Background: an optimization exercise with open tools, aiming at small area, a short achievable clock period and few clock cycles. Do not read the settings as production practice. Where RTL was checked, it was by simulation tests only, not by an equivalence proof against the original. The series may have gaps, and a smaller design here may also do less where the tests do not look. No functional check of the RTL was part of runs 4 to 13.

Figure 1. Layout detail (run 1).
Window x 127 to 157, y 127 to 157 um. Cells in grey, sequential cells in the stronger grey; small squares are vias.
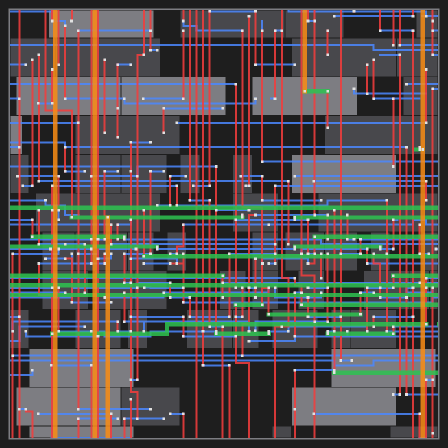
Figure 2. Signal wires on met2 (run 1).
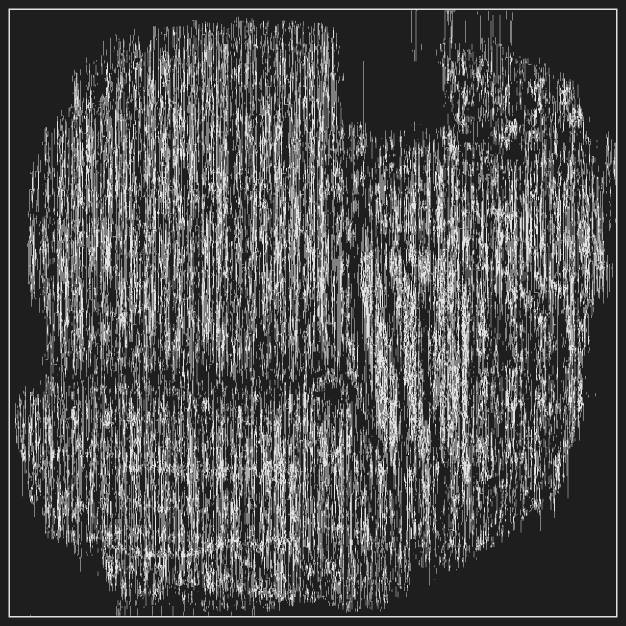
Figure 3. Register map, names as in the netlist (run 1).
Scale bar: 200 um. Other sequential cells in the stronger grey, the rest of the logic in the fainter grey.
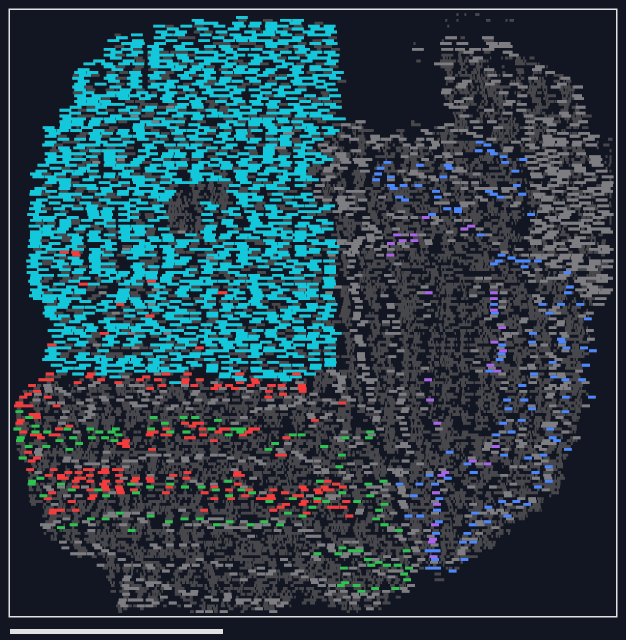
--- flow/design.v ---
typedef enum logic [4:0] {
	S_IDLE,
	S_UART_RX,
	S_M1,
	S_M2,
	S_M3
} top_state_type;
typedef enum logic [1:0] {
	S_RXC_IDLE,
	S_RXC_SYNC,
	S_RXC_ASSEMBLE_DATA,
	S_RXC_STOP_BIT
} RX_Controller_state_type;
typedef enum logic [2:0] {
	S_US_IDLE,
	S_US_STRIP_FILE_HEADER_1,
	S_US_STRIP_FILE_HEADER_2,
	S_US_START_FIRST_BYTE_RECEIVE,
	S_US_WRITE_FIRST_BYTE,
	S_US_START_SECOND_BYTE_RECEIVE,
	S_US_WRITE_SECOND_BYTE
} UART_SRAM_state_type;
typedef enum logic [3:0] {
	S_VS_WAIT_NEW_PIXEL_ROW,
	S_VS_NEW_PIXEL_ROW_DELAY_1,
	S_VS_NEW_PIXEL_ROW_DELAY_2,
	S_VS_NEW_PIXEL_ROW_DELAY_3,
	S_VS_NEW_PIXEL_ROW_DELAY_4,
	S_VS_NEW_PIXEL_ROW_DELAY_5,
	S_VS_FETCH_PIXEL_DATA_0,
	S_VS_FETCH_PIXEL_DATA_1,
	S_VS_FETCH_PIXEL_DATA_2,
	S_VS_FETCH_PIXEL_DATA_3
} VGA_SRAM_state_type;
typedef enum logic[6:0]{
    S_LEADIN_0,
    S_LEADIN_1,
    S_LEADIN_2,
    S_LEADIN_3,
    S_LEADIN_4,
    S_LEADIN_5,
    S_LEADIN_6,
    S_LEADIN_7,
    S_LEADIN_8,
    S_LEADIN_9,
    S_LEADIN_10,
    S_LEADIN_11,
    S_LEADIN_12,
    S_LEADIN_13,
    S_LEADIN_14,
    S_LEADIN_15,
    S_LEADIN_16,
    S_LEADIN_17,
    S_LEADIN_18,
    CC_0,
    CC_1,
    CC_2,
    CC_3,
    CC_4,
    CC_5,
    CC_6,
    S_LEADOUT_0,
    S_LEADOUT_1,
    S_LEADOUT_2,
    S_LEADOUT_3,
    S_LEADOUT_4,
    S_LEADOUT_5,
    S_LEADOUT_6,
    S_LEADOUT_7,
    S_LEADOUT_8,
    S_LEADOUT_9,
    S_LEADOUT_10,
    S_LEADOUT_11,
    S_LEADOUT_12,
    S_LEADOUT_13,
    S_LEADOUT_14,
    S_LEADOUT_15,
    S_LEADOUT_16,
    S_LEADOUT_17
} M1_state_type;
typedef enum logic[8:0]{
	S_IDLE_M2,
	 S_LEADIN_Fs_0,
    S_LEADIN_Fs_1,
    S_LEADIN_Fs_2,
    S_LEADIN_Fs_3,
    S_LEADIN_Fs_4,
    S_LEADIN_Fs_5,
    S_LEADIN_Fs_6,
    S_LEADIN_Fs_7,
    S_LEADIN_Fs_8,
    S_LEADIN_Fs_9,
    S_LEADIN_Fs_10,
    S_LEADIN_Fs_11,
    S_LEADIN_Fs_12,
    S_LEADIN_Fs_13,
    S_LEADIN_Fs_14,
    S_LEADIN_Fs_15,
    S_LEADIN_Fs_16,
    S_LEADIN_Fs_17,
    S_LEADIN_Fs_18,
	 S_LEADIN_CC_Fs,
    CC_Fs_0,
    CC_Fs_1,
    CC_Fs_2,
    CC_Fs_3,
    CC_Fs_4,
    CC_Fs_5,
    CC_Fs_6,
    S_LEADOUT_Fs_0,
    S_LEADOUT_Fs_1,
    S_LEADOUT_Fs_2,
    S_LEADOUT_Fs_3,
    S_LEADOUT_Fs_4,
    S_LEADOUT_Fs_5,
    S_LEADOUT_Fs_6,
    S_LEADOUT_Fs_7,
    S_LEADOUT_Fs_8,
    S_LEADOUT_Fs_9,
    S_LEADOUT_Fs_10,
    S_LEADOUT_Fs_11,
    S_LEADOUT_Fs_12,
    S_LEADOUT_Fs_13,
    S_LEADOUT_Fs_14,
    S_LEADOUT_Fs_15,
    S_LEADOUT_Fs_16,
    S_LEADOUT_Fs_17,
	 S_WS_CT_LI_WRITE_LAST_S,
	 S_LEADIN_CT_0_0,
	 S_LEADIN_CT_0,
    S_LEADIN_CT_1,
    S_LEADIN_CT_2,
    S_LEADIN_CT_3,
    S_LEADIN_CT_4,
    S_LEADIN_CT_5,
    S_LEADIN_CT_6,
    S_LEADIN_CT_7,
    S_LEADIN_CT_8,
    S_LEADIN_CT_9,
    S_LEADIN_CT_10,
    S_LEADIN_CT_11,
    S_LEADIN_CT_12,
    S_LEADIN_CT_13,
    S_LEADIN_CT_14,
    S_LEADIN_CT_15,
    S_LEADIN_CT_16,
    S_LEADIN_CT_17,
    S_LEADIN_CT_18,
    S_CC_CT_0,
    S_CC_CT_1,
    S_CC_CT_2,
    S_CC_CT_3,
    S_CC_CT_4,
    S_CC_CT_5,
    S_CC_CT_6,
	 S_CC_CT_7,
	 S_CC_CT_LO_0,
	 S_CC_CT_LO_1,
    S_LEADOUT_CT_0,
    S_LEADOUT_CT_1,
    S_LEADOUT_CT_2,
    S_LEADOUT_CT_3,
    S_LEADOUT_CT_4,
    S_LEADOUT_CT_5,
    S_LEADOUT_CT_6,
    S_LEADOUT_CT_7,
    S_LEADOUT_CT_8,
    S_LEADOUT_CT_9,
    S_LEADOUT_CT_10,
    S_LEADOUT_CT_11,
    S_LEADOUT_CT_12,
    S_LEADOUT_CT_13,
    S_LEADOUT_CT_14,
    S_LEADOUT_CT_15,
    S_LEADOUT_CT_16,
    S_LEADOUT_CT_17,
	 S_WS_CT_LI_hold,
	 S_CS_FS_LI_0,
	 S_CS_FS_LI_1,
	 S_CS_FS_LI_2,
	 S_CS_FS_LI_3,
	 S_CS_FS_LI_4,
	 S_CS_FS_LI_5,
	 S_CS_FS_LI_6,
	 S_CS_FS_LI_7,
	 S_CS_FS_LI_8,
	 S_CS_FS_CC_0,
	 S_CS_FS_CC_1,
	 S_CS_FS_CC_2,
	 S_CS_FS_CC_3,
	 S_CS_FS_CC_4,
	 S_CS_FS_CC_5,
	 S_CS_FS_CC_6,
	 S_CS_FS_CC_7,
	 S_CS_FS_LO_0,
	 S_CS_FS_LO_1,
	 S_CS_FS_LO_2,
	 S_WS_CT_LI_0,
	 S_WS_CT_LI_1,
	 S_WS_CT_LI_2,
	 S_WS_CT_LI_3,
	 S_WS_CT_LI_4,
	 S_WS_CT_LI_5,
	 S_WS_CT_LI_6,
	 S_WS_CT_LI_7,
	 S_WS_CT_LI_8,
	 S_WS_CT_LI_9,
	 S_WS_CT_CC_0,
	 S_WS_CT_CC_1,
	 S_WS_CT_CC_2,
	 S_WS_CT_CC_3,
	 S_WS_CT_CC_4,
	 S_WS_CT_CC_5,
	 S_WS_CT_CC_6,
	 S_WS_CT_CC_7,
	 S_WS_CT_CC_8,
	 S_WS_CT_LO_0,
	 S_LAST_WRITE_LI_0,
	 S_LAST_WRITE_LI_1,
	 S_LAST_WRITE_LI_2,
	 S_LAST_WRITE_LI_3,
	 S_LAST_WRITE_LO_0
} M2_state_type;
typedef enum logic[6:0]{
	S_IDLE_M3,
	S_THE_HUB,
   S_READ_16_BIT_1,
	S_READ_16_BIT_2,
	S_READ_16_BIT_3,
	S_READ_16_BIT_4,
	S_WRITE_WORD_2,
	S_WRITE_WORD_3,
	S_WRITE_WORD_4,
	S_00X,
	S_01X,
	S_100,
	S_101,
	S_110,
	S_111,
	S_ONE_DEL,
	S_READ_HEADER_0,
	S_READ_HEADER_1,
	S_READ_HEADER_2,
	S_READ_HEADER_3,
	S_READ_HEADER_4,
	S_DEQUANT
} M3_state_type;
parameter 
   VIEW_AREA_LEFT = 160,
   VIEW_AREA_RIGHT = 480,
   VIEW_AREA_TOP = 120,
   VIEW_AREA_BOTTOM = 360;
module dual_port_RAM_0 (
	input  logic        clock,
	input  logic        wren,
	input  logic [5:0]  waddr,
	input  logic [21:0] wdata,
	input  logic [5:0]  raddr,
	output logic [21:0] rdata
);
logic [21:0] mem [0:63];
always_ff @ (posedge clock) begin
	if (wren) mem[waddr] <= wdata;
end
assign rdata = mem[raddr];
endmodule
module row_pass (input logic clk, input logic [15:0] x, input logic [17:0] x3, input logic [3:0] p0,
  output logic [29:0] ra0, ra1, ra2, ra3, rb0, rb1, rb2, rb3);
function automatic logic [59:0] csa(input logic [29:0] a, b, c);
  logic [29:0] s, cy; s = a ^ b ^ c; cy = ((a & b) | (a & c) | (b & c)) << 1; csa = {s, cy};
endfunction
function automatic logic [29:0] add30(input logic [29:0] a, b, input logic ci);
  logic [29:0] g, p, G, P, Gn, Pn;
  g = a & b; p = a ^ b; g[0] = g[0] | (p[0] & ci); G = g; P = p;
  Gn = G; Pn = P;
  Gn[1] = G[1] | (P[1] & G[0]); Pn[1] = P[1] & P[0];
  Gn[3] = G[3] | (P[3] & G[2]); Pn[3] = P[3] & P[2];
  Gn[5] = G[5] | (P[5] & G[4]); Pn[5] = P[5] & P[4];
  Gn[7] = G[7] | (P[7] & G[6]); Pn[7] = P[7] & P[6];
  Gn[9] = G[9] | (P[9] & G[8]); Pn[9] = P[9] & P[8];
  Gn[11] = G[11] | (P[11] & G[10]); Pn[11] = P[11] & P[10];
  Gn[13] = G[13] | (P[13] & G[12]); Pn[13] = P[13] & P[12];
  Gn[15] = G[15] | (P[15] & G[14]); Pn[15] = P[15] & P[14];
  Gn[17] = G[17] | (P[17] & G[16]); Pn[17] = P[17] & P[16];
  Gn[19] = G[19] | (P[19] & G[18]); Pn[19] = P[19] & P[18];
  Gn[21] = G[21] | (P[21] & G[20]); Pn[21] = P[21] & P[20];
  Gn[23] = G[23] | (P[23] & G[22]); Pn[23] = P[23] & P[22];
  Gn[25] = G[25] | (P[25] & G[24]); Pn[25] = P[25] & P[24];
  Gn[27] = G[27] | (P[27] & G[26]); Pn[27] = P[27] & P[26];
  Gn[29] = G[29] | (P[29] & G[28]); Pn[29] = P[29] & P[28];
  G = Gn; P = Pn;
  Gn = G; Pn = P;
  Gn[2] = G[2] | (P[2] & G[1]); Pn[2] = P[2] & P[1];
  Gn[3] = G[3] | (P[3] & G[1]); Pn[3] = P[3] & P[1];
  Gn[6] = G[6] | (P[6] & G[5]); Pn[6] = P[6] & P[5];
  Gn[7] = G[7] | (P[7] & G[5]); Pn[7] = P[7] & P[5];
  Gn[10] = G[10] | (P[10] & G[9]); Pn[10] = P[10] & P[9];
  Gn[11] = G[11] | (P[11] & G[9]); Pn[11] = P[11] & P[9];
  Gn[14] = G[14] | (P[14] & G[13]); Pn[14] = P[14] & P[13];
  Gn[15] = G[15] | (P[15] & G[13]); Pn[15] = P[15] & P[13];
  Gn[18] = G[18] | (P[18] & G[17]); Pn[18] = P[18] & P[17];
  Gn[19] = G[19] | (P[19] & G[17]); Pn[19] = P[19] & P[17];
  Gn[22] = G[22] | (P[22] & G[21]); Pn[22] = P[22] & P[21];
  Gn[23] = G[23] | (P[23] & G[21]); Pn[23] = P[23] & P[21];
  Gn[26] = G[26] | (P[26] & G[25]); Pn[26] = P[26] & P[25];
  Gn[27] = G[27] | (P[27] & G[25]); Pn[27] = P[27] & P[25];
  G = Gn; P = Pn;
  Gn = G; Pn = P;
  Gn[4] = G[4] | (P[4] & G[3]); Pn[4] = P[4] & P[3];
  Gn[5] = G[5] | (P[5] & G[3]); Pn[5] = P[5] & P[3];
  Gn[6] = G[6] | (P[6] & G[3]); Pn[6] = P[6] & P[3];
  Gn[7] = G[7] | (P[7] & G[3]); Pn[7] = P[7] & P[3];
  Gn[12] = G[12] | (P[12] & G[11]); Pn[12] = P[12] & P[11];
  Gn[13] = G[13] | (P[13] & G[11]); Pn[13] = P[13] & P[11];
  Gn[14] = G[14] | (P[14] & G[11]); Pn[14] = P[14] & P[11];
  Gn[15] = G[15] | (P[15] & G[11]); Pn[15] = P[15] & P[11];
  Gn[20] = G[20] | (P[20] & G[19]); Pn[20] = P[20] & P[19];
  Gn[21] = G[21] | (P[21] & G[19]); Pn[21] = P[21] & P[19];
  Gn[22] = G[22] | (P[22] & G[19]); Pn[22] = P[22] & P[19];
  Gn[23] = G[23] | (P[23] & G[19]); Pn[23] = P[23] & P[19];
  Gn[28] = G[28] | (P[28] & G[27]); Pn[28] = P[28] & P[27];
  Gn[29] = G[29] | (P[29] & G[27]); Pn[29] = P[29] & P[27];
  G = Gn; P = Pn;
  Gn = G; Pn = P;
  Gn[8] = G[8] | (P[8] & G[7]); Pn[8] = P[8] & P[7];
  Gn[9] = G[9] | (P[9] & G[7]); Pn[9] = P[9] & P[7];
  Gn[10] = G[10] | (P[10] & G[7]); Pn[10] = P[10] & P[7];
  Gn[11] = G[11] | (P[11] & G[7]); Pn[11] = P[11] & P[7];
  Gn[12] = G[12] | (P[12] & G[7]); Pn[12] = P[12] & P[7];
  Gn[13] = G[13] | (P[13] & G[7]); Pn[13] = P[13] & P[7];
  Gn[14] = G[14] | (P[14] & G[7]); Pn[14] = P[14] & P[7];
  Gn[15] = G[15] | (P[15] & G[7]); Pn[15] = P[15] & P[7];
  Gn[24] = G[24] | (P[24] & G[23]); Pn[24] = P[24] & P[23];
  Gn[25] = G[25] | (P[25] & G[23]); Pn[25] = P[25] & P[23];
  Gn[26] = G[26] | (P[26] & G[23]); Pn[26] = P[26] & P[23];
  Gn[27] = G[27] | (P[27] & G[23]); Pn[27] = P[27] & P[23];
  Gn[28] = G[28] | (P[28] & G[23]); Pn[28] = P[28] & P[23];
  Gn[29] = G[29] | (P[29] & G[23]); Pn[29] = P[29] & P[23];
  G = Gn; P = Pn;
  Gn = G; Pn = P;
  Gn[16] = G[16] | (P[16] & G[15]); Pn[16] = P[16] & P[15];
  Gn[17] = G[17] | (P[17] & G[15]); Pn[17] = P[17] & P[15];
  Gn[18] = G[18] | (P[18] & G[15]); Pn[18] = P[18] & P[15];
  Gn[19] = G[19] | (P[19] & G[15]); Pn[19] = P[19] & P[15];
  Gn[20] = G[20] | (P[20] & G[15]); Pn[20] = P[20] & P[15];
  Gn[21] = G[21] | (P[21] & G[15]); Pn[21] = P[21] & P[15];
  Gn[22] = G[22] | (P[22] & G[15]); Pn[22] = P[22] & P[15];
  Gn[23] = G[23] | (P[23] & G[15]); Pn[23] = P[23] & P[15];
  Gn[24] = G[24] | (P[24] & G[15]); Pn[24] = P[24] & P[15];
  Gn[25] = G[25] | (P[25] & G[15]); Pn[25] = P[25] & P[15];
  Gn[26] = G[26] | (P[26] & G[15]); Pn[26] = P[26] & P[15];
  Gn[27] = G[27] | (P[27] & G[15]); Pn[27] = P[27] & P[15];
  Gn[28] = G[28] | (P[28] & G[15]); Pn[28] = P[28] & P[15];
  Gn[29] = G[29] | (P[29] & G[15]); Pn[29] = P[29] & P[15];
  G = Gn; P = Pn;
  add30 = p ^ {G[28:0], ci};
endfunction
logic [1:0] sel0; logic sg0;
always_ff @(posedge clk) case (p0)
  4'd0: begin sel0 <= 2'd0; sg0 <= 1'b0; end
  4'd1: begin sel0 <= 2'd0; sg0 <= 1'b1; end
  4'd3: begin sel0 <= 2'd0; sg0 <= 1'b1; end
  4'd4: begin sel0 <= 2'd1; sg0 <= 1'b0; end
  4'd6: begin sel0 <= 2'd0; sg0 <= 1'b1; end
  4'd7: begin sel0 <= 2'd1; sg0 <= 1'b1; end
  4'd9: begin sel0 <= 2'd2; sg0 <= 1'b0; end
  4'd10: begin sel0 <= 2'd2; sg0 <= 1'b0; end
  default: begin sel0 <= 2'd3; sg0 <= 1'b0; end
endcase
logic [15:0] yu0; assign yu0 = (x ^ {16{sg0}}) ^ {1'b1, 15'd0};
logic [17:0] zu0; assign zu0 = (x3 ^ {18{sg0}}) ^ {1'b1, 17'd0};
logic [29:0] r0 [0:3];
assign r0[0] = (sel0==2'd0 ? (30'({yu0, 3'd0})) : sel0==2'd1 ? (30'({~zu0, 2'd0})) : sel0==2'd2 ? (30'({yu0, 3'd0})) : 30'd0);
assign r0[1] = (sel0==2'd0 ? (30'({yu0, 11'd0})) : sel0==2'd1 ? (30'({yu0, 11'd0})) : sel0==2'd2 ? (30'({yu0, 11'd0})) : 30'd0);
assign r0[2] = (sel0==2'd0 ? (30'({~zu0, 4'd0})) : sel0==2'd1 ? (30'({~zu0, 4'd0})) : sel0==2'd2 ? (30'({~yu0, 9'd0})) : 30'd0);
assign r0[3] = (sel0==2'd0 ? 30'd0 : sel0==2'd1 ? (30'({~zu0, 5'd0})) : sel0==2'd2 ? (30'({~zu0, 5'd0})) : 30'd0);
logic [29:0] t0_0s, t0_0c; assign {t0_0s, t0_0c} = csa(r0[0], r0[1], r0[2]);
logic [29:0] t0_1s, t0_1c; assign {t0_1s, t0_1c} = csa(t0_0s, t0_0c, r0[3]);
logic [29:0] ps0, pc0; always_ff @(posedge clk) begin ps0 <= t0_1s; pc0 <= t0_1c; end
logic [1:0] sel1; logic sg1;
always_ff @(posedge clk) case (p0)
  4'd0: begin sel1 <= 2'd0; sg1 <= 1'b0; end
  4'd1: begin sel1 <= 2'd0; sg1 <= 1'b0; end
  4'd3: begin sel1 <= 2'd0; sg1 <= 1'b0; end
  4'd4: begin sel1 <= 2'd1; sg1 <= 1'b0; end
  4'd6: begin sel1 <= 2'd0; sg1 <= 1'b0; end
  4'd7: begin sel1 <= 2'd1; sg1 <= 1'b1; end
  4'd9: begin sel1 <= 2'd2; sg1 <= 1'b0; end
  4'd10: begin sel1 <= 2'd2; sg1 <= 1'b1; end
  default: begin sel1 <= 2'd3; sg1 <= 1'b0; end
endcase
logic [15:0] yu1; assign yu1 = (x ^ {16{sg1}}) ^ {1'b1, 15'd0};
logic [17:0] zu1; assign zu1 = (x3 ^ {18{sg1}}) ^ {1'b1, 17'd0};
logic [29:0] r1 [0:3];
assign r1[0] = (sel1==2'd0 ? (30'({yu1, 10'd0})) : sel1==2'd1 ? (30'({yu1, 3'd0})) : sel1==2'd2 ? (30'({yu1, 3'd0})) : 30'd0);
assign r1[1] = (sel1==2'd0 ? (30'({zu1, 1'd0})) : sel1==2'd1 ? (30'({zu1, 1'd0})) : sel1==2'd2 ? (30'({zu1, 8'd0})) : 30'd0);
assign r1[2] = (sel1==2'd0 ? (30'({zu1, 8'd0})) : sel1==2'd1 ? (30'({zu1, 8'd0})) : sel1==2'd2 ? (30'({zu1, 8'd0})) : 30'd0);
assign r1[3] = (sel1==2'd0 ? (30'({~zu1, 5'd0})) : sel1==2'd1 ? (30'(yu1)) : sel1==2'd2 ? (30'({~zu1, 5'd0})) : 30'd0);
logic [29:0] t1_0s, t1_0c; assign {t1_0s, t1_0c} = csa(r1[0], r1[1], r1[2]);
logic [29:0] t1_1s, t1_1c; assign {t1_1s, t1_1c} = csa(t1_0s, t1_0c, r1[3]);
logic [29:0] ps1, pc1; always_ff @(posedge clk) begin ps1 <= t1_1s; pc1 <= t1_1c; end
logic [1:0] sel2; logic sg2;
always_ff @(posedge clk) case (p0)
  4'd0: begin sel2 <= 2'd0; sg2 <= 1'b0; end
  4'd1: begin sel2 <= 2'd0; sg2 <= 1'b1; end
  4'd3: begin sel2 <= 2'd0; sg2 <= 1'b0; end
  4'd4: begin sel2 <= 2'd1; sg2 <= 1'b1; end
  4'd6: begin sel2 <= 2'd0; sg2 <= 1'b1; end
  4'd7: begin sel2 <= 2'd1; sg2 <= 1'b0; end
  4'd9: begin sel2 <= 2'd2; sg2 <= 1'b0; end
  4'd10: begin sel2 <= 2'd2; sg2 <= 1'b1; end
  default: begin sel2 <= 2'd3; sg2 <= 1'b0; end
endcase
logic [15:0] yu2; assign yu2 = (x ^ {16{sg2}}) ^ {1'b1, 15'd0};
logic [17:0] zu2; assign zu2 = (x3 ^ {18{sg2}}) ^ {1'b1, 17'd0};
logic [29:0] r2 [0:3];
assign r2[0] = (sel2==2'd0 ? (30'(yu2)) : sel2==2'd1 ? ({14'd0, ~yu2}) : sel2==2'd2 ? (30'({zu2, 3'd0})) : 30'd0);
assign r2[1] = (sel2==2'd0 ? (30'({yu2, 4'd0})) : sel2==2'd1 ? (30'({yu2, 4'd0})) : sel2==2'd2 ? (30'({yu2, 4'd0})) : 30'd0);
assign r2[2] = (sel2==2'd0 ? (30'({yu2, 10'd0})) : sel2==2'd1 ? (30'({yu2, 10'd0})) : sel2==2'd2 ? (30'({yu2, 10'd0})) : 30'd0);
assign r2[3] = (sel2==2'd0 ? (30'({zu2, 5'd0})) : sel2==2'd1 ? (30'({~yu2, 8'd0})) : sel2==2'd2 ? (30'({zu2, 7'd0})) : 30'd0);
logic [29:0] t2_0s, t2_0c; assign {t2_0s, t2_0c} = csa(r2[0], r2[1], r2[2]);
logic [29:0] t2_1s, t2_1c; assign {t2_1s, t2_1c} = csa(t2_0s, t2_0c, r2[3]);
logic [29:0] ps2, pc2; always_ff @(posedge clk) begin ps2 <= t2_1s; pc2 <= t2_1c; end
logic [1:0] sel3; logic sg3;
always_ff @(posedge clk) case (p0)
  4'd0: begin sel3 <= 2'd0; sg3 <= 1'b0; end
  4'd1: begin sel3 <= 2'd0; sg3 <= 1'b1; end
  4'd3: begin sel3 <= 2'd0; sg3 <= 1'b0; end
  4'd4: begin sel3 <= 2'd1; sg3 <= 1'b1; end
  4'd6: begin sel3 <= 2'd0; sg3 <= 1'b0; end
  4'd7: begin sel3 <= 2'd1; sg3 <= 1'b0; end
  4'd9: begin sel3 <= 2'd2; sg3 <= 1'b0; end
  4'd10: begin sel3 <= 2'd2; sg3 <= 1'b0; end
  default: begin sel3 <= 2'd3; sg3 <= 1'b0; end
endcase
logic [15:0] yu3; assign yu3 = (x ^ {16{sg3}}) ^ {1'b1, 15'd0};
logic [17:0] zu3; assign zu3 = (x3 ^ {18{sg3}}) ^ {1'b1, 17'd0};
logic [29:0] r3 [0:3];
assign r3[0] = (sel3==2'd0 ? (30'({yu3, 4'd0})) : sel3==2'd1 ? (30'({~yu3, 5'd0})) : sel3==2'd2 ? (30'({yu3, 4'd0})) : 30'd0);
assign r3[1] = (sel3==2'd0 ? ({14'd0, ~yu3}) : sel3==2'd1 ? (30'({yu3, 2'd0})) : sel3==2'd2 ? (30'({zu3, 3'd0})) : 30'd0);
assign r3[2] = (sel3==2'd0 ? (30'({zu3, 7'd0})) : sel3==2'd1 ? (30'({zu3, 7'd0})) : sel3==2'd2 ? (30'({zu3, 7'd0})) : 30'd0);
assign r3[3] = (sel3==2'd0 ? 30'd0 : sel3==2'd1 ? (30'({zu3, 9'd0})) : sel3==2'd2 ? (30'({yu3, 10'd0})) : 30'd0);
logic [29:0] t3_0s, t3_0c; assign {t3_0s, t3_0c} = csa(r3[0], r3[1], r3[2]);
logic [29:0] t3_1s, t3_1c; assign {t3_1s, t3_1c} = csa(t3_0s, t3_0c, r3[3]);
logic [29:0] ps3, pc3; always_ff @(posedge clk) begin ps3 <= t3_1s; pc3 <= t3_1c; end
logic [3:0] p1; always_ff @(posedge clk) p1 <= p0;
logic xb, ld; always_ff @(posedge clk) begin ld <= (p1 == 4'd11); case (p1)
  4'd1: xb <= 1'b1;
  4'd2: xb <= 1'b1;
  4'd3: xb <= 1'b1;
  4'd5: xb <= 1'b1;
  4'd6: xb <= 1'b1;
  4'd11: xb <= 1'b1;
  default: xb <= 1'b0;
endcase end
logic [29:0] ra [0:3]; logic [29:0] rb [0:3];
logic [29:0] ua0p, ua0s, ua0c;
assign ua0p = ra[2];
assign ua0s = ua0p ^ ps0 ^ pc0; assign ua0c = {((ua0p & ps0) | (ua0p & pc0) | (ps0 & pc0)), 1'b0};
always_ff @(posedge clk) ra[0] <= ld ? 30'd665229697 : add30(ua0s, ua0c, 1'b0);
logic [29:0] ub0p, ub0s, ub0c;
assign ub0p = rb[2];
assign ub0s = ub0p ^ ps0 ^ pc0; assign ub0c = {((ub0p & ps0) | (ub0p & pc0) | (ps0 & pc0)), 1'b0};
always_ff @(posedge clk) rb[0] <= ld ? 30'd15171664 : (add30(ub0s, ub0c, 1'b0) ^ {30{xb}});
logic [29:0] ua1p, ua1s, ua1c;
assign ua1p = ra[0];
assign ua1s = ua1p ^ ps1 ^ pc1; assign ua1c = {((ua1p & ps1) | (ua1p & pc1) | (ps1 & pc1)), 1'b0};
always_ff @(posedge clk) ra[1] <= ld ? 30'd617648649 : add30(ua1s, ua1c, 1'b0);
logic [29:0] ub1p, ub1s, ub1c;
assign ub1p = rb[0];
assign ub1s = ub1p ^ ps1 ^ pc1; assign ub1c = {((ub1p & ps1) | (ub1p & pc1) | (ps1 & pc1)), 1'b0};
always_ff @(posedge clk) rb[1] <= ld ? 30'd62752426 : (add30(ub1s, ub1c, 1'b0) ^ {30{xb}});
logic [29:0] ua2p, ua2s, ua2c;
assign ua2p = ra[3];
assign ua2s = ua2p ^ ps2 ^ pc2; assign ua2c = {((ua2p & ps2) | (ua2p & pc2) | (ps2 & pc2)), 1'b0};
always_ff @(posedge clk) ra[2] <= ld ? 30'd637174150 : add30(ua2s, ua2c, 1'b0);
logic [29:0] ub2p, ub2s, ub2c;
assign ub2p = rb[3];
assign ub2s = ub2p ^ ps2 ^ pc2; assign ub2c = {((ub2p & ps2) | (ub2p & pc2) | (ps2 & pc2)), 1'b0};
always_ff @(posedge clk) rb[2] <= ld ? 30'd43220699 : (add30(ub2s, ub2c, 1'b0) ^ {30{xb}});
logic [29:0] ua3p, ua3s, ua3c;
assign ua3p = ra[1];
assign ua3s = ua3p ^ ps3 ^ pc3; assign ua3c = {((ua3p & ps3) | (ua3p & pc3) | (ps3 & pc3)), 1'b0};
always_ff @(posedge clk) ra[3] <= ld ? 30'd589598849 : add30(ua3s, ua3c, 1'b0);
logic [29:0] ub3p, ub3s, ub3c;
assign ub3p = rb[1];
assign ub3s = ub3p ^ ps3 ^ pc3; assign ub3c = {((ub3p & ps3) | (ub3p & pc3) | (ps3 & pc3)), 1'b0};
always_ff @(posedge clk) rb[3] <= ld ? 30'd90800080 : (add30(ub3s, ub3c, 1'b0) ^ {30{xb}});
assign ra0 = ra[0]; assign rb0 = rb[0];
assign ra1 = ra[1]; assign rb1 = rb[1];
assign ra2 = ra[2]; assign rb2 = rb[2];
assign ra3 = ra[3]; assign rb3 = rb[3];
endmodule
module col_pass (input logic clk, input logic [21:0] x, input logic [23:0] x3, input logic [3:0] p0,
  output logic [31:0] ra0, ra1, ra2, ra3, rb0, rb1, rb2, rb3);
function automatic logic [63:0] csa(input logic [31:0] a, b, c);
  logic [31:0] s, cy; s = a ^ b ^ c; cy = ((a & b) | (a & c) | (b & c)) << 1; csa = {s, cy};
endfunction
function automatic logic [31:0] add32(input logic [31:0] a, b, input logic ci);
  logic [31:0] g, p, G, P, Gn, Pn;
  g = a & b; p = a ^ b; g[0] = g[0] | (p[0] & ci); G = g; P = p;
  Gn = G; Pn = P;
  Gn[1] = G[1] | (P[1] & G[0]); Pn[1] = P[1] & P[0];
  Gn[3] = G[3] | (P[3] & G[2]); Pn[3] = P[3] & P[2];
  Gn[5] = G[5] | (P[5] & G[4]); Pn[5] = P[5] & P[4];
  Gn[7] = G[7] | (P[7] & G[6]); Pn[7] = P[7] & P[6];
  Gn[9] = G[9] | (P[9] & G[8]); Pn[9] = P[9] & P[8];
  Gn[11] = G[11] | (P[11] & G[10]); Pn[11] = P[11] & P[10];
  Gn[13] = G[13] | (P[13] & G[12]); Pn[13] = P[13] & P[12];
  Gn[15] = G[15] | (P[15] & G[14]); Pn[15] = P[15] & P[14];
  Gn[17] = G[17] | (P[17] & G[16]); Pn[17] = P[17] & P[16];
  Gn[19] = G[19] | (P[19] & G[18]); Pn[19] = P[19] & P[18];
  Gn[21] = G[21] | (P[21] & G[20]); Pn[21] = P[21] & P[20];
  Gn[23] = G[23] | (P[23] & G[22]); Pn[23] = P[23] & P[22];
  Gn[25] = G[25] | (P[25] & G[24]); Pn[25] = P[25] & P[24];
  Gn[27] = G[27] | (P[27] & G[26]); Pn[27] = P[27] & P[26];
  Gn[29] = G[29] | (P[29] & G[28]); Pn[29] = P[29] & P[28];
  Gn[31] = G[31] | (P[31] & G[30]); Pn[31] = P[31] & P[30];
  G = Gn; P = Pn;
  Gn = G; Pn = P;
  Gn[2] = G[2] | (P[2] & G[1]); Pn[2] = P[2] & P[1];
  Gn[3] = G[3] | (P[3] & G[1]); Pn[3] = P[3] & P[1];
  Gn[6] = G[6] | (P[6] & G[5]); Pn[6] = P[6] & P[5];
  Gn[7] = G[7] | (P[7] & G[5]); Pn[7] = P[7] & P[5];
  Gn[10] = G[10] | (P[10] & G[9]); Pn[10] = P[10] & P[9];
  Gn[11] = G[11] | (P[11] & G[9]); Pn[11] = P[11] & P[9];
  Gn[14] = G[14] | (P[14] & G[13]); Pn[14] = P[14] & P[13];
  Gn[15] = G[15] | (P[15] & G[13]); Pn[15] = P[15] & P[13];
  Gn[18] = G[18] | (P[18] & G[17]); Pn[18] = P[18] & P[17];
  Gn[19] = G[19] | (P[19] & G[17]); Pn[19] = P[19] & P[17];
  Gn[22] = G[22] | (P[22] & G[21]); Pn[22] = P[22] & P[21];
  Gn[23] = G[23] | (P[23] & G[21]); Pn[23] = P[23] & P[21];
  Gn[26] = G[26] | (P[26] & G[25]); Pn[26] = P[26] & P[25];
  Gn[27] = G[27] | (P[27] & G[25]); Pn[27] = P[27] & P[25];
  Gn[30] = G[30] | (P[30] & G[29]); Pn[30] = P[30] & P[29];
  Gn[31] = G[31] | (P[31] & G[29]); Pn[31] = P[31] & P[29];
  G = Gn; P = Pn;
  Gn = G; Pn = P;
  Gn[4] = G[4] | (P[4] & G[3]); Pn[4] = P[4] & P[3];
  Gn[5] = G[5] | (P[5] & G[3]); Pn[5] = P[5] & P[3];
  Gn[6] = G[6] | (P[6] & G[3]); Pn[6] = P[6] & P[3];
  Gn[7] = G[7] | (P[7] & G[3]); Pn[7] = P[7] & P[3];
  Gn[12] = G[12] | (P[12] & G[11]); Pn[12] = P[12] & P[11];
  Gn[13] = G[13] | (P[13] & G[11]); Pn[13] = P[13] & P[11];
  Gn[14] = G[14] | (P[14] & G[11]); Pn[14] = P[14] & P[11];
  Gn[15] = G[15] | (P[15] & G[11]); Pn[15] = P[15] & P[11];
  Gn[20] = G[20] | (P[20] & G[19]); Pn[20] = P[20] & P[19];
  Gn[21] = G[21] | (P[21] & G[19]); Pn[21] = P[21] & P[19];
  Gn[22] = G[22] | (P[22] & G[19]); Pn[22] = P[22] & P[19];
  Gn[23] = G[23] | (P[23] & G[19]); Pn[23] = P[23] & P[19];
  Gn[28] = G[28] | (P[28] & G[27]); Pn[28] = P[28] & P[27];
  Gn[29] = G[29] | (P[29] & G[27]); Pn[29] = P[29] & P[27];
  Gn[30] = G[30] | (P[30] & G[27]); Pn[30] = P[30] & P[27];
  Gn[31] = G[31] | (P[31] & G[27]); Pn[31] = P[31] & P[27];
  G = Gn; P = Pn;
  Gn = G; Pn = P;
  Gn[8] = G[8] | (P[8] & G[7]); Pn[8] = P[8] & P[7];
  Gn[9] = G[9] | (P[9] & G[7]); Pn[9] = P[9] & P[7];
  Gn[10] = G[10] | (P[10] & G[7]); Pn[10] = P[10] & P[7];
  Gn[11] = G[11] | (P[11] & G[7]); Pn[11] = P[11] & P[7];
  Gn[12] = G[12] | (P[12] & G[7]); Pn[12] = P[12] & P[7];
  Gn[13] = G[13] | (P[13] & G[7]); Pn[13] = P[13] & P[7];
  Gn[14] = G[14] | (P[14] & G[7]); Pn[14] = P[14] & P[7];
  Gn[15] = G[15] | (P[15] & G[7]); Pn[15] = P[15] & P[7];
  Gn[24] = G[24] | (P[24] & G[23]); Pn[24] = P[24] & P[23];
  Gn[25] = G[25] | (P[25] & G[23]); Pn[25] = P[25] & P[23];
  Gn[26] = G[26] | (P[26] & G[23]); Pn[26] = P[26] & P[23];
  Gn[27] = G[27] | (P[27] & G[23]); Pn[27] = P[27] & P[23];
  Gn[28] = G[28] | (P[28] & G[23]); Pn[28] = P[28] & P[23];
  Gn[29] = G[29] | (P[29] & G[23]); Pn[29] = P[29] & P[23];
  Gn[30] = G[30] | (P[30] & G[23]); Pn[30] = P[30] & P[23];
  Gn[31] = G[31] | (P[31] & G[23]); Pn[31] = P[31] & P[23];
  G = Gn; P = Pn;
  Gn = G; Pn = P;
  Gn[16] = G[16] | (P[16] & G[15]); Pn[16] = P[16] & P[15];
  Gn[17] = G[17] | (P[17] & G[15]); Pn[17] = P[17] & P[15];
  Gn[18] = G[18] | (P[18] & G[15]); Pn[18] = P[18] & P[15];
  Gn[19] = G[19] | (P[19] & G[15]); Pn[19] = P[19] & P[15];
  Gn[20] = G[20] | (P[20] & G[15]); Pn[20] = P[20] & P[15];
  Gn[21] = G[21] | (P[21] & G[15]); Pn[21] = P[21] & P[15];
  Gn[22] = G[22] | (P[22] & G[15]); Pn[22] = P[22] & P[15];
  Gn[23] = G[23] | (P[23] & G[15]); Pn[23] = P[23] & P[15];
  Gn[24] = G[24] | (P[24] & G[15]); Pn[24] = P[24] & P[15];
  Gn[25] = G[25] | (P[25] & G[15]); Pn[25] = P[25] & P[15];
  Gn[26] = G[26] | (P[26] & G[15]); Pn[26] = P[26] & P[15];
  Gn[27] = G[27] | (P[27] & G[15]); Pn[27] = P[27] & P[15];
  Gn[28] = G[28] | (P[28] & G[15]); Pn[28] = P[28] & P[15];
  Gn[29] = G[29] | (P[29] & G[15]); Pn[29] = P[29] & P[15];
  Gn[30] = G[30] | (P[30] & G[15]); Pn[30] = P[30] & P[15];
  Gn[31] = G[31] | (P[31] & G[15]); Pn[31] = P[31] & P[15];
  G = Gn; P = Pn;
  add32 = p ^ {G[30:0], ci};
endfunction
logic [1:0] sel0; logic sg0;
always_ff @(posedge clk) case (p0)
  4'd0: begin sel0 <= 2'd0; sg0 <= 1'b0; end
  4'd1: begin sel0 <= 2'd0; sg0 <= 1'b1; end
  4'd3: begin sel0 <= 2'd0; sg0 <= 1'b1; end
  4'd4: begin sel0 <= 2'd1; sg0 <= 1'b0; end
  4'd6: begin sel0 <= 2'd0; sg0 <= 1'b1; end
  4'd7: begin sel0 <= 2'd1; sg0 <= 1'b1; end
  4'd9: begin sel0 <= 2'd2; sg0 <= 1'b0; end
  4'd10: begin sel0 <= 2'd2; sg0 <= 1'b0; end
  default: begin sel0 <= 2'd3; sg0 <= 1'b0; end
endcase
logic [21:0] yu0; assign yu0 = (x ^ {22{sg0}}) ^ {1'b1, 21'd0};
logic [23:0] zu0; assign zu0 = (x3 ^ {24{sg0}}) ^ {1'b1, 23'd0};
logic [31:0] r0 [0:3];
assign r0[0] = (sel0==2'd0 ? (32'({yu0, 3'd0})) : sel0==2'd1 ? (32'({~zu0, 2'd0})) : sel0==2'd2 ? (32'({yu0, 3'd0})) : 32'd0);
assign r0[1] = (sel0==2'd0 ? (32'({yu0, 11'd0})) : sel0==2'd1 ? (32'({yu0, 11'd0})) : sel0==2'd2 ? (32'({yu0, 11'd0})) : 32'd0);
assign r0[2] = (sel0==2'd0 ? (32'({~zu0, 4'd0})) : sel0==2'd1 ? (32'({~zu0, 4'd0})) : sel0==2'd2 ? (32'({~yu0, 9'd0})) : 32'd0);
assign r0[3] = (sel0==2'd0 ? 32'd0 : sel0==2'd1 ? (32'({~zu0, 5'd0})) : sel0==2'd2 ? (32'({~zu0, 5'd0})) : 32'd0);
logic [31:0] t0_0s, t0_0c; assign {t0_0s, t0_0c} = csa(r0[0], r0[1], r0[2]);
logic [31:0] t0_1s, t0_1c; assign {t0_1s, t0_1c} = csa(t0_0s, t0_0c, r0[3]);
logic [31:0] ps0, pc0; always_ff @(posedge clk) begin ps0 <= t0_1s; pc0 <= t0_1c; end
logic [1:0] sel1; logic sg1;
always_ff @(posedge clk) case (p0)
  4'd0: begin sel1 <= 2'd0; sg1 <= 1'b0; end
  4'd1: begin sel1 <= 2'd0; sg1 <= 1'b0; end
  4'd3: begin sel1 <= 2'd0; sg1 <= 1'b0; end
  4'd4: begin sel1 <= 2'd1; sg1 <= 1'b0; end
  4'd6: begin sel1 <= 2'd0; sg1 <= 1'b0; end
  4'd7: begin sel1 <= 2'd1; sg1 <= 1'b1; end
  4'd9: begin sel1 <= 2'd2; sg1 <= 1'b0; end
  4'd10: begin sel1 <= 2'd2; sg1 <= 1'b1; end
  default: begin sel1 <= 2'd3; sg1 <= 1'b0; end
endcase
logic [21:0] yu1; assign yu1 = (x ^ {22{sg1}}) ^ {1'b1, 21'd0};
logic [23:0] zu1; assign zu1 = (x3 ^ {24{sg1}}) ^ {1'b1, 23'd0};
logic [31:0] r1 [0:3];
assign r1[0] = (sel1==2'd0 ? (32'({yu1, 10'd0})) : sel1==2'd1 ? (32'({yu1, 3'd0})) : sel1==2'd2 ? (32'({yu1, 3'd0})) : 32'd0);
assign r1[1] = (sel1==2'd0 ? (32'({zu1, 1'd0})) : sel1==2'd1 ? (32'({zu1, 1'd0})) : sel1==2'd2 ? (32'({zu1, 8'd0})) : 32'd0);
assign r1[2] = (sel1==2'd0 ? (32'({zu1, 8'd0})) : sel1==2'd1 ? (32'({zu1, 8'd0})) : sel1==2'd2 ? (32'({zu1, 8'd0})) : 32'd0);
assign r1[3] = (sel1==2'd0 ? (32'({~zu1, 5'd0})) : sel1==2'd1 ? (32'(yu1)) : sel1==2'd2 ? (32'({~zu1, 5'd0})) : 32'd0);
logic [31:0] t1_0s, t1_0c; assign {t1_0s, t1_0c} = csa(r1[0], r1[1], r1[2]);
logic [31:0] t1_1s, t1_1c; assign {t1_1s, t1_1c} = csa(t1_0s, t1_0c, r1[3]);
logic [31:0] ps1, pc1; always_ff @(posedge clk) begin ps1 <= t1_1s; pc1 <= t1_1c; end
logic [1:0] sel2; logic sg2;
always_ff @(posedge clk) case (p0)
  4'd0: begin sel2 <= 2'd0; sg2 <= 1'b0; end
  4'd1: begin sel2 <= 2'd0; sg2 <= 1'b1; end
  4'd3: begin sel2 <= 2'd0; sg2 <= 1'b0; end
  4'd4: begin sel2 <= 2'd1; sg2 <= 1'b1; end
  4'd6: begin sel2 <= 2'd0; sg2 <= 1'b1; end
  4'd7: begin sel2 <= 2'd1; sg2 <= 1'b0; end
  4'd9: begin sel2 <= 2'd2; sg2 <= 1'b0; end
  4'd10: begin sel2 <= 2'd2; sg2 <= 1'b1; end
  default: begin sel2 <= 2'd3; sg2 <= 1'b0; end
endcase
logic [21:0] yu2; assign yu2 = (x ^ {22{sg2}}) ^ {1'b1, 21'd0};
logic [23:0] zu2; assign zu2 = (x3 ^ {24{sg2}}) ^ {1'b1, 23'd0};
logic [31:0] r2 [0:3];
assign r2[0] = (sel2==2'd0 ? (32'(yu2)) : sel2==2'd1 ? ({10'd0, ~yu2}) : sel2==2'd2 ? (32'({zu2, 3'd0})) : 32'd0);
assign r2[1] = (sel2==2'd0 ? (32'({yu2, 4'd0})) : sel2==2'd1 ? (32'({yu2, 4'd0})) : sel2==2'd2 ? (32'({yu2, 4'd0})) : 32'd0);
assign r2[2] = (sel2==2'd0 ? (32'({yu2, 10'd0})) : sel2==2'd1 ? (32'({yu2, 10'd0})) : sel2==2'd2 ? (32'({yu2, 10'd0})) : 32'd0);
assign r2[3] = (sel2==2'd0 ? (32'({zu2, 5'd0})) : sel2==2'd1 ? (32'({~yu2, 8'd0})) : sel2==2'd2 ? (32'({zu2, 7'd0})) : 32'd0);
logic [31:0] t2_0s, t2_0c; assign {t2_0s, t2_0c} = csa(r2[0], r2[1], r2[2]);
logic [31:0] t2_1s, t2_1c; assign {t2_1s, t2_1c} = csa(t2_0s, t2_0c, r2[3]);
logic [31:0] ps2, pc2; always_ff @(posedge clk) begin ps2 <= t2_1s; pc2 <= t2_1c; end
logic [1:0] sel3; logic sg3;
always_ff @(posedge clk) case (p0)
  4'd0: begin sel3 <= 2'd0; sg3 <= 1'b0; end
  4'd1: begin sel3 <= 2'd0; sg3 <= 1'b1; end
  4'd3: begin sel3 <= 2'd0; sg3 <= 1'b0; end
  4'd4: begin sel3 <= 2'd1; sg3 <= 1'b1; end
  4'd6: begin sel3 <= 2'd0; sg3 <= 1'b0; end
  4'd7: begin sel3 <= 2'd1; sg3 <= 1'b0; end
  4'd9: begin sel3 <= 2'd2; sg3 <= 1'b0; end
  4'd10: begin sel3 <= 2'd2; sg3 <= 1'b0; end
  default: begin sel3 <= 2'd3; sg3 <= 1'b0; end
endcase
logic [21:0] yu3; assign yu3 = (x ^ {22{sg3}}) ^ {1'b1, 21'd0};
logic [23:0] zu3; assign zu3 = (x3 ^ {24{sg3}}) ^ {1'b1, 23'd0};
logic [31:0] r3 [0:3];
assign r3[0] = (sel3==2'd0 ? (32'({yu3, 4'd0})) : sel3==2'd1 ? (32'({~yu3, 5'd0})) : sel3==2'd2 ? (32'({yu3, 4'd0})) : 32'd0);
assign r3[1] = (sel3==2'd0 ? ({10'd0, ~yu3}) : sel3==2'd1 ? (32'({yu3, 2'd0})) : sel3==2'd2 ? (32'({zu3, 3'd0})) : 32'd0);
assign r3[2] = (sel3==2'd0 ? (32'({zu3, 7'd0})) : sel3==2'd1 ? (32'({zu3, 7'd0})) : sel3==2'd2 ? (32'({zu3, 7'd0})) : 32'd0);
assign r3[3] = (sel3==2'd0 ? 32'd0 : sel3==2'd1 ? (32'({zu3, 9'd0})) : sel3==2'd2 ? (32'({yu3, 10'd0})) : 32'd0);
logic [31:0] t3_0s, t3_0c; assign {t3_0s, t3_0c} = csa(r3[0], r3[1], r3[2]);
logic [31:0] t3_1s, t3_1c; assign {t3_1s, t3_1c} = csa(t3_0s, t3_0c, r3[3]);
logic [31:0] ps3, pc3; always_ff @(posedge clk) begin ps3 <= t3_1s; pc3 <= t3_1c; end
logic [3:0] p1; always_ff @(posedge clk) p1 <= p0;
logic xb, ld; always_ff @(posedge clk) begin ld <= (p1 == 4'd11); case (p1)
  4'd1: xb <= 1'b1;
  4'd2: xb <= 1'b1;
  4'd3: xb <= 1'b1;
  4'd5: xb <= 1'b1;
  4'd6: xb <= 1'b1;
  4'd11: xb <= 1'b1;
  default: xb <= 1'b0;
endcase end
logic [31:0] ra [0:3]; logic [31:0] rb [0:3];
logic [31:0] ua0p, ua0s, ua0c;
assign ua0p = ra[2];
assign ua0s = ua0p ^ ps0 ^ pc0; assign ua0c = {((ua0p & ps0) | (ua0p & pc0) | (ps0 & pc0)), 1'b0};
always_ff @(posedge clk) ra[0] <= ld ? 32'd3919583617 : add32(ua0s, ua0c, 1'b0);
logic [31:0] ub0p, ub0s, ub0c;
assign ub0p = rb[2];
assign ub0s = ub0p ^ ps0 ^ pc0; assign ub0c = {((ub0p & ps0) | (ub0p & pc0) | (ps0 & pc0)), 1'b0};
always_ff @(posedge clk) rb[0] <= ld ? 32'd970981456 : (add32(ub0s, ub0c, 1'b0) ^ {32{xb}});
logic [31:0] ua1p, ua1s, ua1c;
assign ua1p = ra[0];
assign ua1s = ua1p ^ ps1 ^ pc1; assign ua1c = {((ua1p & ps1) | (ua1p & pc1) | (ps1 & pc1)), 1'b0};
always_ff @(posedge clk) ra[1] <= ld ? 32'd874517001 : add32(ua1s, ua1c, 1'b0);
logic [31:0] ub1p, ub1s, ub1c;
assign ub1p = rb[0];
assign ub1s = ub1p ^ ps1 ^ pc1; assign ub1c = {((ub1p & ps1) | (ub1p & pc1) | (ps1 & pc1)), 1'b0};
always_ff @(posedge clk) rb[1] <= ld ? 32'd4016047786 : (add32(ub1s, ub1c, 1'b0) ^ {32{xb}});
logic [31:0] ua2p, ua2s, ua2c;
assign ua2p = ra[3];
assign ua2s = ua2p ^ ps2 ^ pc2; assign ua2c = {((ua2p & ps2) | (ua2p & pc2) | (ps2 & pc2)), 1'b0};
always_ff @(posedge clk) ra[2] <= ld ? 32'd2124415366 : add32(ua2s, ua2c, 1'b0);
logic [31:0] ub2p, ub2s, ub2c;
assign ub2p = rb[3];
assign ub2s = ub2p ^ ps2 ^ pc2; assign ub2c = {((ub2p & ps2) | (ub2p & pc2) | (ps2 & pc2)), 1'b0};
always_ff @(posedge clk) rb[2] <= ld ? 32'd2766143195 : (add32(ub2s, ub2c, 1'b0) ^ {32{xb}});
logic [31:0] ua3p, ua3s, ua3c;
assign ua3p = ra[1];
assign ua3s = ua3p ^ ps3 ^ pc3; assign ua3c = {((ua3p & ps3) | (ua3p & pc3) | (ps3 & pc3)), 1'b0};
always_ff @(posedge clk) ra[3] <= ld ? 32'd3374321793 : add32(ua3s, ua3c, 1'b0);
logic [31:0] ub3p, ub3s, ub3c;
assign ub3p = rb[1];
assign ub3s = ub3p ^ ps3 ^ pc3; assign ub3c = {((ub3p & ps3) | (ub3p & pc3) | (ps3 & pc3)), 1'b0};
always_ff @(posedge clk) rb[3] <= ld ? 32'd1516240848 : (add32(ub3s, ub3c, 1'b0) ^ {32{xb}});
assign ra0 = ra[0]; assign rb0 = rb[0];
assign ra1 = ra[1]; assign rb1 = rb[1];
assign ra2 = ra[2]; assign rb2 = rb[2];
assign ra3 = ra[3]; assign rb3 = rb[3];
endmodule
`timescale 1ns/100ps
`default_nettype none
module M2 (
	input  logic        Clock_50,
	input  logic        Resetn,
	input  logic [15:0] SRAM_read_data,
	input  logic        M2_start,
	output logic        SRAM_we_n,
	output logic        M2_done,
	output logic [15:0] SRAM_write_data,
	output logic [17:0] SRAM_address
);
function automatic logic [7:0] clip(input logic [31:0] s);
	clip = s[31] ? 8'd0 : (|s[30:24]) ? 8'd255 : s[23:16];
endfunction
function automatic logic [3:0] inc12(input logic [3:0] v);
	inc12 = (v == 4'd11) ? 4'd0 : v + 4'd1;
endfunction
function automatic logic [2:0] nof(input logic [3:0] p);
	case (p)
		4'd0: nof = 3'd1; 4'd1: nof = 3'd3; 4'd3: nof = 3'd5; 4'd4: nof = 3'd2;
		4'd6: nof = 3'd7; 4'd7: nof = 3'd6; 4'd9: nof = 3'd0; default: nof = 3'd4;
	endcase
endfunction
logic        run;
logic        wr;             
assign SRAM_we_n = ~wr;
logic [3:0]  q;              
logic [3:0]  rp0;            
logic [3:0]  cp0;            
logic [3:0]  cp1;            
logic        rd_on;          
logic        q_rd;
assign q_rd = (q != 4'd2) && (q != 4'd5) && (q != 4'd8) && (q != 4'd11);
logic [14:0] rowb;
logic [2:0]  rk;
logic [5:0]  rbc;
logic [4:0]  rbr;
logic [1:0]  rpl;
logic        r_last_bc;
logic [14:0] rinc;
assign r_last_bc = (rpl == 2'd0) ? (rbc == 6'd39) : (rbc == 6'd19);
always_comb begin
	if (rk != 3'd7)      rinc = (rpl == 2'd0) ? 15'd40 : 15'd20;
	else if (!r_last_bc) rinc = (rpl == 2'd0) ? -15'sd279 : -15'sd139;
	else                 rinc = 15'd1;
end
logic [16:0] waddr;
logic [2:0]  wk;
logic [1:0]  wp;
logic [5:0]  wbc;
logic [4:0]  wbr;
logic [1:0]  wpl;
logic        w_last_bc;
logic [16:0] winc;
assign w_last_bc = (wpl == 2'd0) ? (wbc == 6'd39) : (wbc == 6'd19);
always_comb begin
	if (wk == 3'd3)                    winc = (wpl == 2'd0) ? -17'sd800 : -17'sd400;
	else if (wk != 3'd7)               winc = (wpl == 2'd0) ? 17'd320 : 17'd160;
	else if (wp != 2'd3 || !w_last_bc) winc = (wpl == 2'd0) ? -17'sd1119 : -17'sd559;
	else                               winc = 17'd1;
end
logic [15:0] wb [0:7];
logic [3:0]  wb_cnt;
logic        wslot;          
logic        do_write;
logic        last_write;
assign last_write = (wpl == 2'd2) && (wbr == 5'd29) && w_last_bc && (wp == 2'd3) && (wk == 3'd7);
assign do_write = wslot && (wb_cnt != 4'd0);
always_ff @(posedge Clock_50 or negedge Resetn) begin
	if (!Resetn) begin
		run <= 1'b0; rd_on <= 1'b1;
		q <= 4'd0; rp0 <= 4'd8; cp0 <= 4'd2; cp1 <= 4'd1; wslot <= 1'b0;
		rowb <= 15'd9600; rk <= 3'd0; rbc <= 6'd0; rbr <= 5'd0; rpl <= 2'd0;
		waddr <= 17'd0; wk <= 3'd0; wp <= 2'd0; wbc <= 6'd0; wbr <= 5'd0; wpl <= 2'd0;
		wr <= 1'b0;
		M2_done <= 1'b0;
	end else begin
		wr <= 1'b0;
		if (!run) begin
			if (M2_start && !M2_done) run <= 1'b1;
		end else begin
			q <= inc12(q); rp0 <= inc12(rp0); cp0 <= inc12(cp0); cp1 <= inc12(cp1);
			wslot <= (q == 4'd1) || (q == 4'd4) || (q == 4'd7) || (q == 4'd10);
			if (q_rd) begin
				if (rd_on) begin
					if (q == 4'd10) begin
						rowb <= rowb + rinc;
						rk <= rk + 3'd1;
						if (rk == 3'd7) begin
							if (!r_last_bc) rbc <= rbc + 6'd1;
							else begin
								rbc <= 6'd0;
								if (rbr != 5'd29) rbr <= rbr + 5'd1;
								else begin
									rbr <= 5'd0;
									if (rpl == 2'd2) rd_on <= 1'b0;
									else rpl <= rpl + 2'd1;
								end
							end
						end
					end
				end
			end else if (wb_cnt != 4'd0) begin
				wr <= 1'b1;
				waddr <= waddr + winc;
				wk <= wk + 3'd1;
				if (wk == 3'd7) begin
					wp <= wp + 2'd1;
					if (wp == 2'd3) begin
						if (!w_last_bc) wbc <= wbc + 6'd1;
						else begin
							wbc <= 6'd0;
							if (wbr != 5'd29) wbr <= wbr + 5'd1;
							else begin
								wbr <= 5'd0;
								wpl <= wpl + 2'd1;
							end
						end
					end
				end
				if (last_write) begin
					M2_done <= 1'b1;
					run <= 1'b0;
				end
			end
		end
	end
end
always_ff @(posedge Clock_50) begin
	if (run) begin
		if (q_rd) SRAM_address <= {rowb, nof(q)};
		else begin
			SRAM_address <= {1'b0, waddr};
			SRAM_write_data <= wb[wk];
		end
	end
end
logic [15:0] xr, xr2;
logic [17:0] xr3;            
always_ff @(posedge Clock_50) begin
	xr <= SRAM_read_data;
	xr2 <= xr;
	xr3 <= {{2{xr[15]}}, xr} + {xr[15], xr, 1'b0};
end
logic [29:0] rpa [0:3];
logic [29:0] rpb [0:3];
row_pass rpass (
	.clk(Clock_50), .x(xr2), .x3(xr3), .p0(rp0),
	.ra0(rpa[0]), .ra1(rpa[1]), .ra2(rpa[2]), .ra3(rpa[3]),
	.rb0(rpb[0]), .rb1(rpb[1]), .rb2(rpb[2]), .rb3(rpb[3])
);
logic        row_v;          
logic        row_end;        
logic [2:0]  rp_k;
logic        rp_par;
logic [21:0] stg [0:7];
logic        tw_we;
logic [2:0]  tw_i, tw_k;
logic        tw_par;
logic [5:0]  tw_addr;
always_ff @(posedge Clock_50) begin
	if (row_end) begin
		stg[0] <= rpa[2][29:8];    
		stg[1] <= rpa[0][29:8];    
		stg[2] <= rpb[1][29:8];    
		stg[3] <= rpa[1][29:8];    
		stg[4] <= rpb[3][29:8];    
		stg[5] <= rpb[2][29:8];    
		stg[6] <= rpa[3][29:8];    
		stg[7] <= rpb[0][29:8];    
	end else begin
		for (int j = 0; j < 7; j++) stg[j] <= stg[j + 1];
	end
end
function automatic logic [2:0] mof(input logic [2:0] i);
	case (i)
		3'd0: mof = 3'd1; 3'd1: mof = 3'd3; 3'd2: mof = 3'd5; 3'd3: mof = 3'd2;
		3'd4: mof = 3'd7; 3'd5: mof = 3'd6; 3'd6: mof = 3'd0; default: mof = 3'd4;
	endcase
endfunction
logic        cp_on, cp_pend, cp_par, cp_pend_par;
logic [2:0]  cp_m;
logic        cp_on_n, cp_par_n;
logic [2:0]  cp_m_n, cp_n_n;
logic [5:0]  cp_addr;
logic        cv1, cv2, col_done, col_odd;
logic [2:0]  cm1, cm2;
always_comb begin
	cp_on_n = cp_on; cp_m_n = cp_m; cp_par_n = cp_par;
	if (run && cp0 == 4'd11) begin
		if (cp_pend) begin
			cp_on_n = 1'b1; cp_m_n = 3'd0; cp_par_n = cp_pend_par;
		end else if (cp_on) begin
			cp_m_n = cp_m + 3'd1;
			if (cp_m == 3'd7) cp_on_n = 1'b0;
		end
	end
	cp_n_n = nof(run ? inc12(cp0) : cp0);
end
always_ff @(posedge Clock_50 or negedge Resetn) begin
	if (!Resetn) begin
		row_v <= 1'b0; row_end <= 1'b0; rp_k <= 3'd0; rp_par <= 1'b0;
		tw_we <= 1'b0; tw_i <= 3'd0; tw_k <= 3'd0; tw_par <= 1'b0; tw_addr <= 6'd0;
		cp_on <= 1'b0; cp_pend <= 1'b0; cp_par <= 1'b0; cp_pend_par <= 1'b0; cp_m <= 3'd0;
		cp_addr <= 6'd0;
		cv1 <= 1'b0; cm1 <= 3'd0; cv2 <= 1'b0; cm2 <= 3'd0; col_done <= 1'b0; col_odd <= 1'b0;
	end else begin
		if (run && q == 4'd10) row_v <= rd_on;
		row_end <= run && (q == 4'd4) && row_v;
		if (row_end) begin
			rp_k <= rp_k + 3'd1;
			if (rp_k == 3'd7) rp_par <= ~rp_par;
			tw_we <= 1'b1; tw_i <= 3'd0; tw_k <= rp_k; tw_par <= rp_par;
			tw_addr <= rp_par ? {mof(3'd0), rp_k} : {rp_k, mof(3'd0)};
		end else if (tw_we) begin
			tw_i <= tw_i + 3'd1;
			if (tw_i == 3'd7) tw_we <= 1'b0;
			tw_addr <= tw_par ? {mof(tw_i + 3'd1), tw_k} : {tw_k, mof(tw_i + 3'd1)};
		end
		if (row_end && rp_k == 3'd7) begin
			cp_pend <= 1'b1; cp_pend_par <= rp_par;
		end else if (run && cp0 == 4'd11) cp_pend <= 1'b0;
		cp_on <= cp_on_n; cp_m <= cp_m_n; cp_par <= cp_par_n;
		cp_addr <= cp_par_n ? {cp_m_n, cp_n_n} : {cp_n_n, cp_m_n};
		cv1 <= cp_on; cm1 <= cp_m;
		cv2 <= cv1;   cm2 <= cm1;
		col_done <= (q == 4'd11) && cv2;
		col_odd <= cm2[0];
	end
end
logic [21:0] tb_rdata;
dual_port_RAM_0 tbuf (
	.clock(Clock_50), .wren(tw_we), .waddr(tw_addr), .wdata(stg[0]),
	.raddr(cp_addr), .rdata(tb_rdata)
);
logic [21:0] cx, cx2;
logic [23:0] cx3;            
always_ff @(posedge Clock_50) begin
	cx <= tb_rdata;
	cx2 <= cx;
	cx3 <= {{2{cx[21]}}, cx} + {cx[21], cx, 1'b0};
end
logic [31:0] cpa [0:3];
logic [31:0] cpb [0:3];
col_pass cpass (
	.clk(Clock_50), .x(cx2), .x3(cx3), .p0(cp1),
	.ra0(cpa[0]), .ra1(cpa[1]), .ra2(cpa[2]), .ra3(cpa[3]),
	.rb0(cpb[0]), .rb1(cpb[1]), .rb2(cpb[2]), .rb3(cpb[3])
);
logic [7:0] smp [0:7];
always_comb begin
	for (int c = 0; c < 4; c++) begin
		smp[3 - c] = clip(cpa[c]);
		smp[4 + c] = clip(cpb[c]);
	end
end
always_ff @(posedge Clock_50) begin
	if (col_done && !col_odd) begin
		for (int j = 0; j < 4; j++) wb[j] <= {smp[2 * j], smp[2 * j + 1]};
	end
	if (col_done && col_odd) begin
		for (int j = 0; j < 4; j++) begin
			wb[j]     <= {wb[j][15:8], smp[2 * j]};
			wb[4 + j] <= {wb[j][7:0], smp[2 * j + 1]};
		end
	end
end
always_ff @(posedge Clock_50 or negedge Resetn) begin
	if (!Resetn) wb_cnt <= 4'd0;
	else if (col_done && col_odd) wb_cnt <= 4'd8;
	else if (do_write) wb_cnt <= wb_cnt - 4'd1;
end
endmodule
--- flow/flow/run.sh ---
#!/bin/bash
# The standard layout, with timing repair aiming at 8.15 ns of setup slack
# instead of 0.  The clock period and constraints are the standard flow's.
set -euo pipefail
bash standard.sh SETUP_SLACK_MARGIN=8.15 finish > standard.log 2>&1
--- flow/standard.sh ---
#!/bin/bash
# synth_recipe.tcl (not shown) runs the flow's synth.tcl, then flattens the netlist and writes it again
# the make line also repeats each setting of config.mk as NAME=value (left out here)
make -C /OpenROAD-flow-scripts/flow DESIGN_CONFIG=/design/flow/config.mk WORK_HOME=/design/flow/orfs CLKGATE_MAP_FILE= SYNTH_SCRIPT=/design/flow/synth_recipe.tcl "${@:-finish}"
--- flow/config.mk ---
export PLATFORM = sky130hd
export DESIGN_NAME = M2
export DESIGN_NICKNAME = M2
export VERILOG_FILES = /design/flow/design.v
export SDC_FILE = /design/flow/constraint.sdc
export NUM_CORES = 8
export LEC_CHECK = 0
export CAP_MARGIN = 20
export CORE_MARGIN = 2
export CORE_UTILIZATION = 45
export CTS_CLUSTER_DIAMETER = 70
export CTS_CLUSTER_SIZE = 30
export SLEW_MARGIN = 20
export SYNTH_MEMORY_MAX_BITS = 4096
--- flow/constraint.sdc ---
create_clock -name core_clock -period 12.0 [get_ports {Clock_50}]
set_input_delay 2.4000 -clock core_clock [delete_from_list [all_inputs] [get_ports {Clock_50}]]
set_output_delay 2.4000 -clock core_clock [all_outputs]
set_load 0.01 [all_outputs]
==> metrics.csv, run 1 <==
stage;metric;value;unit
final_layout;final_cell_mix;edfxtp_1 (1592), dfxtp_1 (1163), nor2_1 (808), fa_1 (712), ha_1 (712);
global_route;grt_remaining_overflow;0;
routing;wire_per_inst;25.38;um
synthesis;synth_most_common_cell;edfxtp_1;
cts;cts_max_path_buffers;4;
synthesis;yosys-mux-area-fraction;9.159;%
floorplan;die_height;568.7;um
timing;fin_crit_sh;32.18;%
synthesis;syn-instance-count;10620;
final_layout;final.fill_count;27210;
synthesis;ys_top_cells_by_area;edfxtp_1 (33%), dfxtp_1 (17%), fa_1 (9.9%);
hold_path;hold_path_class;reg2reg;
timing;worst_margin_slew;1.104;ns
critical_path;path_delay_family;flip-flops;
cts;htree_num_levels;4;
floorplan;fp.coreArea;0.3175;sq mm
synthesis;yosys.area_share.adder;16.23;%
placement;detailed_place.area;0.1489;sq mm
final_layout;areaGrowthSynthToFinish;8.980;%
hold_path;min_from;cv1;
timing;rsz0062_at_grt;true;
critical_path;path_cells;buf_6;
critical_path;timing.critical_path.required;9.60;ns
synthesis;synthTopCellsByCount;edfxtp_1 (1592), dfxtp_1 (1213), nor2_1 (880), ha_1 (722), fa_1 (712);
cts;numCtsBuffers;171;
timing;fin_skew;0.07488;ns
critical_path;end_kind;output port;
floorplan;design.portCount;55;
final_layout;seqCellArea;0.07548;sq mm
final_layout;num-nets-final;12000;
global_route;first_global_vias;86150;
critical_path;crit_path_max_fanout;1;
synthesis;ys.warnings.count;26;
critical_path;r2r-end;cpass.rb[1][31];
routing;vias;84030;
critical_path;critPathCapture;SRAM_address[3];
synthesis;synth_cell_types;95;
cts;cts_tree;built;
status;outcome;no timing/DRC/antenna violations;
critical_path;rrSetupSlack;8.25;ns
critical_path;timing.critical_path.arrival;1.46;ns
floorplan;initial_core_util;45.19;%
timing;max-slew-margin-rel;26.39;%
critical_path;worstSetupPathDepth;1;
timing;setup_violations;0;
critical_path;worst-r2r-cell-count;14;
floorplan;die_x;568.7;um
routing;drt_iter0_drcs;7986;
global_route;grt_util_all_layers;23.26;%
placement;post-dp-hpwl;259900;um
final_layout;share_of_cells_above_drive_strength_1;14.64;%
cts;clockRootBuffer;clkbuf_16;
hold_path;hold-path-endpoint;cv2;
cts;worst_setup_hold_path_clk_slew;0.10;ns
final_layout;multi_input_comb_area;0.06570;sq mm
floorplan;std_cell_rows;207;
synthesis;synth_largest_type_area_fraction;33.32;%
synthesis;asyncSetResetFlopFracSynth;4.429;%
critical_path;crit_path_start;SRAM_address[3];
cts;clock_insertion_delay_worst_skew;0.89;ns
routing;route.final.wire_length;377500;um
final_layout;final_cell_area;0.1564;sq mm
critical_path;timing.setup.critical_path_class;reg2out;
routing;routed_via_density;5.649;
synthesis;synth-compound-area-share;6.608;%
synthesis;yosysSeqAreaShare;52.52;%
synthesis;synth_area_per_cell;13.51;sq um
critical_path;start_kind;register;
placement;place.gp.congestion;0.9307;
synthesis;cell_type_with_the_highest_aggregate_area_in_the_netlist;edfxtp_1;
critical_path;path_buf_inv;1;
critical_path;critPathSlowestCell;edfxtp_1;
synthesis;synthXorXnorAreaFrac;6.336;%
timing;fin_setup_tns;0;ns
global_route;antenna_found_initial;19;
global_route;pin_count_of_the_biggest_net_entering_global_routing;173;
cts;cts_hold_fix_bufs;0;
synthesis;ys_ff_latch;2935;
timing;timing.fmax;0.2590;GHz
final_layout;mostFrequentLayoutCell;edfxtp_1;
cts;cts.sink_count;2935;
critical_path;reg2reg_from;cpass.rb[0][5];
floorplan;die-area;0.3234;sq mm
Testbench counts for the RTL of run 1, summed over its fixed seeds: cycles 1,383,204.
Back to the opening pictures, Figure 1:
met2 -> red
met1 -> blue
met4 -> orange
met3 -> green
most frequent = dfxtp_1 (9), xor2_1 (7), fa_1 (6)
netlist names of flops here include = stg (3), rpass.pc2 (2), rpass.ps2 (2)
sequential cells in the window = 9
cells with their middle in the window = 52

Back to the opening pictures, Figure 2:
main direction = vertical
wire length on this layer = 182 mm
nets with wire on the layer = 10462
longest straight run = 185 um

Back to the opening pictures, Figure 3:
cpass.rb -> blue  # sequential cells 128
tbuf.mem -> cyan  # sequential cells 1408
stg -> red  # sequential cells 176
cpass.ps3 -> purple  # sequential cells 32
rpass.rb -> green  # sequential cells 120
not coloured = 1071

## run 1: stage by stage
| stage | std cells | util (%) | hold slack [ns] | setup WS, ns |
|---|---|---|---|---|
| floorplan | 10620 | - | 0.3312 | 8.161 |
| global placement | 14510 | 46.89 | 0.3380 | 6.981 |
| detailed placement | 14510 | 46.90 | 0.3355 | 7.043 |
| CTS | 14850 | 49.00 | 0.3594 | 8.064 |
| global route | 14870 | 49.24 | 0.3691 | 7.931 |
| finish | 14880 | 49.25 | 0.3566 | 8.138 |
## run 1: layer usage
layer	vias to the layer above	track usage [%]	wire length, um
li1	37560	-	-
met1	43290	32.47	162500
met2	2722	38.80	181900
met3	464	2.449	22600
met4	2	6.143	10560
met5	-	0	17
## run 1: cell families (layout without fill, tap and decap cells)
family,count (synthesis),in the layout
fa+ha+maj,1434,1434
other cells,0,10
compound gates,1464,1464
simple gates,2096,2096
xor+xnor,1038,1038
mux,709,709
buf+inv,947,1009
flops,2935,2935
## run 1: registers in the layout, summed over array words and instances, names as in the netlist, 27 cells and up
| name | count |
|---|---|
| cpass.pc1 | 30 |
| cpass.ps0 | 30 |
| cpass.ps1 | 32 |
| cpass.ps2 | 32 |
| cpass.ps3 | 32 |
| cpass.ra | 128 |
| cpass.rb | 128 |
| rpass.ps1 | 27 |
| rpass.ps3 | 27 |
| rpass.ra | 120 |
| rpass.rb | 120 |
| stg | 176 |
| tbuf.mem | 1408 |
| wb | 128 |
## run 1: area by class of cell
type / count / share of cell area (%)
Clock inverter: 125 / 1.133
Multi-Input combinational cell: 6741 / 42.01
Sequential cell: 2935 / 48.27
Antenna cell: 10 / 0.01600
Inverter: 454 / 1.092
Timing Repair Buffer: 246 / 1.322
Tap cell: 4180 / 3.345
Clock buffer: 184 / 2.808
## run 1: what timing repair did
action / 4_1_cts / 5_1_grt
setup buffers: 22 / 18
gates cloned: 0 / 1
gates resized for setup: 258 / 116
endpoints found under the setup margin: 176 / 113
pin swaps: 26 / 51
## Run 2: what changed since run 1
--- a/flow/config.mk
+++ b/flow/config.mk
@@ -9,3 +9,3 @@
 export CORE_MARGIN = 2
-export CORE_UTILIZATION = 45
+export CORE_UTILIZATION = 42
 export CTS_CLUSTER_DIAMETER = 70
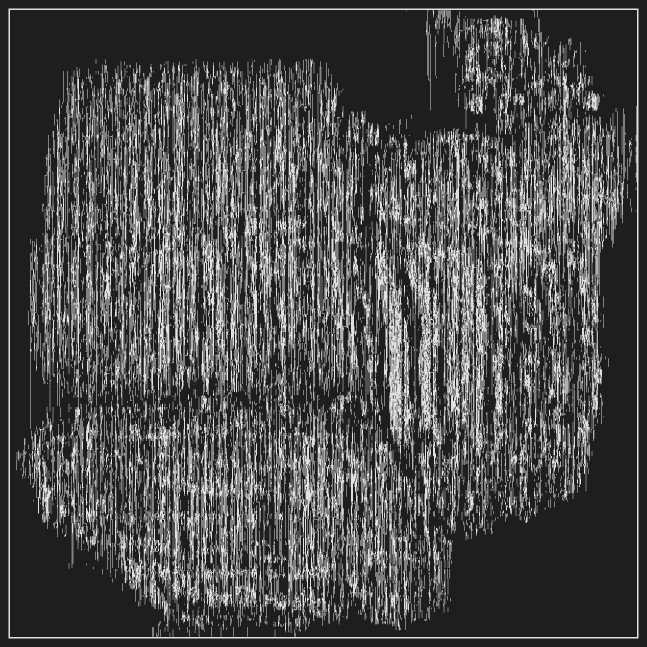
Figure 4: run 2, signal wires on met2.
met2 demand-to-capacity share in global routing: 35.80%
via count of the routed design: 83710
detailed-route wire length: 379300 um

==> run 2 against run 1 <==
Compared with the run above: still clean on timing, DRC and antenna; final area grew 0.37%; hold slack lost 0.00064 ns; worst setup slack lost 0.13 ns; synthesized area is the same; register-to-register slack gained 0.02 ns; clock skew shrank 0.017 ns; critical endpoint is now SRAM_address[0]; highest routed layer unchanged.
==> metrics.csv, run 2 <==
stage;metric;value;unit
critical_path;timing.setup.critical_path_class;reg2out;
floorplan;die-area;0.3463;sq mm
floorplan;std_cell_rows;214;
critical_path;path_delay_family;flip-flops;
critical_path;timing.critical_path.required;9.60;ns
synthesis;syn-instance-count;10620;
critical_path;end_kind;output port;
final_layout;share_of_cells_above_drive_strength_1;14.76;%
final_layout;final.fill_count;29730;
final_layout;largest_reg_flops;1408;
routing;routed_via_density;5.491;
critical_path;timing.critical_path.arrival;1.60;ns
synthesis;yosysSeqAreaShare;52.52;%
cts;htree_num_levels;4;
timing;fin_setup_tns;0;ns
floorplan;die_height;588.5;um
final_layout;top_register;tbuf.mem;
timing;smallest_hold_slack;0.3560;ns
critical_path;crit_path_max_fanout;1;
synthesis;synthTopCellsByCount;edfxtp_1 (1592), dfxtp_1 (1213), nor2_1 (880), ha_1 (722), fa_1 (712);
synthesis;cell_type_with_the_highest_aggregate_area_in_the_netlist;edfxtp_1;
final_layout;seqCellArea;0.07549;sq mm
timing;layout_setup_ws;8.004;ns
floorplan;initial_core_util;42.23;%
synthesis;ys.warnings.count;26;
global_route;pin_count_of_the_biggest_net_entering_global_routing;189;
routing;drc_violations_left;0;
timing;fin_crit_sh;33.30;%
critical_path;path_buf_inv;1;
status;outcome;no timing/DRC/antenna violations;
timing;worst_margin_slew;1.133;ns
synthesis;synth_largest_type_area_fraction;33.32;%
final_layout;num-nets-final;12020;
global_route;grt_remaining_overflow;0;
critical_path;start_kind;register;
synthesis;ys_top_cells_by_area;edfxtp_1 (33%), dfxtp_1 (17%), fa_1 (9.9%);
final_layout;multi_input_comb_area;0.06565;sq mm
floorplan;fp.coreArea;0.3398;sq mm
final_layout;top_regs;tbuf.mem x1408, stg x176;
cts;cts_hold_fix_bufs;0;
global_route;first_global_vias;86540;
cts;worst_setup_hold_path_clk_slew;0.10;ns
floorplan;die_x;588.5;um
cts;cts_max_path_buffers;4;
cts;clockRootBuffer;clkbuf_16;
timing;rsz0062_at_grt;true;
global_route;grt_util_all_layers;21.75;%
synthesis;synth_area_per_cell;13.51;sq um
hold_path;hold_path_class;reg2reg;
cts;clock_insertion_delay_worst_skew;0.95;ns
timing;fin_skew;0.05740;ns
synthesis;synth_cell_types;95;
synthesis;asyncSetResetFlopFracSynth;4.429;%
critical_path;path_cells;buf_6;
floorplan;design.portCount;55;
timing;setup_violations;0;
final_layout;mostFrequentLayoutCell;edfxtp_1;
cts;cts.sink_count;2935;
cts;cts_tree;built;
routing;drt_iter0_drcs;7829;
timing;timing.fmax;0.2503;GHz
synthesis;ys_ff_latch;2935;
synthesis;synth_most_common_cell;edfxtp_1;
placement;post-place-ws;7.153;ns
global_route;antenna_found_initial;30;
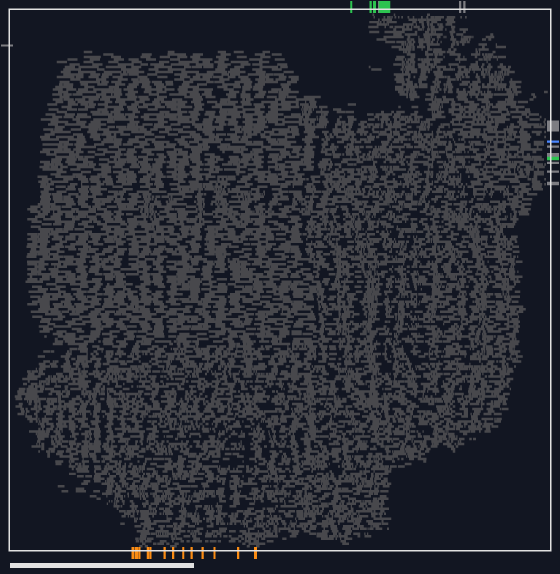
Figure 5: run 2, I/O pins on the die edge.
Scale bar: 200 um. Pins as bars across the die edge, other pins in grey.
SRAM_we_n -> blue  # pins 1, direction output, edge east
SRAM_address -> green  # pins 18, direction output, edge 16 north, 2 east
SRAM_read_data -> orange  # pins 16, direction input, edge south
all pins by edge = 19 east, 19 north, 16 south, 1 west

## run 2: cell counts after synthesis
Identical to the previous run, type by type.
## run 2: cell type report
| cell class | instances | share of cell area (%) |
|---|---|---|
| Antenna cell | 8 | 0.01275 |
| Clock buffer | 196 | 2.914 |
| Timing Repair Buffer | 257 | 1.358 |
| Tap cell | 4536 | 3.616 |
| Multi-Input combinational cell | 6741 | 41.83 |
| Sequential cell | 2935 | 48.10 |
| Clock inverter | 118 | 1.081 |
| Inverter | 454 | 1.088 |
## run 2: cell families (layout without fill, tap and decap cells)
group | count (synthesis) | count (layout) | synth area share, %
buffers and inverters | 947 | 1025 | 2.479
adder cells (fa/ha/maj) | 1434 | 1434 | 16.23
XOR/XNOR | 1038 | 1038 | 6.336
AND/OR/NAND/NOR | 2096 | 2096 | 6.673
other | 0 | 8 | 0
multiplexers | 709 | 709 | 9.159
flip-flops | 2935 | 2935 | 52.52
AO/OA/AOI/OAI | 1464 | 1464 | 6.608
## run 2: path summary, 6_finish.rpt
path	from	end	slack [ns]	depth (start not counted)
max	SRAM_address[0]	SRAM_address[0]	8.00	1
min	cm1	cm2	0.36	0
max reg2reg	cpass.rb[0][5]	cpass.rb[1][31]	8.27	13
min reg2reg	cm1	cm2	0.36	0
max in group asynchronous	Resetn	row_end	9.07	2
min in group asynchronous	Resetn	rowb[4]	1.51	1
## run 2: layer usage
| layer | wire [um] | GRT usage [%] |
|---|---|---|
| met5 | 27 | 0 |
| met1 | 164100 | 30.10 |
| met3 | 23080 | 2.715 |
| met2 | 179300 | 35.80 |
| met4 | 12700 | 6.665 |
## run 2: metrics by stage
step,cells,area (sq um),util (%)
2_1_floorplan,10620,143500,-
6_report,15250,157000,46.19
5_1_grt,15240,156900,46.19
4_1_cts,15210,156100,45.95
3_5_place_dp,14870,149300,43.94
3_3_place_gp,14870,149300,43.94
## run 2: repair_timing
action,in CTS,in global routing
endpoints found under the setup margin,193,185
pin swaps,23,53
gates resized for setup,255,124
buffers inserted,26,29
gates cloned,1,0
## Run 3: what changed since run 2
--- a/flow/config.mk
+++ b/flow/config.mk
@@ -9,5 +9,5 @@
 export CORE_MARGIN = 2
-export CORE_UTILIZATION = 42
-export CTS_CLUSTER_DIAMETER = 70
-export CTS_CLUSTER_SIZE = 30
+export CORE_UTILIZATION = 45
+export CTS_CLUSTER_DIAMETER = 60
+export CTS_CLUSTER_SIZE = 35
 export SLEW_MARGIN = 20
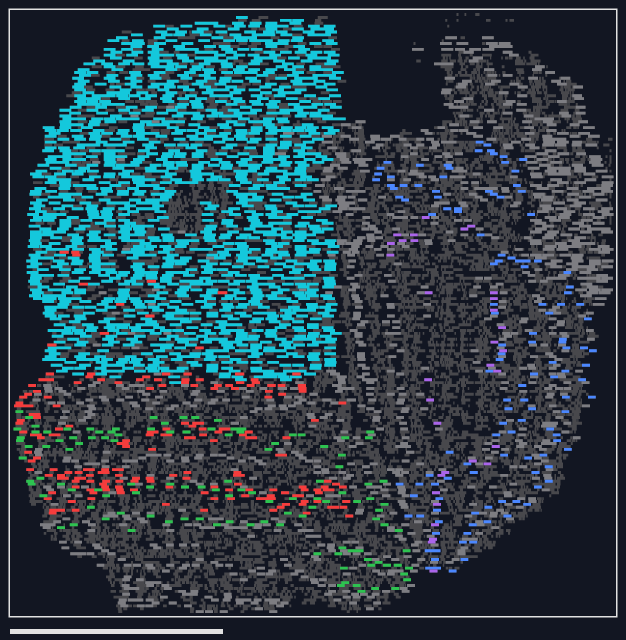
Figure 6: run 3, register map, names as in the netlist.
Scale bar: 200 um. Other sequential cells in the stronger grey, the rest of the logic in the fainter grey.
sequential cell area share: 47.60%
area taken by flip-flops and latches: 0.07547 sq mm

==> run 3 against run 2 <==
Compared with the run above: fmax grew 2.4%; worst setup slack better by 0.095 ns; core utilization is 3.7 points higher; clock-buffer cell count rose by 54; routed wire length fell by 0.12%; clock skew rose by 0.046 ns; register-to-register slack got worse by 0.08 ns; global-route usage increased by 1.6 points; sequential share of layout area down 0.50 points; critical path type unchanged; critical endpoint is now SRAM_address[4]; highest routed layer unchanged.
==> metrics.csv, run 3 <==
stage;metric;value;unit
routing;detailroute.wirelength.met2;181400;um
placement;place.gp.congestion;0.9307;
final_layout;largest_reg_flops;1408;
floorplan;std_cell_rows;207;
routing;detail_route.wirelength.met1;163700;um
placement;dpl.cell_count;14510;
global_route;grtUsageMet3;2.679;%
critical_path;timing.critical_path.arrival;1.50;ns
critical_path;path_buf_inv;1;
critical_path;end_kind;output port;
critical_path;timing.setup.critical_path_class;reg2out;
timing;fin_setup_tns;0;ns
final_layout;num-nets-final;12060;
floorplan;die_height;568.7;um
floorplan;die_x;568.7;um
synthesis;synthTopCellsByCount;edfxtp_1 (1592), dfxtp_1 (1213), nor2_1 (880), ha_1 (722), fa_1 (712);
routing;drc_violations_left;0;
placement;post-dp-hpwl;259900;um
final_layout;areaGrowthSynthToFinish;10.50;%
synthesis;synth_largest_type_area_fraction;33.32;%
routing;route.final.wire_length;378800;um
cts;cts.sink_count;2935;
synthesis;yosysSeqAreaShare;52.52;%
routing;met3_length;21930;um
synthesis;synth_area_per_cell;13.51;sq um
cts;htree_num_levels;4;
cts;cts_tree;built;
routing;routed_via_density;5.620;
cts;cts_max_path_buffers;4;
timing;fin_skew;0.1039;ns
critical_path;critPathSlowestCell;edfxtp_1;
routing;wire_per_inst;25.26;um
status;outcome;no timing/DRC/antenna violations;
final_layout;final_cell_mix;edfxtp_1 (1592), dfxtp_1 (1170), nor2_1 (808), ha_1 (713), fa_1 (712);
timing;setup_violations;0;
final_layout;final.fill_count;27020;
timing;worst_margin_slew;1.179;ns
synthesis;ys_top_cells_by_area;edfxtp_1 (33%), dfxtp_1 (17%), fa_1 (9.9%);
global_route;grt_util_all_layers;23.36;%
critical_path;path_cells;buf_2;
synthesis;ys.warnings.count;26;
routing;drt_iter0_drcs;7931;
synthesis;asyncSetResetFlopFracSynth;4.429;%
global_route;grt_remaining_overflow;0;
cts;clock_insertion_delay_worst_skew;0.98;ns
critical_path;crit_path_max_fanout;1;
floorplan;fp.coreArea;0.3175;sq mm
final_layout;mostFrequentLayoutCell;edfxtp_1;
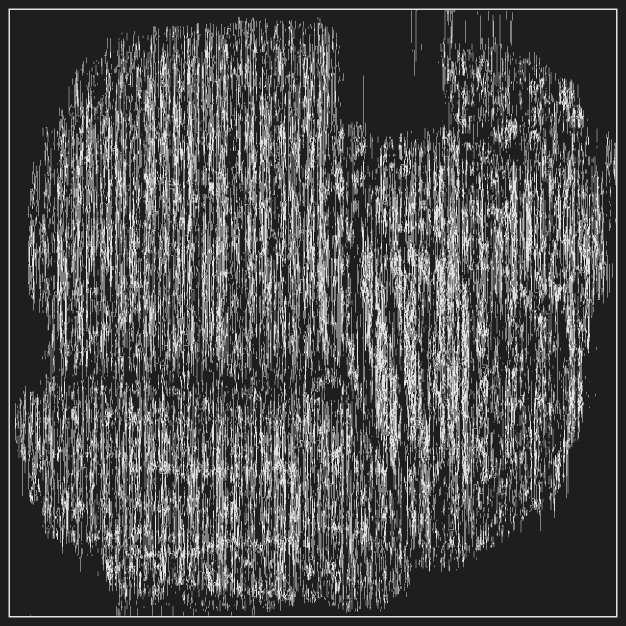
Figure 7: run 3, signal wires on met2.
met2 demand-to-capacity share in global routing: 38.86%
via count of the routed design: 84290

-- run 3: cell counts after synthesis --
Identical to the previous run, type by type.
-- run 3: final cells by class --
| cell class | count | area (sq um) | area share (%) |
|---|---|---|---|
| antenna | 12 | 30.03 | 0.01894 |
| clock buffer | 250 | 6040 | 3.809 |
| clock inverter | 181 | 2442 | 1.540 |
| inverter | 454 | 1708 | 1.077 |
| multi-input combinational | 6741 | 65600 | 41.37 |
| sequential | 2935 | 75470 | 47.60 |
| tap | 4180 | 5230 | 3.299 |
| timing repair buffer | 244 | 2034 | 1.283 |
-- run 3: worst paths after layout --
path                                      start              end  slack (ns)  depth (start not counted)
worst max register to register   rpass.rb[2][9]  rpass.rb[0][28]        8.19                         13
max in group asynchronous                Resetn            wk[2]        9.23                          2
worst min register to register              cv1              cv2        0.35                          0
worst min-delay path                        cv1              cv2        0.35                          0
worst max-delay path            SRAM_address[4]  SRAM_address[4]        8.10                          1
min in group asynchronous                Resetn         rowb[14]        1.50                          1
-- run 3: per-stage QoR --
| step | util, % | hold slack, ns | worst slack (ns) | area (sq um) |
|---|---|---|---|---|
| 2_1_floorplan | - | 0.3312 | 8.161 | 143500 |
| 3_3_place_gp | 46.89 | 0.3380 | 6.981 | 148900 |
| 3_5_place_dp | 46.90 | 0.3355 | 7.043 | 148900 |
| 4_1_cts | 49.72 | 0.3556 | 8.012 | 157900 |
| 5_1_grt | 49.93 | 0.3595 | 7.993 | 158500 |
| 6_report | 49.93 | 0.3534 | 8.100 | 158600 |
-- run 3: repair_timing --
item / 4_1_cts / 5_1_grt
resized for setup: 252 / 101
pin swaps: 21 / 43
cloned: 0 / 0
endpoints found under the setup margin: 171 / 126
setup buffers: 21 / 18
-- run 3: kinds of logic (layout without fill, tap and decap cells) --
family          after synthesis  after routing  synth area share, %
compound gates             1464           1464                6.608
xor+xnor                   1038           1038                6.336
fa+ha+maj                  1434           1434                16.23
buf+inv                     947           1129                2.479
flops                      2935           2935                52.52
mux                         709            709                9.159
other cells                   0             12                    0
simple gates               2096           2096                6.673
## Run 4: what changed since run 3
--- a/flow/design.v
+++ b/flow/design.v
@@ -378,3 +378,3 @@
 logic [29:0] t0_1s, t0_1c; assign {t0_1s, t0_1c} = csa(t0_0s, t0_0c, r0[3]);
-logic [29:0] ps0, pc0; always_ff @(posedge clk) begin ps0 <= t0_1s; pc0 <= t0_1c; end
+logic [29:0] ps0, pc0; assign ps0 = t0_1s; assign pc0 = t0_1c;
 logic [1:0] sel1; logic sg1;
@@ -400,3 +400,3 @@
 logic [29:0] t1_1s, t1_1c; assign {t1_1s, t1_1c} = csa(t1_0s, t1_0c, r1[3]);
-logic [29:0] ps1, pc1; always_ff @(posedge clk) begin ps1 <= t1_1s; pc1 <= t1_1c; end
+logic [29:0] ps1, pc1; assign ps1 = t1_1s; assign pc1 = t1_1c;
 logic [1:0] sel2; logic sg2;
@@ -422,3 +422,3 @@
 logic [29:0] t2_1s, t2_1c; assign {t2_1s, t2_1c} = csa(t2_0s, t2_0c, r2[3]);
-logic [29:0] ps2, pc2; always_ff @(posedge clk) begin ps2 <= t2_1s; pc2 <= t2_1c; end
+logic [29:0] ps2, pc2; assign ps2 = t2_1s; assign pc2 = t2_1c;
 logic [1:0] sel3; logic sg3;
@@ -444,4 +444,4 @@
 logic [29:0] t3_1s, t3_1c; assign {t3_1s, t3_1c} = csa(t3_0s, t3_0c, r3[3]);
-logic [29:0] ps3, pc3; always_ff @(posedge clk) begin ps3 <= t3_1s; pc3 <= t3_1c; end
-logic [3:0] p1; always_ff @(posedge clk) p1 <= p0;
+logic [29:0] ps3, pc3; assign ps3 = t3_1s; assign pc3 = t3_1c;
+logic [3:0] p1; assign p1 = p0;
 logic xb, ld; always_ff @(posedge clk) begin ld <= (p1 == 4'd11); case (p1)
@@ -614,3 +614,3 @@
 logic [31:0] t0_1s, t0_1c; assign {t0_1s, t0_1c} = csa(t0_0s, t0_0c, r0[3]);
-logic [31:0] ps0, pc0; always_ff @(posedge clk) begin ps0 <= t0_1s; pc0 <= t0_1c; end
+logic [31:0] ps0, pc0; assign ps0 = t0_1s; assign pc0 = t0_1c;
 logic [1:0] sel1; logic sg1;
@@ -636,3 +636,3 @@
 logic [31:0] t1_1s, t1_1c; assign {t1_1s, t1_1c} = csa(t1_0s, t1_0c, r1[3]);
-logic [31:0] ps1, pc1; always_ff @(posedge clk) begin ps1 <= t1_1s; pc1 <= t1_1c; end
+logic [31:0] ps1, pc1; assign ps1 = t1_1s; assign pc1 = t1_1c;
 logic [1:0] sel2; logic sg2;
@@ -658,3 +658,3 @@
 logic [31:0] t2_1s, t2_1c; assign {t2_1s, t2_1c} = csa(t2_0s, t2_0c, r2[3]);
-logic [31:0] ps2, pc2; always_ff @(posedge clk) begin ps2 <= t2_1s; pc2 <= t2_1c; end
+logic [31:0] ps2, pc2; assign ps2 = t2_1s; assign pc2 = t2_1c;
 logic [1:0] sel3; logic sg3;
@@ -680,4 +680,4 @@
 logic [31:0] t3_1s, t3_1c; assign {t3_1s, t3_1c} = csa(t3_0s, t3_0c, r3[3]);
-logic [31:0] ps3, pc3; always_ff @(posedge clk) begin ps3 <= t3_1s; pc3 <= t3_1c; end
-logic [3:0] p1; always_ff @(posedge clk) p1 <= p0;
+logic [31:0] ps3, pc3; assign ps3 = t3_1s; assign pc3 = t3_1c;
+logic [3:0] p1; assign p1 = p0;
 logic xb, ld; always_ff @(posedge clk) begin ld <= (p1 == 4'd11); case (p1)
@@ -754,4 +754,2 @@
 logic        run;
-logic        wr;             
-assign SRAM_we_n = ~wr;
 logic [3:0]  q;              
@@ -786,4 +784,3 @@
 always_comb begin
-	if (wk == 3'd3)                    winc = (wpl == 2'd0) ? -17'sd800 : -17'sd400;
-	else if (wk != 3'd7)               winc = (wpl == 2'd0) ? 17'd320 : 17'd160;
+	if (wk != 3'd7)                    winc = (wpl == 2'd0) ? 17'd160 : 17'd80;
 	else if (wp != 2'd3 || !w_last_bc) winc = (wpl == 2'd0) ? -17'sd1119 : -17'sd559;
@@ -804,6 +801,6 @@
 		waddr <= 17'd0; wk <= 3'd0; wp <= 2'd0; wbc <= 6'd0; wbr <= 5'd0; wpl <= 2'd0;
-		wr <= 1'b0;
+		SRAM_address <= 18'd0; SRAM_we_n <= 1'b1; SRAM_write_data <= 16'd0;
 		M2_done <= 1'b0;
 	end else begin
-		wr <= 1'b0;
+		SRAM_we_n <= 1'b1;
 		if (!run) begin
@@ -815,2 +812,3 @@
 				if (rd_on) begin
+					SRAM_address <= {rowb, nof(q)};
 					if (q == 4'd10) begin
@@ -833,3 +831,5 @@
 			end else if (wb_cnt != 4'd0) begin
-				wr <= 1'b1;
+				SRAM_address <= {1'b0, waddr};
+				SRAM_we_n <= 1'b0;
+				SRAM_write_data <= wb[0];
 				waddr <= waddr + winc;
@@ -858,11 +858,2 @@
 end
-always_ff @(posedge Clock_50) begin
-	if (run) begin
-		if (q_rd) SRAM_address <= {rowb, nof(q)};
-		else begin
-			SRAM_address <= {1'b0, waddr};
-			SRAM_write_data <= wb[wk];
-		end
-	end
-end
 logic [15:0] xr, xr2;
@@ -915,4 +906,4 @@
 logic [5:0]  cp_addr;
-logic        cv1, cv2, col_done, col_odd;
-logic [2:0]  cm1, cm2;
+logic        cv1, col_done, col_odd;
+logic [2:0]  cm1;
 always_comb begin
@@ -935,6 +926,6 @@
 		cp_addr <= 6'd0;
-		cv1 <= 1'b0; cm1 <= 3'd0; cv2 <= 1'b0; cm2 <= 3'd0; col_done <= 1'b0; col_odd <= 1'b0;
+		cv1 <= 1'b0; cm1 <= 3'd0; col_done <= 1'b0; col_odd <= 1'b0;
 	end else begin
 		if (run && q == 4'd10) row_v <= rd_on;
-		row_end <= run && (q == 4'd4) && row_v;
+		row_end <= run && (q == 4'd3) && row_v;
 		if (row_end) begin
@@ -955,5 +946,4 @@
 		cv1 <= cp_on; cm1 <= cp_m;
-		cv2 <= cv1;   cm2 <= cm1;
-		col_done <= (q == 4'd11) && cv2;
-		col_odd <= cm2[0];
+		col_done <= (q == 4'd10) && cv1;
+		col_odd <= cm1[0];
 	end
@@ -979,18 +969,17 @@
 );
-logic [7:0] smp [0:7];
-always_comb begin
-	for (int c = 0; c < 4; c++) begin
-		smp[3 - c] = clip(cpa[c]);
-		smp[4 + c] = clip(cpb[c]);
-	end
-end
+logic [7:0] ev [0:7];
 always_ff @(posedge Clock_50) begin
 	if (col_done && !col_odd) begin
-		for (int j = 0; j < 4; j++) wb[j] <= {smp[2 * j], smp[2 * j + 1]};
+		for (int c = 0; c < 4; c++) begin
+			ev[3 - c] <= clip(cpa[c]);
+			ev[4 + c] <= clip(cpb[c]);
+		end
 	end
 	if (col_done && col_odd) begin
-		for (int j = 0; j < 4; j++) begin
-			wb[j]     <= {wb[j][15:8], smp[2 * j]};
-			wb[4 + j] <= {wb[j][7:0], smp[2 * j + 1]};
+		for (int c = 0; c < 4; c++) begin
+			wb[3 - c] <= {ev[3 - c], clip(cpa[c])};
+			wb[4 + c] <= {ev[4 + c], clip(cpb[c])};
 		end
+	end else if (do_write) begin
+		for (int j = 0; j < 7; j++) wb[j] <= wb[j + 1];
 	end
==> flow/flow/run.sh (replaced) <==
#!/bin/bash
# The standard layout, with timing repair aiming at 8 ns of setup slack
# instead of 0.  The clock period and constraints are the standard flow's.
set -euo pipefail
bash standard.sh SETUP_SLACK_MARGIN=8 finish > standard.log 2>&1
--- a/flow/config.mk
+++ b/flow/config.mk
@@ -9,5 +9,5 @@
 export CORE_MARGIN = 2
-export CORE_UTILIZATION = 45
-export CTS_CLUSTER_DIAMETER = 60
-export CTS_CLUSTER_SIZE = 35
+export CORE_UTILIZATION = 40
+export CTS_CLUSTER_DIAMETER = 70
+export CTS_CLUSTER_SIZE = 30
 export SLEW_MARGIN = 20
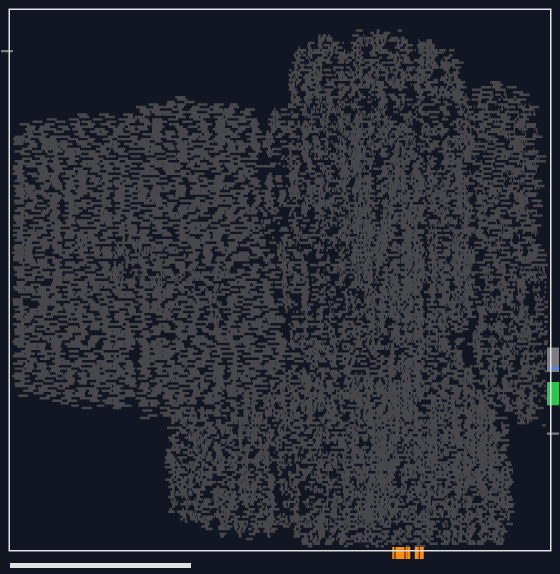
Figure 8: run 4, I/O pins on the die edge.
Scale bar: 200 um. Pins as bars across the die edge, other pins in grey.
SRAM_read_data -> orange  # pins 16, direction input, edge south
SRAM_we_n -> blue  # pins 1, direction output, edge east
SRAM_address -> green  # pins 18, direction output, edge east

==> run 4 against run 3 <==
Compared with the run above: critical path type is now reg2reg; die area increased by 9.5%; fmax decreased by 29%; synthesized cell count increased by 5.6%; register-to-register slack got worse by 1.7 ns; first-iteration DRC count increased by 24%; sequential share of layout area decreased by 7.3 points; still clean; core utilization decreased by 1.1 points.
==> metrics.csv, run 4 <==
stage;metric;value;unit
final_layout;share_of_cells_above_drive_strength_1;28.79;%
critical_path;crit_path_start;cpass.sel1[1];
floorplan;die-area;0.3543;sq mm
critical_path;timing.setup.critical_path_class;reg2reg;
synthesis;synth_most_common_cell;edfxtp_1;
timing;fin_crit_sh;45.80;%
floorplan;die_x;595.2;um
synthesis;cell_type_with_the_highest_aggregate_area_in_the_netlist;edfxtp_1;
placement;place.gp.congestion;0.9545;
floorplan;initial_core_util;40.10;%
final_layout;top_regs;tbuf.mem x1408, stg x176;
floorplan;design.portCount;55;
synthesis;synth_area_per_cell;12.47;sq um
critical_path;end_kind;register;
final_layout;areaGrowthSynthToFinish;21.80;%
critical_path;reg2reg_from;cpass.sel1[1];
synthesis;ys_ff_latch;2564;
timing;min_period;5.496;ns
critical_path;r2r-end;cpass.ra[3][28];
cts;clockRootBuffer;clkbuf_16;
critical_path;start_kind;register;
floorplan;die_height;595.2;um
critical_path;crit_path_max_fanout;6;
floorplan;fp.coreArea;0.3486;sq mm
hold_path;timing.hold.worst_path_depth;0;
global_route;grt_remaining_overflow;0;
final_layout;largest_reg_flops;1408;
critical_path;timing.critical_path.arrival;6.30;ns
global_route;busiest_layer;met2;
final_layout;mostFrequentLayoutCell;edfxtp_1;
timing;fin_skew;0.04569;ns
synthesis;synthTopCellsByCount;edfxtp_1 (1622), nor2_1 (1047), nand2_1 (977), dfxtp_1 (780), ha_1 (722);
global_route;grt_util_all_layers;24.20;%
routing;route.final.wire_length;438700;um
critical_path;critPathSlowestCell;fa_1;
routing;wire_per_inst;26.55;um
placement;post-dp-hpwl;281000;um
critical_path;timing.critical_path.required;12.80;ns
cts;cts_tree;built;
cts;htree_num_levels;4;
floorplan;std_cell_rows;217;
routing;routed_via_density;5.659;
critical_path;critPathCapture;cpass.ra[3][28];
global_route;first_global_vias;95120;
status;outcome;no timing/DRC/antenna violations;
final_layout;top_register;tbuf.mem;
cts;worst_setup_hold_path_clk_slew;0.10;ns
cts;numCtsBuffers;158;
timing;rsz0062_at_grt;true;
hold_path;hold_path_class;reg2reg;
synthesis;yosysSeqAreaShare;48.92;%
final_layout;final_util;48.84;%
cts;cts_hold_fix_bufs;0;
synthesis;syn-instance-count;11220;
routing;detailedRoute.firstPassIterationCount;10;
synthesis;synth_largest_type_area_fraction;34.84;%
synthesis;synth_cell_types;94;
synthesis;synth_edf_count;1622;
global_route;antenna_found_initial;18;
placement;detailed_place.area;0.1474;sq mm
timing;worst_margin_slew;1.176;ns
critical_path;rrSetupSlack;6.50;ns
global_route;grt.met1_usage;33.10;%
final_layout;final.fill_count;29760;
global_route;pin_count_of_the_biggest_net_entering_global_routing;144;
timing;setup_violations;0;
final_layout;multi_input_comb_area;0.07691;sq mm
synthesis;asyncSetResetFlopFracSynth;6.318;%
synthesis;ys_top_cells_by_area;edfxtp_1 (35%), dfxtp_1 (11%), fa_1 (10%);
final_layout;final_cell_mix;edfxtp_1 (1622), nand2_1 (930), nor2_1 (891), dfxtp_1 (708), fa_1 (556);
critical_path;path_cells;buf_12 -> buf_12 -> nor2_4 -> buf_12 -> buf_12 -> buf_16 -> a211oi_2 -> a21oi_2 -> fa_2 -> fa_1 -> inv_2 -> buf_6 -> fa_1 -> inv_2 -> ha_4 -> a211oi_2 -> nand2_2 -> o221ai_4 -> a211oi_4 -> buf_12 -> or2_4 -> a211oi_4 -> o21bai_1 -> mux2_4;
final_layout;final_cell_area;0.1703;sq mm
timing;timing.fmax;0.1820;GHz
synthesis;ys.warnings.count;26;
cts;clock_insertion_delay_worst_skew;0.92;ns
cts;cts.sink_count;2564;
timing;max-slew-margin-rel;21.57;%
global_route;grtUsageMet3;4.808;%
cts;cts_max_path_buffers;4;
final_layout;num-nets-final;13230;
routing;drt_iter0_drcs;9864;
timing;fin_setup_tns;0;ns
routing;drc_violations_left;0;
final_layout;seqCellArea;0.06855;sq mm
global_route;globalRouteMet2Util;38.45;%
critical_path;worst-r2r-cell-count;24;
routing;vias;93490;
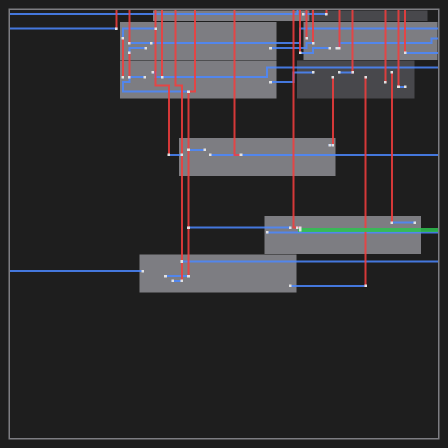
Figure 9: run 4, layout detail.
Window x 134 to 164, y 134 to 164 um. Cells in grey, sequential cells in the stronger grey; small squares are vias.

-- run 4: worst min-delay path by stage --
stage | slack, ns | end | startpoint
final | 0.36 | cx3[0] | cx[0]
after CTS | 0.36 | cx3[0] | cx[0]
after global placement | 0.35 | cx3[0] | cx[0]
after global routing | 0.37 | cx3[0] | cx[0]
after floorplan | 0.33 | col_odd | cm1
after detailed placement | 0.35 | cx3[0] | cx[0]
-- run 4: cell type report --
class                      instances  area share (%)
clock inverter                   108          0.9435
antenna                            7         0.01029
multi-input combinational       7473           45.17
sequential                      2564           40.26
clock buffer                     179           2.461
tap                             4599           3.379
timing repair inverter             6         0.04115
inverter                         599           1.377
timing repair buffer             986           6.361
-- run 4: routing by layer --
layer | vias up | wire [um]
met5 | - | 43
met4 | 6 | 19250
met3 | 1003 | 36250
met2 | 3984 | 200800
met1 | 47710 | 182300
li1 | 40790 | -
-- run 4: critical path, delay by kind of cell, from the launching register on --
| family | cells | cell delay [ns] |
|---|---|---|
| AO/OA/AOI/OAI | 7 | 1.38 |
| adder cells (fa/ha/maj) | 4 | 1.72 |
| buffers and inverters | 9 | 1.06 |
| flip-flops | 1 | 0.44 |
| multiplexers | 1 | 0.32 |
| AND/OR/NAND/NOR | 3 | 0.46 |
-- run 4: through the flow --
step / setup slack [ns] / hold slack, ns / std cells
after floorplan: 7.119 / 0.3312 / 11220
after global placement: 4.985 / 0.3526 / 15460
after detailed placement: 4.910 / 0.3506 / 15470
after CTS: 6.655 / 0.3631 / 16280
after global routing: 6.450 / 0.3706 / 16520
final: 6.504 / 0.3609 / 16520
-- run 4: logic make-up after synthesis --
| kind of cell | count (synthesis) | synth area share [%] |
|---|---|---|
| buf+inv | 1186 | 3.192 |
| mux | 657 | 8.986 |
| flops | 2564 | 48.92 |
| xor+xnor | 1058 | 6.628 |
| fa+ha+maj | 1426 | 16.54 |
| simple gates | 2633 | 8.025 |
| compound gates | 1691 | 7.716 |
-- run 4: repair_timing --
item / CTS / global route
gates resized for setup: 1453 / 610
endpoints found under the setup margin: 538 / 418
pin swaps: 580 / 609
cloned: 62 / 5
buffers inserted: 464 / 230
==> run 5: a larger rewrite; changed files in full <==
removed: flow/flow/run.sh
removed: flow/standard.sh
==> flow/design.v <==
typedef enum logic [4:0] {
	S_IDLE,
	S_UART_RX,
	S_M1,
	S_M2,
	S_M3
} top_state_type;
typedef enum logic [1:0] {
	S_RXC_IDLE,
	S_RXC_SYNC,
	S_RXC_ASSEMBLE_DATA,
	S_RXC_STOP_BIT
} RX_Controller_state_type;
typedef enum logic [2:0] {
	S_US_IDLE,
	S_US_STRIP_FILE_HEADER_1,
	S_US_STRIP_FILE_HEADER_2,
	S_US_START_FIRST_BYTE_RECEIVE,
	S_US_WRITE_FIRST_BYTE,
	S_US_START_SECOND_BYTE_RECEIVE,
	S_US_WRITE_SECOND_BYTE
} UART_SRAM_state_type;
typedef enum logic [3:0] {
	S_VS_WAIT_NEW_PIXEL_ROW,
	S_VS_NEW_PIXEL_ROW_DELAY_1,
	S_VS_NEW_PIXEL_ROW_DELAY_2,
	S_VS_NEW_PIXEL_ROW_DELAY_3,
	S_VS_NEW_PIXEL_ROW_DELAY_4,
	S_VS_NEW_PIXEL_ROW_DELAY_5,
	S_VS_FETCH_PIXEL_DATA_0,
	S_VS_FETCH_PIXEL_DATA_1,
	S_VS_FETCH_PIXEL_DATA_2,
	S_VS_FETCH_PIXEL_DATA_3
} VGA_SRAM_state_type;
typedef enum logic[6:0]{
    S_LEADIN_0,
    S_LEADIN_1,
    S_LEADIN_2,
    S_LEADIN_3,
    S_LEADIN_4,
    S_LEADIN_5,
    S_LEADIN_6,
    S_LEADIN_7,
    S_LEADIN_8,
    S_LEADIN_9,
    S_LEADIN_10,
    S_LEADIN_11,
    S_LEADIN_12,
    S_LEADIN_13,
    S_LEADIN_14,
    S_LEADIN_15,
    S_LEADIN_16,
    S_LEADIN_17,
    S_LEADIN_18,
    CC_0,
    CC_1,
    CC_2,
    CC_3,
    CC_4,
    CC_5,
    CC_6,
    S_LEADOUT_0,
    S_LEADOUT_1,
    S_LEADOUT_2,
    S_LEADOUT_3,
    S_LEADOUT_4,
    S_LEADOUT_5,
    S_LEADOUT_6,
    S_LEADOUT_7,
    S_LEADOUT_8,
    S_LEADOUT_9,
    S_LEADOUT_10,
    S_LEADOUT_11,
    S_LEADOUT_12,
    S_LEADOUT_13,
    S_LEADOUT_14,
    S_LEADOUT_15,
    S_LEADOUT_16,
    S_LEADOUT_17
} M1_state_type;
typedef enum logic[8:0]{
	S_IDLE_M2,
	 S_LEADIN_Fs_0,
    S_LEADIN_Fs_1,
    S_LEADIN_Fs_2,
    S_LEADIN_Fs_3,
    S_LEADIN_Fs_4,
    S_LEADIN_Fs_5,
    S_LEADIN_Fs_6,
    S_LEADIN_Fs_7,
    S_LEADIN_Fs_8,
    S_LEADIN_Fs_9,
    S_LEADIN_Fs_10,
    S_LEADIN_Fs_11,
    S_LEADIN_Fs_12,
    S_LEADIN_Fs_13,
    S_LEADIN_Fs_14,
    S_LEADIN_Fs_15,
    S_LEADIN_Fs_16,
    S_LEADIN_Fs_17,
    S_LEADIN_Fs_18,
	 S_LEADIN_CC_Fs,
    CC_Fs_0,
    CC_Fs_1,
    CC_Fs_2,
    CC_Fs_3,
    CC_Fs_4,
    CC_Fs_5,
    CC_Fs_6,
    S_LEADOUT_Fs_0,
    S_LEADOUT_Fs_1,
    S_LEADOUT_Fs_2,
    S_LEADOUT_Fs_3,
    S_LEADOUT_Fs_4,
    S_LEADOUT_Fs_5,
    S_LEADOUT_Fs_6,
    S_LEADOUT_Fs_7,
    S_LEADOUT_Fs_8,
    S_LEADOUT_Fs_9,
    S_LEADOUT_Fs_10,
    S_LEADOUT_Fs_11,
    S_LEADOUT_Fs_12,
    S_LEADOUT_Fs_13,
    S_LEADOUT_Fs_14,
    S_LEADOUT_Fs_15,
    S_LEADOUT_Fs_16,
    S_LEADOUT_Fs_17,
	 S_WS_CT_LI_WRITE_LAST_S,
	 S_LEADIN_CT_0_0,
	 S_LEADIN_CT_0,
    S_LEADIN_CT_1,
    S_LEADIN_CT_2,
    S_LEADIN_CT_3,
    S_LEADIN_CT_4,
    S_LEADIN_CT_5,
    S_LEADIN_CT_6,
    S_LEADIN_CT_7,
    S_LEADIN_CT_8,
    S_LEADIN_CT_9,
    S_LEADIN_CT_10,
    S_LEADIN_CT_11,
    S_LEADIN_CT_12,
    S_LEADIN_CT_13,
    S_LEADIN_CT_14,
    S_LEADIN_CT_15,
    S_LEADIN_CT_16,
    S_LEADIN_CT_17,
    S_LEADIN_CT_18,
    S_CC_CT_0,
    S_CC_CT_1,
    S_CC_CT_2,
    S_CC_CT_3,
    S_CC_CT_4,
    S_CC_CT_5,
    S_CC_CT_6,
	 S_CC_CT_7,
	 S_CC_CT_LO_0,
	 S_CC_CT_LO_1,
    S_LEADOUT_CT_0,
    S_LEADOUT_CT_1,
    S_LEADOUT_CT_2,
    S_LEADOUT_CT_3,
    S_LEADOUT_CT_4,
    S_LEADOUT_CT_5,
    S_LEADOUT_CT_6,
    S_LEADOUT_CT_7,
    S_LEADOUT_CT_8,
    S_LEADOUT_CT_9,
    S_LEADOUT_CT_10,
    S_LEADOUT_CT_11,
    S_LEADOUT_CT_12,
    S_LEADOUT_CT_13,
    S_LEADOUT_CT_14,
    S_LEADOUT_CT_15,
    S_LEADOUT_CT_16,
    S_LEADOUT_CT_17,
	 S_WS_CT_LI_hold,
	 S_CS_FS_LI_0,
	 S_CS_FS_LI_1,
	 S_CS_FS_LI_2,
	 S_CS_FS_LI_3,
	 S_CS_FS_LI_4,
	 S_CS_FS_LI_5,
	 S_CS_FS_LI_6,
	 S_CS_FS_LI_7,
	 S_CS_FS_LI_8,
	 S_CS_FS_CC_0,
	 S_CS_FS_CC_1,
	 S_CS_FS_CC_2,
	 S_CS_FS_CC_3,
	 S_CS_FS_CC_4,
	 S_CS_FS_CC_5,
	 S_CS_FS_CC_6,
	 S_CS_FS_CC_7,
	 S_CS_FS_LO_0,
	 S_CS_FS_LO_1,
	 S_CS_FS_LO_2,
	 S_WS_CT_LI_0,
	 S_WS_CT_LI_1,
	 S_WS_CT_LI_2,
	 S_WS_CT_LI_3,
	 S_WS_CT_LI_4,
	 S_WS_CT_LI_5,
	 S_WS_CT_LI_6,
	 S_WS_CT_LI_7,
	 S_WS_CT_LI_8,
	 S_WS_CT_LI_9,
	 S_WS_CT_CC_0,
	 S_WS_CT_CC_1,
	 S_WS_CT_CC_2,
	 S_WS_CT_CC_3,
	 S_WS_CT_CC_4,
	 S_WS_CT_CC_5,
	 S_WS_CT_CC_6,
	 S_WS_CT_CC_7,
	 S_WS_CT_CC_8,
	 S_WS_CT_LO_0,
	 S_LAST_WRITE_LI_0,
	 S_LAST_WRITE_LI_1,
	 S_LAST_WRITE_LI_2,
	 S_LAST_WRITE_LI_3,
	 S_LAST_WRITE_LO_0
} M2_state_type;
typedef enum logic[6:0]{
	S_IDLE_M3,
	S_THE_HUB,
   S_READ_16_BIT_1,
	S_READ_16_BIT_2,
	S_READ_16_BIT_3,
	S_READ_16_BIT_4,
	S_WRITE_WORD_2,
	S_WRITE_WORD_3,
	S_WRITE_WORD_4,
	S_00X,
	S_01X,
	S_100,
	S_101,
	S_110,
	S_111,
	S_ONE_DEL,
	S_READ_HEADER_0,
	S_READ_HEADER_1,
	S_READ_HEADER_2,
	S_READ_HEADER_3,
	S_READ_HEADER_4,
	S_DEQUANT
} M3_state_type;
parameter 
   VIEW_AREA_LEFT = 160,
   VIEW_AREA_RIGHT = 480,
   VIEW_AREA_TOP = 120,
   VIEW_AREA_BOTTOM = 360;
module dual_port_RAM_0 (
	input  logic        clock,
	input  logic        wren,
	input  logic [5:0]  waddr,
	input  logic [21:0] wdata,
	input  logic [5:0]  raddr,
	output logic [21:0] rdata
);
logic [21:0] mem [0:63];
always_ff @ (posedge clock) begin
	if (wren) mem[waddr] <= wdata;
end
assign rdata = mem[raddr];
endmodule
`timescale 1ns/100ps
`default_nettype none
module M2 (
	input  logic        Clock_50,
	input  logic        Resetn,
	input  logic [15:0] SRAM_read_data,
	input  logic        M2_start,
	output logic        SRAM_we_n,
	output logic        M2_done,
	output logic [15:0] SRAM_write_data,
	output logic [17:0] SRAM_address
);
function automatic logic signed [11:0] coef(input logic [2:0] n, input logic [1:0] j);
	case ({n, j})
		{3'd0,2'd0}: coef =  12'sd1448; {3'd0,2'd1}: coef =  12'sd1448; {3'd0,2'd2}: coef =  12'sd1448; {3'd0,2'd3}: coef =  12'sd1448;
		{3'd1,2'd0}: coef =  12'sd2008; {3'd1,2'd1}: coef =  12'sd1702; {3'd1,2'd2}: coef =  12'sd1137; {3'd1,2'd3}: coef =  12'sd399;
		{3'd2,2'd0}: coef =  12'sd1892; {3'd2,2'd1}: coef =  12'sd783;  {3'd2,2'd2}: coef = -12'sd783;  {3'd2,2'd3}: coef = -12'sd1892;
		{3'd3,2'd0}: coef =  12'sd1702; {3'd3,2'd1}: coef = -12'sd399;  {3'd3,2'd2}: coef = -12'sd2008; {3'd3,2'd3}: coef = -12'sd1137;
		{3'd4,2'd0}: coef =  12'sd1448; {3'd4,2'd1}: coef = -12'sd1448; {3'd4,2'd2}: coef = -12'sd1448; {3'd4,2'd3}: coef =  12'sd1448;
		{3'd5,2'd0}: coef =  12'sd1137; {3'd5,2'd1}: coef = -12'sd2008; {3'd5,2'd2}: coef =  12'sd399;  {3'd5,2'd3}: coef =  12'sd1702;
		{3'd6,2'd0}: coef =  12'sd783;  {3'd6,2'd1}: coef = -12'sd1892; {3'd6,2'd2}: coef =  12'sd1892; {3'd6,2'd3}: coef = -12'sd783;
		default:     coef = (j == 2'd0) ? 12'sd399 : (j == 2'd1) ? -12'sd1137 : (j == 2'd2) ? 12'sd1702 : -12'sd2008;
	endcase
endfunction
function automatic logic [7:0] clip(input logic [31:0] s);
	clip = s[31] ? 8'd0 : (|s[30:24]) ? 8'd255 : s[23:16];
endfunction
logic        run, go;
logic [1:0]  ph;             
logic        rd_on;          
assign go = run | (M2_start & ~M2_done);
logic [17:0] raddr;
logic [2:0]  rn, rk;
logic [5:0]  rbc;
logic [4:0]  rbr;
logic [1:0]  rpl;
logic        r_last_bc;
logic [17:0] rinc;
assign r_last_bc = (rpl == 2'd0) ? (rbc == 6'd39) : (rbc == 6'd19);
always_comb begin
	if (rn != 3'd7)      rinc = 18'd1;
	else if (rk != 3'd7) rinc = (rpl == 2'd0) ? 18'd313 : 18'd153;
	else if (!r_last_bc) rinc = (rpl == 2'd0) ? -18'sd2239 : -18'sd1119;
	else                 rinc = 18'd1;
end
logic [16:0] waddr;
logic [2:0]  wk;
logic [1:0]  wp;
logic [5:0]  wbc;
logic [4:0]  wbr;
logic [1:0]  wpl;
logic        w_last_bc;
logic [16:0] winc;
assign w_last_bc = (wpl == 2'd0) ? (wbc == 6'd39) : (wbc == 6'd19);
always_comb begin
	if (wk != 3'd7)                    winc = (wpl == 2'd0) ? 17'd160 : 17'd80;
	else if (wp != 2'd3 || !w_last_bc) winc = (wpl == 2'd0) ? -17'sd1119 : -17'sd559;
	else                               winc = 17'd1;
end
logic [15:0] wb [0:7];
logic [3:0]  wb_cnt;
logic        last_write;
assign last_write = (wpl == 2'd2) && (wbr == 5'd29) && w_last_bc && (wp == 2'd3) && (wk == 3'd7);
logic iss0, iss1, iss2;
always_ff @(posedge Clock_50 or negedge Resetn) begin
	if (!Resetn) begin
		run <= 1'b0; ph <= 2'd0; rd_on <= 1'b1;
		raddr <= 18'd76800; rn <= 3'd0; rk <= 3'd0; rbc <= 6'd0; rbr <= 5'd0; rpl <= 2'd0;
		waddr <= 17'd0; wk <= 3'd0; wp <= 2'd0; wbc <= 6'd0; wbr <= 5'd0; wpl <= 2'd0;
		SRAM_address <= 18'd0; SRAM_we_n <= 1'b1; SRAM_write_data <= 16'd0;
		M2_done <= 1'b0;
		iss0 <= 1'b0; iss1 <= 1'b0; iss2 <= 1'b0;
	end else begin
		iss1 <= iss0; iss2 <= iss1;
		iss0 <= 1'b0;
		SRAM_we_n <= 1'b1;
		if (go) begin
			run <= 1'b1;
			ph <= (ph == 2'd2) ? 2'd0 : ph + 2'd1;
			if (ph != 2'd2) begin
				if (rd_on) begin
					SRAM_address <= raddr;
					iss0 <= 1'b1;
					raddr <= raddr + rinc;
					rn <= rn + 3'd1;
					if (rn == 3'd7) begin
						rk <= rk + 3'd1;
						if (rk == 3'd7) begin
							if (!r_last_bc) rbc <= rbc + 6'd1;
							else begin
								rbc <= 6'd0;
								if (rbr != 5'd29) rbr <= rbr + 5'd1;
								else begin
									rbr <= 5'd0;
									if (rpl == 2'd2) rd_on <= 1'b0;
									else rpl <= rpl + 2'd1;
								end
							end
						end
					end
				end
			end else if (wb_cnt != 4'd0) begin
				SRAM_address <= {1'b0, waddr};
				SRAM_we_n <= 1'b0;
				SRAM_write_data <= wb[0];
				waddr <= waddr + winc;
				wk <= wk + 3'd1;
				if (wk == 3'd7) begin
					wp <= wp + 2'd1;
					if (wp == 2'd3) begin
						if (!w_last_bc) wbc <= wbc + 6'd1;
						else begin
							wbc <= 6'd0;
							if (wbr != 5'd29) wbr <= wbr + 5'd1;
							else begin
								wbr <= 5'd0;
								wpl <= wpl + 2'd1;
							end
						end
					end
				end
				if (last_write) begin
					M2_done <= 1'b1;
					run <= 1'b0;
				end
			end
		end
	end
end
logic [15:0] xr;
logic        xv;
logic [2:0]  rp_n, rp_k;
logic        rp_par;
always_ff @(posedge Clock_50) xr <= SRAM_read_data;
logic signed [27:0] rp_p [0:3];
logic        rp_pv;
logic [2:0]  rp_pn;
logic signed [29:0] rp_a [0:3];
logic signed [29:0] rp_b [0:3];
logic signed [29:0] rp_an [0:3];
logic signed [29:0] rp_bn [0:3];
always_ff @(posedge Clock_50) begin
	for (int j = 0; j < 4; j++) rp_p[j] <= $signed(xr) * coef(rp_n, j[1:0]);
	rp_pn <= rp_n;
end
always_comb begin
	for (int j = 0; j < 4; j++) begin
		rp_an[j] = (rp_pn == 3'd0 ? 30'sd0 : rp_a[j]) + rp_p[j];
		rp_bn[j] = (rp_pn == 3'd0 ? 30'sd0 : rp_b[j]) + (rp_pn[0] ? -rp_p[j] : rp_p[j]);
	end
end
always_ff @(posedge Clock_50) begin
	if (rp_pv) begin
		for (int j = 0; j < 4; j++) begin
			rp_a[j] <= rp_an[j];
			rp_b[j] <= rp_bn[j];
		end
	end
end
logic [21:0] stg [0:7];
logic        row_end;
logic [3:0]  tw_cnt;
logic [2:0]  tw_m, tw_k;
logic        tw_par;
assign row_end = rp_pv && (rp_pn == 3'd7);
always_ff @(posedge Clock_50) begin
	if (row_end) begin
		for (int j = 0; j < 4; j++) begin
			stg[j]     <= rp_an[j][29:8];
			stg[7 - j] <= rp_bn[j][29:8];
		end
	end else begin
		for (int j = 0; j < 7; j++) stg[j] <= stg[j + 1];
	end
end
logic        cp_on;
logic [2:0]  cp_m;
logic [3:0]  cp_t;
logic        cp_par;
always_ff @(posedge Clock_50 or negedge Resetn) begin
	if (!Resetn) begin
		xv <= 1'b0; rp_n <= 3'd0; rp_k <= 3'd0; rp_par <= 1'b0; rp_pv <= 1'b0;
		tw_cnt <= 4'd0; tw_m <= 3'd0; tw_k <= 3'd0; tw_par <= 1'b0;
		cp_on <= 1'b0; cp_m <= 3'd0; cp_t <= 4'd0; cp_par <= 1'b0;
	end else begin
		xv <= iss2;
		rp_pv <= xv;
		if (xv) rp_n <= rp_n + 3'd1;
		if (row_end) begin
			rp_k <= rp_k + 3'd1;
			if (rp_k == 3'd7) rp_par <= ~rp_par;
			tw_cnt <= 4'd8; tw_m <= 3'd0; tw_k <= rp_k; tw_par <= rp_par;
		end else if (tw_cnt != 4'd0) begin
			tw_cnt <= tw_cnt - 4'd1;
			tw_m <= tw_m + 3'd1;
		end
		if (row_end && rp_k == 3'd7) begin
			cp_on <= 1'b1; cp_m <= 3'd0; cp_t <= 4'd0; cp_par <= rp_par;
		end else if (cp_on) begin
			if (cp_t == 4'd11) begin
				cp_t <= 4'd0;
				cp_m <= cp_m + 3'd1;
				if (cp_m == 3'd7) cp_on <= 1'b0;
			end else cp_t <= cp_t + 4'd1;
		end
	end
end
logic [5:0]  tb_waddr, tb_raddr;
logic [21:0] tb_rdata;
assign tb_waddr = tw_par ? {tw_m, tw_k} : {tw_k, tw_m};
assign tb_raddr = cp_par ? {cp_m, cp_t[2:0]} : {cp_t[2:0], cp_m};
dual_port_RAM_0 tbuf (
	.clock(Clock_50), .wren(tw_cnt != 4'd0), .waddr(tb_waddr), .wdata(stg[0]),
	.raddr(tb_raddr), .rdata(tb_rdata)
);
logic [21:0] cx;
logic        cxv, cx_odd;
logic [2:0]  cxn;
logic signed [31:0] cp_p [0:3];
logic        cp_pv, cp_p_odd;
logic [2:0]  cp_pn;
logic signed [31:0] cp_a [0:3];
logic signed [31:0] cp_b [0:3];
logic        col_done, col_odd;
always_ff @(posedge Clock_50) begin
	cx <= tb_rdata;
	cxn <= cp_t[2:0];
	cx_odd <= cp_m[0];
	for (int j = 0; j < 4; j++) cp_p[j] <= $signed(cx) * coef(cxn, j[1:0]);
	cp_pn <= cxn;
	cp_p_odd <= cx_odd;
	if (cp_pv) begin
		for (int j = 0; j < 4; j++) begin
			cp_a[j] <= (cp_pn == 3'd0 ? 32'sd0 : cp_a[j]) + cp_p[j];
			cp_b[j] <= (cp_pn == 3'd0 ? 32'sd0 : cp_b[j]) + (cp_pn[0] ? -cp_p[j] : cp_p[j]);
		end
	end
	col_odd <= cp_p_odd;
end
always_ff @(posedge Clock_50 or negedge Resetn) begin
	if (!Resetn) begin
		cxv <= 1'b0; cp_pv <= 1'b0; col_done <= 1'b0;
	end else begin
		cxv <= cp_on && (cp_t < 4'd8);
		cp_pv <= cxv;
		col_done <= cp_pv && (cp_pn == 3'd7);
	end
end
logic [7:0] ev [0:7];
always_ff @(posedge Clock_50) begin
	if (col_done && !col_odd) begin
		for (int j = 0; j < 4; j++) begin
			ev[j]     <= clip(cp_a[j]);
			ev[7 - j] <= clip(cp_b[j]);
		end
	end
	if (col_done && col_odd) begin
		for (int j = 0; j < 4; j++) begin
			wb[j]     <= {ev[j], clip(cp_a[j])};
			wb[7 - j] <= {ev[7 - j], clip(cp_b[j])};
		end
	end else if (go && ph == 2'd2 && wb_cnt != 4'd0) begin
		for (int j = 0; j < 7; j++) wb[j] <= wb[j + 1];
	end
end
always_ff @(posedge Clock_50 or negedge Resetn) begin
	if (!Resetn) wb_cnt <= 4'd0;
	else if (col_done && col_odd) wb_cnt <= 4'd8;
	else if (go && ph == 2'd2 && wb_cnt != 4'd0) wb_cnt <= wb_cnt - 4'd1;
end
endmodule
==> flow/run.sh <==
#!/bin/bash
# synth_recipe.tcl (not shown) runs the flow's synth.tcl, then flattens the netlist and writes it again
# the make line also repeats each setting of config.mk as NAME=value (left out here)
make -C /OpenROAD-flow-scripts/flow DESIGN_CONFIG=/design/flow/config.mk WORK_HOME=/design/flow/orfs CLKGATE_MAP_FILE= SYNTH_SCRIPT=/design/flow/synth_recipe.tcl finish
==> flow/config.mk <==
export PLATFORM = sky130hd
export DESIGN_NAME = M2
export DESIGN_NICKNAME = M2
export VERILOG_FILES = /design/flow/design.v
export SDC_FILE = /design/flow/constraint.sdc
export NUM_CORES = 8
export LEC_CHECK = 0
export CAP_MARGIN = 20
export CORE_MARGIN = 2
export CORE_UTILIZATION = 40
export SLEW_MARGIN = 20
export SYNTH_MEMORY_MAX_BITS = 4096
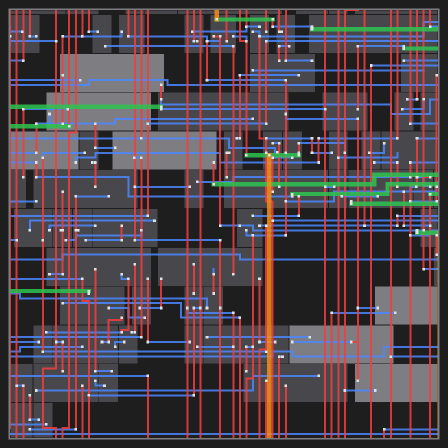
Figure 10: run 5, layout detail.
Window x 158 to 188, y 158 to 188 um. Cells in grey, sequential cells in the stronger grey; small squares are vias.
met2 -> red
met3 -> green
met1 -> blue
met4 -> orange
sequential cells in the window = 7
most frequent = inv_1 (18)
netlist names of flops here include = rp_p (7)
cells with their middle in the window = 54

==> run 5 against run 4 <==
Compared with the run above: clock-buffer cell count grew 247; synthesized cell count grew 52%; via count grew 33%; die area grew 35%; register-to-register slack lost 3.6 ns; first-iteration DRC count shrank 5.4%; flip-flop and latch count grew 149; critical path depth grew 3; largest cell class unchanged; highest routed layer unchanged.
==> metrics.csv, run 5 <==
stage;metric;value;unit
status;outcome;no timing/DRC/antenna violations;
synthesis;syn-instance-count;17090;
timing;max-slew-margin-rel;10.32;%
critical_path;crit_path_max_fanout;39;
timing;fin_skew;0.09209;ns
cts;cts_hold_fix_bufs;0;
timing;worst_margin_slew;1.337;ns
cts;clock_insertion_delay_worst_skew;0.97;ns
final_layout;top_register;tbuf.mem;
synthesis;asyncSetResetFlopFracSynth;5.566;%
cts;clockRootBuffer;clkbuf_16;
floorplan;fp.coreArea;0.4711;sq mm
cts;cts_tree;built;
global_route;grt_remaining_overflow;0;
critical_path;critPathSlowestCell;dfxtp_2;
final_layout;top_regs;tbuf.mem x1408, stg x176;
critical_path;timing.critical_path.required;12.77;ns
timing;setup_violations;0;
placement;detailed_place.area;0.1971;sq mm
cts;cts.sink_count;2713;
placement;post-dp-hpwl;342200;um
synthesis;synth_largest_type_area_fraction;33.61;%
cts;cts_max_path_buffers;4;
hold_path;hold_path_class;reg2reg;
routing;drt_iter0_drcs;9336;
floorplan;design.portCount;55;
synthesis;ys_top_cells_by_area;edfxtp_1 (34%), fa_1 (17%), ha_1 (7.1%);
timing;fin_crit_sh;76.01;%
timing;rsz0062_at_grt;false;
final_layout;areaGrowthSynthToFinish;9.383;%
routing;route.final.wire_length;496200;um
floorplan;die-area;0.4786;sq mm
cts;cts_resized;0;
synthesis;synth_cell_types;102;
routing;routed_via_density;5.306;
floorplan;std_cell_rows;252;
synthesis;synthTopCellsByCount;nand2_1 (2270), inv_1 (2206), edfxtp_1 (2118), fa_1 (1602), ha_1 (1069);
timing;fin_setup_tns;0;ns
floorplan;die_x;691.8;um
final_layout;final_util;43.94;%
critical_path;timing.critical_path.arrival;9.89;ns
global_route;grtUsageMet3;2.466;%
final_layout;mostFrequentLayoutCell;nand2_1;
final_layout;largest_reg_flops;1408;
timing;min_period;9.121;ns
critical_path;path_delay_family;adder cells;
placement;dpl.cell_count;22860;
timing;layout_setup_ws;2.879;ns
critical_path;end_kind;register;
placement;place.gp.congestion;0.8894;
cts;worst_setup_hold_path_clk_slew;0.06;ns
final_layout;final_cell_area;0.2070;sq mm
routing;wire_per_inst;21.19;um
global_route;globalRouteMet2Util;35.12;%
critical_path;path_buf_inv;6;
synthesis;cell_type_with_the_highest_aggregate_area_in_the_netlist;edfxtp_1;
timing;smallest_hold_slack;0.3476;ns
cts;htree_num_levels;5;
routing;detailedRoute.firstPassIterationCount;6;
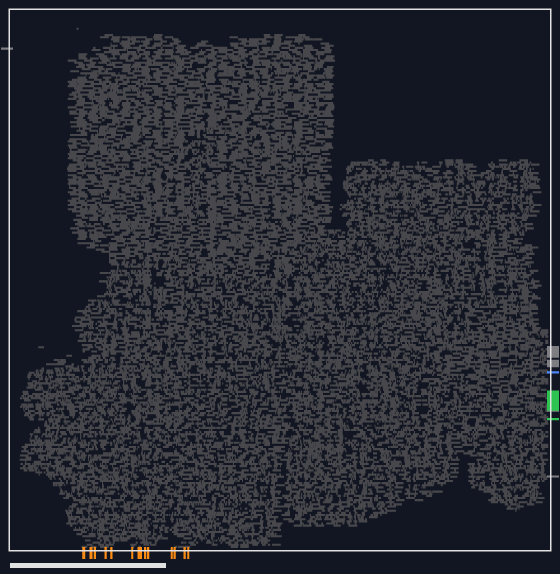
Figure 11: run 5, I/O pins on the die edge.
Scale bar: 200 um. Pins as bars across the die edge, other pins in grey.
SRAM_read_data -> orange  # pins 16, direction input, edge south
SRAM_address -> green  # pins 18, direction output, edge east
SRAM_we_n -> blue  # pins 1, direction output, edge east
all pins by edge = 38 east, 16 south, 1 west

## run 5: changes by cell type after synthesis, sizes merged, moves of 152 or more
cell	change
nand2b	+152
nor2	-336
edfxtp	+496
and2	+916
ha	+347
o21ai	+166
inv	+1612
nand2	+1293
clkbuf	+179
dfxtp	-336
xor2	-252
fa	+899
## run 5: cells by family after synthesis
kind of cell             after synthesis  synth area share [%]
buffers and inverters               2907                 5.798
multiplexers                         455                 4.777
AO/OA/AOI/OAI                       2304                 7.903
XOR/XNOR                             928                 4.299
flip-flops                          2713                 40.30
adder cells (fa/ha/maj)             2671                 24.01
AND/OR/NAND/NOR                     5111                 12.91
## run 5: metal layers
metal  vias up  routed length (um)
met5         -                   9
met4         2               16940
met3       752               26440
met2      3223              239300
met1     63000              213600
li1      57310                   -
## run 5: area by class of cell
cell class | count | area (sq um)
Antenna cell | 9 | 22.52
Clock buffer | 426 | 8700
Clock inverter | 132 | 1191
Fill cell | 43980 | 264100
Inverter | 2212 | 8308
Multi-Input combinational cell | 11470 | 102600
Sequential cell | 2713 | 76340
Tap cell | 6223 | 7786
Timing Repair Buffer | 238 | 2038
## run 5: worst register-to-register path: cells and delay by family, from the launching register on
family | cells | cell delay (ns)
compound gates | 7 | 1.99
fa+ha+maj | 6 | 2.83
buf+inv | 6 | 1.26
flops | 1 | 0.70
mux | 1 | 0.27
simple gates | 7 | 1.93
## run 5: worst paths after layout
kind | start | end | slack (ns) | cells after the start
min in group asynchronous | Resetn | raddr[15] | 1.47 | 1
max | cxn[1] | cp_p[0][30] | 2.88 | 27
max reg2reg | cxn[1] | cp_p[0][30] | 2.88 | 27
min | iss1 | iss2 | 0.35 | 0
min reg2reg | iss1 | iss2 | 0.35 | 0
max in group asynchronous | Resetn | rp_pv | 9.14 | 2
==> run 6: a larger rewrite; changed files in full <==
==> flow/design.v <==
typedef enum logic [4:0] {
	S_IDLE,
	S_UART_RX,
	S_M1,
	S_M2,
	S_M3
} top_state_type;
typedef enum logic [1:0] {
	S_RXC_IDLE,
	S_RXC_SYNC,
	S_RXC_ASSEMBLE_DATA,
	S_RXC_STOP_BIT
} RX_Controller_state_type;
typedef enum logic [2:0] {
	S_US_IDLE,
	S_US_STRIP_FILE_HEADER_1,
	S_US_STRIP_FILE_HEADER_2,
	S_US_START_FIRST_BYTE_RECEIVE,
	S_US_WRITE_FIRST_BYTE,
	S_US_START_SECOND_BYTE_RECEIVE,
	S_US_WRITE_SECOND_BYTE
} UART_SRAM_state_type;
typedef enum logic [3:0] {
	S_VS_WAIT_NEW_PIXEL_ROW,
	S_VS_NEW_PIXEL_ROW_DELAY_1,
	S_VS_NEW_PIXEL_ROW_DELAY_2,
	S_VS_NEW_PIXEL_ROW_DELAY_3,
	S_VS_NEW_PIXEL_ROW_DELAY_4,
	S_VS_NEW_PIXEL_ROW_DELAY_5,
	S_VS_FETCH_PIXEL_DATA_0,
	S_VS_FETCH_PIXEL_DATA_1,
	S_VS_FETCH_PIXEL_DATA_2,
	S_VS_FETCH_PIXEL_DATA_3
} VGA_SRAM_state_type;
typedef enum logic[6:0]{
    S_LEADIN_0,
    S_LEADIN_1,
    S_LEADIN_2,
    S_LEADIN_3,
    S_LEADIN_4,
    S_LEADIN_5,
    S_LEADIN_6,
    S_LEADIN_7,
    S_LEADIN_8,
    S_LEADIN_9,
    S_LEADIN_10,
    S_LEADIN_11,
    S_LEADIN_12,
    S_LEADIN_13,
    S_LEADIN_14,
    S_LEADIN_15,
    S_LEADIN_16,
    S_LEADIN_17,
    S_LEADIN_18,
    CC_0,
    CC_1,
    CC_2,
    CC_3,
    CC_4,
    CC_5,
    CC_6,
    S_LEADOUT_0,
    S_LEADOUT_1,
    S_LEADOUT_2,
    S_LEADOUT_3,
    S_LEADOUT_4,
    S_LEADOUT_5,
    S_LEADOUT_6,
    S_LEADOUT_7,
    S_LEADOUT_8,
    S_LEADOUT_9,
    S_LEADOUT_10,
    S_LEADOUT_11,
    S_LEADOUT_12,
    S_LEADOUT_13,
    S_LEADOUT_14,
    S_LEADOUT_15,
    S_LEADOUT_16,
    S_LEADOUT_17
} M1_state_type;
typedef enum logic[8:0]{
	S_IDLE_M2,
	 S_LEADIN_Fs_0,
    S_LEADIN_Fs_1,
    S_LEADIN_Fs_2,
    S_LEADIN_Fs_3,
    S_LEADIN_Fs_4,
    S_LEADIN_Fs_5,
    S_LEADIN_Fs_6,
    S_LEADIN_Fs_7,
    S_LEADIN_Fs_8,
    S_LEADIN_Fs_9,
    S_LEADIN_Fs_10,
    S_LEADIN_Fs_11,
    S_LEADIN_Fs_12,
    S_LEADIN_Fs_13,
    S_LEADIN_Fs_14,
    S_LEADIN_Fs_15,
    S_LEADIN_Fs_16,
    S_LEADIN_Fs_17,
    S_LEADIN_Fs_18,
	 S_LEADIN_CC_Fs,
    CC_Fs_0,
    CC_Fs_1,
    CC_Fs_2,
    CC_Fs_3,
    CC_Fs_4,
    CC_Fs_5,
    CC_Fs_6,
    S_LEADOUT_Fs_0,
    S_LEADOUT_Fs_1,
    S_LEADOUT_Fs_2,
    S_LEADOUT_Fs_3,
    S_LEADOUT_Fs_4,
    S_LEADOUT_Fs_5,
    S_LEADOUT_Fs_6,
    S_LEADOUT_Fs_7,
    S_LEADOUT_Fs_8,
    S_LEADOUT_Fs_9,
    S_LEADOUT_Fs_10,
    S_LEADOUT_Fs_11,
    S_LEADOUT_Fs_12,
    S_LEADOUT_Fs_13,
    S_LEADOUT_Fs_14,
    S_LEADOUT_Fs_15,
    S_LEADOUT_Fs_16,
    S_LEADOUT_Fs_17,
	 S_WS_CT_LI_WRITE_LAST_S,
	 S_LEADIN_CT_0_0,
	 S_LEADIN_CT_0,
    S_LEADIN_CT_1,
    S_LEADIN_CT_2,
    S_LEADIN_CT_3,
    S_LEADIN_CT_4,
    S_LEADIN_CT_5,
    S_LEADIN_CT_6,
    S_LEADIN_CT_7,
    S_LEADIN_CT_8,
    S_LEADIN_CT_9,
    S_LEADIN_CT_10,
    S_LEADIN_CT_11,
    S_LEADIN_CT_12,
    S_LEADIN_CT_13,
    S_LEADIN_CT_14,
    S_LEADIN_CT_15,
    S_LEADIN_CT_16,
    S_LEADIN_CT_17,
    S_LEADIN_CT_18,
    S_CC_CT_0,
    S_CC_CT_1,
    S_CC_CT_2,
    S_CC_CT_3,
    S_CC_CT_4,
    S_CC_CT_5,
    S_CC_CT_6,
	 S_CC_CT_7,
	 S_CC_CT_LO_0,
	 S_CC_CT_LO_1,
    S_LEADOUT_CT_0,
    S_LEADOUT_CT_1,
    S_LEADOUT_CT_2,
    S_LEADOUT_CT_3,
    S_LEADOUT_CT_4,
    S_LEADOUT_CT_5,
    S_LEADOUT_CT_6,
    S_LEADOUT_CT_7,
    S_LEADOUT_CT_8,
    S_LEADOUT_CT_9,
    S_LEADOUT_CT_10,
    S_LEADOUT_CT_11,
    S_LEADOUT_CT_12,
    S_LEADOUT_CT_13,
    S_LEADOUT_CT_14,
    S_LEADOUT_CT_15,
    S_LEADOUT_CT_16,
    S_LEADOUT_CT_17,
	 S_WS_CT_LI_hold,
	 S_CS_FS_LI_0,
	 S_CS_FS_LI_1,
	 S_CS_FS_LI_2,
	 S_CS_FS_LI_3,
	 S_CS_FS_LI_4,
	 S_CS_FS_LI_5,
	 S_CS_FS_LI_6,
	 S_CS_FS_LI_7,
	 S_CS_FS_LI_8,
	 S_CS_FS_CC_0,
	 S_CS_FS_CC_1,
	 S_CS_FS_CC_2,
	 S_CS_FS_CC_3,
	 S_CS_FS_CC_4,
	 S_CS_FS_CC_5,
	 S_CS_FS_CC_6,
	 S_CS_FS_CC_7,
	 S_CS_FS_LO_0,
	 S_CS_FS_LO_1,
	 S_CS_FS_LO_2,
	 S_WS_CT_LI_0,
	 S_WS_CT_LI_1,
	 S_WS_CT_LI_2,
	 S_WS_CT_LI_3,
	 S_WS_CT_LI_4,
	 S_WS_CT_LI_5,
	 S_WS_CT_LI_6,
	 S_WS_CT_LI_7,
	 S_WS_CT_LI_8,
	 S_WS_CT_LI_9,
	 S_WS_CT_CC_0,
	 S_WS_CT_CC_1,
	 S_WS_CT_CC_2,
	 S_WS_CT_CC_3,
	 S_WS_CT_CC_4,
	 S_WS_CT_CC_5,
	 S_WS_CT_CC_6,
	 S_WS_CT_CC_7,
	 S_WS_CT_CC_8,
	 S_WS_CT_LO_0,
	 S_LAST_WRITE_LI_0,
	 S_LAST_WRITE_LI_1,
	 S_LAST_WRITE_LI_2,
	 S_LAST_WRITE_LI_3,
	 S_LAST_WRITE_LO_0
} M2_state_type;
typedef enum logic[6:0]{
	S_IDLE_M3,
	S_THE_HUB,
   S_READ_16_BIT_1,
	S_READ_16_BIT_2,
	S_READ_16_BIT_3,
	S_READ_16_BIT_4,
	S_WRITE_WORD_2,
	S_WRITE_WORD_3,
	S_WRITE_WORD_4,
	S_00X,
	S_01X,
	S_100,
	S_101,
	S_110,
	S_111,
	S_ONE_DEL,
	S_READ_HEADER_0,
	S_READ_HEADER_1,
	S_READ_HEADER_2,
	S_READ_HEADER_3,
	S_READ_HEADER_4,
	S_DEQUANT
} M3_state_type;
parameter 
   VIEW_AREA_LEFT = 160,
   VIEW_AREA_RIGHT = 480,
   VIEW_AREA_TOP = 120,
   VIEW_AREA_BOTTOM = 360;
module dual_port_RAM_0 (
	input  logic        clock,
	input  logic        wren,
	input  logic [5:0]  waddr,
	input  logic [21:0] wdata,
	input  logic [5:0]  raddr,
	output logic [21:0] rdata
);
logic [21:0] mem [0:63];
always_ff @ (posedge clock) begin
	if (wren) mem[waddr] <= wdata;
end
assign rdata = mem[raddr];
endmodule
module row_pass (input logic clk, input logic [15:0] x, input logic [3:0] p1, input logic [3:0] p2,
  output logic [29:0] ra0, ra1, ra2, ra3, rb0, rb1, rb2, rb3);
logic [29:0] X; assign X = {{14{x[15]}}, x};
function automatic logic [59:0] csa(input logic [29:0] a, b, c);
  logic [29:0] s, cy; s = a ^ b ^ c; cy = ((a & b) | (a & c) | (b & c)) << 1; csa = {s, cy};
endfunction
logic [1:0] sel0; always_comb case (p1)
  4'd0: sel0 = 2'd0;
  4'd1: sel0 = 2'd0;
  4'd3: sel0 = 2'd0;
  4'd4: sel0 = 2'd1;
  4'd6: sel0 = 2'd0;
  4'd7: sel0 = 2'd1;
  4'd9: sel0 = 2'd2;
  4'd10: sel0 = 2'd2;
  default: sel0 = 2'd3;
endcase
logic [29:0] r0 [0:5];
assign r0[0] = (sel0==2'd0 ? (X << 11) : sel0==2'd1 ? (X << 11) : sel0==2'd2 ? (X << 11) : 30'd0);
assign r0[1] = (sel0==2'd0 ? ~(X << 5) : sel0==2'd1 ? ~(X << 7) : sel0==2'd2 ? ~(X << 9) : 30'd0);
assign r0[2] = (sel0==2'd0 ? ~(X << 3) : sel0==2'd1 ? ~(X << 5) : sel0==2'd2 ? ~(X << 7) : 30'd0);
assign r0[3] = (sel0==2'd0 ? 30'd0 : sel0==2'd1 ? (X << 2) : sel0==2'd2 ? (X << 5) : 30'd0);
assign r0[4] = (sel0==2'd0 ? 30'd0 : sel0==2'd1 ? 30'd0 : sel0==2'd2 ? (X << 3) : 30'd0);
assign r0[5] = (sel0==2'd0 ? 30'd2 : sel0==2'd1 ? 30'd2 : sel0==2'd2 ? 30'd2 : 30'd0);
logic [29:0] t0_0s, t0_0c; assign {t0_0s, t0_0c} = csa(r0[0], r0[1], r0[2]);
logic [29:0] t0_1s, t0_1c; assign {t0_1s, t0_1c} = csa(r0[3], r0[4], r0[5]);
logic [29:0] t0_2s, t0_2c; assign {t0_2s, t0_2c} = csa(t0_0s, t0_0c, t0_1s);
logic [29:0] t0_3s, t0_3c; assign {t0_3s, t0_3c} = csa(t0_2s, t0_2c, t0_1c);
logic [29:0] ps0, pc0; always_ff @(posedge clk) begin ps0 <= t0_3s; pc0 <= t0_3c; end
logic [1:0] sel1; always_comb case (p1)
  4'd0: sel1 = 2'd0;
  4'd1: sel1 = 2'd0;
  4'd3: sel1 = 2'd0;
  4'd4: sel1 = 2'd1;
  4'd6: sel1 = 2'd0;
  4'd7: sel1 = 2'd1;
  4'd9: sel1 = 2'd2;
  4'd10: sel1 = 2'd2;
  default: sel1 = 2'd3;
endcase
logic [29:0] r1 [0:6];
assign r1[0] = (sel1==2'd0 ? (X << 11) : sel1==2'd1 ? (X << 10) : sel1==2'd2 ? (X << 11) : 30'd0);
assign r1[1] = (sel1==2'd0 ? ~(X << 9) : sel1==2'd1 ? ~(X << 8) : sel1==2'd2 ? ~(X << 9) : 30'd0);
assign r1[2] = (sel1==2'd0 ? (X << 7) : sel1==2'd1 ? (X << 4) : sel1==2'd2 ? ~(X << 7) : 30'd0);
assign r1[3] = (sel1==2'd0 ? (X << 5) : sel1==2'd1 ? ~(X << 0) : sel1==2'd2 ? (X << 5) : 30'd0);
assign r1[4] = (sel1==2'd0 ? (X << 3) : sel1==2'd1 ? 30'd0 : sel1==2'd2 ? (X << 3) : 30'd0);
assign r1[5] = (sel1==2'd0 ? ~(X << 1) : sel1==2'd1 ? 30'd0 : sel1==2'd2 ? 30'd0 : 30'd0);
assign r1[6] = (sel1==2'd0 ? 30'd2 : sel1==2'd1 ? 30'd2 : sel1==2'd2 ? 30'd2 : 30'd0);
logic [29:0] t1_0s, t1_0c; assign {t1_0s, t1_0c} = csa(r1[0], r1[1], r1[2]);
logic [29:0] t1_1s, t1_1c; assign {t1_1s, t1_1c} = csa(r1[3], r1[4], r1[5]);
logic [29:0] t1_2s, t1_2c; assign {t1_2s, t1_2c} = csa(t1_0s, t1_0c, t1_1s);
logic [29:0] t1_3s, t1_3c; assign {t1_3s, t1_3c} = csa(t1_2s, t1_2c, t1_1c);
logic [29:0] t1_4s, t1_4c; assign {t1_4s, t1_4c} = csa(t1_3s, t1_3c, r1[6]);
logic [29:0] ps1, pc1; always_ff @(posedge clk) begin ps1 <= t1_4s; pc1 <= t1_4c; end
logic [1:0] sel2; always_comb case (p1)
  4'd0: sel2 = 2'd0;
  4'd1: sel2 = 2'd0;
  4'd3: sel2 = 2'd0;
  4'd4: sel2 = 2'd1;
  4'd6: sel2 = 2'd0;
  4'd7: sel2 = 2'd1;
  4'd9: sel2 = 2'd2;
  4'd10: sel2 = 2'd2;
  default: sel2 = 2'd3;
endcase
logic [29:0] r2 [0:5];
assign r2[0] = (sel2==2'd0 ? (X << 10) : sel2==2'd1 ? (X << 10) : sel2==2'd2 ? (X << 11) : 30'd0);
assign r2[1] = (sel2==2'd0 ? (X << 7) : sel2==2'd1 ? ~(X << 8) : sel2==2'd2 ? ~(X << 9) : 30'd0);
assign r2[2] = (sel2==2'd0 ? ~(X << 4) : sel2==2'd1 ? (X << 4) : sel2==2'd2 ? ~(X << 7) : 30'd0);
assign r2[3] = (sel2==2'd0 ? (X << 0) : sel2==2'd1 ? ~(X << 0) : sel2==2'd2 ? (X << 5) : 30'd0);
assign r2[4] = (sel2==2'd0 ? 30'd0 : sel2==2'd1 ? 30'd0 : sel2==2'd2 ? (X << 3) : 30'd0);
assign r2[5] = (sel2==2'd0 ? 30'd1 : sel2==2'd1 ? 30'd2 : sel2==2'd2 ? 30'd2 : 30'd0);
logic [29:0] t2_0s, t2_0c; assign {t2_0s, t2_0c} = csa(r2[0], r2[1], r2[2]);
logic [29:0] t2_1s, t2_1c; assign {t2_1s, t2_1c} = csa(r2[3], r2[4], r2[5]);
logic [29:0] t2_2s, t2_2c; assign {t2_2s, t2_2c} = csa(t2_0s, t2_0c, t2_1s);
logic [29:0] t2_3s, t2_3c; assign {t2_3s, t2_3c} = csa(t2_2s, t2_2c, t2_1c);
logic [29:0] ps2, pc2; always_ff @(posedge clk) begin ps2 <= t2_3s; pc2 <= t2_3c; end
logic [1:0] sel3; always_comb case (p1)
  4'd0: sel3 = 2'd0;
  4'd1: sel3 = 2'd0;
  4'd3: sel3 = 2'd0;
  4'd4: sel3 = 2'd1;
  4'd6: sel3 = 2'd0;
  4'd7: sel3 = 2'd1;
  4'd9: sel3 = 2'd2;
  4'd10: sel3 = 2'd2;
  default: sel3 = 2'd3;
endcase
logic [29:0] r3 [0:5];
assign r3[0] = (sel3==2'd0 ? (X << 9) : sel3==2'd1 ? (X << 11) : sel3==2'd2 ? (X << 11) : 30'd0);
assign r3[1] = (sel3==2'd0 ? ~(X << 7) : sel3==2'd1 ? ~(X << 7) : sel3==2'd2 ? ~(X << 9) : 30'd0);
assign r3[2] = (sel3==2'd0 ? (X << 4) : sel3==2'd1 ? ~(X << 5) : sel3==2'd2 ? ~(X << 7) : 30'd0);
assign r3[3] = (sel3==2'd0 ? ~(X << 0) : sel3==2'd1 ? (X << 2) : sel3==2'd2 ? (X << 5) : 30'd0);
assign r3[4] = (sel3==2'd0 ? 30'd0 : sel3==2'd1 ? 30'd0 : sel3==2'd2 ? (X << 3) : 30'd0);
assign r3[5] = (sel3==2'd0 ? 30'd2 : sel3==2'd1 ? 30'd2 : sel3==2'd2 ? 30'd2 : 30'd0);
logic [29:0] t3_0s, t3_0c; assign {t3_0s, t3_0c} = csa(r3[0], r3[1], r3[2]);
logic [29:0] t3_1s, t3_1c; assign {t3_1s, t3_1c} = csa(r3[3], r3[4], r3[5]);
logic [29:0] t3_2s, t3_2c; assign {t3_2s, t3_2c} = csa(t3_0s, t3_0c, t3_1s);
logic [29:0] t3_3s, t3_3c; assign {t3_3s, t3_3c} = csa(t3_2s, t3_2c, t3_1c);
logic [29:0] ps3, pc3; always_ff @(posedge clk) begin ps3 <= t3_3s; pc3 <= t3_3c; end
logic [3:0] sa; always_comb case (p2)
  4'd0: sa = 4'b0000;
  4'd1: sa = 4'b1101;
  4'd3: sa = 4'b0001;
  4'd4: sa = 4'b1100;
  4'd6: sa = 4'b0101;
  4'd7: sa = 4'b0011;
  4'd9: sa = 4'b0000;
  4'd10: sa = 4'b0110;
  default: sa = 4'b0000;
endcase
logic [3:0] sb; always_comb case (p2)
  4'd0: sb = 4'b1111;
  4'd1: sb = 4'b0010;
  4'd3: sb = 4'b1110;
  4'd4: sb = 4'b1100;
  4'd6: sb = 4'b1010;
  4'd7: sb = 4'b0011;
  4'd9: sb = 4'b0000;
  4'd10: sb = 4'b0110;
  default: sb = 4'b0000;
endcase
logic [29:0] ra [0:3]; logic [29:0] rb [0:3];
logic clr; assign clr = (p2 == 4'd0);
logic [29:0] ua0p, ua0x, ua0y, ua0s, ua0c;
assign ua0p = clr ? 30'd0 : ra[2];
assign ua0x = ps0 ^ {30{sa[0]}}; assign ua0y = pc0 ^ {30{sa[0]}};
assign ua0s = ua0p ^ ua0x ^ ua0y; assign ua0c = {((ua0p & ua0x) | (ua0p & ua0y) | (ua0x & ua0y)), sa[0]};
always_ff @(posedge clk) ra[0] <= ua0s + ua0c + 30'(sa[0]);
logic [29:0] ub0p, ub0x, ub0y, ub0s, ub0c;
assign ub0p = clr ? 30'd0 : rb[2];
assign ub0x = ps0 ^ {30{sb[0]}}; assign ub0y = pc0 ^ {30{sb[0]}};
assign ub0s = ub0p ^ ub0x ^ ub0y; assign ub0c = {((ub0p & ub0x) | (ub0p & ub0y) | (ub0x & ub0y)), sb[0]};
always_ff @(posedge clk) rb[0] <= ub0s + ub0c + 30'(sb[0]);
logic [29:0] ua1p, ua1x, ua1y, ua1s, ua1c;
assign ua1p = clr ? 30'd0 : ra[0];
assign ua1x = ps1 ^ {30{sa[1]}}; assign ua1y = pc1 ^ {30{sa[1]}};
assign ua1s = ua1p ^ ua1x ^ ua1y; assign ua1c = {((ua1p & ua1x) | (ua1p & ua1y) | (ua1x & ua1y)), sa[1]};
always_ff @(posedge clk) ra[1] <= ua1s + ua1c + 30'(sa[1]);
logic [29:0] ub1p, ub1x, ub1y, ub1s, ub1c;
assign ub1p = clr ? 30'd0 : rb[0];
assign ub1x = ps1 ^ {30{sb[1]}}; assign ub1y = pc1 ^ {30{sb[1]}};
assign ub1s = ub1p ^ ub1x ^ ub1y; assign ub1c = {((ub1p & ub1x) | (ub1p & ub1y) | (ub1x & ub1y)), sb[1]};
always_ff @(posedge clk) rb[1] <= ub1s + ub1c + 30'(sb[1]);
logic [29:0] ua2p, ua2x, ua2y, ua2s, ua2c;
assign ua2p = clr ? 30'd0 : ra[3];
assign ua2x = ps2 ^ {30{sa[2]}}; assign ua2y = pc2 ^ {30{sa[2]}};
assign ua2s = ua2p ^ ua2x ^ ua2y; assign ua2c = {((ua2p & ua2x) | (ua2p & ua2y) | (ua2x & ua2y)), sa[2]};
always_ff @(posedge clk) ra[2] <= ua2s + ua2c + 30'(sa[2]);
logic [29:0] ub2p, ub2x, ub2y, ub2s, ub2c;
assign ub2p = clr ? 30'd0 : rb[3];
assign ub2x = ps2 ^ {30{sb[2]}}; assign ub2y = pc2 ^ {30{sb[2]}};
assign ub2s = ub2p ^ ub2x ^ ub2y; assign ub2c = {((ub2p & ub2x) | (ub2p & ub2y) | (ub2x & ub2y)), sb[2]};
always_ff @(posedge clk) rb[2] <= ub2s + ub2c + 30'(sb[2]);
logic [29:0] ua3p, ua3x, ua3y, ua3s, ua3c;
assign ua3p = clr ? 30'd0 : ra[1];
assign ua3x = ps3 ^ {30{sa[3]}}; assign ua3y = pc3 ^ {30{sa[3]}};
assign ua3s = ua3p ^ ua3x ^ ua3y; assign ua3c = {((ua3p & ua3x) | (ua3p & ua3y) | (ua3x & ua3y)), sa[3]};
always_ff @(posedge clk) ra[3] <= ua3s + ua3c + 30'(sa[3]);
logic [29:0] ub3p, ub3x, ub3y, ub3s, ub3c;
assign ub3p = clr ? 30'd0 : rb[1];
assign ub3x = ps3 ^ {30{sb[3]}}; assign ub3y = pc3 ^ {30{sb[3]}};
assign ub3s = ub3p ^ ub3x ^ ub3y; assign ub3c = {((ub3p & ub3x) | (ub3p & ub3y) | (ub3x & ub3y)), sb[3]};
always_ff @(posedge clk) rb[3] <= ub3s + ub3c + 30'(sb[3]);
assign ra0 = ra[0]; assign rb0 = rb[0];
assign ra1 = ra[1]; assign rb1 = rb[1];
assign ra2 = ra[2]; assign rb2 = rb[2];
assign ra3 = ra[3]; assign rb3 = rb[3];
endmodule
module col_pass (input logic clk, input logic [21:0] x, input logic [3:0] p1, input logic [3:0] p2,
  output logic [31:0] ra0, ra1, ra2, ra3, rb0, rb1, rb2, rb3);
logic [31:0] X; assign X = {{10{x[21]}}, x};
function automatic logic [63:0] csa(input logic [31:0] a, b, c);
  logic [31:0] s, cy; s = a ^ b ^ c; cy = ((a & b) | (a & c) | (b & c)) << 1; csa = {s, cy};
endfunction
logic [1:0] sel0; always_comb case (p1)
  4'd0: sel0 = 2'd0;
  4'd1: sel0 = 2'd0;
  4'd3: sel0 = 2'd0;
  4'd4: sel0 = 2'd1;
  4'd6: sel0 = 2'd0;
  4'd7: sel0 = 2'd1;
  4'd9: sel0 = 2'd2;
  4'd10: sel0 = 2'd2;
  default: sel0 = 2'd3;
endcase
logic [31:0] r0 [0:5];
assign r0[0] = (sel0==2'd0 ? (X << 11) : sel0==2'd1 ? (X << 11) : sel0==2'd2 ? (X << 11) : 32'd0);
assign r0[1] = (sel0==2'd0 ? ~(X << 5) : sel0==2'd1 ? ~(X << 7) : sel0==2'd2 ? ~(X << 9) : 32'd0);
assign r0[2] = (sel0==2'd0 ? ~(X << 3) : sel0==2'd1 ? ~(X << 5) : sel0==2'd2 ? ~(X << 7) : 32'd0);
assign r0[3] = (sel0==2'd0 ? 32'd0 : sel0==2'd1 ? (X << 2) : sel0==2'd2 ? (X << 5) : 32'd0);
assign r0[4] = (sel0==2'd0 ? 32'd0 : sel0==2'd1 ? 32'd0 : sel0==2'd2 ? (X << 3) : 32'd0);
assign r0[5] = (sel0==2'd0 ? 32'd2 : sel0==2'd1 ? 32'd2 : sel0==2'd2 ? 32'd2 : 32'd0);
logic [31:0] t0_0s, t0_0c; assign {t0_0s, t0_0c} = csa(r0[0], r0[1], r0[2]);
logic [31:0] t0_1s, t0_1c; assign {t0_1s, t0_1c} = csa(r0[3], r0[4], r0[5]);
logic [31:0] t0_2s, t0_2c; assign {t0_2s, t0_2c} = csa(t0_0s, t0_0c, t0_1s);
logic [31:0] t0_3s, t0_3c; assign {t0_3s, t0_3c} = csa(t0_2s, t0_2c, t0_1c);
logic [31:0] ps0, pc0; always_ff @(posedge clk) begin ps0 <= t0_3s; pc0 <= t0_3c; end
logic [1:0] sel1; always_comb case (p1)
  4'd0: sel1 = 2'd0;
  4'd1: sel1 = 2'd0;
  4'd3: sel1 = 2'd0;
  4'd4: sel1 = 2'd1;
  4'd6: sel1 = 2'd0;
  4'd7: sel1 = 2'd1;
  4'd9: sel1 = 2'd2;
  4'd10: sel1 = 2'd2;
  default: sel1 = 2'd3;
endcase
logic [31:0] r1 [0:6];
assign r1[0] = (sel1==2'd0 ? (X << 11) : sel1==2'd1 ? (X << 10) : sel1==2'd2 ? (X << 11) : 32'd0);
assign r1[1] = (sel1==2'd0 ? ~(X << 9) : sel1==2'd1 ? ~(X << 8) : sel1==2'd2 ? ~(X << 9) : 32'd0);
assign r1[2] = (sel1==2'd0 ? (X << 7) : sel1==2'd1 ? (X << 4) : sel1==2'd2 ? ~(X << 7) : 32'd0);
assign r1[3] = (sel1==2'd0 ? (X << 5) : sel1==2'd1 ? ~(X << 0) : sel1==2'd2 ? (X << 5) : 32'd0);
assign r1[4] = (sel1==2'd0 ? (X << 3) : sel1==2'd1 ? 32'd0 : sel1==2'd2 ? (X << 3) : 32'd0);
assign r1[5] = (sel1==2'd0 ? ~(X << 1) : sel1==2'd1 ? 32'd0 : sel1==2'd2 ? 32'd0 : 32'd0);
assign r1[6] = (sel1==2'd0 ? 32'd2 : sel1==2'd1 ? 32'd2 : sel1==2'd2 ? 32'd2 : 32'd0);
logic [31:0] t1_0s, t1_0c; assign {t1_0s, t1_0c} = csa(r1[0], r1[1], r1[2]);
logic [31:0] t1_1s, t1_1c; assign {t1_1s, t1_1c} = csa(r1[3], r1[4], r1[5]);
logic [31:0] t1_2s, t1_2c; assign {t1_2s, t1_2c} = csa(t1_0s, t1_0c, t1_1s);
logic [31:0] t1_3s, t1_3c; assign {t1_3s, t1_3c} = csa(t1_2s, t1_2c, t1_1c);
logic [31:0] t1_4s, t1_4c; assign {t1_4s, t1_4c} = csa(t1_3s, t1_3c, r1[6]);
logic [31:0] ps1, pc1; always_ff @(posedge clk) begin ps1 <= t1_4s; pc1 <= t1_4c; end
logic [1:0] sel2; always_comb case (p1)
  4'd0: sel2 = 2'd0;
  4'd1: sel2 = 2'd0;
  4'd3: sel2 = 2'd0;
  4'd4: sel2 = 2'd1;
  4'd6: sel2 = 2'd0;
  4'd7: sel2 = 2'd1;
  4'd9: sel2 = 2'd2;
  4'd10: sel2 = 2'd2;
  default: sel2 = 2'd3;
endcase
logic [31:0] r2 [0:5];
assign r2[0] = (sel2==2'd0 ? (X << 10) : sel2==2'd1 ? (X << 10) : sel2==2'd2 ? (X << 11) : 32'd0);
assign r2[1] = (sel2==2'd0 ? (X << 7) : sel2==2'd1 ? ~(X << 8) : sel2==2'd2 ? ~(X << 9) : 32'd0);
assign r2[2] = (sel2==2'd0 ? ~(X << 4) : sel2==2'd1 ? (X << 4) : sel2==2'd2 ? ~(X << 7) : 32'd0);
assign r2[3] = (sel2==2'd0 ? (X << 0) : sel2==2'd1 ? ~(X << 0) : sel2==2'd2 ? (X << 5) : 32'd0);
assign r2[4] = (sel2==2'd0 ? 32'd0 : sel2==2'd1 ? 32'd0 : sel2==2'd2 ? (X << 3) : 32'd0);
assign r2[5] = (sel2==2'd0 ? 32'd1 : sel2==2'd1 ? 32'd2 : sel2==2'd2 ? 32'd2 : 32'd0);
logic [31:0] t2_0s, t2_0c; assign {t2_0s, t2_0c} = csa(r2[0], r2[1], r2[2]);
logic [31:0] t2_1s, t2_1c; assign {t2_1s, t2_1c} = csa(r2[3], r2[4], r2[5]);
logic [31:0] t2_2s, t2_2c; assign {t2_2s, t2_2c} = csa(t2_0s, t2_0c, t2_1s);
logic [31:0] t2_3s, t2_3c; assign {t2_3s, t2_3c} = csa(t2_2s, t2_2c, t2_1c);
logic [31:0] ps2, pc2; always_ff @(posedge clk) begin ps2 <= t2_3s; pc2 <= t2_3c; end
logic [1:0] sel3; always_comb case (p1)
  4'd0: sel3 = 2'd0;
  4'd1: sel3 = 2'd0;
  4'd3: sel3 = 2'd0;
  4'd4: sel3 = 2'd1;
  4'd6: sel3 = 2'd0;
  4'd7: sel3 = 2'd1;
  4'd9: sel3 = 2'd2;
  4'd10: sel3 = 2'd2;
  default: sel3 = 2'd3;
endcase
logic [31:0] r3 [0:5];
assign r3[0] = (sel3==2'd0 ? (X << 9) : sel3==2'd1 ? (X << 11) : sel3==2'd2 ? (X << 11) : 32'd0);
assign r3[1] = (sel3==2'd0 ? ~(X << 7) : sel3==2'd1 ? ~(X << 7) : sel3==2'd2 ? ~(X << 9) : 32'd0);
assign r3[2] = (sel3==2'd0 ? (X << 4) : sel3==2'd1 ? ~(X << 5) : sel3==2'd2 ? ~(X << 7) : 32'd0);
assign r3[3] = (sel3==2'd0 ? ~(X << 0) : sel3==2'd1 ? (X << 2) : sel3==2'd2 ? (X << 5) : 32'd0);
assign r3[4] = (sel3==2'd0 ? 32'd0 : sel3==2'd1 ? 32'd0 : sel3==2'd2 ? (X << 3) : 32'd0);
assign r3[5] = (sel3==2'd0 ? 32'd2 : sel3==2'd1 ? 32'd2 : sel3==2'd2 ? 32'd2 : 32'd0);
logic [31:0] t3_0s, t3_0c; assign {t3_0s, t3_0c} = csa(r3[0], r3[1], r3[2]);
logic [31:0] t3_1s, t3_1c; assign {t3_1s, t3_1c} = csa(r3[3], r3[4], r3[5]);
logic [31:0] t3_2s, t3_2c; assign {t3_2s, t3_2c} = csa(t3_0s, t3_0c, t3_1s);
logic [31:0] t3_3s, t3_3c; assign {t3_3s, t3_3c} = csa(t3_2s, t3_2c, t3_1c);
logic [31:0] ps3, pc3; always_ff @(posedge clk) begin ps3 <= t3_3s; pc3 <= t3_3c; end
logic [3:0] sa; always_comb case (p2)
  4'd0: sa = 4'b0000;
  4'd1: sa = 4'b1101;
  4'd3: sa = 4'b0001;
  4'd4: sa = 4'b1100;
  4'd6: sa = 4'b0101;
  4'd7: sa = 4'b0011;
  4'd9: sa = 4'b0000;
  4'd10: sa = 4'b0110;
  default: sa = 4'b0000;
endcase
logic [3:0] sb; always_comb case (p2)
  4'd0: sb = 4'b1111;
  4'd1: sb = 4'b0010;
  4'd3: sb = 4'b1110;
  4'd4: sb = 4'b1100;
  4'd6: sb = 4'b1010;
  4'd7: sb = 4'b0011;
  4'd9: sb = 4'b0000;
  4'd10: sb = 4'b0110;
  default: sb = 4'b0000;
endcase
logic [31:0] ra [0:3]; logic [31:0] rb [0:3];
logic clr; assign clr = (p2 == 4'd0);
logic [31:0] ua0p, ua0x, ua0y, ua0s, ua0c;
assign ua0p = clr ? 32'd0 : ra[2];
assign ua0x = ps0 ^ {32{sa[0]}}; assign ua0y = pc0 ^ {32{sa[0]}};
assign ua0s = ua0p ^ ua0x ^ ua0y; assign ua0c = {((ua0p & ua0x) | (ua0p & ua0y) | (ua0x & ua0y)), sa[0]};
always_ff @(posedge clk) ra[0] <= ua0s + ua0c + 32'(sa[0]);
logic [31:0] ub0p, ub0x, ub0y, ub0s, ub0c;
assign ub0p = clr ? 32'd0 : rb[2];
assign ub0x = ps0 ^ {32{sb[0]}}; assign ub0y = pc0 ^ {32{sb[0]}};
assign ub0s = ub0p ^ ub0x ^ ub0y; assign ub0c = {((ub0p & ub0x) | (ub0p & ub0y) | (ub0x & ub0y)), sb[0]};
always_ff @(posedge clk) rb[0] <= ub0s + ub0c + 32'(sb[0]);
logic [31:0] ua1p, ua1x, ua1y, ua1s, ua1c;
assign ua1p = clr ? 32'd0 : ra[0];
assign ua1x = ps1 ^ {32{sa[1]}}; assign ua1y = pc1 ^ {32{sa[1]}};
assign ua1s = ua1p ^ ua1x ^ ua1y; assign ua1c = {((ua1p & ua1x) | (ua1p & ua1y) | (ua1x & ua1y)), sa[1]};
always_ff @(posedge clk) ra[1] <= ua1s + ua1c + 32'(sa[1]);
logic [31:0] ub1p, ub1x, ub1y, ub1s, ub1c;
assign ub1p = clr ? 32'd0 : rb[0];
assign ub1x = ps1 ^ {32{sb[1]}}; assign ub1y = pc1 ^ {32{sb[1]}};
assign ub1s = ub1p ^ ub1x ^ ub1y; assign ub1c = {((ub1p & ub1x) | (ub1p & ub1y) | (ub1x & ub1y)), sb[1]};
always_ff @(posedge clk) rb[1] <= ub1s + ub1c + 32'(sb[1]);
logic [31:0] ua2p, ua2x, ua2y, ua2s, ua2c;
assign ua2p = clr ? 32'd0 : ra[3];
assign ua2x = ps2 ^ {32{sa[2]}}; assign ua2y = pc2 ^ {32{sa[2]}};
assign ua2s = ua2p ^ ua2x ^ ua2y; assign ua2c = {((ua2p & ua2x) | (ua2p & ua2y) | (ua2x & ua2y)), sa[2]};
always_ff @(posedge clk) ra[2] <= ua2s + ua2c + 32'(sa[2]);
logic [31:0] ub2p, ub2x, ub2y, ub2s, ub2c;
assign ub2p = clr ? 32'd0 : rb[3];
assign ub2x = ps2 ^ {32{sb[2]}}; assign ub2y = pc2 ^ {32{sb[2]}};
assign ub2s = ub2p ^ ub2x ^ ub2y; assign ub2c = {((ub2p & ub2x) | (ub2p & ub2y) | (ub2x & ub2y)), sb[2]};
always_ff @(posedge clk) rb[2] <= ub2s + ub2c + 32'(sb[2]);
logic [31:0] ua3p, ua3x, ua3y, ua3s, ua3c;
assign ua3p = clr ? 32'd0 : ra[1];
assign ua3x = ps3 ^ {32{sa[3]}}; assign ua3y = pc3 ^ {32{sa[3]}};
assign ua3s = ua3p ^ ua3x ^ ua3y; assign ua3c = {((ua3p & ua3x) | (ua3p & ua3y) | (ua3x & ua3y)), sa[3]};
always_ff @(posedge clk) ra[3] <= ua3s + ua3c + 32'(sa[3]);
logic [31:0] ub3p, ub3x, ub3y, ub3s, ub3c;
assign ub3p = clr ? 32'd0 : rb[1];
assign ub3x = ps3 ^ {32{sb[3]}}; assign ub3y = pc3 ^ {32{sb[3]}};
assign ub3s = ub3p ^ ub3x ^ ub3y; assign ub3c = {((ub3p & ub3x) | (ub3p & ub3y) | (ub3x & ub3y)), sb[3]};
always_ff @(posedge clk) rb[3] <= ub3s + ub3c + 32'(sb[3]);
assign ra0 = ra[0]; assign rb0 = rb[0];
assign ra1 = ra[1]; assign rb1 = rb[1];
assign ra2 = ra[2]; assign rb2 = rb[2];
assign ra3 = ra[3]; assign rb3 = rb[3];
endmodule
`timescale 1ns/100ps
`default_nettype none
module M2 (
	input  logic        Clock_50,
	input  logic        Resetn,
	input  logic [15:0] SRAM_read_data,
	input  logic        M2_start,
	output logic        SRAM_we_n,
	output logic        M2_done,
	output logic [15:0] SRAM_write_data,
	output logic [17:0] SRAM_address
);
function automatic logic [7:0] clip(input logic [31:0] s);
	clip = s[31] ? 8'd0 : (|s[30:24]) ? 8'd255 : s[23:16];
endfunction
logic        run, go;
logic [3:0]  q;              
logic [3:0]  rp1, rp2;       
logic [3:0]  cp0, cp1;       
logic        rd_on;          
assign go = run | (M2_start & ~M2_done);
function automatic logic [3:0] inc12(input logic [3:0] v);
	inc12 = (v == 4'd11) ? 4'd0 : v + 4'd1;
endfunction
function automatic logic [2:0] nof(input logic [3:0] p);
	case (p)
		4'd0: nof = 3'd1; 4'd1: nof = 3'd3; 4'd3: nof = 3'd5; 4'd4: nof = 3'd2;
		4'd6: nof = 3'd7; 4'd7: nof = 3'd6; 4'd9: nof = 3'd0; default: nof = 3'd4;
	endcase
endfunction
logic q_rd, q_wr;
assign q_rd = (q != 4'd2) && (q != 4'd5) && (q != 4'd8) && (q != 4'd11);
assign q_wr = ~q_rd;
logic [14:0] rowb;
logic [2:0]  rk;
logic [5:0]  rbc;
logic [4:0]  rbr;
logic [1:0]  rpl;
logic        r_last_bc;
logic [14:0] rinc;
assign r_last_bc = (rpl == 2'd0) ? (rbc == 6'd39) : (rbc == 6'd19);
always_comb begin
	if (rk != 3'd7)      rinc = (rpl == 2'd0) ? 15'd40 : 15'd20;
	else if (!r_last_bc) rinc = (rpl == 2'd0) ? -15'sd279 : -15'sd139;
	else                 rinc = 15'd1;
end
logic [16:0] waddr;
logic [2:0]  wk;
logic [1:0]  wp;
logic [5:0]  wbc;
logic [4:0]  wbr;
logic [1:0]  wpl;
logic        w_last_bc;
logic [16:0] winc;
assign w_last_bc = (wpl == 2'd0) ? (wbc == 6'd39) : (wbc == 6'd19);
always_comb begin
	if (wk != 3'd7)                    winc = (wpl == 2'd0) ? 17'd160 : 17'd80;
	else if (wp != 2'd3 || !w_last_bc) winc = (wpl == 2'd0) ? -17'sd1119 : -17'sd559;
	else                               winc = 17'd1;
end
logic [15:0] wb [0:7];
logic [3:0]  wb_cnt;
logic        last_write;
logic        do_write;
assign last_write = (wpl == 2'd2) && (wbr == 5'd29) && w_last_bc && (wp == 2'd3) && (wk == 3'd7);
assign do_write = go && q_wr && (wb_cnt != 4'd0);
logic iss0, iss1, iss2, xv;
always_ff @(posedge Clock_50 or negedge Resetn) begin
	if (!Resetn) begin
		run <= 1'b0; rd_on <= 1'b1;
		q <= 4'd0; rp1 <= 4'd8; rp2 <= 4'd7; cp0 <= 4'd2; cp1 <= 4'd1;
		rowb <= 15'd9600; rk <= 3'd0; rbc <= 6'd0; rbr <= 5'd0; rpl <= 2'd0;
		waddr <= 17'd0; wk <= 3'd0; wp <= 2'd0; wbc <= 6'd0; wbr <= 5'd0; wpl <= 2'd0;
		SRAM_address <= 18'd0; SRAM_we_n <= 1'b1; SRAM_write_data <= 16'd0;
		M2_done <= 1'b0;
		iss0 <= 1'b0; iss1 <= 1'b0; iss2 <= 1'b0; xv <= 1'b0;
	end else begin
		iss1 <= iss0; iss2 <= iss1; xv <= iss2;
		iss0 <= 1'b0;
		SRAM_we_n <= 1'b1;
		if (go) begin
			run <= 1'b1;
			q <= inc12(q); rp1 <= inc12(rp1); rp2 <= inc12(rp2);
			cp0 <= inc12(cp0); cp1 <= inc12(cp1);
			if (q_rd) begin
				if (rd_on) begin
					SRAM_address <= {rowb, nof(q)};
					iss0 <= 1'b1;
					if (q == 4'd10) begin
						rowb <= rowb + rinc;
						rk <= rk + 3'd1;
						if (rk == 3'd7) begin
							if (!r_last_bc) rbc <= rbc + 6'd1;
							else begin
								rbc <= 6'd0;
								if (rbr != 5'd29) rbr <= rbr + 5'd1;
								else begin
									rbr <= 5'd0;
									if (rpl == 2'd2) rd_on <= 1'b0;
									else rpl <= rpl + 2'd1;
								end
							end
						end
					end
				end
			end else if (wb_cnt != 4'd0) begin
				SRAM_address <= {1'b0, waddr};
				SRAM_we_n <= 1'b0;
				SRAM_write_data <= wb[0];
				waddr <= waddr + winc;
				wk <= wk + 3'd1;
				if (wk == 3'd7) begin
					wp <= wp + 2'd1;
					if (wp == 2'd3) begin
						if (!w_last_bc) wbc <= wbc + 6'd1;
						else begin
							wbc <= 6'd0;
							if (wbr != 5'd29) wbr <= wbr + 5'd1;
							else begin
								wbr <= 5'd0;
								wpl <= wpl + 2'd1;
							end
						end
					end
				end
				if (last_write) begin
					M2_done <= 1'b1;
					run <= 1'b0;
				end
			end
		end
	end
end
logic [15:0] xr;
always_ff @(posedge Clock_50) xr <= SRAM_read_data;
logic [29:0] rpa [0:3];
logic [29:0] rpb [0:3];
row_pass rpass (
	.clk(Clock_50), .x(xr), .p1(rp1), .p2(rp2),
	.ra0(rpa[0]), .ra1(rpa[1]), .ra2(rpa[2]), .ra3(rpa[3]),
	.rb0(rpb[0]), .rb1(rpb[1]), .rb2(rpb[2]), .rb3(rpb[3])
);
logic        row_v;          
logic        row_end;
logic [2:0]  rp_k;
logic        rp_par;
assign row_end = (rp2 == 4'd11) && row_v;
logic [21:0] stg [0:7];
logic [3:0]  tw_cnt;
logic [2:0]  tw_i, tw_k, tw_m;
logic        tw_par;
always_ff @(posedge Clock_50) begin
	if (row_end) begin
		stg[0] <= rpa[2][29:8];    
		stg[1] <= rpa[0][29:8];    
		stg[2] <= rpb[1][29:8];    
		stg[3] <= rpa[1][29:8];    
		stg[4] <= rpb[3][29:8];    
		stg[5] <= rpb[2][29:8];    
		stg[6] <= rpa[3][29:8];    
		stg[7] <= rpb[0][29:8];    
	end else begin
		for (int j = 0; j < 7; j++) stg[j] <= stg[j + 1];
	end
end
always_comb begin
	case (tw_i)
		3'd0: tw_m = 3'd1; 3'd1: tw_m = 3'd3; 3'd2: tw_m = 3'd5; 3'd3: tw_m = 3'd2;
		3'd4: tw_m = 3'd7; 3'd5: tw_m = 3'd6; 3'd6: tw_m = 3'd0; default: tw_m = 3'd4;
	endcase
end
logic        cp_on, cp_pend, cp_par, cp_pend_par;
logic [2:0]  cp_m;
logic        cv1, cv2;
logic [2:0]  cm1, cm2;
always_ff @(posedge Clock_50 or negedge Resetn) begin
	if (!Resetn) begin
		row_v <= 1'b0; rp_k <= 3'd0; rp_par <= 1'b0;
		tw_cnt <= 4'd0; tw_i <= 3'd0; tw_k <= 3'd0; tw_par <= 1'b0;
		cp_on <= 1'b0; cp_pend <= 1'b0; cp_par <= 1'b0; cp_pend_par <= 1'b0; cp_m <= 3'd0;
		cv1 <= 1'b0; cv2 <= 1'b0; cm1 <= 3'd0; cm2 <= 3'd0;
	end else begin
		if (rp1 == 4'd0) row_v <= xv;
		if (row_end) begin
			rp_k <= rp_k + 3'd1;
			if (rp_k == 3'd7) rp_par <= ~rp_par;
			tw_cnt <= 4'd8; tw_i <= 3'd0; tw_k <= rp_k; tw_par <= rp_par;
		end else if (tw_cnt != 4'd0) begin
			tw_cnt <= tw_cnt - 4'd1;
			tw_i <= tw_i + 3'd1;
		end
		if (row_end && rp_k == 3'd7) begin
			cp_pend <= 1'b1; cp_pend_par <= rp_par;
		end
		if (go && cp0 == 4'd11) begin
			if (cp_pend) begin
				cp_on <= 1'b1; cp_m <= 3'd0; cp_par <= cp_pend_par; cp_pend <= 1'b0;
			end else if (cp_on) begin
				cp_m <= cp_m + 3'd1;
				if (cp_m == 3'd7) cp_on <= 1'b0;
			end
		end
		cv1 <= cp_on; cm1 <= cp_m;
		cv2 <= cv1;   cm2 <= cm1;
	end
end
logic [5:0]  tb_waddr, tb_raddr;
logic [21:0] tb_rdata;
logic [2:0]  cp_n;
assign cp_n = nof(cp0);
assign tb_waddr = tw_par ? {tw_m, tw_k} : {tw_k, tw_m};
assign tb_raddr = cp_par ? {cp_m, cp_n} : {cp_n, cp_m};
dual_port_RAM_0 tbuf (
	.clock(Clock_50), .wren(tw_cnt != 4'd0), .waddr(tb_waddr), .wdata(stg[0]),
	.raddr(tb_raddr), .rdata(tb_rdata)
);
logic [21:0] cx;
always_ff @(posedge Clock_50) cx <= tb_rdata;
logic [31:0] cpa [0:3];
logic [31:0] cpb [0:3];
col_pass cpass (
	.clk(Clock_50), .x(cx), .p1(cp1), .p2(q),
	.ra0(cpa[0]), .ra1(cpa[1]), .ra2(cpa[2]), .ra3(cpa[3]),
	.rb0(cpb[0]), .rb1(cpb[1]), .rb2(cpb[2]), .rb3(cpb[3])
);
logic       col_done;
logic [7:0] ev [0:7];
assign col_done = (q == 4'd11) && cv2;
always_ff @(posedge Clock_50) begin
	if (col_done && !cm2[0]) begin
		for (int c = 0; c < 4; c++) begin
			ev[3 - c] <= clip(cpa[c]);
			ev[4 + c] <= clip(cpb[c]);
		end
	end
	if (col_done && cm2[0]) begin
		for (int c = 0; c < 4; c++) begin
			wb[3 - c] <= {ev[3 - c], clip(cpa[c])};
			wb[4 + c] <= {ev[4 + c], clip(cpb[c])};
		end
	end else if (do_write) begin
		for (int j = 0; j < 7; j++) wb[j] <= wb[j + 1];
	end
end
always_ff @(posedge Clock_50 or negedge Resetn) begin
	if (!Resetn) wb_cnt <= 4'd0;
	else if (col_done && cm2[0]) wb_cnt <= 4'd8;
	else if (do_write) wb_cnt <= wb_cnt - 4'd1;
end
endmodule
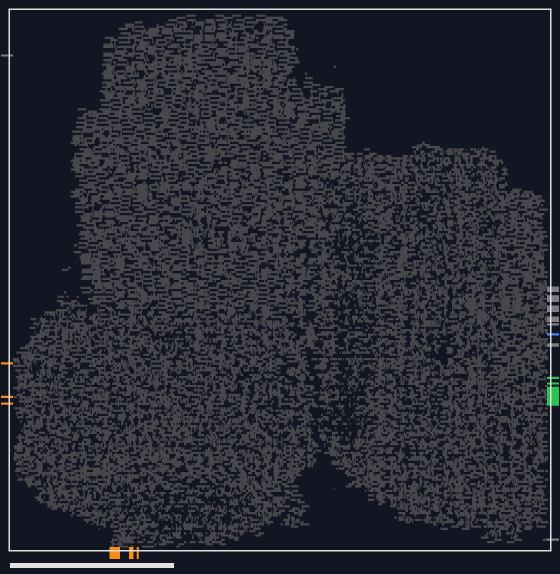
Figure 12: run 6, I/O pins on the die edge.
Scale bar: 200 um. Pins as bars across the die edge, other pins in grey.
SRAM_we_n -> blue  # pins 1, direction output, edge east
SRAM_address -> green  # pins 18, direction output, edge east
SRAM_read_data -> orange  # pins 16, direction input, edge 13 south, 3 west
all pins by edge = 38 east, 13 south, 4 west

==> run 6 against run 5 <==
Compared with the run above: still clean; synthesized cell count fell by 0.56%; critical path depth fell by 9; fmax rose by 33%; hold slack got worse by 0.0010 ns; clock skew fell by 0.012 ns; core utilization rose by 0.34 points; synthesized area fell by 9.5%; first-iteration DRC count rose by 18%; via count fell by 3.1%; flip-flop and latch count rose by 226; die area fell by 9.5%; critical path type unchanged; critical endpoint is now rpass.ra[3][23].
==> metrics.csv, run 6 <==
stage;metric;value;unit
synthesis;ys_dominant_reg_cell;edfxtp_1;
critical_path;end_kind;register;
placement;post-dp-hpwl;365800;um
final_layout;final_cell_mix;nand2_1 (3051), inv_1 (1790), edfxtp_1 (1622), xnor2_1 (1157), dfxtp_1 (1136);
synthesis;synth_cell_types;104;
floorplan;fp.coreArea;0.4267;sq mm
cts;cts_tree;built;
timing;fin_crit_sh;57.12;%
global_route;globalRouteMet2Util;38.28;%
cts;postCtsSetupBuffers;0;
cts;cts_hold_fix_bufs;0;
run;timing.max_cap.violations;0;
final_layout;final_standard_cell_count_with_taps_included_and_fillers_excluded;22780;
cts;worst_setup_hold_path_clk_slew;0.06;ns
final_layout;num-nets-final;18700;
global_route;first_global_vias;118300;
synthesis;synth-compound-area-share;9.133;%
timing;min_period;6.854;ns
final_layout;top_register;tbuf.mem;
timing;fin_skew;0.07993;ns
timing;timing.fmax;0.1459;GHz
placement;place.gp.congestion;0.9623;
global_route;busiest_layer;met2;
cts;clock_insertion_delay_worst_skew;0.98;ns
synthesis;yosys.area_share.adder;18.19;%
global_route;grt_util_all_layers;23.12;%
routing;vias;120500;
cts;clockRootBuffer;clkbuf_16;
synthesis;ys.warnings.count;26;
synthesis;synth_area_per_cell;10.08;sq um
global_route;grt.met1_usage;30.73;%
critical_path;timing.critical_path.required;12.88;ns
global_route;grtUsageMet3;2.724;%
timing;setup_violations;0;
synthesis;ys_top_cells_by_area;edfxtp_1 (28%), dfxtp_1 (14%), fa_1 (12%);
cts;cts_max_path_buffers;4;
synthesis;synth_top_family_by_area;adder cells;
final_layout;mostFrequentLayoutCell;nand2_1;
cts;htree_num_levels;5;
timing;fin_setup_tns;0;ns
routing;drc_violations_left;0;
hold_path;hold_path_class;reg2reg;
global_route;antenna_found_initial;17;
cts;cts_resized;0;
cts;cts.sink_count;2939;
synthesis;synth_largest_type_area_fraction;28.45;%
timing;rsz0062_at_grt;false;
cts;numCtsBuffers;331;
critical_path;path_cells;inv_1 -> ha_1 -> or3b_4 -> buf_4 -> buf_12 -> nand2_1 -> fa_1 -> inv_1 -> ha_1 -> a21o_1 -> a21o_1 -> a21oi_1 -> nand2b_1 -> a31oi_1 -> nor4_1 -> o31ai_1 -> or4_1 -> nand4_1;
synthesis;synthTopCellsByCount;nand2_1 (3055), inv_1 (1790), edfxtp_1 (1622), dfxtp_1 (1158), xnor2_1 (1157);
routing;detailedRoute.firstPassIterationCount;8;
global_route;pin_count_of_the_biggest_net_entering_global_routing;159;
timing;worst_margin_slew;1.264;ns
floorplan;initial_core_util;40.13;%
timing;max-slew-margin-rel;14.96;%
status;outcome;no timing/DRC/antenna violations;
routing;routed_via_density;5.288;
synthesis;synth_most_common_cell;nand2_1;
final_layout;top_regs;tbuf.mem x1408, stg x176;
synthesis;yosysSeqAreaShare;44.32;%
synthesis;ys_ff_latch;2939;
floorplan;die_x;658.3;um
critical_path;start_kind;register;
placement;dpl.cell_count;22180;
final_layout;areaGrowthSynthToFinish;10.38;%
critical_path;critPathSlowestCell;nor4_1;
final_layout;final_cell_area;0.1890;sq mm
critical_path;timing.critical_path.arrival;7.73;ns
synthesis;synthXorXnorAreaFrac;7.443;%
synthesis;cell_type_with_the_highest_aggregate_area_in_the_netlist;edfxtp_1;
final_layout;largest_reg_flops;1408;
critical_path;crit_path_max_fanout;139;
floorplan;design.portCount;55;
global_route;grt_remaining_overflow;0;
floorplan;die-area;0.4333;sq mm
synthesis;syn-instance-count;16990;
synthesis;synth-simple-area-share;14.07;%
critical_path;timing.setup.critical_path_class;reg2reg;
routing;wire_per_inst;22.37;um
floorplan;std_cell_rows;240;
placement;port_buffers;54;
synthesis;asyncSetResetFlopFracSynth;5.410;%
final_layout;share_of_cells_above_drive_strength_1;5.939;%
placement;detailed_place.area;0.1783;sq mm
routing;route.final.wire_length;509600;um
floorplan;die_height;658.3;um
synthesis;synth_edf_count;1622;
synthesis;yosys-mux-area-fraction;1.132;%
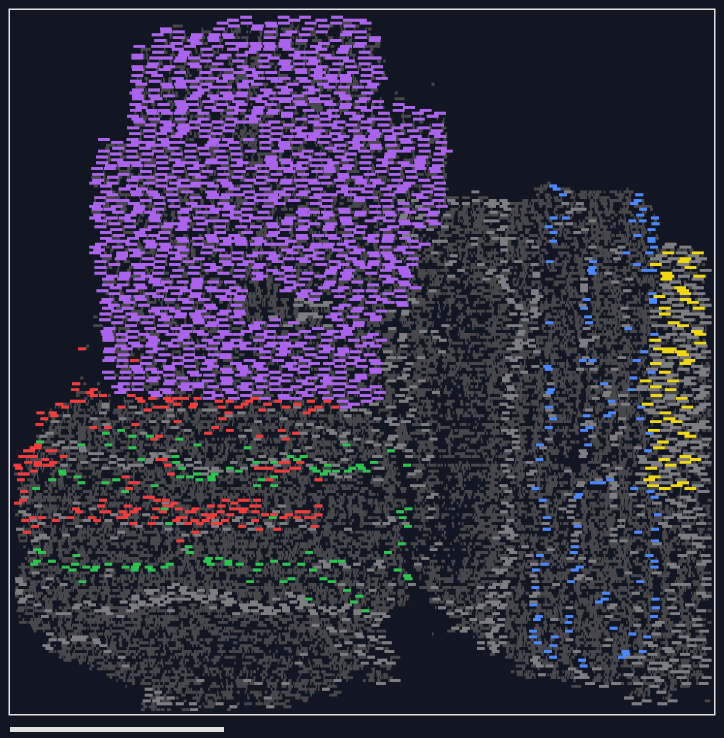
Figure 13: run 6, register map, names as in the netlist.
Scale bar: 200 um. Other sequential cells in the stronger grey, the rest of the logic in the fainter grey.
area taken by flip-flops and latches: 0.07591 sq mm
sequential cell area share: 40.17%
Final Util: 44.29%

-- run 6: worst paths after layout --
path                       depth (start not counted)  slack (ns)   start                  to
setup / recovery                                  18        5.15  rp2[0]     rpass.ra[3][23]
hold / removal                                     0        0.35    iss0                iss1
setup reg to reg                                  18        5.15  rp2[0]     rpass.ra[3][23]
hold reg to reg                                    0        0.35    iss0                iss1
max in group asynchronous                          2        9.19  Resetn  SRAM_write_data[1]
min in group asynchronous                          1        1.50  Resetn              wpl[0]
-- run 6: final cells by class --
class,instances,area [sq um]
inverter,1809,6798
antenna,7,17.52
fill,40370,237700
clock inverter,160,1654
tap,5687,7116
sequential,2939,75910
clock buffer,439,8995
multi-input combinational,11470,86140
timing repair buffer,277,2354
-- run 6: critical path, delay by kind of cell (launching register included) --
family / cells / cell delay, ns
simple gates: 6 / 2.72
flops: 1 / 0.57
compound gates: 5 / 0.95
fa+ha+maj: 3 / 1.11
buf+inv: 4 / 1.23
-- run 6: metrics by stage --
| step | worst slack, ns | util, % | hold slack [ns] |
|---|---|---|---|
| 5_1_grt | 4.819 | 44.29 | 0.3659 |
| 2_1_floorplan | 5.616 | - | 0.3312 |
| 6_report | 5.146 | 44.29 | 0.3466 |
| 4_1_cts | 5.259 | 44.29 | 0.3467 |
| 3_3_place_gp | 5.261 | 41.79 | 0.3366 |
| 3_5_place_dp | 5.271 | 41.79 | 0.3347 |
-- run 6: metal layers --
layer | vias to the layer above | wire [um]
met5 | - | 13
met4 | 2 | 24100
met3 | 908 | 30590
met2 | 3980 | 238900
met1 | 59260 | 216000
li1 | 56330 | -
-- run 6: cells by family after synthesis --
logic type      Yosys count
other cells               2
xor+xnor               1455
compound gates         2409
simple gates           5547
fa+ha+maj              1865
buf+inv                2592
flops                  2939
mux                     184
==> run 7: too many edits to list; what changed since run 6 <==
flow/design.v: 854 -> 853 lines; modules unchanged: 1
  row_pass: edited, 169 -> 165 lines
  col_pass: edited, 169 -> 165 lines
  M2: edited, 248 -> 255 lines
==> module col_pass as of run 7 <==
module col_pass (input logic clk, input logic [21:0] x, input logic [3:0] p0,
  output logic [31:0] ra0, ra1, ra2, ra3, rb0, rb1, rb2, rb3);
function automatic logic [63:0] csa(input logic [31:0] a, b, c);
  logic [31:0] s, cy; s = a ^ b ^ c; cy = ((a & b) | (a & c) | (b & c)) << 1; csa = {s, cy};
endfunction
logic [1:0] sel0; logic sg0; logic [31:0] k0;
always_ff @(posedge clk) case (p0)
  4'd0: begin sel0 <= 2'd0; sg0 <= 1'b0; k0 <= 32'd4211081218; end
  4'd1: begin sel0 <= 2'd0; sg0 <= 1'b1; k0 <= 32'd4211083226; end
  4'd3: begin sel0 <= 2'd0; sg0 <= 1'b1; k0 <= 32'd4211083226; end
  4'd4: begin sel0 <= 2'd1; sg0 <= 1'b0; k0 <= 32'd3951034370; end
  4'd6: begin sel0 <= 2'd0; sg0 <= 1'b1; k0 <= 32'd4211083226; end
  4'd7: begin sel0 <= 2'd1; sg0 <= 1'b1; k0 <= 32'd3951036262; end
  4'd9: begin sel0 <= 2'd2; sg0 <= 1'b0; k0 <= 32'd2868903938; end
  4'd10: begin sel0 <= 2'd2; sg0 <= 1'b0; k0 <= 32'd2868903938; end
  default: begin sel0 <= 2'd3; sg0 <= 1'b0; k0 <= 32'd0; end
endcase
logic [21:0] yu0; assign yu0 = (x ^ {22{sg0}}) ^ {1'b1, 21'd0};
logic [31:0] Y0; assign Y0 = 32'(yu0);
logic [31:0] r0 [0:5];
assign r0[0] = (sel0==2'd0 ? (Y0 << 11) : sel0==2'd1 ? (Y0 << 11) : sel0==2'd2 ? (Y0 << 11) : 32'd0);
assign r0[1] = (sel0==2'd0 ? (32'({~yu0, 5'h1f})) : sel0==2'd1 ? (32'({~yu0, 7'h7f})) : sel0==2'd2 ? (32'({~yu0, 9'h1ff})) : 32'd0);
assign r0[2] = (sel0==2'd0 ? (32'({~yu0, 3'h7})) : sel0==2'd1 ? (32'({~yu0, 5'h1f})) : sel0==2'd2 ? (32'({~yu0, 7'h7f})) : 32'd0);
assign r0[3] = (sel0==2'd0 ? 32'd0 : sel0==2'd1 ? (Y0 << 2) : sel0==2'd2 ? (Y0 << 5) : 32'd0);
assign r0[4] = (sel0==2'd0 ? 32'd0 : sel0==2'd1 ? 32'd0 : sel0==2'd2 ? (Y0 << 3) : 32'd0);
assign r0[5] = k0;
logic [31:0] t0_0s, t0_0c; assign {t0_0s, t0_0c} = csa(r0[0], r0[1], r0[2]);
logic [31:0] t0_1s, t0_1c; assign {t0_1s, t0_1c} = csa(r0[3], r0[4], r0[5]);
logic [31:0] t0_2s, t0_2c; assign {t0_2s, t0_2c} = csa(t0_0s, t0_0c, t0_1s);
logic [31:0] t0_3s, t0_3c; assign {t0_3s, t0_3c} = csa(t0_2s, t0_2c, t0_1c);
logic [31:0] ps0, pc0; always_ff @(posedge clk) begin ps0 <= t0_3s; pc0 <= t0_3c; end
logic [1:0] sel1; logic sg1; logic [31:0] k1;
always_ff @(posedge clk) case (p0)
  4'd0: begin sel1 <= 2'd0; sg1 <= 1'b0; k1 <= 32'd2864709634; end
  4'd1: begin sel1 <= 2'd0; sg1 <= 1'b0; k1 <= 32'd2864709634; end
  4'd3: begin sel1 <= 2'd0; sg1 <= 1'b0; k1 <= 32'd2864709634; end
  4'd4: begin sel1 <= 2'd1; sg1 <= 1'b0; k1 <= 32'd1574961154; end
  4'd6: begin sel1 <= 2'd0; sg1 <= 1'b0; k1 <= 32'd2864709634; end
  4'd7: begin sel1 <= 2'd1; sg1 <= 1'b1; k1 <= 32'd1574961937; end
  4'd9: begin sel1 <= 2'd2; sg1 <= 1'b0; k1 <= 32'd2868903938; end
  4'd10: begin sel1 <= 2'd2; sg1 <= 1'b1; k1 <= 32'd2868905386; end
  default: begin sel1 <= 2'd3; sg1 <= 1'b0; k1 <= 32'd0; end
endcase
logic [21:0] yu1; assign yu1 = (x ^ {22{sg1}}) ^ {1'b1, 21'd0};
logic [31:0] Y1; assign Y1 = 32'(yu1);
logic [31:0] r1 [0:6];
assign r1[0] = (sel1==2'd0 ? (Y1 << 11) : sel1==2'd1 ? (Y1 << 10) : sel1==2'd2 ? (Y1 << 11) : 32'd0);
assign r1[1] = (sel1==2'd0 ? (32'({~yu1, 9'h1ff})) : sel1==2'd1 ? (32'({~yu1, 8'hff})) : sel1==2'd2 ? (32'({~yu1, 9'h1ff})) : 32'd0);
assign r1[2] = (sel1==2'd0 ? (Y1 << 7) : sel1==2'd1 ? (Y1 << 4) : sel1==2'd2 ? (32'({~yu1, 7'h7f})) : 32'd0);
assign r1[3] = (sel1==2'd0 ? (Y1 << 5) : sel1==2'd1 ? ({10'd0, ~yu1}) : sel1==2'd2 ? (Y1 << 5) : 32'd0);
assign r1[4] = (sel1==2'd0 ? (Y1 << 3) : sel1==2'd1 ? 32'd0 : sel1==2'd2 ? (Y1 << 3) : 32'd0);
assign r1[5] = (sel1==2'd0 ? (32'({~yu1, 1'h1})) : sel1==2'd1 ? 32'd0 : sel1==2'd2 ? 32'd0 : 32'd0);
assign r1[6] = k1;
logic [31:0] t1_0s, t1_0c; assign {t1_0s, t1_0c} = csa(r1[0], r1[1], r1[2]);
logic [31:0] t1_1s, t1_1c; assign {t1_1s, t1_1c} = csa(r1[3], r1[4], r1[5]);
logic [31:0] t1_2s, t1_2c; assign {t1_2s, t1_2c} = csa(t1_0s, t1_0c, t1_1s);
logic [31:0] t1_3s, t1_3c; assign {t1_3s, t1_3c} = csa(t1_2s, t1_2c, t1_1c);
logic [31:0] t1_4s, t1_4c; assign {t1_4s, t1_4c} = csa(t1_3s, t1_3c, r1[6]);
logic [31:0] ps1, pc1; always_ff @(posedge clk) begin ps1 <= t1_4s; pc1 <= t1_4c; end
logic [1:0] sel2; logic sg2; logic [31:0] k2;
always_ff @(posedge clk) case (p0)
  4'd0: begin sel2 <= 2'd0; sg2 <= 1'b0; k2 <= 32'd1843396609; end
  4'd1: begin sel2 <= 2'd0; sg2 <= 1'b1; k2 <= 32'd1843397746; end
  4'd3: begin sel2 <= 2'd0; sg2 <= 1'b0; k2 <= 32'd1843396609; end
  4'd4: begin sel2 <= 2'd1; sg2 <= 1'b1; k2 <= 32'd1574961937; end
  4'd6: begin sel2 <= 2'd0; sg2 <= 1'b1; k2 <= 32'd1843397746; end
  4'd7: begin sel2 <= 2'd1; sg2 <= 1'b0; k2 <= 32'd1574961154; end
  4'd9: begin sel2 <= 2'd2; sg2 <= 1'b0; k2 <= 32'd2868903938; end
  4'd10: begin sel2 <= 2'd2; sg2 <= 1'b1; k2 <= 32'd2868905386; end
  default: begin sel2 <= 2'd3; sg2 <= 1'b0; k2 <= 32'd0; end
endcase
logic [21:0] yu2; assign yu2 = (x ^ {22{sg2}}) ^ {1'b1, 21'd0};
logic [31:0] Y2; assign Y2 = 32'(yu2);
logic [31:0] r2 [0:5];
assign r2[0] = (sel2==2'd0 ? (Y2 << 10) : sel2==2'd1 ? (Y2 << 10) : sel2==2'd2 ? (Y2 << 11) : 32'd0);
assign r2[1] = (sel2==2'd0 ? (Y2 << 7) : sel2==2'd1 ? (32'({~yu2, 8'hff})) : sel2==2'd2 ? (32'({~yu2, 9'h1ff})) : 32'd0);
assign r2[2] = (sel2==2'd0 ? (32'({~yu2, 4'hf})) : sel2==2'd1 ? (Y2 << 4) : sel2==2'd2 ? (32'({~yu2, 7'h7f})) : 32'd0);
assign r2[3] = (sel2==2'd0 ? (Y2 << 0) : sel2==2'd1 ? ({10'd0, ~yu2}) : sel2==2'd2 ? (Y2 << 5) : 32'd0);
assign r2[4] = (sel2==2'd0 ? 32'd0 : sel2==2'd1 ? 32'd0 : sel2==2'd2 ? (Y2 << 3) : 32'd0);
assign r2[5] = k2;
logic [31:0] t2_0s, t2_0c; assign {t2_0s, t2_0c} = csa(r2[0], r2[1], r2[2]);
logic [31:0] t2_1s, t2_1c; assign {t2_1s, t2_1c} = csa(r2[3], r2[4], r2[5]);
logic [31:0] t2_2s, t2_2c; assign {t2_2s, t2_2c} = csa(t2_0s, t2_0c, t2_1s);
logic [31:0] t2_3s, t2_3c; assign {t2_3s, t2_3c} = csa(t2_2s, t2_2c, t2_1c);
logic [31:0] ps2, pc2; always_ff @(posedge clk) begin ps2 <= t2_3s; pc2 <= t2_3c; end
logic [1:0] sel3; logic sg3; logic [31:0] k3;
always_ff @(posedge clk) case (p0)
  4'd0: begin sel3 <= 2'd0; sg3 <= 1'b0; k3 <= 32'd2917138434; end
  4'd1: begin sel3 <= 2'd0; sg3 <= 1'b1; k3 <= 32'd2917138833; end
  4'd3: begin sel3 <= 2'd0; sg3 <= 1'b0; k3 <= 32'd2917138434; end
  4'd4: begin sel3 <= 2'd1; sg3 <= 1'b1; k3 <= 32'd3951036262; end
  4'd6: begin sel3 <= 2'd0; sg3 <= 1'b0; k3 <= 32'd2917138434; end
  4'd7: begin sel3 <= 2'd1; sg3 <= 1'b0; k3 <= 32'd3951034370; end
  4'd9: begin sel3 <= 2'd2; sg3 <= 1'b0; k3 <= 32'd2868903938; end
  4'd10: begin sel3 <= 2'd2; sg3 <= 1'b0; k3 <= 32'd2868903938; end
  default: begin sel3 <= 2'd3; sg3 <= 1'b0; k3 <= 32'd0; end
endcase
logic [21:0] yu3; assign yu3 = (x ^ {22{sg3}}) ^ {1'b1, 21'd0};
logic [31:0] Y3; assign Y3 = 32'(yu3);
logic [31:0] r3 [0:5];
assign r3[0] = (sel3==2'd0 ? (Y3 << 9) : sel3==2'd1 ? (Y3 << 11) : sel3==2'd2 ? (Y3 << 11) : 32'd0);
assign r3[1] = (sel3==2'd0 ? (32'({~yu3, 7'h7f})) : sel3==2'd1 ? (32'({~yu3, 7'h7f})) : sel3==2'd2 ? (32'({~yu3, 9'h1ff})) : 32'd0);
assign r3[2] = (sel3==2'd0 ? (Y3 << 4) : sel3==2'd1 ? (32'({~yu3, 5'h1f})) : sel3==2'd2 ? (32'({~yu3, 7'h7f})) : 32'd0);
assign r3[3] = (sel3==2'd0 ? ({10'd0, ~yu3}) : sel3==2'd1 ? (Y3 << 2) : sel3==2'd2 ? (Y3 << 5) : 32'd0);
assign r3[4] = (sel3==2'd0 ? 32'd0 : sel3==2'd1 ? 32'd0 : sel3==2'd2 ? (Y3 << 3) : 32'd0);
assign r3[5] = k3;
logic [31:0] t3_0s, t3_0c; assign {t3_0s, t3_0c} = csa(r3[0], r3[1], r3[2]);
logic [31:0] t3_1s, t3_1c; assign {t3_1s, t3_1c} = csa(r3[3], r3[4], r3[5]);
logic [31:0] t3_2s, t3_2c; assign {t3_2s, t3_2c} = csa(t3_0s, t3_0c, t3_1s);
logic [31:0] t3_3s, t3_3c; assign {t3_3s, t3_3c} = csa(t3_2s, t3_2c, t3_1c);
logic [31:0] ps3, pc3; always_ff @(posedge clk) begin ps3 <= t3_3s; pc3 <= t3_3c; end
logic [3:0] p1; always_ff @(posedge clk) p1 <= p0;
logic nb, clr; always_ff @(posedge clk) begin clr <= (p1 == 4'd0); case (p1)
  4'd0: nb <= 1'b1;
  4'd1: nb <= 1'b1;
  4'd3: nb <= 1'b1;
  4'd4: nb <= 1'b0;
  4'd6: nb <= 1'b1;
  4'd7: nb <= 1'b0;
  4'd9: nb <= 1'b0;
  4'd10: nb <= 1'b0;
  default: nb <= 1'b0;
endcase end
logic [31:0] ra [0:3]; logic [31:0] rb [0:3];
logic [31:0] ua0p, ua0s, ua0c;
assign ua0p = clr ? 32'd0 : ra[2];
assign ua0s = ua0p ^ ps0 ^ pc0; assign ua0c = {((ua0p & ps0) | (ua0p & pc0) | (ps0 & pc0)), 1'b0};
always_ff @(posedge clk) ra[0] <= ua0s + ua0c;
logic [31:0] ub0p, ub0x, ub0y, ub0s, ub0c;
assign ub0p = clr ? 32'd0 : rb[2];
assign ub0x = ps0 ^ {32{nb}}; assign ub0y = pc0 ^ {32{nb}};
assign ub0s = ub0p ^ ub0x ^ ub0y; assign ub0c = {((ub0p & ub0x) | (ub0p & ub0y) | (ub0x & ub0y)), nb};
always_ff @(posedge clk) rb[0] <= ub0s + ub0c + 32'(nb);
logic [31:0] ua1p, ua1s, ua1c;
assign ua1p = clr ? 32'd0 : ra[0];
assign ua1s = ua1p ^ ps1 ^ pc1; assign ua1c = {((ua1p & ps1) | (ua1p & pc1) | (ps1 & pc1)), 1'b0};
always_ff @(posedge clk) ra[1] <= ua1s + ua1c;
logic [31:0] ub1p, ub1x, ub1y, ub1s, ub1c;
assign ub1p = clr ? 32'd0 : rb[0];
assign ub1x = ps1 ^ {32{nb}}; assign ub1y = pc1 ^ {32{nb}};
assign ub1s = ub1p ^ ub1x ^ ub1y; assign ub1c = {((ub1p & ub1x) | (ub1p & ub1y) | (ub1x & ub1y)), nb};
always_ff @(posedge clk) rb[1] <= ub1s + ub1c + 32'(nb);
logic [31:0] ua2p, ua2s, ua2c;
assign ua2p = clr ? 32'd0 : ra[3];
assign ua2s = ua2p ^ ps2 ^ pc2; assign ua2c = {((ua2p & ps2) | (ua2p & pc2) | (ps2 & pc2)), 1'b0};
always_ff @(posedge clk) ra[2] <= ua2s + ua2c;
logic [31:0] ub2p, ub2x, ub2y, ub2s, ub2c;
assign ub2p = clr ? 32'd0 : rb[3];
assign ub2x = ps2 ^ {32{nb}}; assign ub2y = pc2 ^ {32{nb}};
assign ub2s = ub2p ^ ub2x ^ ub2y; assign ub2c = {((ub2p & ub2x) | (ub2p & ub2y) | (ub2x & ub2y)), nb};
always_ff @(posedge clk) rb[2] <= ub2s + ub2c + 32'(nb);
logic [31:0] ua3p, ua3s, ua3c;
assign ua3p = clr ? 32'd0 : ra[1];
assign ua3s = ua3p ^ ps3 ^ pc3; assign ua3c = {((ua3p & ps3) | (ua3p & pc3) | (ps3 & pc3)), 1'b0};
always_ff @(posedge clk) ra[3] <= ua3s + ua3c;
logic [31:0] ub3p, ub3x, ub3y, ub3s, ub3c;
assign ub3p = clr ? 32'd0 : rb[1];
assign ub3x = ps3 ^ {32{nb}}; assign ub3y = pc3 ^ {32{nb}};
assign ub3s = ub3p ^ ub3x ^ ub3y; assign ub3c = {((ub3p & ub3x) | (ub3p & ub3y) | (ub3x & ub3y)), nb};
always_ff @(posedge clk) rb[3] <= ub3s + ub3c + 32'(nb);
assign ra0 = ra[0]; assign rb0 = rb[0];
assign ra1 = ra[1]; assign rb1 = rb[1];
assign ra2 = ra[2]; assign rb2 = rb[2];
assign ra3 = ra[3]; assign rb3 = rb[3];
endmodule
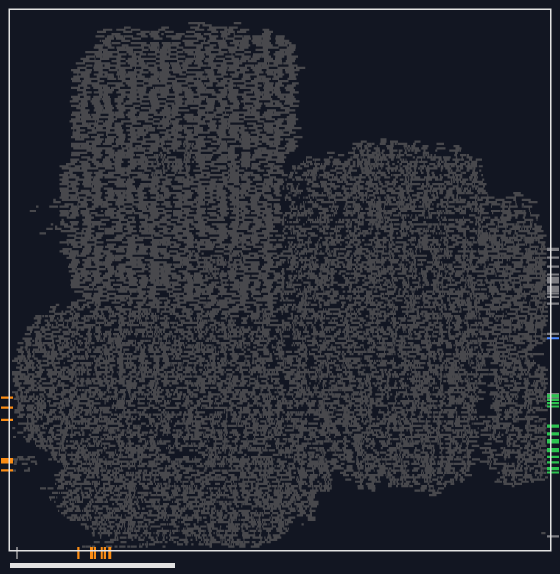
Figure 14: run 7, I/O pins on the die edge.
Scale bar: 200 um. Pins as bars across the die edge, other pins in grey.
SRAM_address -> green  # pins 18, direction output, edge east
SRAM_read_data -> orange  # pins 16, direction input, edge 8 south, 8 west
SRAM_we_n -> blue  # pins 1, direction output, edge east
all pins by edge = 38 east, 9 south, 8 west

==> run 7 against run 6 <==
Compared with the run above: worst setup slack improved by 0.45 ns; synthesized cell count decreased by 14%; global-route usage decreased by 1.3 points; critical path depth decreased by 2; critical endpoint is now rpass.rb[1][29]; final cell count decreased by 9.9%; fmax increased by 7.1%; clock-buffer cell count increased by 3; die area decreased by 0.56%; core utilization increased by 0.42 points.
==> metrics.csv, run 7 <==
stage;metric;value;unit
status;outcome;no timing/DRC/antenna violations;
critical_path;path_buf_inv;4;
synthesis;synth_cell_types;105;
critical_path;start_kind;register;
critical_path;rrSetupSlack;5.60;ns
synthesis;synth-simple-area-share;7.915;%
cts;clockRootBuffer;clkbuf_16;
global_route;antenna_found_initial;29;
placement;place.gp.congestion;0.9538;
synthesis;ys_ff_latch;2999;
floorplan;std_cell_rows;239;
cts;postCtsSetupBuffers;0;
final_layout;final_cell_mix;inv_1 (2060), edfxtp_1 (1622), dfxtp_1 (1186), fa_1 (1081), nand2_1 (869);
global_route;grt_remaining_overflow;0;
critical_path;crit_path_max_fanout;59;
critical_path;timing.critical_path.required;12.92;ns
routing;drc_violations_left;0;
cts;cts_max_path_buffers;4;
final_layout;areaGrowthSynthToFinish;11.29;%
synthesis;cell_type_with_the_highest_aggregate_area_in_the_netlist;edfxtp_1;
timing;fin_crit_sh;53.35;%
synthesis;syn-instance-count;14560;
floorplan;die-area;0.4309;sq mm
timing;timing.fmax;0.1562;GHz
cts;cts.sink_count;2999;
final_layout;largest_reg_flops;1408;
synthesis;synth-compound-area-share;8.474;%
critical_path;reg2reg_from;rpass.nb;
hold_path;hold_path_class;reg2reg;
synthesis;synth_most_common_cell;inv_1;
critical_path;critPathSlowestCell;buf_4;
routing;vias;108700;
timing;min_period;6.402;ns
final_layout;top_regs;tbuf.mem x1408, stg x176;
cts;worst_setup_hold_path_clk_slew;0.08;ns
cts;clock_insertion_delay_worst_skew;0.99;ns
synthesis;synthXorXnorAreaFrac;6.405;%
timing;setup_violations;0;
critical_path;timing.critical_path.arrival;7.32;ns
synthesis;synth_largest_type_area_fraction;28.61;%
final_layout;share_of_cells_above_drive_strength_1;10.77;%
synthesis;synth_top_family_by_area;adder cells;
final_layout;mostFrequentLayoutCell;inv_1;
timing;max-slew-margin-rel;13.00;%
global_route;first_global_vias;109600;
global_route;grt_util_all_layers;21.79;%
placement;port_buffers;54;
cts;numCtsBuffers;337;
routing;routed_via_density;5.294;
synthesis;synthTopCellsByCount;inv_1 (2061), edfxtp_1 (1622), dfxtp_1 (1219), fa_1 (1081), nand2_1 (876);
placement;post-dp-hpwl;342900;um
timing;fin_skew;0.07603;ns
synthesis;ys.warnings.count;26;
synthesis;synth_area_per_cell;11.69;sq um
timing;rsz0062_at_grt;false;
cts;cts_resized;0;
floorplan;die_x;656.4;um
critical_path;crit_path_start;rpass.nb;
timing;fin_setup_tns;0;ns
critical_path;r2r-end;rpass.rb[1][29];
synthesis;yosys.area_share.adder;18.65;%
cts;cts_tree;built;
critical_path;worst_path_most_repeated_cell;a21oi_1;
critical_path;end_kind;register;
routing;drt_iter0_drcs;10300;
floorplan;initial_core_util;40.18;%
synthesis;ys_top_cells_by_area;edfxtp_1 (29%), dfxtp_1 (14%), fa_1 (13%);
critical_path;path_cells;buf_4 -> buf_16 -> buf_4 -> xnor2_1 -> fa_1 -> inv_1 -> ha_1 -> a21oi_1 -> a21oi_1 -> o21a_1 -> o31ai_1 -> a31oi_1 -> a221oi_1 -> o2111ai_1 -> a21oi_1 -> xnor2_1;
critical_path;timing.setup.critical_path_class;reg2reg;
global_route;pin_count_of_the_biggest_net_entering_global_routing;216;
final_layout;final.fill_count;38960;
final_layout;top_register;tbuf.mem;
critical_path;critPathCapture;rpass.rb[1][29];
synthesis;asyncSetResetFlopFracSynth;5.268;%
final_layout;num-nets-final;16480;
floorplan;design.portCount;55;
timing;worst_margin_slew;1.305;ns
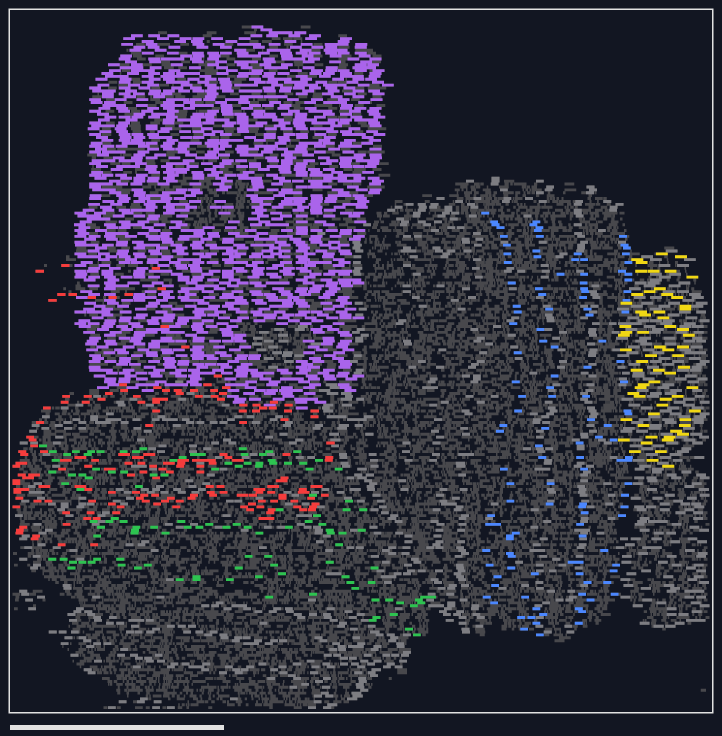
Figure 15: run 7, register map, names as in the netlist.
Scale bar: 200 um. Other sequential cells in the stronger grey, the rest of the logic in the fainter grey.
ev -> yellow  # sequential cells 64, where east
tbuf.mem -> purple  # sequential cells 1408
rpass.rb -> green  # sequential cells 120
cpass.rb -> blue  # sequential cells 128
stg -> red  # sequential cells 176
not coloured = 1103

-- run 7: how the worst min path moves through the flow --
stage	cells after the start	slack, ns	from	end
5_1_grt	1	0.41	rpass.p1[0]	rpass.clr
6_report	1	0.39	rpass.p1[0]	rpass.clr
3_3_place_gp	0	0.40	ev[7][7]	wb[7][15]
2_1_floorplan	0	0.33	cm1	col_odd
3_5_place_dp	0	0.41	ev[7][2]	wb[7][10]
4_1_cts	1	0.39	rpass.p1[0]	rpass.clr
-- run 7: final cells by class --
type                    instances  area, sq um  area share (%)
diodes                          5        12.51        0.006604
clock buffers                 442         9351           4.936
clock inverters               182         2429           1.282
inverters                    2068         7762           4.097
multi-input cells            8909        83500           44.07
flip-flops and latches       2999        77150           40.72
well taps                    5663         7086           3.740
repair buffers                261         2176           1.148
-- run 7: cells by family (layout without fill, tap and decap cells) --
group | Yosys count | count (layout)
AOI/OAI and AO/OA | 2241 | 2241
xor gates and xnor gates | 1245 | 1245
adders and majority gates | 1891 | 1891
buffers and inverters | 2660 | 2953
DFF | 2999 | 2999
muxes | 662 | 662
other | 2 | 11
and+or+nand+nor | 2864 | 2864
-- run 7: layer usage --
layer  vias to the layer above  wire length (um)  global-route usage [%]  share of wire [%]
met2                      3822            226100                   36.35                 48
li1                      49430                 -                       -                  -
met5                         -                69                       0              0.015
met4                        10             19050                   7.807                4.0
met3                       853             29760                   2.722                6.3
met1                     54580            200700                   29.20                 42
-- run 7: through the flow --
step | hold slack [ns] | instance area [sq um] | std cells | util (%) | setup WS, ns
5_1_grt | 0.4092 | 189500 | 20530 | 44.71 | 5.352
4_1_cts | 0.3946 | 189400 | 20520 | 44.70 | 5.526
2_1_floorplan | 0.3312 | 170300 | 14570 | - | 7.337
6_report | 0.3935 | 189500 | 20530 | 44.71 | 5.598
3_3_place_gp | 0.4017 | 177600 | 19900 | 41.92 | 5.561
3_5_place_dp | 0.4056 | 177600 | 19900 | 41.92 | 5.491
## Run 8: what changed since run 7
--- a/flow/config.mk
+++ b/flow/config.mk
@@ -7,2 +7,3 @@
 export LEC_CHECK = 0
+export ABC_CLOCK_PERIOD_IN_PS = 4000
 export CAP_MARGIN = 20
@@ -10,2 +11,3 @@
 export CORE_UTILIZATION = 40
+export SETUP_SLACK_MARGIN = 5
 export SLEW_MARGIN = 20
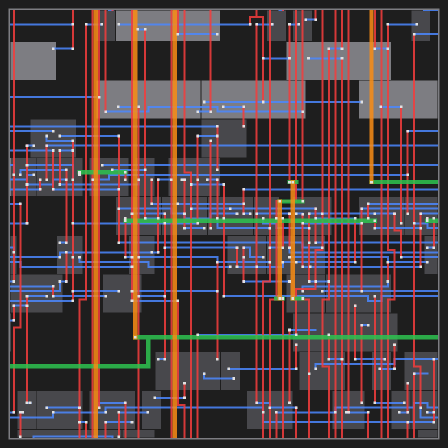
Figure 16: run 8, layout detail.
Window x 149 to 179, y 149 to 179 um. Cells in grey, sequential cells in the stronger grey; small squares are vias.

==> run 8 against run 7 <==
Compared with the run above: still clean; clock-buffer cell count stayed put; first-iteration DRC count stayed put; clock skew stayed put; non-clock buffer count stayed put; routed wire length stayed put; fmax stayed put; via count stayed put; critical endpoint unchanged; largest cell class unchanged.
==> metrics.csv, run 8 <==
stage;metric;value;unit
floorplan;die_x;656.4;um
timing;fin_setup_tns;0;ns
timing;min_period;6.402;ns
timing;max-slew-margin-rel;13.00;%
cts;postCtsSetupBuffers;0;
cts;cts_tree;built;
timing;fin_skew;0.07603;ns
global_route;grt_remaining_overflow;0;
global_route;grt_util_all_layers;21.79;%
run;timing.max_cap.violations;0;
timing;setup_violations;0;
hold_path;min_from;rpass.p1[0];
timing;rsz0062_at_grt;false;
timing;fin_crit_sh;53.35;%
critical_path;path_cells;buf_4 -> buf_16 -> buf_4 -> xnor2_1 -> fa_1 -> inv_1 -> ha_1 -> a21oi_1 -> a21oi_1 -> o21a_1 -> o31ai_1 -> a31oi_1 -> a221oi_1 -> o2111ai_1 -> a21oi_1 -> xnor2_1;
critical_path;start_kind;register;
floorplan;die_height;656.4;um
final_layout;areaGrowthSynthToFinish;11.29;%
final_layout;final_cell_mix;inv_1 (2060), edfxtp_1 (1622), dfxtp_1 (1186), fa_1 (1081), nand2_1 (869);
synthesis;synth_largest_type_area_fraction;28.61;%
critical_path;rrSetupSlack;5.60;ns
timing;worst_margin_slew;1.305;ns
placement;place.gp.congestion;0.9538;
routing;wire_per_inst;23.17;um
critical_path;reg2reg_from;rpass.nb;
critical_path;timing.setup.critical_path_class;reg2reg;
final_layout;top_register;tbuf.mem;
floorplan;design.portCount;55;
cts;clock_insertion_delay_worst_skew;0.99;ns
critical_path;path_delay_family;compound AO/OA/AOI/OAI gates;
status;outcome;no timing/DRC/antenna violations;
routing;routed_via_density;5.294;
synthesis;asyncSetResetFlopFracSynth;5.268;%
final_layout;share_of_cells_above_drive_strength_1;10.77;%
routing;detailedRoute.firstPassIterationCount;6;
placement;port_buffers;54;
floorplan;fp.coreArea;0.4237;sq mm
routing;vias;108700;
routing;drc_violations_left;0;
synthesis;synth_edf_count;1622;
synthesis;synth_cell_types;105;
critical_path;end_kind;register;
floorplan;initial_core_util;40.18;%
placement;post-dp-hpwl;342900;um
critical_path;timing.critical_path.required;12.92;ns
global_route;first_global_vias;109600;
cts;cts.sink_count;2999;
synthesis;syn-instance-count;14560;
critical_path;crit_path_max_fanout;59;
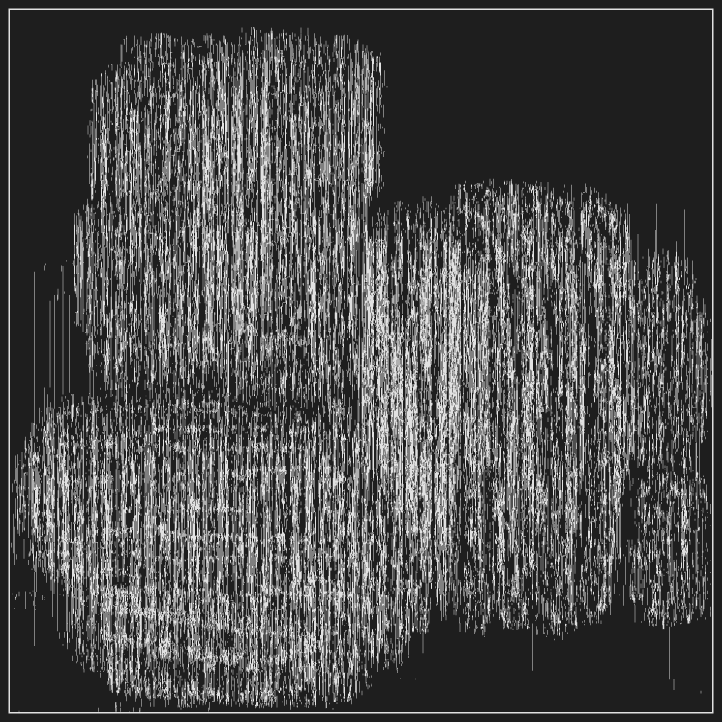
Figure 17: run 8, signal wires on met2.
longest straight run = 165 um
main direction = vertical
wire length on this layer = 226 mm
share of all routed wire = 48%

run 8: cell counts after synthesis:
Identical to the previous run, type by type.
run 8: path summary, 6_finish.rpt:
| path | endpoint | cells past startpoint |
|---|---|---|
| min in group asynchronous | wbc[5] | 1 |
| max | rpass.rb[1][29] | 16 |
| min | rpass.clr | 1 |
| max in group asynchronous | run | 2 |
| max reg2reg | rpass.rb[1][29] | 16 |
| min reg2reg | rpass.clr | 1 |
run 8: through the flow:
| stage | instances | utilization [%] | hold slack (ns) | cell area [sq um] |
|---|---|---|---|---|
| 2_1_floorplan | 14570 | - | 0.3312 | 170300 |
| 3_3_place_gp | 19900 | 41.92 | 0.4017 | 177600 |
| 3_5_place_dp | 19900 | 41.92 | 0.4056 | 177600 |
| 4_1_cts | 20520 | 44.70 | 0.3946 | 189400 |
| 5_1_grt | 20530 | 44.71 | 0.4092 | 189500 |
| 6_report | 20530 | 44.71 | 0.3935 | 189500 |
run 8: cells by family after synthesis:
group	count (synthesis)	share of synthesized area, %
flops	2999	45.27
simple gates	2864	7.915
buf+inv	2660	5.879
compound gates	2241	8.474
fa+ha+maj	1891	18.65
xor+xnor	1245	6.405
mux	662	7.404
other cells	2	0.004411
run 8: area by class of cell:
type / instances / area [sq um]
Clock buffer: 442 / 9351
Fill cell: 38960 / 234300
Clock inverter: 182 / 2429
Inverter: 2068 / 7762
Timing Repair Buffer: 261 / 2176
Tap cell: 5663 / 7086
Sequential cell: 2999 / 77150
Antenna cell: 5 / 12.51
Multi-Input combinational cell: 8909 / 83500
run 8: layer usage:
| layer | vias up | track usage [%] | wire length [um] |
|---|---|---|---|
| met3 | 853 | 2.722 | 29760 |
| li1 | 49430 | - | - |
| met4 | 10 | 7.807 | 19050 |
| met5 | - | 0 | 69 |
| met2 | 3822 | 36.35 | 226100 |
| met1 | 54580 | 29.20 | 200700 |
## Run 9: large edit since run 8, in outline
flow/design.v: 853 -> 1034 lines; modules unchanged: 2
  row_pass: edited, 165 -> 251 lines
  col_pass: edited, 165 -> 260 lines
--- a/flow/config.mk
+++ b/flow/config.mk
@@ -6,9 +6,8 @@
 export NUM_CORES = 8
 export LEC_CHECK = 0
-export ABC_CLOCK_PERIOD_IN_PS = 4000
-export CAP_MARGIN = 20
+export CAP_MARGIN = 60
 export CORE_MARGIN = 2
 export CORE_UTILIZATION = 40
 export SETUP_SLACK_MARGIN = 5
-export SLEW_MARGIN = 20
+export SLEW_MARGIN = 60
 export SYNTH_MEMORY_MAX_BITS = 4096
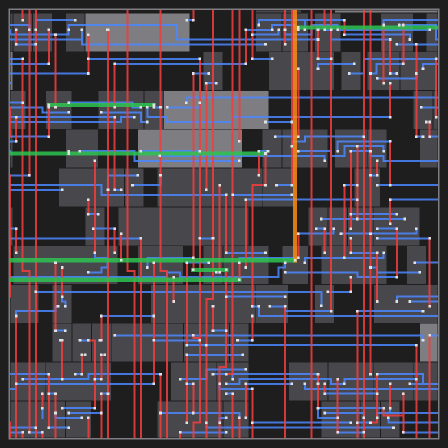
Figure 18: run 9, layout detail.
Window x 147 to 177, y 147 to 177 um. Cells in grey, sequential cells in the stronger grey; small squares are vias.

==> run 9 against run 8 <==
Compared with the run above: still clean; clock-buffer cell count up 9; final cell count down 5.2%; sequential share of layout area up 0.82 points; clock skew up 0.026 ns; worst setup slack better by 0.98 ns; non-clock buffer count up 32; register-to-register slack better by 0.98 ns; die area down 2.9%; critical endpoint is now cpass.rb[3][31]; largest cell class unchanged.
==> metrics.csv, run 9 <==
stage;metric;value;unit
timing;rsz0062_at_grt;false;
global_route;grt_remaining_overflow;0;
status;outcome;no timing/DRC/antenna violations;
routing;drt_iter0_drcs;9163;
critical_path;end_kind;register;
routing;detailedRoute.firstPassIterationCount;8;
cts;clockRootBuffer;clkbuf_16;
cts;cts_resized;0;
placement;port_buffers;54;
timing;timing.fmax;0.1844;GHz
critical_path;r2r-end;cpass.rb[3][31];
floorplan;design.portCount;55;
timing;fin_setup_tns;0;ns
floorplan;die_height;647.0;um
synthesis;ys_dominant_reg_cell;edfxtp_1;
final_layout;final.fill_count;37390;
global_route;pin_count_of_the_biggest_net_entering_global_routing;91;
cts;cts_hold_fix_bufs;0;
timing;setup_violations;0;
hold_path;timing.hold.worst_path_depth;1;
placement;place.gp.congestion;0.9164;
synthesis;synthTopCellsByCount;inv_1 (2033), edfxtp_1 (1622), dfxtp_1 (1219), fa_1 (1135), nor2_1 (812);
synthesis;synth_cell_types;98;
critical_path;worst-r2r-cell-count;19;
hold_path;hold-path-endpoint;rpass.clr;
cts;worst_setup_hold_path_clk_slew;0.06;ns
critical_path;rrSetupSlack;6.58;ns
placement;dpl.cell_count;18850;
synthesis;ys.warnings.count;26;
final_layout;num-nets-final;15640;
routing;drc_violations_left;0;
critical_path;crit_path_max_fanout;53;
timing;fin_skew;0.1019;ns
critical_path;path_buf_inv;6;
synthesis;synth_area_per_cell;12.11;sq um
synthesis;ys_top_cells_by_area;edfxtp_1 (29%), dfxtp_1 (15%), fa_1 (14%);
critical_path;critPathSlowestCell;fa_1;
timing;min_period;5.424;ns
routing;route.final.wire_length;435800;um
critical_path;timing.critical_path.arrival;6.25;ns
cts;postCtsSetupBuffers;0;
synthesis;synth_most_common_cell;inv_1;
final_layout;areaGrowthSynthToFinish;12.44;%
routing;routed_via_density;5.161;
routing;wire_per_inst;22.38;um
floorplan;die-area;0.4186;sq mm
timing;max-slew-margin-rel;56.87;%
floorplan;die_x;647.0;um
placement;detailed_place.area;0.1745;sq mm
hold_path;min_from;rpass.p1[0];
placement;post-dp-hpwl;311500;um
critical_path;path_delay_family;compound AO/OA/AOI/OAI gates;
final_layout;top_regs;tbuf.mem x1408, stg x176;
timing;fin_crit_sh;45.20;%
critical_path;timing.critical_path.required;12.83;ns
cts;clock_insertion_delay_worst_skew;0.98;ns
synthesis;syn-instance-count;13660;
final_layout;top_register;tbuf.mem;
critical_path;path_cells;buf_12 -> buf_16 -> buf_16 -> buf_8 -> buf_16 -> xnor2_1 -> fa_1 -> inv_1 -> ha_1 -> a21o_1 -> a21o_1 -> a21o_1 -> a21o_1 -> a21oi_1 -> o22ai_1 -> a21oi_2 -> o21ai_0 -> o41ai_1 -> xnor2_1;
floorplan;initial_core_util;40.09;%
critical_path;start_kind;register;
synthesis;yosysSeqAreaShare;46.61;%
synthesis;asyncSetResetFlopFracSynth;5.268;%
final_layout;final_standard_cell_count_with_taps_included_and_fillers_excluded;19470;
synthesis;ys_ff_latch;2999;
synthesis;cell_type_with_the_highest_aggregate_area_in_the_netlist;edfxtp_1;
final_layout;share_of_cells_above_drive_strength_1;12.53;%
timing;smallest_hold_slack;0.4080;ns
timing;worst_margin_slew;0.6456;ns
routing;vias;100500;
final_layout;final_cell_mix;inv_1 (2028), edfxtp_1 (1622), dfxtp_1 (1140), fa_1 (1135), ha_1 (766);
global_route;first_global_vias;102800;
critical_path;timing.setup.critical_path_class;reg2reg;
final_layout;mostFrequentLayoutCell;inv_1;
cts;numCtsBuffers;329;
hold_path;hold_path_class;reg2reg;
cts;cts_tree;built;
floorplan;std_cell_rows;236;
cts;cts_max_path_buffers;4;
global_route;grt_util_all_layers;20.86;%
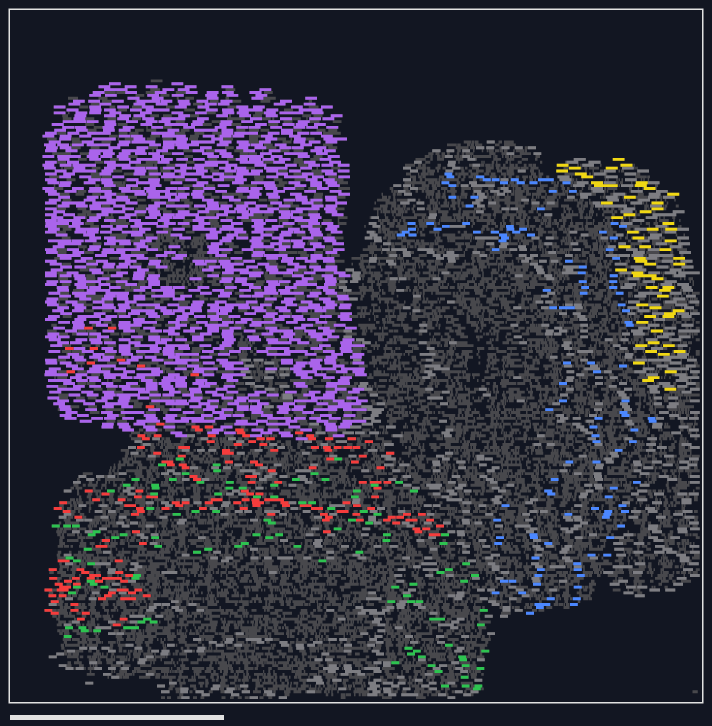
Figure 19: run 9, register map, names as in the netlist.
Scale bar: 200 um. Other sequential cells in the stronger grey, the rest of the logic in the fainter grey.
rpass.rb -> green  # sequential cells 120
ev -> yellow  # sequential cells 64
tbuf.mem -> purple  # sequential cells 1408
cpass.rb -> blue  # sequential cells 128
stg -> red  # sequential cells 176

run 9: cell types whose count changed after synthesis, moves of 40 or more:
cell,previous run,this run
a21oi_1,615,458
nand2_1,876,751
xnor2_1,858,755
o21ai_0,448,369
nand3_1,138,77
fa_1,1081,1135
a21o_1,220,168
nand2b_1,445,396
o21bai_1,65,24
a211oi_1,61,21
run 9: layout make-up:
class	instances	area [sq um]	area share, %
Inverter	2040	7661	4.120
Clock inverter	154	1685	0.9064
Multi-Input combinational cell	8052	79840	42.94
Clock buffer	451	9240	4.970
Antenna cell	6	15.01	0.008075
Sequential cell	2999	77230	41.54
Tap cell	5474	6849	3.684
Timing Repair Buffer	293	3413	1.836
run 9: cells by family after synthesis:
group	after synthesis	share of synthesized area (%)
AOI/OAI and AO/OA	1736	6.751
xor gates and xnor gates	1167	6.181
adders and majority gates	1919	19.66
buffers and inverters	2609	5.928
DFF	2999	46.61
muxes	662	7.625
other	2	0.004541
and+or+nand+nor	2562	7.246
run 9: worst max path at each step:
stage | slack (ns) | cells after the start | startpoint | end
final | 6.58 | 19 | cpass.nb | cpass.rb[3][31]
after global placement | 6.16 | 15 | rpass.nb | rpass.rb[2][29]
after floorplan | 7.21 | 17 | rpass.nb | rpass.rb[1][29]
after CTS | 6.48 | 17 | rpass.clr | rpass.rb[3][29]
after detailed placement | 6.43 | 17 | rpass.clr | rpass.rb[3][29]
after global routing | 6.27 | 17 | cpass.nb | cpass.rb[1][31]
run 9: metal layers:
| metal | share of wire, % | GRT usage (%) |
|---|---|---|
| met3 | 5.8 | 2.450 |
| met5 | 0.018 | 0 |
| met4 | 2.9 | 5.491 |
| met1 | 44 | 28.84 |
| met2 | 48 | 34.78 |
run 9: metrics by stage:
stage               util [%]  setup WS (ns)
global placement       41.82          6.161
detailed placement     42.30          6.431
global route           45.07          6.274
floorplan                  -          7.206
finish                 45.07          6.576
CTS                    44.95          6.475
## Run 10: what changed since run 9
==> flow/flow/run.sh (new file) <==
#!/bin/bash
# The standard layout, with timing repair aiming at 7.5 ns of setup slack
# (4.5 ns paths) instead of 0.  The clock period and constraints are the standard flow's.
set -euo pipefail
bash standard.sh SETUP_SLACK_MARGIN=7.5 finish > standard.log 2>&1
==> flow/standard.sh (new file) <==
#!/bin/bash
# synth_recipe.tcl (not shown) runs the flow's synth.tcl, then flattens the netlist and writes it again
# the make line also repeats each setting of config.mk as NAME=value (left out here)
make -C /OpenROAD-flow-scripts/flow DESIGN_CONFIG=/design/flow/config.mk WORK_HOME=/design/flow/orfs CLKGATE_MAP_FILE= SYNTH_SCRIPT=/design/flow/synth_recipe.tcl "${@:-finish}"
--- a/flow/config.mk
+++ b/flow/config.mk
@@ -7,7 +7,6 @@
 export LEC_CHECK = 0
-export CAP_MARGIN = 60
+export CAP_MARGIN = 20
 export CORE_MARGIN = 2
 export CORE_UTILIZATION = 40
-export SETUP_SLACK_MARGIN = 5
-export SLEW_MARGIN = 60
+export SLEW_MARGIN = 20
 export SYNTH_MEMORY_MAX_BITS = 4096
removed: flow/run.sh
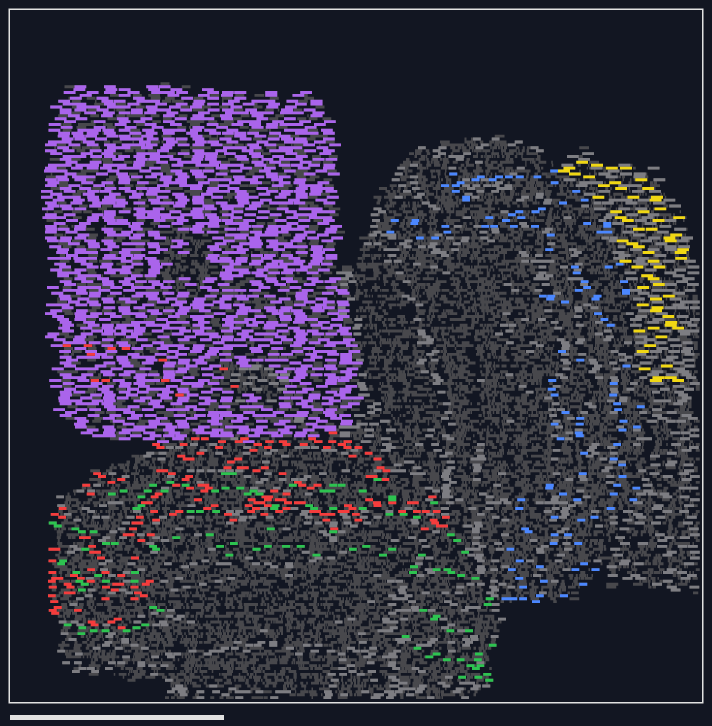
Figure 20: run 10, register map, names as in the netlist.
Scale bar: 200 um. Other sequential cells in the stronger grey, the rest of the logic in the fainter grey.
cpass.rb -> blue  # sequential cells 128
rpass.rb -> green  # sequential cells 120
stg -> red  # sequential cells 176
ev -> yellow  # sequential cells 64
tbuf.mem -> purple  # sequential cells 1408

==> run 10 against run 9 <==
Compared with the run above: still clean on timing, DRC and antenna; core utilization down 0.070 points; routed wire length increased by 1.5%; final area shrank 0.15%; critical path depth down 1; via count is 0.90% higher; register-to-register slack improved by 0.96 ns; synthesized cell count unchanged; critical path type unchanged.
==> metrics.csv, run 10 <==
stage;metric;value;unit
status;outcome;no timing/DRC/antenna violations;
timing;worst_margin_slew;1.092;ns
final_layout;n_all_buffers;331;
cts;cts_max_path_buffers;4;
timing;rsz0062_at_grt;true;
global_route;antenna_found_initial;22;
floorplan;die-area;0.4186;sq mm
final_layout;clock_buffer_count;439;
synthesis;yosys-mux-area-fraction;7.625;%
final_layout;final_cell_area;0.1856;sq mm
final_layout;top_regs;tbuf.mem x1408, stg x176;
final_layout;final_cell_mix;inv_1 (2033), edfxtp_1 (1622), dfxtp_1 (1185), fa_1 (1135), ha_1 (769);
floorplan;initial_core_util;40.09;%
synthesis;syn-instance-count;13660;
timing;fin_crit_sh;37.17;%
synthesis;synth-compound-area-share;6.751;%
cts;cts_tree;built;
placement;place.gp.congestion;0.9208;
timing;max-slew-margin-rel;27.17;%
synthesis;synth_edf_count;1622;
global_route;first_global_vias;103200;
synthesis;synth_cell_types;98;
cts;cts_hold_fix_bufs;0;
timing;fin_skew;0.08819;ns
routing;routed_via_density;5.196;
synthesis;synth_most_common_cell;inv_1;
synthesis;ys_dominant_reg_cell;edfxtp_1;
timing;fin_setup_tns;0;ns
final_layout;non_clock_inverter_count;2040;
routing;vias;101400;
final_layout;area_dominant_class;multi-input combinational cells;
floorplan;design.portCount;55;
critical_path;start_kind;register;
floorplan;die_x;647.0;um
floorplan;die_height;647.0;um
final_layout;largest_reg_flops;1408;
routing;detailedRoute.firstPassIterationCount;6;
final_layout;seqCellArea;0.07715;sq mm
final_layout;share_of_cells_above_drive_strength_1;11.92;%
critical_path;timing.critical_path.required;12.87;ns
cts;htree_num_levels;5;
run;timing.max_cap.violations;0;
final_layout;top_register;tbuf.mem;
global_route;globalRouteMet2Util;34.62;%
synthesis;cell_type_with_the_highest_aggregate_area_in_the_netlist;edfxtp_1;
final_layout;sh_seq_area;41.56;%
floorplan;fp.coreArea;0.4125;sq mm
final_layout;final.fill_count;37410;
timing;setup_violations;0;
global_route;grt.met1_usage;29.03;%
synthesis;yosysSeqAreaShare;46.61;%
placement;post-dp-hpwl;305200;um
global_route;grt_remaining_overflow;0;
final_layout;antenna_cells_inserted;12;
cts;numCtsBuffers;326;
timing;timing.fmax;0.2242;GHz
final_layout;multi_input_comb_area;0.07936;sq mm
synthesis;synthXorXnorAreaFrac;6.181;%
final_layout;num-nets-final;15680;
synthesis;synth_largest_type_area_fraction;29.45;%
synthesis;asyncSetResetFlopFracSynth;5.268;%
final_layout;area_share_nonclk_buffers;1.946;%
final_layout;mostFrequentLayoutCell;inv_1;
global_route;grt_util_all_layers;21.00;%
synthesis;yosys.area_share.adder;19.66;%
routing;drc_violations_left;0;
synthesis;ys_ff_latch;2999;
final_layout;clock_tree_area_fraction;5.900;%
hold_path;hold_path_class;reg2reg;
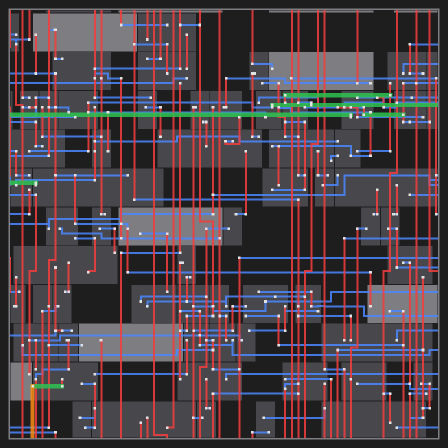
Figure 21: run 10, layout detail.
Window x 147 to 177, y 147 to 177 um. Cells in grey, sequential cells in the stronger grey; small squares are vias.
met1 -> blue
met3 -> green
met4 -> orange
met2 -> red
cells with their middle in the window = 62
netlist names of flops here include = rpass.ra (2)
most frequent = inv_1 (17)
sequential cells in the window = 5

[run 10: cell counts after synthesis]
No cell type changed its count.
[run 10: per-stage QoR]
step / hold WS (ns) / utilization [%] / cells / setup slack [ns]
2_1_floorplan: 0.3312 / - / 13660 / 7.538
3_3_place_gp: 0.3941 / 41.80 / 18800 / 5.828
3_5_place_dp: 0.4035 / 41.81 / 18800 / 5.769
4_1_cts: 0.4113 / 44.80 / 19460 / 7.465
5_1_grt: 0.4257 / 45.00 / 19500 / 7.394
6_report: 0.4184 / 45.00 / 19510 / 7.540
[run 10: cell families after synthesis]
group,count (synthesis)
AOI/OAI and AO/OA,1736
buffers and inverters,2609
adders and majority gates,1919
other,2
muxes,662
DFF,2999
and+or+nand+nor,2562
xor gates and xnor gates,1167
[run 10: what timing repair did]
item,in CTS,in global routing
buffers inserted,38,40
resized for setup,124,88
gates cloned,12,6
endpoints found under the setup margin,652,166
pin swaps,13,21
[run 10: path summary, 6_finish.rpt]
path                             start               to  slack, ns  cells after the start
max                          rpass.clr  rpass.rb[3][29]       7.54                     18
min                        rpass.p1[0]        rpass.clr       0.42                      1
max reg2reg                  rpass.clr  rpass.rb[3][29]       7.54                     18
min reg2reg                rpass.p1[0]        rpass.clr       0.42                      1
max in group asynchronous       Resetn             q[2]       9.31                      2
min in group asynchronous       Resetn        waddr[16]       1.49                      1
[run 10: routing by layer]
layer	up-vias	routed length, um
met1	51180	191800
met4	8	13690
li1	46130	-
met3	658	27840
met5	-	59
met2	3396	208900
[run 10: critical path: stages (launching register included)]
cell,delay [ns]
dfxtp_4,0.40
buf_4,0.16
buf_12,0.15
buf_16,0.18
buf_16,0.20
nand2b_1,0.16
fa_1,0.49
inv_1,0.05
ha_1,0.34
a21o_1,0.18
a21o_1,0.20
a21oi_2,0.19
o21ai_1,0.10
a21oi_2,0.19
or4b_2,0.65
o21ai_4,0.23
o2111ai_2,0.19
a21oi_2,0.17
xnor2_1,0.12
==> run 11: too many edits to list; what changed since run 10 <==
flow/design.v: 1034 -> 1018 lines; modules unchanged: 2
  row_pass: edited, 251 -> 243 lines
  col_pass: edited, 260 -> 252 lines
==> flow/flow/run.sh (replaced) <==
#!/bin/bash
# The standard layout, with timing repair aiming at 8 ns of setup slack
# instead of 0.  The clock period and constraints are the standard flow's.
set -euo pipefail
bash standard.sh SETUP_SLACK_MARGIN=8 finish > standard.log 2>&1
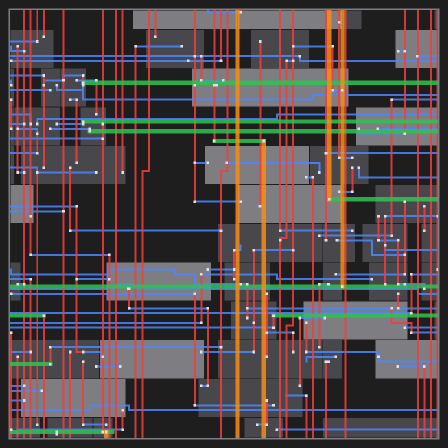
Figure 22: run 11, layout detail.
Window x 140 to 170, y 140 to 170 um. Cells in grey, sequential cells in the stronger grey; small squares are vias.
met1 -> blue
met2 -> red
met4 -> orange
met3 -> green
netlist names of flops here include = stg (4), rpass.pc2 (3), rpass.ps2 (2)
cells with their middle in the window = 37
sequential cells in the window = 9
most frequent = dfxtp_1 (8), inv_1 (5), fa_1 (5)

==> run 11 against run 10 <==
Compared with the run above: flip-flop and latch count is 65 lower; non-clock buffer count grew 35; final cell count shrank 12%; clock-buffer cell count down 28; hold slack worse by 0.042 ns; worst setup slack better by 0.26 ns; clock skew fell by 0.025 ns; highest routed layer unchanged.
==> metrics.csv, run 11 <==
stage;metric;value;unit
routing;wire_per_inst;24.36;um
timing;fin_setup_tns;0;ns
synthesis;asyncSetResetFlopFracSynth;5.385;%
routing;route.final.wire_length;416300;um
synthesis;synthTopCellsByCount;edfxtp_1 (1622), dfxtp_1 (1154), nor2_1 (995), fa_1 (898), inv_1 (795);
final_layout;num-nets-final;13480;
status;outcome;no timing/DRC/antenna violations;
placement;dpl.cell_count;16360;
timing;rsz0062_at_grt;true;
critical_path;start_kind;register;
routing;detailedRoute.firstPassIterationCount;6;
cts;htree_num_levels;5;
final_layout;largest_reg_flops;1408;
critical_path;crit_path_max_fanout;12;
final_layout;top_register;tbuf.mem;
cts;worst_setup_hold_path_clk_slew;0.06;ns
global_route;pin_count_of_the_biggest_net_entering_global_routing;141;
final_layout;final_standard_cell_count_with_taps_included_and_fillers_excluded;17090;
timing;min_period;4.205;ns
synthesis;synth-compound-area-share;6.192;%
cts;clock_insertion_delay_worst_skew;0.96;ns
placement;port_buffers;54;
synthesis;ys_ff_latch;2934;
hold_path;hold_path_class;reg2reg;
timing;smallest_hold_slack;0.3765;ns
timing;timing.fmax;0.2378;GHz
floorplan;die-area;0.3830;sq mm
final_layout;multi_input_comb_area;0.07207;sq mm
critical_path;reg2reg_from;cpass.nb;
routing;drt.antenna.violating_nets;0;
final_layout;areaGrowthSynthToFinish;13.40;%
critical_path;timing.critical_path.arrival;4.96;ns
synthesis;synth_edf_count;1622;
placement;post-dp-hpwl;281700;um
final_layout;share_of_cells_above_drive_strength_1;15.45;%
synthesis;ys_dominant_reg_cell;edfxtp_1;
synthesis;syn-instance-count;11650;
final_layout;final.fill_count;33380;
cts;clockRootBuffer;clkbuf_16;
timing;worst_margin_slew;1.158;ns
critical_path;path_delay_family;compound AO/OA/AOI/OAI gates;
routing;drt_iter0_drcs;8119;
timing;max-slew-margin-rel;22.67;%
placement;place.gp.congestion;0.9476;
global_route;grt_remaining_overflow;0;
routing;drc_violations_left;0;
critical_path;crit_path_start;cpass.nb;
critical_path;path_buf_inv;5;
floorplan;design.portCount;55;
final_layout;mostFrequentLayoutCell;edfxtp_1;
critical_path;worst_path_largest_cell_delay;0.52;ns
floorplan;std_cell_rows;225;
placement;detailed_place.area;0.1578;sq mm
synthesis;cell_type_with_the_highest_aggregate_area_in_the_netlist;edfxtp_1;
synthesis;synthXorXnorAreaFrac;6.632;%
synthesis;yosys.area_share.adder;17.97;%
final_layout;final_cell_area;0.1715;sq mm
synthesis;synth_most_common_cell;edfxtp_1;
synthesis;synth_top_family_by_area;adder cells;
synthesis;synth_cell_types;99;
synthesis;ys.warnings.count;26;
floorplan;fp.coreArea;0.3758;sq mm
cts;cts_tree;built;
critical_path;timing.critical_path.required;12.75;ns
floorplan;die_height;618.8;um
synthesis;ys_top_cells_by_area;edfxtp_1 (32%), dfxtp_1 (15%), fa_1 (12%);
synthesis;synth-simple-area-share;6.994;%
synthesis;yosys-mux-area-fraction;8.796;%
routing;vias;92080;
routing;routed_via_density;5.387;
timing;fin_crit_sh;35.04;%
run;timing.max_cap.violations;0;
timing;setup_violations;0;
cts;numCtsBuffers;322;
final_layout;seqCellArea;0.07588;sq mm
synthesis;synth_area_per_cell;12.98;sq um
cts;cts_max_path_buffers;4;
floorplan;initial_core_util;40.23;%
floorplan;die_x;618.8;um
critical_path;critPathSlowestCell;dfxtp_4;
final_layout;top_regs;tbuf.mem x1408, stg x176;
global_route;antenna_found_initial;17;
timing;fin_skew;0.06291;ns
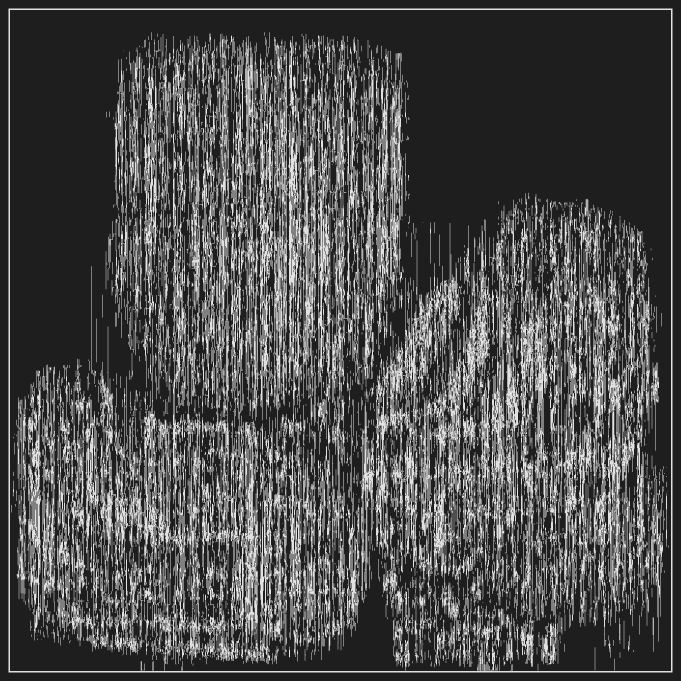
Figure 23: run 11, signal wires on met2.
longest straight run = 193 um
nets with wire on the layer = 11729
share of all routed wire = 48%
main direction = vertical
wire length on this layer = 201 mm

## run 11: changes by cell type after synthesis, moves of 50 or more
cell      previous run  this run
fa_1              1135       898
o21ai_0            369       237
a221oi_1            63         4
dfxtp_1           1219      1154
nand2b_1           396       110
xnor2_1            755       628
inv_1             2033       795
a22oi_1            106        56
xor2_1             412       517
nor2b_1            195       120
nor2_1             812       995
## run 11: worst reg2reg max path, delay by kind of cell, from the launching register on
| kind | cells | cell delay [ns] |
|---|---|---|
| DFF | 1 | 0.52 |
| buffers and inverters | 5 | 0.76 |
| AOI/OAI and AO/OA | 5 | 1.27 |
| xor gates and xnor gates | 2 | 0.24 |
| adders and majority gates | 2 | 0.79 |
| and+or+nand+nor | 3 | 0.48 |
## run 11: metrics by stage
| stage | setup slack [ns] | util [%] |
|---|---|---|
| 2_1_floorplan | 7.889 | - |
| 3_3_place_gp | 6.154 | 41.98 |
| 3_5_place_dp | 6.064 | 41.98 |
| 4_1_cts | 7.814 | 45.30 |
| 5_1_grt | 7.680 | 45.62 |
| 6_report | 7.795 | 45.63 |
## run 11: per-layer routing
layer / wire length [um] / up-vias / share of wire, % / GRT usage [%]
li1: - / 41060 / - / -
met1: 174900 / 47190 / 42 / 28.96
met2: 201300 / 3166 / 48 / 35.97
met3: 26610 / 666 / 6.4 / 3.078
met4: 13320 / 4 / 3.2 / 6.235
met5: 73 / - / 0.018 / 0.1263
## run 11: area by class of cell
class / instances / share of cell area (%)
clock inverters: 176 / 1.110
diodes: 6 / 0.008756
clock buffers: 411 / 5.025
repair buffers: 366 / 2.174
well taps: 4994 / 3.644
multi-input cells: 7404 / 42.03
inverters: 801 / 1.758
flip-flops and latches: 2934 / 44.25
## run 11: final timing paths
kind                                    to  slack, ns  cells after the start
setup / recovery           cpass.rb[3][30]       7.80                     17
hold / removal                     col_odd       0.38                      0
setup reg to reg           cpass.rb[3][30]       7.80                     17
hold reg to reg                    col_odd       0.38                      0
max in group asynchronous       cp_addr[3]       9.16                      2
min in group asynchronous         rowb[12]       1.44                      1
## run 11: repair_timing
action | CTS | global route
hold buffers | 0 | 0
gates resized for setup | 324 | 129
buffers inserted | 64 | 55
cloned | 19 | 4
pin swaps | 48 | 75
endpoints found under the setup margin | 477 | 163
## Run 12: what changed since run 11
==> flow/flow/run.sh (replaced) <==
#!/bin/bash
# The standard layout, with timing repair aiming at 8.5 ns of setup slack
# instead of 0.  The clock period and constraints are the standard flow's.
set -euo pipefail
bash standard.sh SETUP_SLACK_MARGIN=8.5 finish > standard.log 2>&1
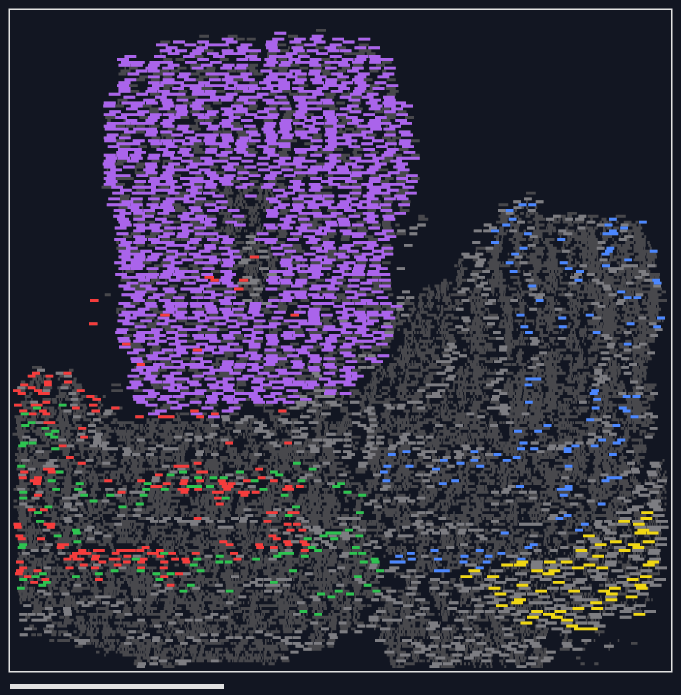
Figure 24: run 12, register map, names as in the netlist.
Scale bar: 200 um. Other sequential cells in the stronger grey, the rest of the logic in the fainter grey.
tbuf.mem -> purple  # sequential cells 1408
ev -> yellow  # sequential cells 64, where south-east
cpass.rb -> blue  # sequential cells 128
rpass.rb -> green  # sequential cells 120
stg -> red  # sequential cells 176

==> run 12 against run 11 <==
Compared with the run above: clock-buffer cell count increased by 24; critical path depth increased by 2; via count increased by 1.7%; final cell count increased by 1.6%; core utilization increased by 1.8 points; sequential share of layout area decreased by 1.6 points; fmax increased by 0.26%; global-route usage increased by 0.30 points.
==> metrics.csv, run 12 <==
stage;metric;value;unit
placement;detailed_place.area;0.1584;sq mm
synthesis;yosys-mux-area-fraction;8.796;%
final_layout;mostFrequentLayoutCell;edfxtp_1;
floorplan;fp.coreArea;0.3758;sq mm
cts;worst_setup_hold_path_clk_slew;0.06;ns
critical_path;start_kind;register;
status;outcome;no timing/DRC/antenna violations;
synthesis;cell_type_with_the_highest_aggregate_area_in_the_netlist;edfxtp_1;
timing;worst_margin_slew;1.051;ns
critical_path;timing.critical_path.required;12.77;ns
synthesis;synth_cell_types;99;
floorplan;die_x;618.8;um
routing;drc_violations_left;0;
final_layout;areaGrowthSynthToFinish;17.88;%
timing;min_period;4.194;ns
floorplan;die-area;0.3830;sq mm
floorplan;std_cell_rows;225;
final_layout;final_standard_cell_count_with_taps_included_and_fillers_excluded;17360;
final_layout;top_register;tbuf.mem;
placement;post-dp-hpwl;279400;um
cts;cts_tree;built;
cts;cts.sink_count;2934;
cts;clock_insertion_delay_worst_skew;0.98;ns
floorplan;initial_core_util;40.23;%
synthesis;asyncSetResetFlopFracSynth;5.385;%
routing;drt.antenna.violating_nets;0;
timing;max-slew-margin-rel;29.81;%
final_layout;share_of_cells_above_drive_strength_1;21.31;%
cts;clockRootBuffer;clkbuf_16;
synthesis;ys_ff_latch;2934;
timing;fin_skew;0.08991;ns
timing;fin_setup_tns;0;ns
synthesis;yosys.area_share.adder;17.97;%
routing;route.final.wire_length;424300;um
placement;dpl.cell_count;16360;
global_route;first_global_vias;97270;
synthesis;syn-instance-count;11650;
cts;numCtsBuffers;325;
floorplan;die_height;618.8;um
run;timing.max_cap.violations;0;
final_layout;num-nets-final;13750;
synthesis;ys_dominant_reg_cell;edfxtp_1;
timing;setup_violations;0;
floorplan;design.portCount;55;
routing;detailedRoute.firstPassIterationCount;8;
synthesis;ys_top_cells_by_area;edfxtp_1 (32%), dfxtp_1 (15%), fa_1 (12%);
timing;layout_setup_ws;7.806;ns
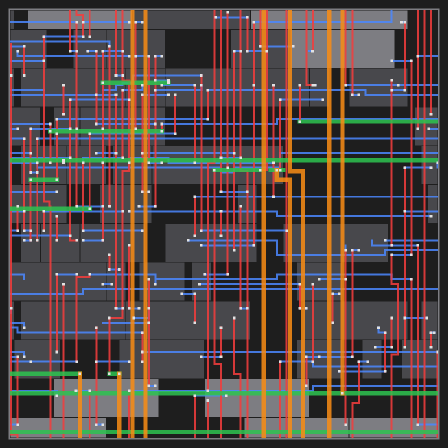
Figure 25: run 12, layout detail.
Window x 140 to 170, y 140 to 170 um. Cells in grey, sequential cells in the stronger grey; small squares are vias.
met1 -> blue
met3 -> green
met2 -> red
met4 -> orange
most frequent = inv_1 (6), fa_1 (6), dfxtp_1 (6)
netlist names of flops here include = rpass.ps2 (3), rpass.pc2 (2)
cells with their middle in the window = 44
sequential cells in the window = 6

## run 12: cell counts after synthesis
Identical to the previous run, type by type.
## run 12: path summary, 6_finish.rpt
| kind | depth (start not counted) | slack (ns) | from | to |
|---|---|---|---|---|
| setup / recovery | 19 | 7.81 | cpass.nb | cpass.rb[3][31] |
| hold / removal | 0 | 0.36 | cm1 | col_odd |
| setup reg to reg | 19 | 7.81 | cpass.nb | cpass.rb[3][31] |
| hold reg to reg | 0 | 0.36 | cm1 | col_odd |
| max in group asynchronous | 2 | 9.17 | Resetn | cp_addr[2] |
| min in group asynchronous | 1 | 1.46 | Resetn | rk[0] |
## run 12: metal layers
layer	share of wire [%]	track usage (%)
met5	0	0
met3	6.0	2.984
met4	4.1	8.148
met1	42	29.02
met2	48	36.16
## run 12: critical path: stages (launching register included)
cell and delay (ns):
dfxtp_4 0.40, buf_12 0.15, buf_12 0.12, buf_16 0.15, buf_12 0.13, xnor2_2 0.13
fa_1 0.49, inv_2 0.05, ha_4 0.15, or2_4 0.25, a2111oi_4 0.28, o211a_4 0.26
nor4b_4 0.07, o41a_1 0.42, o41a_1 0.36, buf_4 0.15, nand4_1 0.09, nand4b_1 0.15
xnor2_1 0.18, nand2_1 0.06
## run 12: final cells by class
class                      instances  area (sq um)  area share, %
tap                             4994          6248          3.505
timing repair buffer             625          6613          3.710
sequential                      2934         75950          42.61
clock inverter                   163          1709         0.9588
clock buffer                     435          9044          5.073
multi-input combinational       7406         75660          42.44
antenna                            4         10.01       0.005615
inverter                         801          3025          1.697
## run 12: cells by family (layout without fill, tap and decap cells)
logic type / count (synthesis) / in the layout
AO/OA/AOI/OAI: 1495 / 1495
XOR/XNOR: 1145 / 1145
adder cells (fa/ha/maj): 1633 / 1633
buffers and inverters: 1320 / 2024
flip-flops: 2934 / 2934
multiplexers: 727 / 727
other: 1 / 12
AND/OR/NAND/NOR: 2394 / 2398
## run 12: timing repair
action | in CTS | in global routing
resized for setup | 729 | 444
gates cloned | 25 | 6
hold buffers | 0 | 0
pin swaps | 211 | 300
setup endpoints to repair | 663 | 397
setup buffers | 201 | 167
## Run 13: large edit since run 12, in outline
flow/design.v: 1018 -> 1059 lines; modules unchanged: 1
  row_pass: edited, 243 -> 256 lines
  col_pass: edited, 252 -> 265 lines
  M2: edited, 255 -> 270 lines
==> flow/flow/run.sh (replaced) <==
#!/bin/bash
# The standard layout, with timing repair aiming at 8.1 ns of setup slack
# instead of 0.  The clock period and constraints are the standard flow's.
set -euo pipefail
bash standard.sh SETUP_SLACK_MARGIN=8.1 finish > standard.log 2>&1
--- a/flow/config.mk
+++ b/flow/config.mk
@@ -9,4 +9,6 @@
 export CORE_MARGIN = 2
 export CORE_UTILIZATION = 40
+export CTS_CLUSTER_DIAMETER = 70
+export CTS_CLUSTER_SIZE = 30
 export SLEW_MARGIN = 20
 export SYNTH_MEMORY_MAX_BITS = 4096
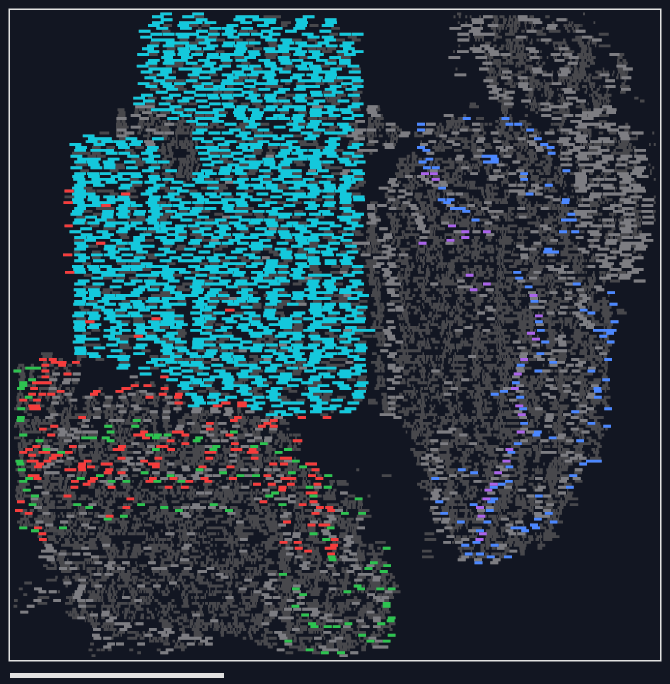
Figure 26: run 13, register map, names as in the netlist.
Scale bar: 200 um. Other sequential cells in the stronger grey, the rest of the logic in the fainter grey.
tbuf.mem -> cyan  # sequential cells 1408
cpass.ps3 -> purple  # sequential cells 32
cpass.rb -> blue  # sequential cells 128
stg -> red  # sequential cells 176
rpass.rb -> green  # sequential cells 120

==> run 13 against run 12 <==
Compared with the run above: via count shrank 5.8%; core utilization is 3.5 points lower; die area fell by 3.2%; worst setup slack better by 0.25 ns; critical path depth down 18.
==> metrics.csv, run 13 <==
stage;metric;value;unit
synthesis;ys_ff_latch;2945;
critical_path;r2r-end;rpass.rb[3][28];
synthesis;yosysSeqAreaShare;51.63;%
timing;fin_skew;0.1251;ns
global_route;pin_count_of_the_biggest_net_entering_global_routing;172;
routing;routed_via_density;5.557;
critical_path;path_cells;buf_6;
cts;clockRootBuffer;clkbuf_16;
timing;smallest_hold_slack;0.3421;ns
critical_path;path_buf_inv;1;
critical_path;crit_path_start;SRAM_we_n;
routing;drc_violations_left;0;
hold_path;hold_path_class;reg2reg;
critical_path;worst_path_largest_cell_delay;0.54;ns
cts;cts.sink_count;2945;
global_route;grt_remaining_overflow;0;
critical_path;timing.setup.critical_path_class;reg2out;
critical_path;end_kind;output port;
final_layout;final.fill_count;32870;
timing;rsz0062_at_grt;true;
timing;max-slew-margin-rel;18.80;%
global_route;first_global_vias;89990;
placement;post-dp-hpwl;278900;um
floorplan;die-area;0.3707;sq mm
synthesis;ys_top_cells_by_area;edfxtp_1 (33%), dfxtp_1 (17%), fa_1 (9.9%);
routing;route.final.wire_length;405800;um
final_layout;top_register;tbuf.mem;
cts;worst_setup_hold_path_clk_slew;0.08;ns
timing;worst_margin_slew;1.218;ns
floorplan;initial_core_util;40.09;%
synthesis;synth_largest_type_area_fraction;32.67;%
final_layout;seqCellArea;0.07572;sq mm
critical_path;worst-r2r-cell-count;11;
global_route;grt_util_all_layers;21.58;%
final_layout;largest_reg_flops;1408;
synthesis;cell_type_with_the_highest_aggregate_area_in_the_netlist;edfxtp_1;
cts;cts_tree;built;
status;outcome;no timing/DRC/antenna violations;
synthesis;synth_area_per_cell;13.24;sq um
critical_path;path_delay_family;flip-flops;
synthesis;synth_most_common_cell;edfxtp_1;
final_layout;final_cell_mix;edfxtp_1 (1592), dfxtp_1 (1171), nand2_1 (762), fa_1 (723), ha_1 (712);
routing;vias;88200;
synthesis;ys.warnings.count;26;
synthesis;syn-instance-count;11060;
synthesis;asyncSetResetFlopFracSynth;4.414;%
floorplan;std_cell_rows;222;
floorplan;fp.coreArea;0.3650;sq mm
final_layout;mostFrequentLayoutCell;edfxtp_1;
cts;htree_num_levels;4;
run;timing.max_cap.violations;0;
placement;post-place-ws;7.386;ns
placement;place.gp.congestion;0.9190;
timing;min_period;3.949;ns
cts;cts_max_path_buffers;4;
critical_path;timing.critical_path.arrival;1.55;ns
timing;fin_setup_tns;0;ns
routing;detailedRoute.firstPassIterationCount;8;
critical_path;critPathCapture;SRAM_we_n;
placement;detailed_place.area;0.1522;sq mm
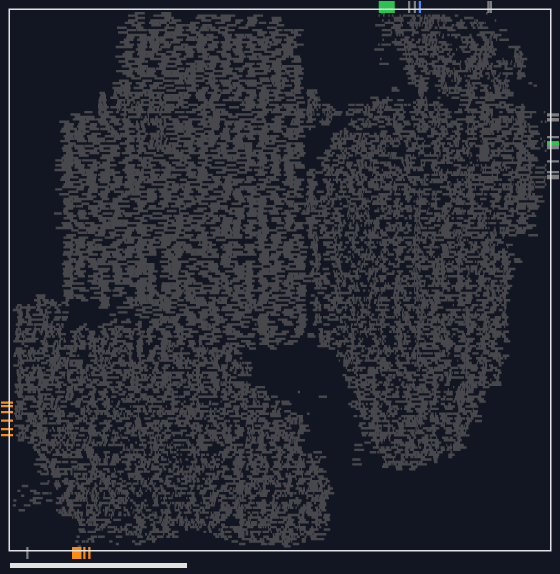
Figure 27: run 13, I/O pins on the die edge.
Scale bar: 200 um. Pins as bars across the die edge, other pins in grey.
die boundary width: 608.9 um
Die Y-Extent: 608.9 um
number of port buffers: 54

run 13: cell types whose count changed after synthesis, moves of 92 or more:
cell,change
o22ai_1,-126
a21oi_1,-92
a31oi_1,+116
and2_1,+154
nor2_1,-358
fa_1,-175
inv_1,-232
a221oi_1,+159
run 13: layout make-up:
class | count | area share (%)
Sequential cell | 2945 | 47.27
Clock buffer | 196 | 2.941
Clock inverter | 141 | 1.399
Inverter | 565 | 1.327
Timing Repair Buffer | 218 | 1.109
Antenna cell | 5 | 0.007812
Multi-Input combinational cell | 6986 | 42.18
Tap cell | 4816 | 3.762
run 13: what timing repair did:
item                       4_1_cts  5_1_grt
cloned                           0        1
buffers inserted                24       21
gates resized for setup        211       85
pin swaps                       17       42
setup endpoints to repair      143      114
run 13: cells by family after synthesis:
group | synth area share, %
adders and majority gates | 16.06
xor gates and xnor gates | 5.979
buffers and inverters | 2.889
and+or+nand+nor | 7.020
AOI/OAI and AO/OA | 7.563
muxes | 8.865
DFF | 51.63
run 13: metrics by stage:
step | std cells | utilization (%)
after CTS | 15840 | 43.69
after global placement | 15480 | 41.70
after floorplan | 11060 | -
final | 15870 | 43.88
after detailed placement | 15480 | 41.70
after global routing | 15870 | 43.88
run 13: worst min-delay path by stage:
stage | startpoint | to | depth (start not counted)
after floorplan | cm1 | cm2 | 0
after global placement | cm1 | cm2 | 0
after detailed placement | cm1 | cm2 | 0
after CTS | xr[13] | xr2[13] | 0
after global routing | xr[13] | xr2[13] | 0
final | xr[13] | xr2[13] | 0
run 13: per-layer routing:
layer,share of wire (%),vias up,track usage [%]
met1,42,45220,29.07
met5,0.012,-,0
met2,49,3145,36.73
li1,-,39210,-
met4,3.4,8,6.410
met3,6.0,615,2.371

## Gallery

I/O pins on the die edge.
Scale bar: 200 um. Pins as bars across the die edge, other pins in grey.
Plate I
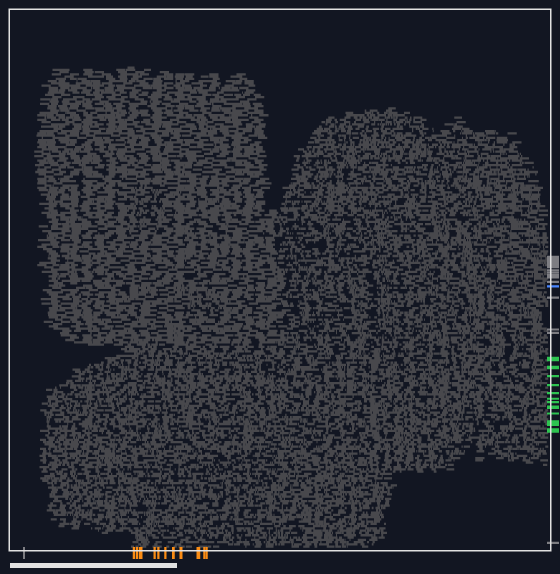
Plate II
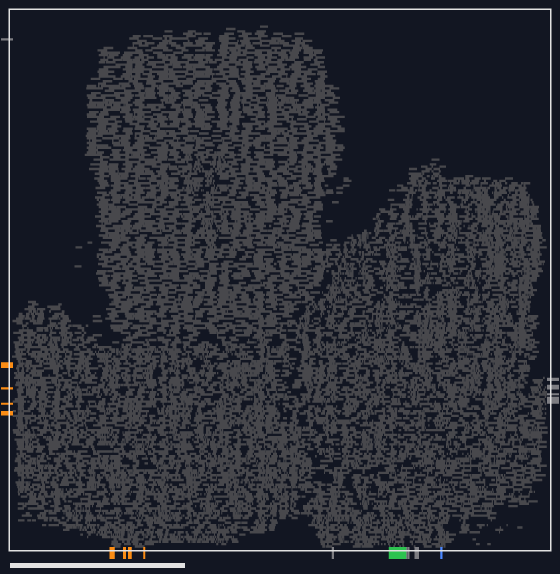
Plate III
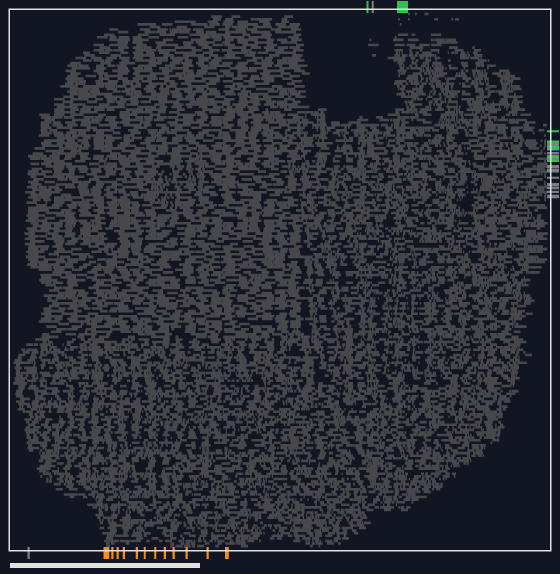
| picture | from |
|---|---|
| Plate I | run 10 |
| Plate III | run 3 |
| Plate II | run 12 |
Of these, smallest die: Plate III


==> layout pictures side by side <==
Layout detail.
panel A
Window x 137 to 167, y 137 to 167 um. Cells in grey, sequential cells in the stronger grey; small squares are vias.
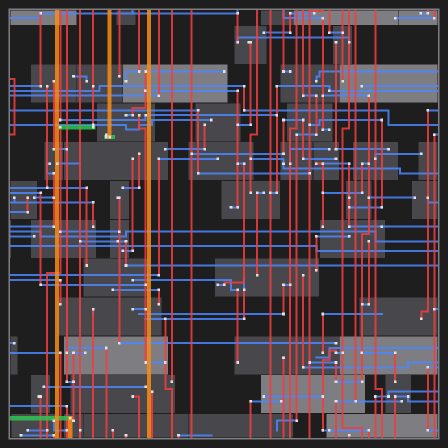
panel B
Window x 127 to 157, y 127 to 157 um. Cells in grey, sequential cells in the stronger grey; small squares are vias.
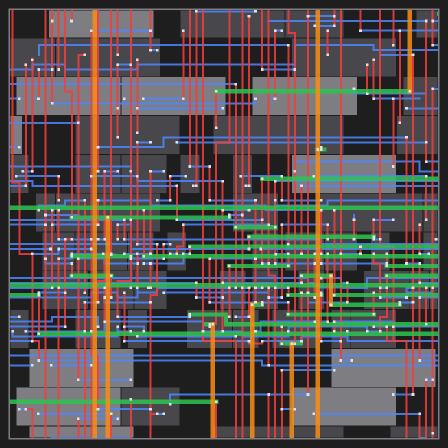
panel C
Window x 150 to 180, y 150 to 180 um. Cells in grey, sequential cells in the stronger grey; small squares are vias.
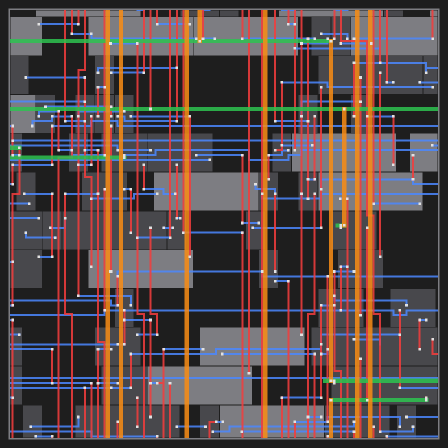
panel D
Window x 132 to 162, y 132 to 162 um. Cells in grey, sequential cells in the stronger grey; small squares are vias.
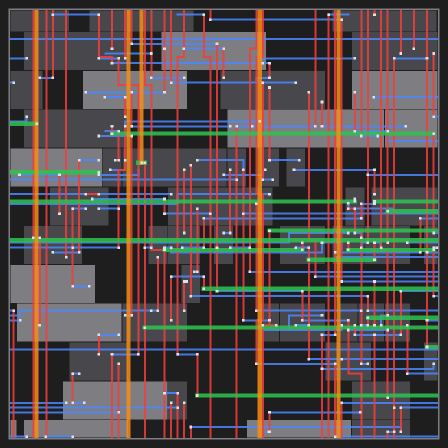
| from | picture |
|---|---|
| run 13 | panel A |
| run 2 | panel D |
| run 6 | panel C |
| run 3 | panel B |

Key to panel A:
met1 -> blue
met2 -> red
met3 -> green
met4 -> orange
most frequent = fa_1 (8)
sequential cells in the window = 6
cells with their middle in the window = 40
netlist names of flops here include = rpass.rb (2), stg (2)

-- re-timing with driven ports --
The results above use ideal ports. As a check the final layouts listed here were re-extracted and re-timed, cells and wires unchanged.
Step 1 (the two cells are an assumption about what drives the block):
set clk [get_ports {Clock_50}]
set_driving_cell -lib_cell sky130_fd_sc_hd__clkbuf_16 $clk
set_driving_cell -lib_cell sky130_fd_sc_hd__buf_2 [delete_from_list [all_inputs] $clk]
Step 2 also shifts input and output timing later by t, the mid clock arrival at the registers, as if the neighbouring blocks saw the same clock.
Slacks: ideal ports / drivers / drivers and shift; pairs: ideal ports / drivers.
run | shift t [ns] | setup WS [ns] | worst setup path after step 2
run 1 | 0.966 | 8.138 / 8.043 / 8.249 | register to register
run 2 | 1.014 | 8.004 / 7.908 / 8.100 | input, reset recovery
run 3 | 1.016 | 8.100 / 7.999 / 8.190 | register to register
run 4 | 0.999 | 6.504 / 6.504 / 6.504 | register to register
run 5 | 1.034 | 2.879 / 2.879 / 2.879 | register to register
run 6 | 1.032 | 5.146 / 5.146 / 5.146 | register to register
run 7 | 1.061 | 5.598 / 5.598 / 5.598 | register to register
run 8 | 1.061 | 5.598 / 5.598 / 5.598 | register to register
run 9 | 1.022 | 6.576 / 6.576 / 6.576 | register to register
run 10 | 1.024 | 7.540 / 7.538 / 7.540 | register to register
run 11 | 1.014 | 7.795 / 7.795 / 7.795 | register to register
run 12 | 1.018 | 7.806 / 7.806 / 7.806 | register to register
run 13 | 1.007 | 8.051 / 7.950 / 8.142 | input, reset recovery
After both steps every run listed still meets setup and hold. Setup slack includes reset recovery checks.
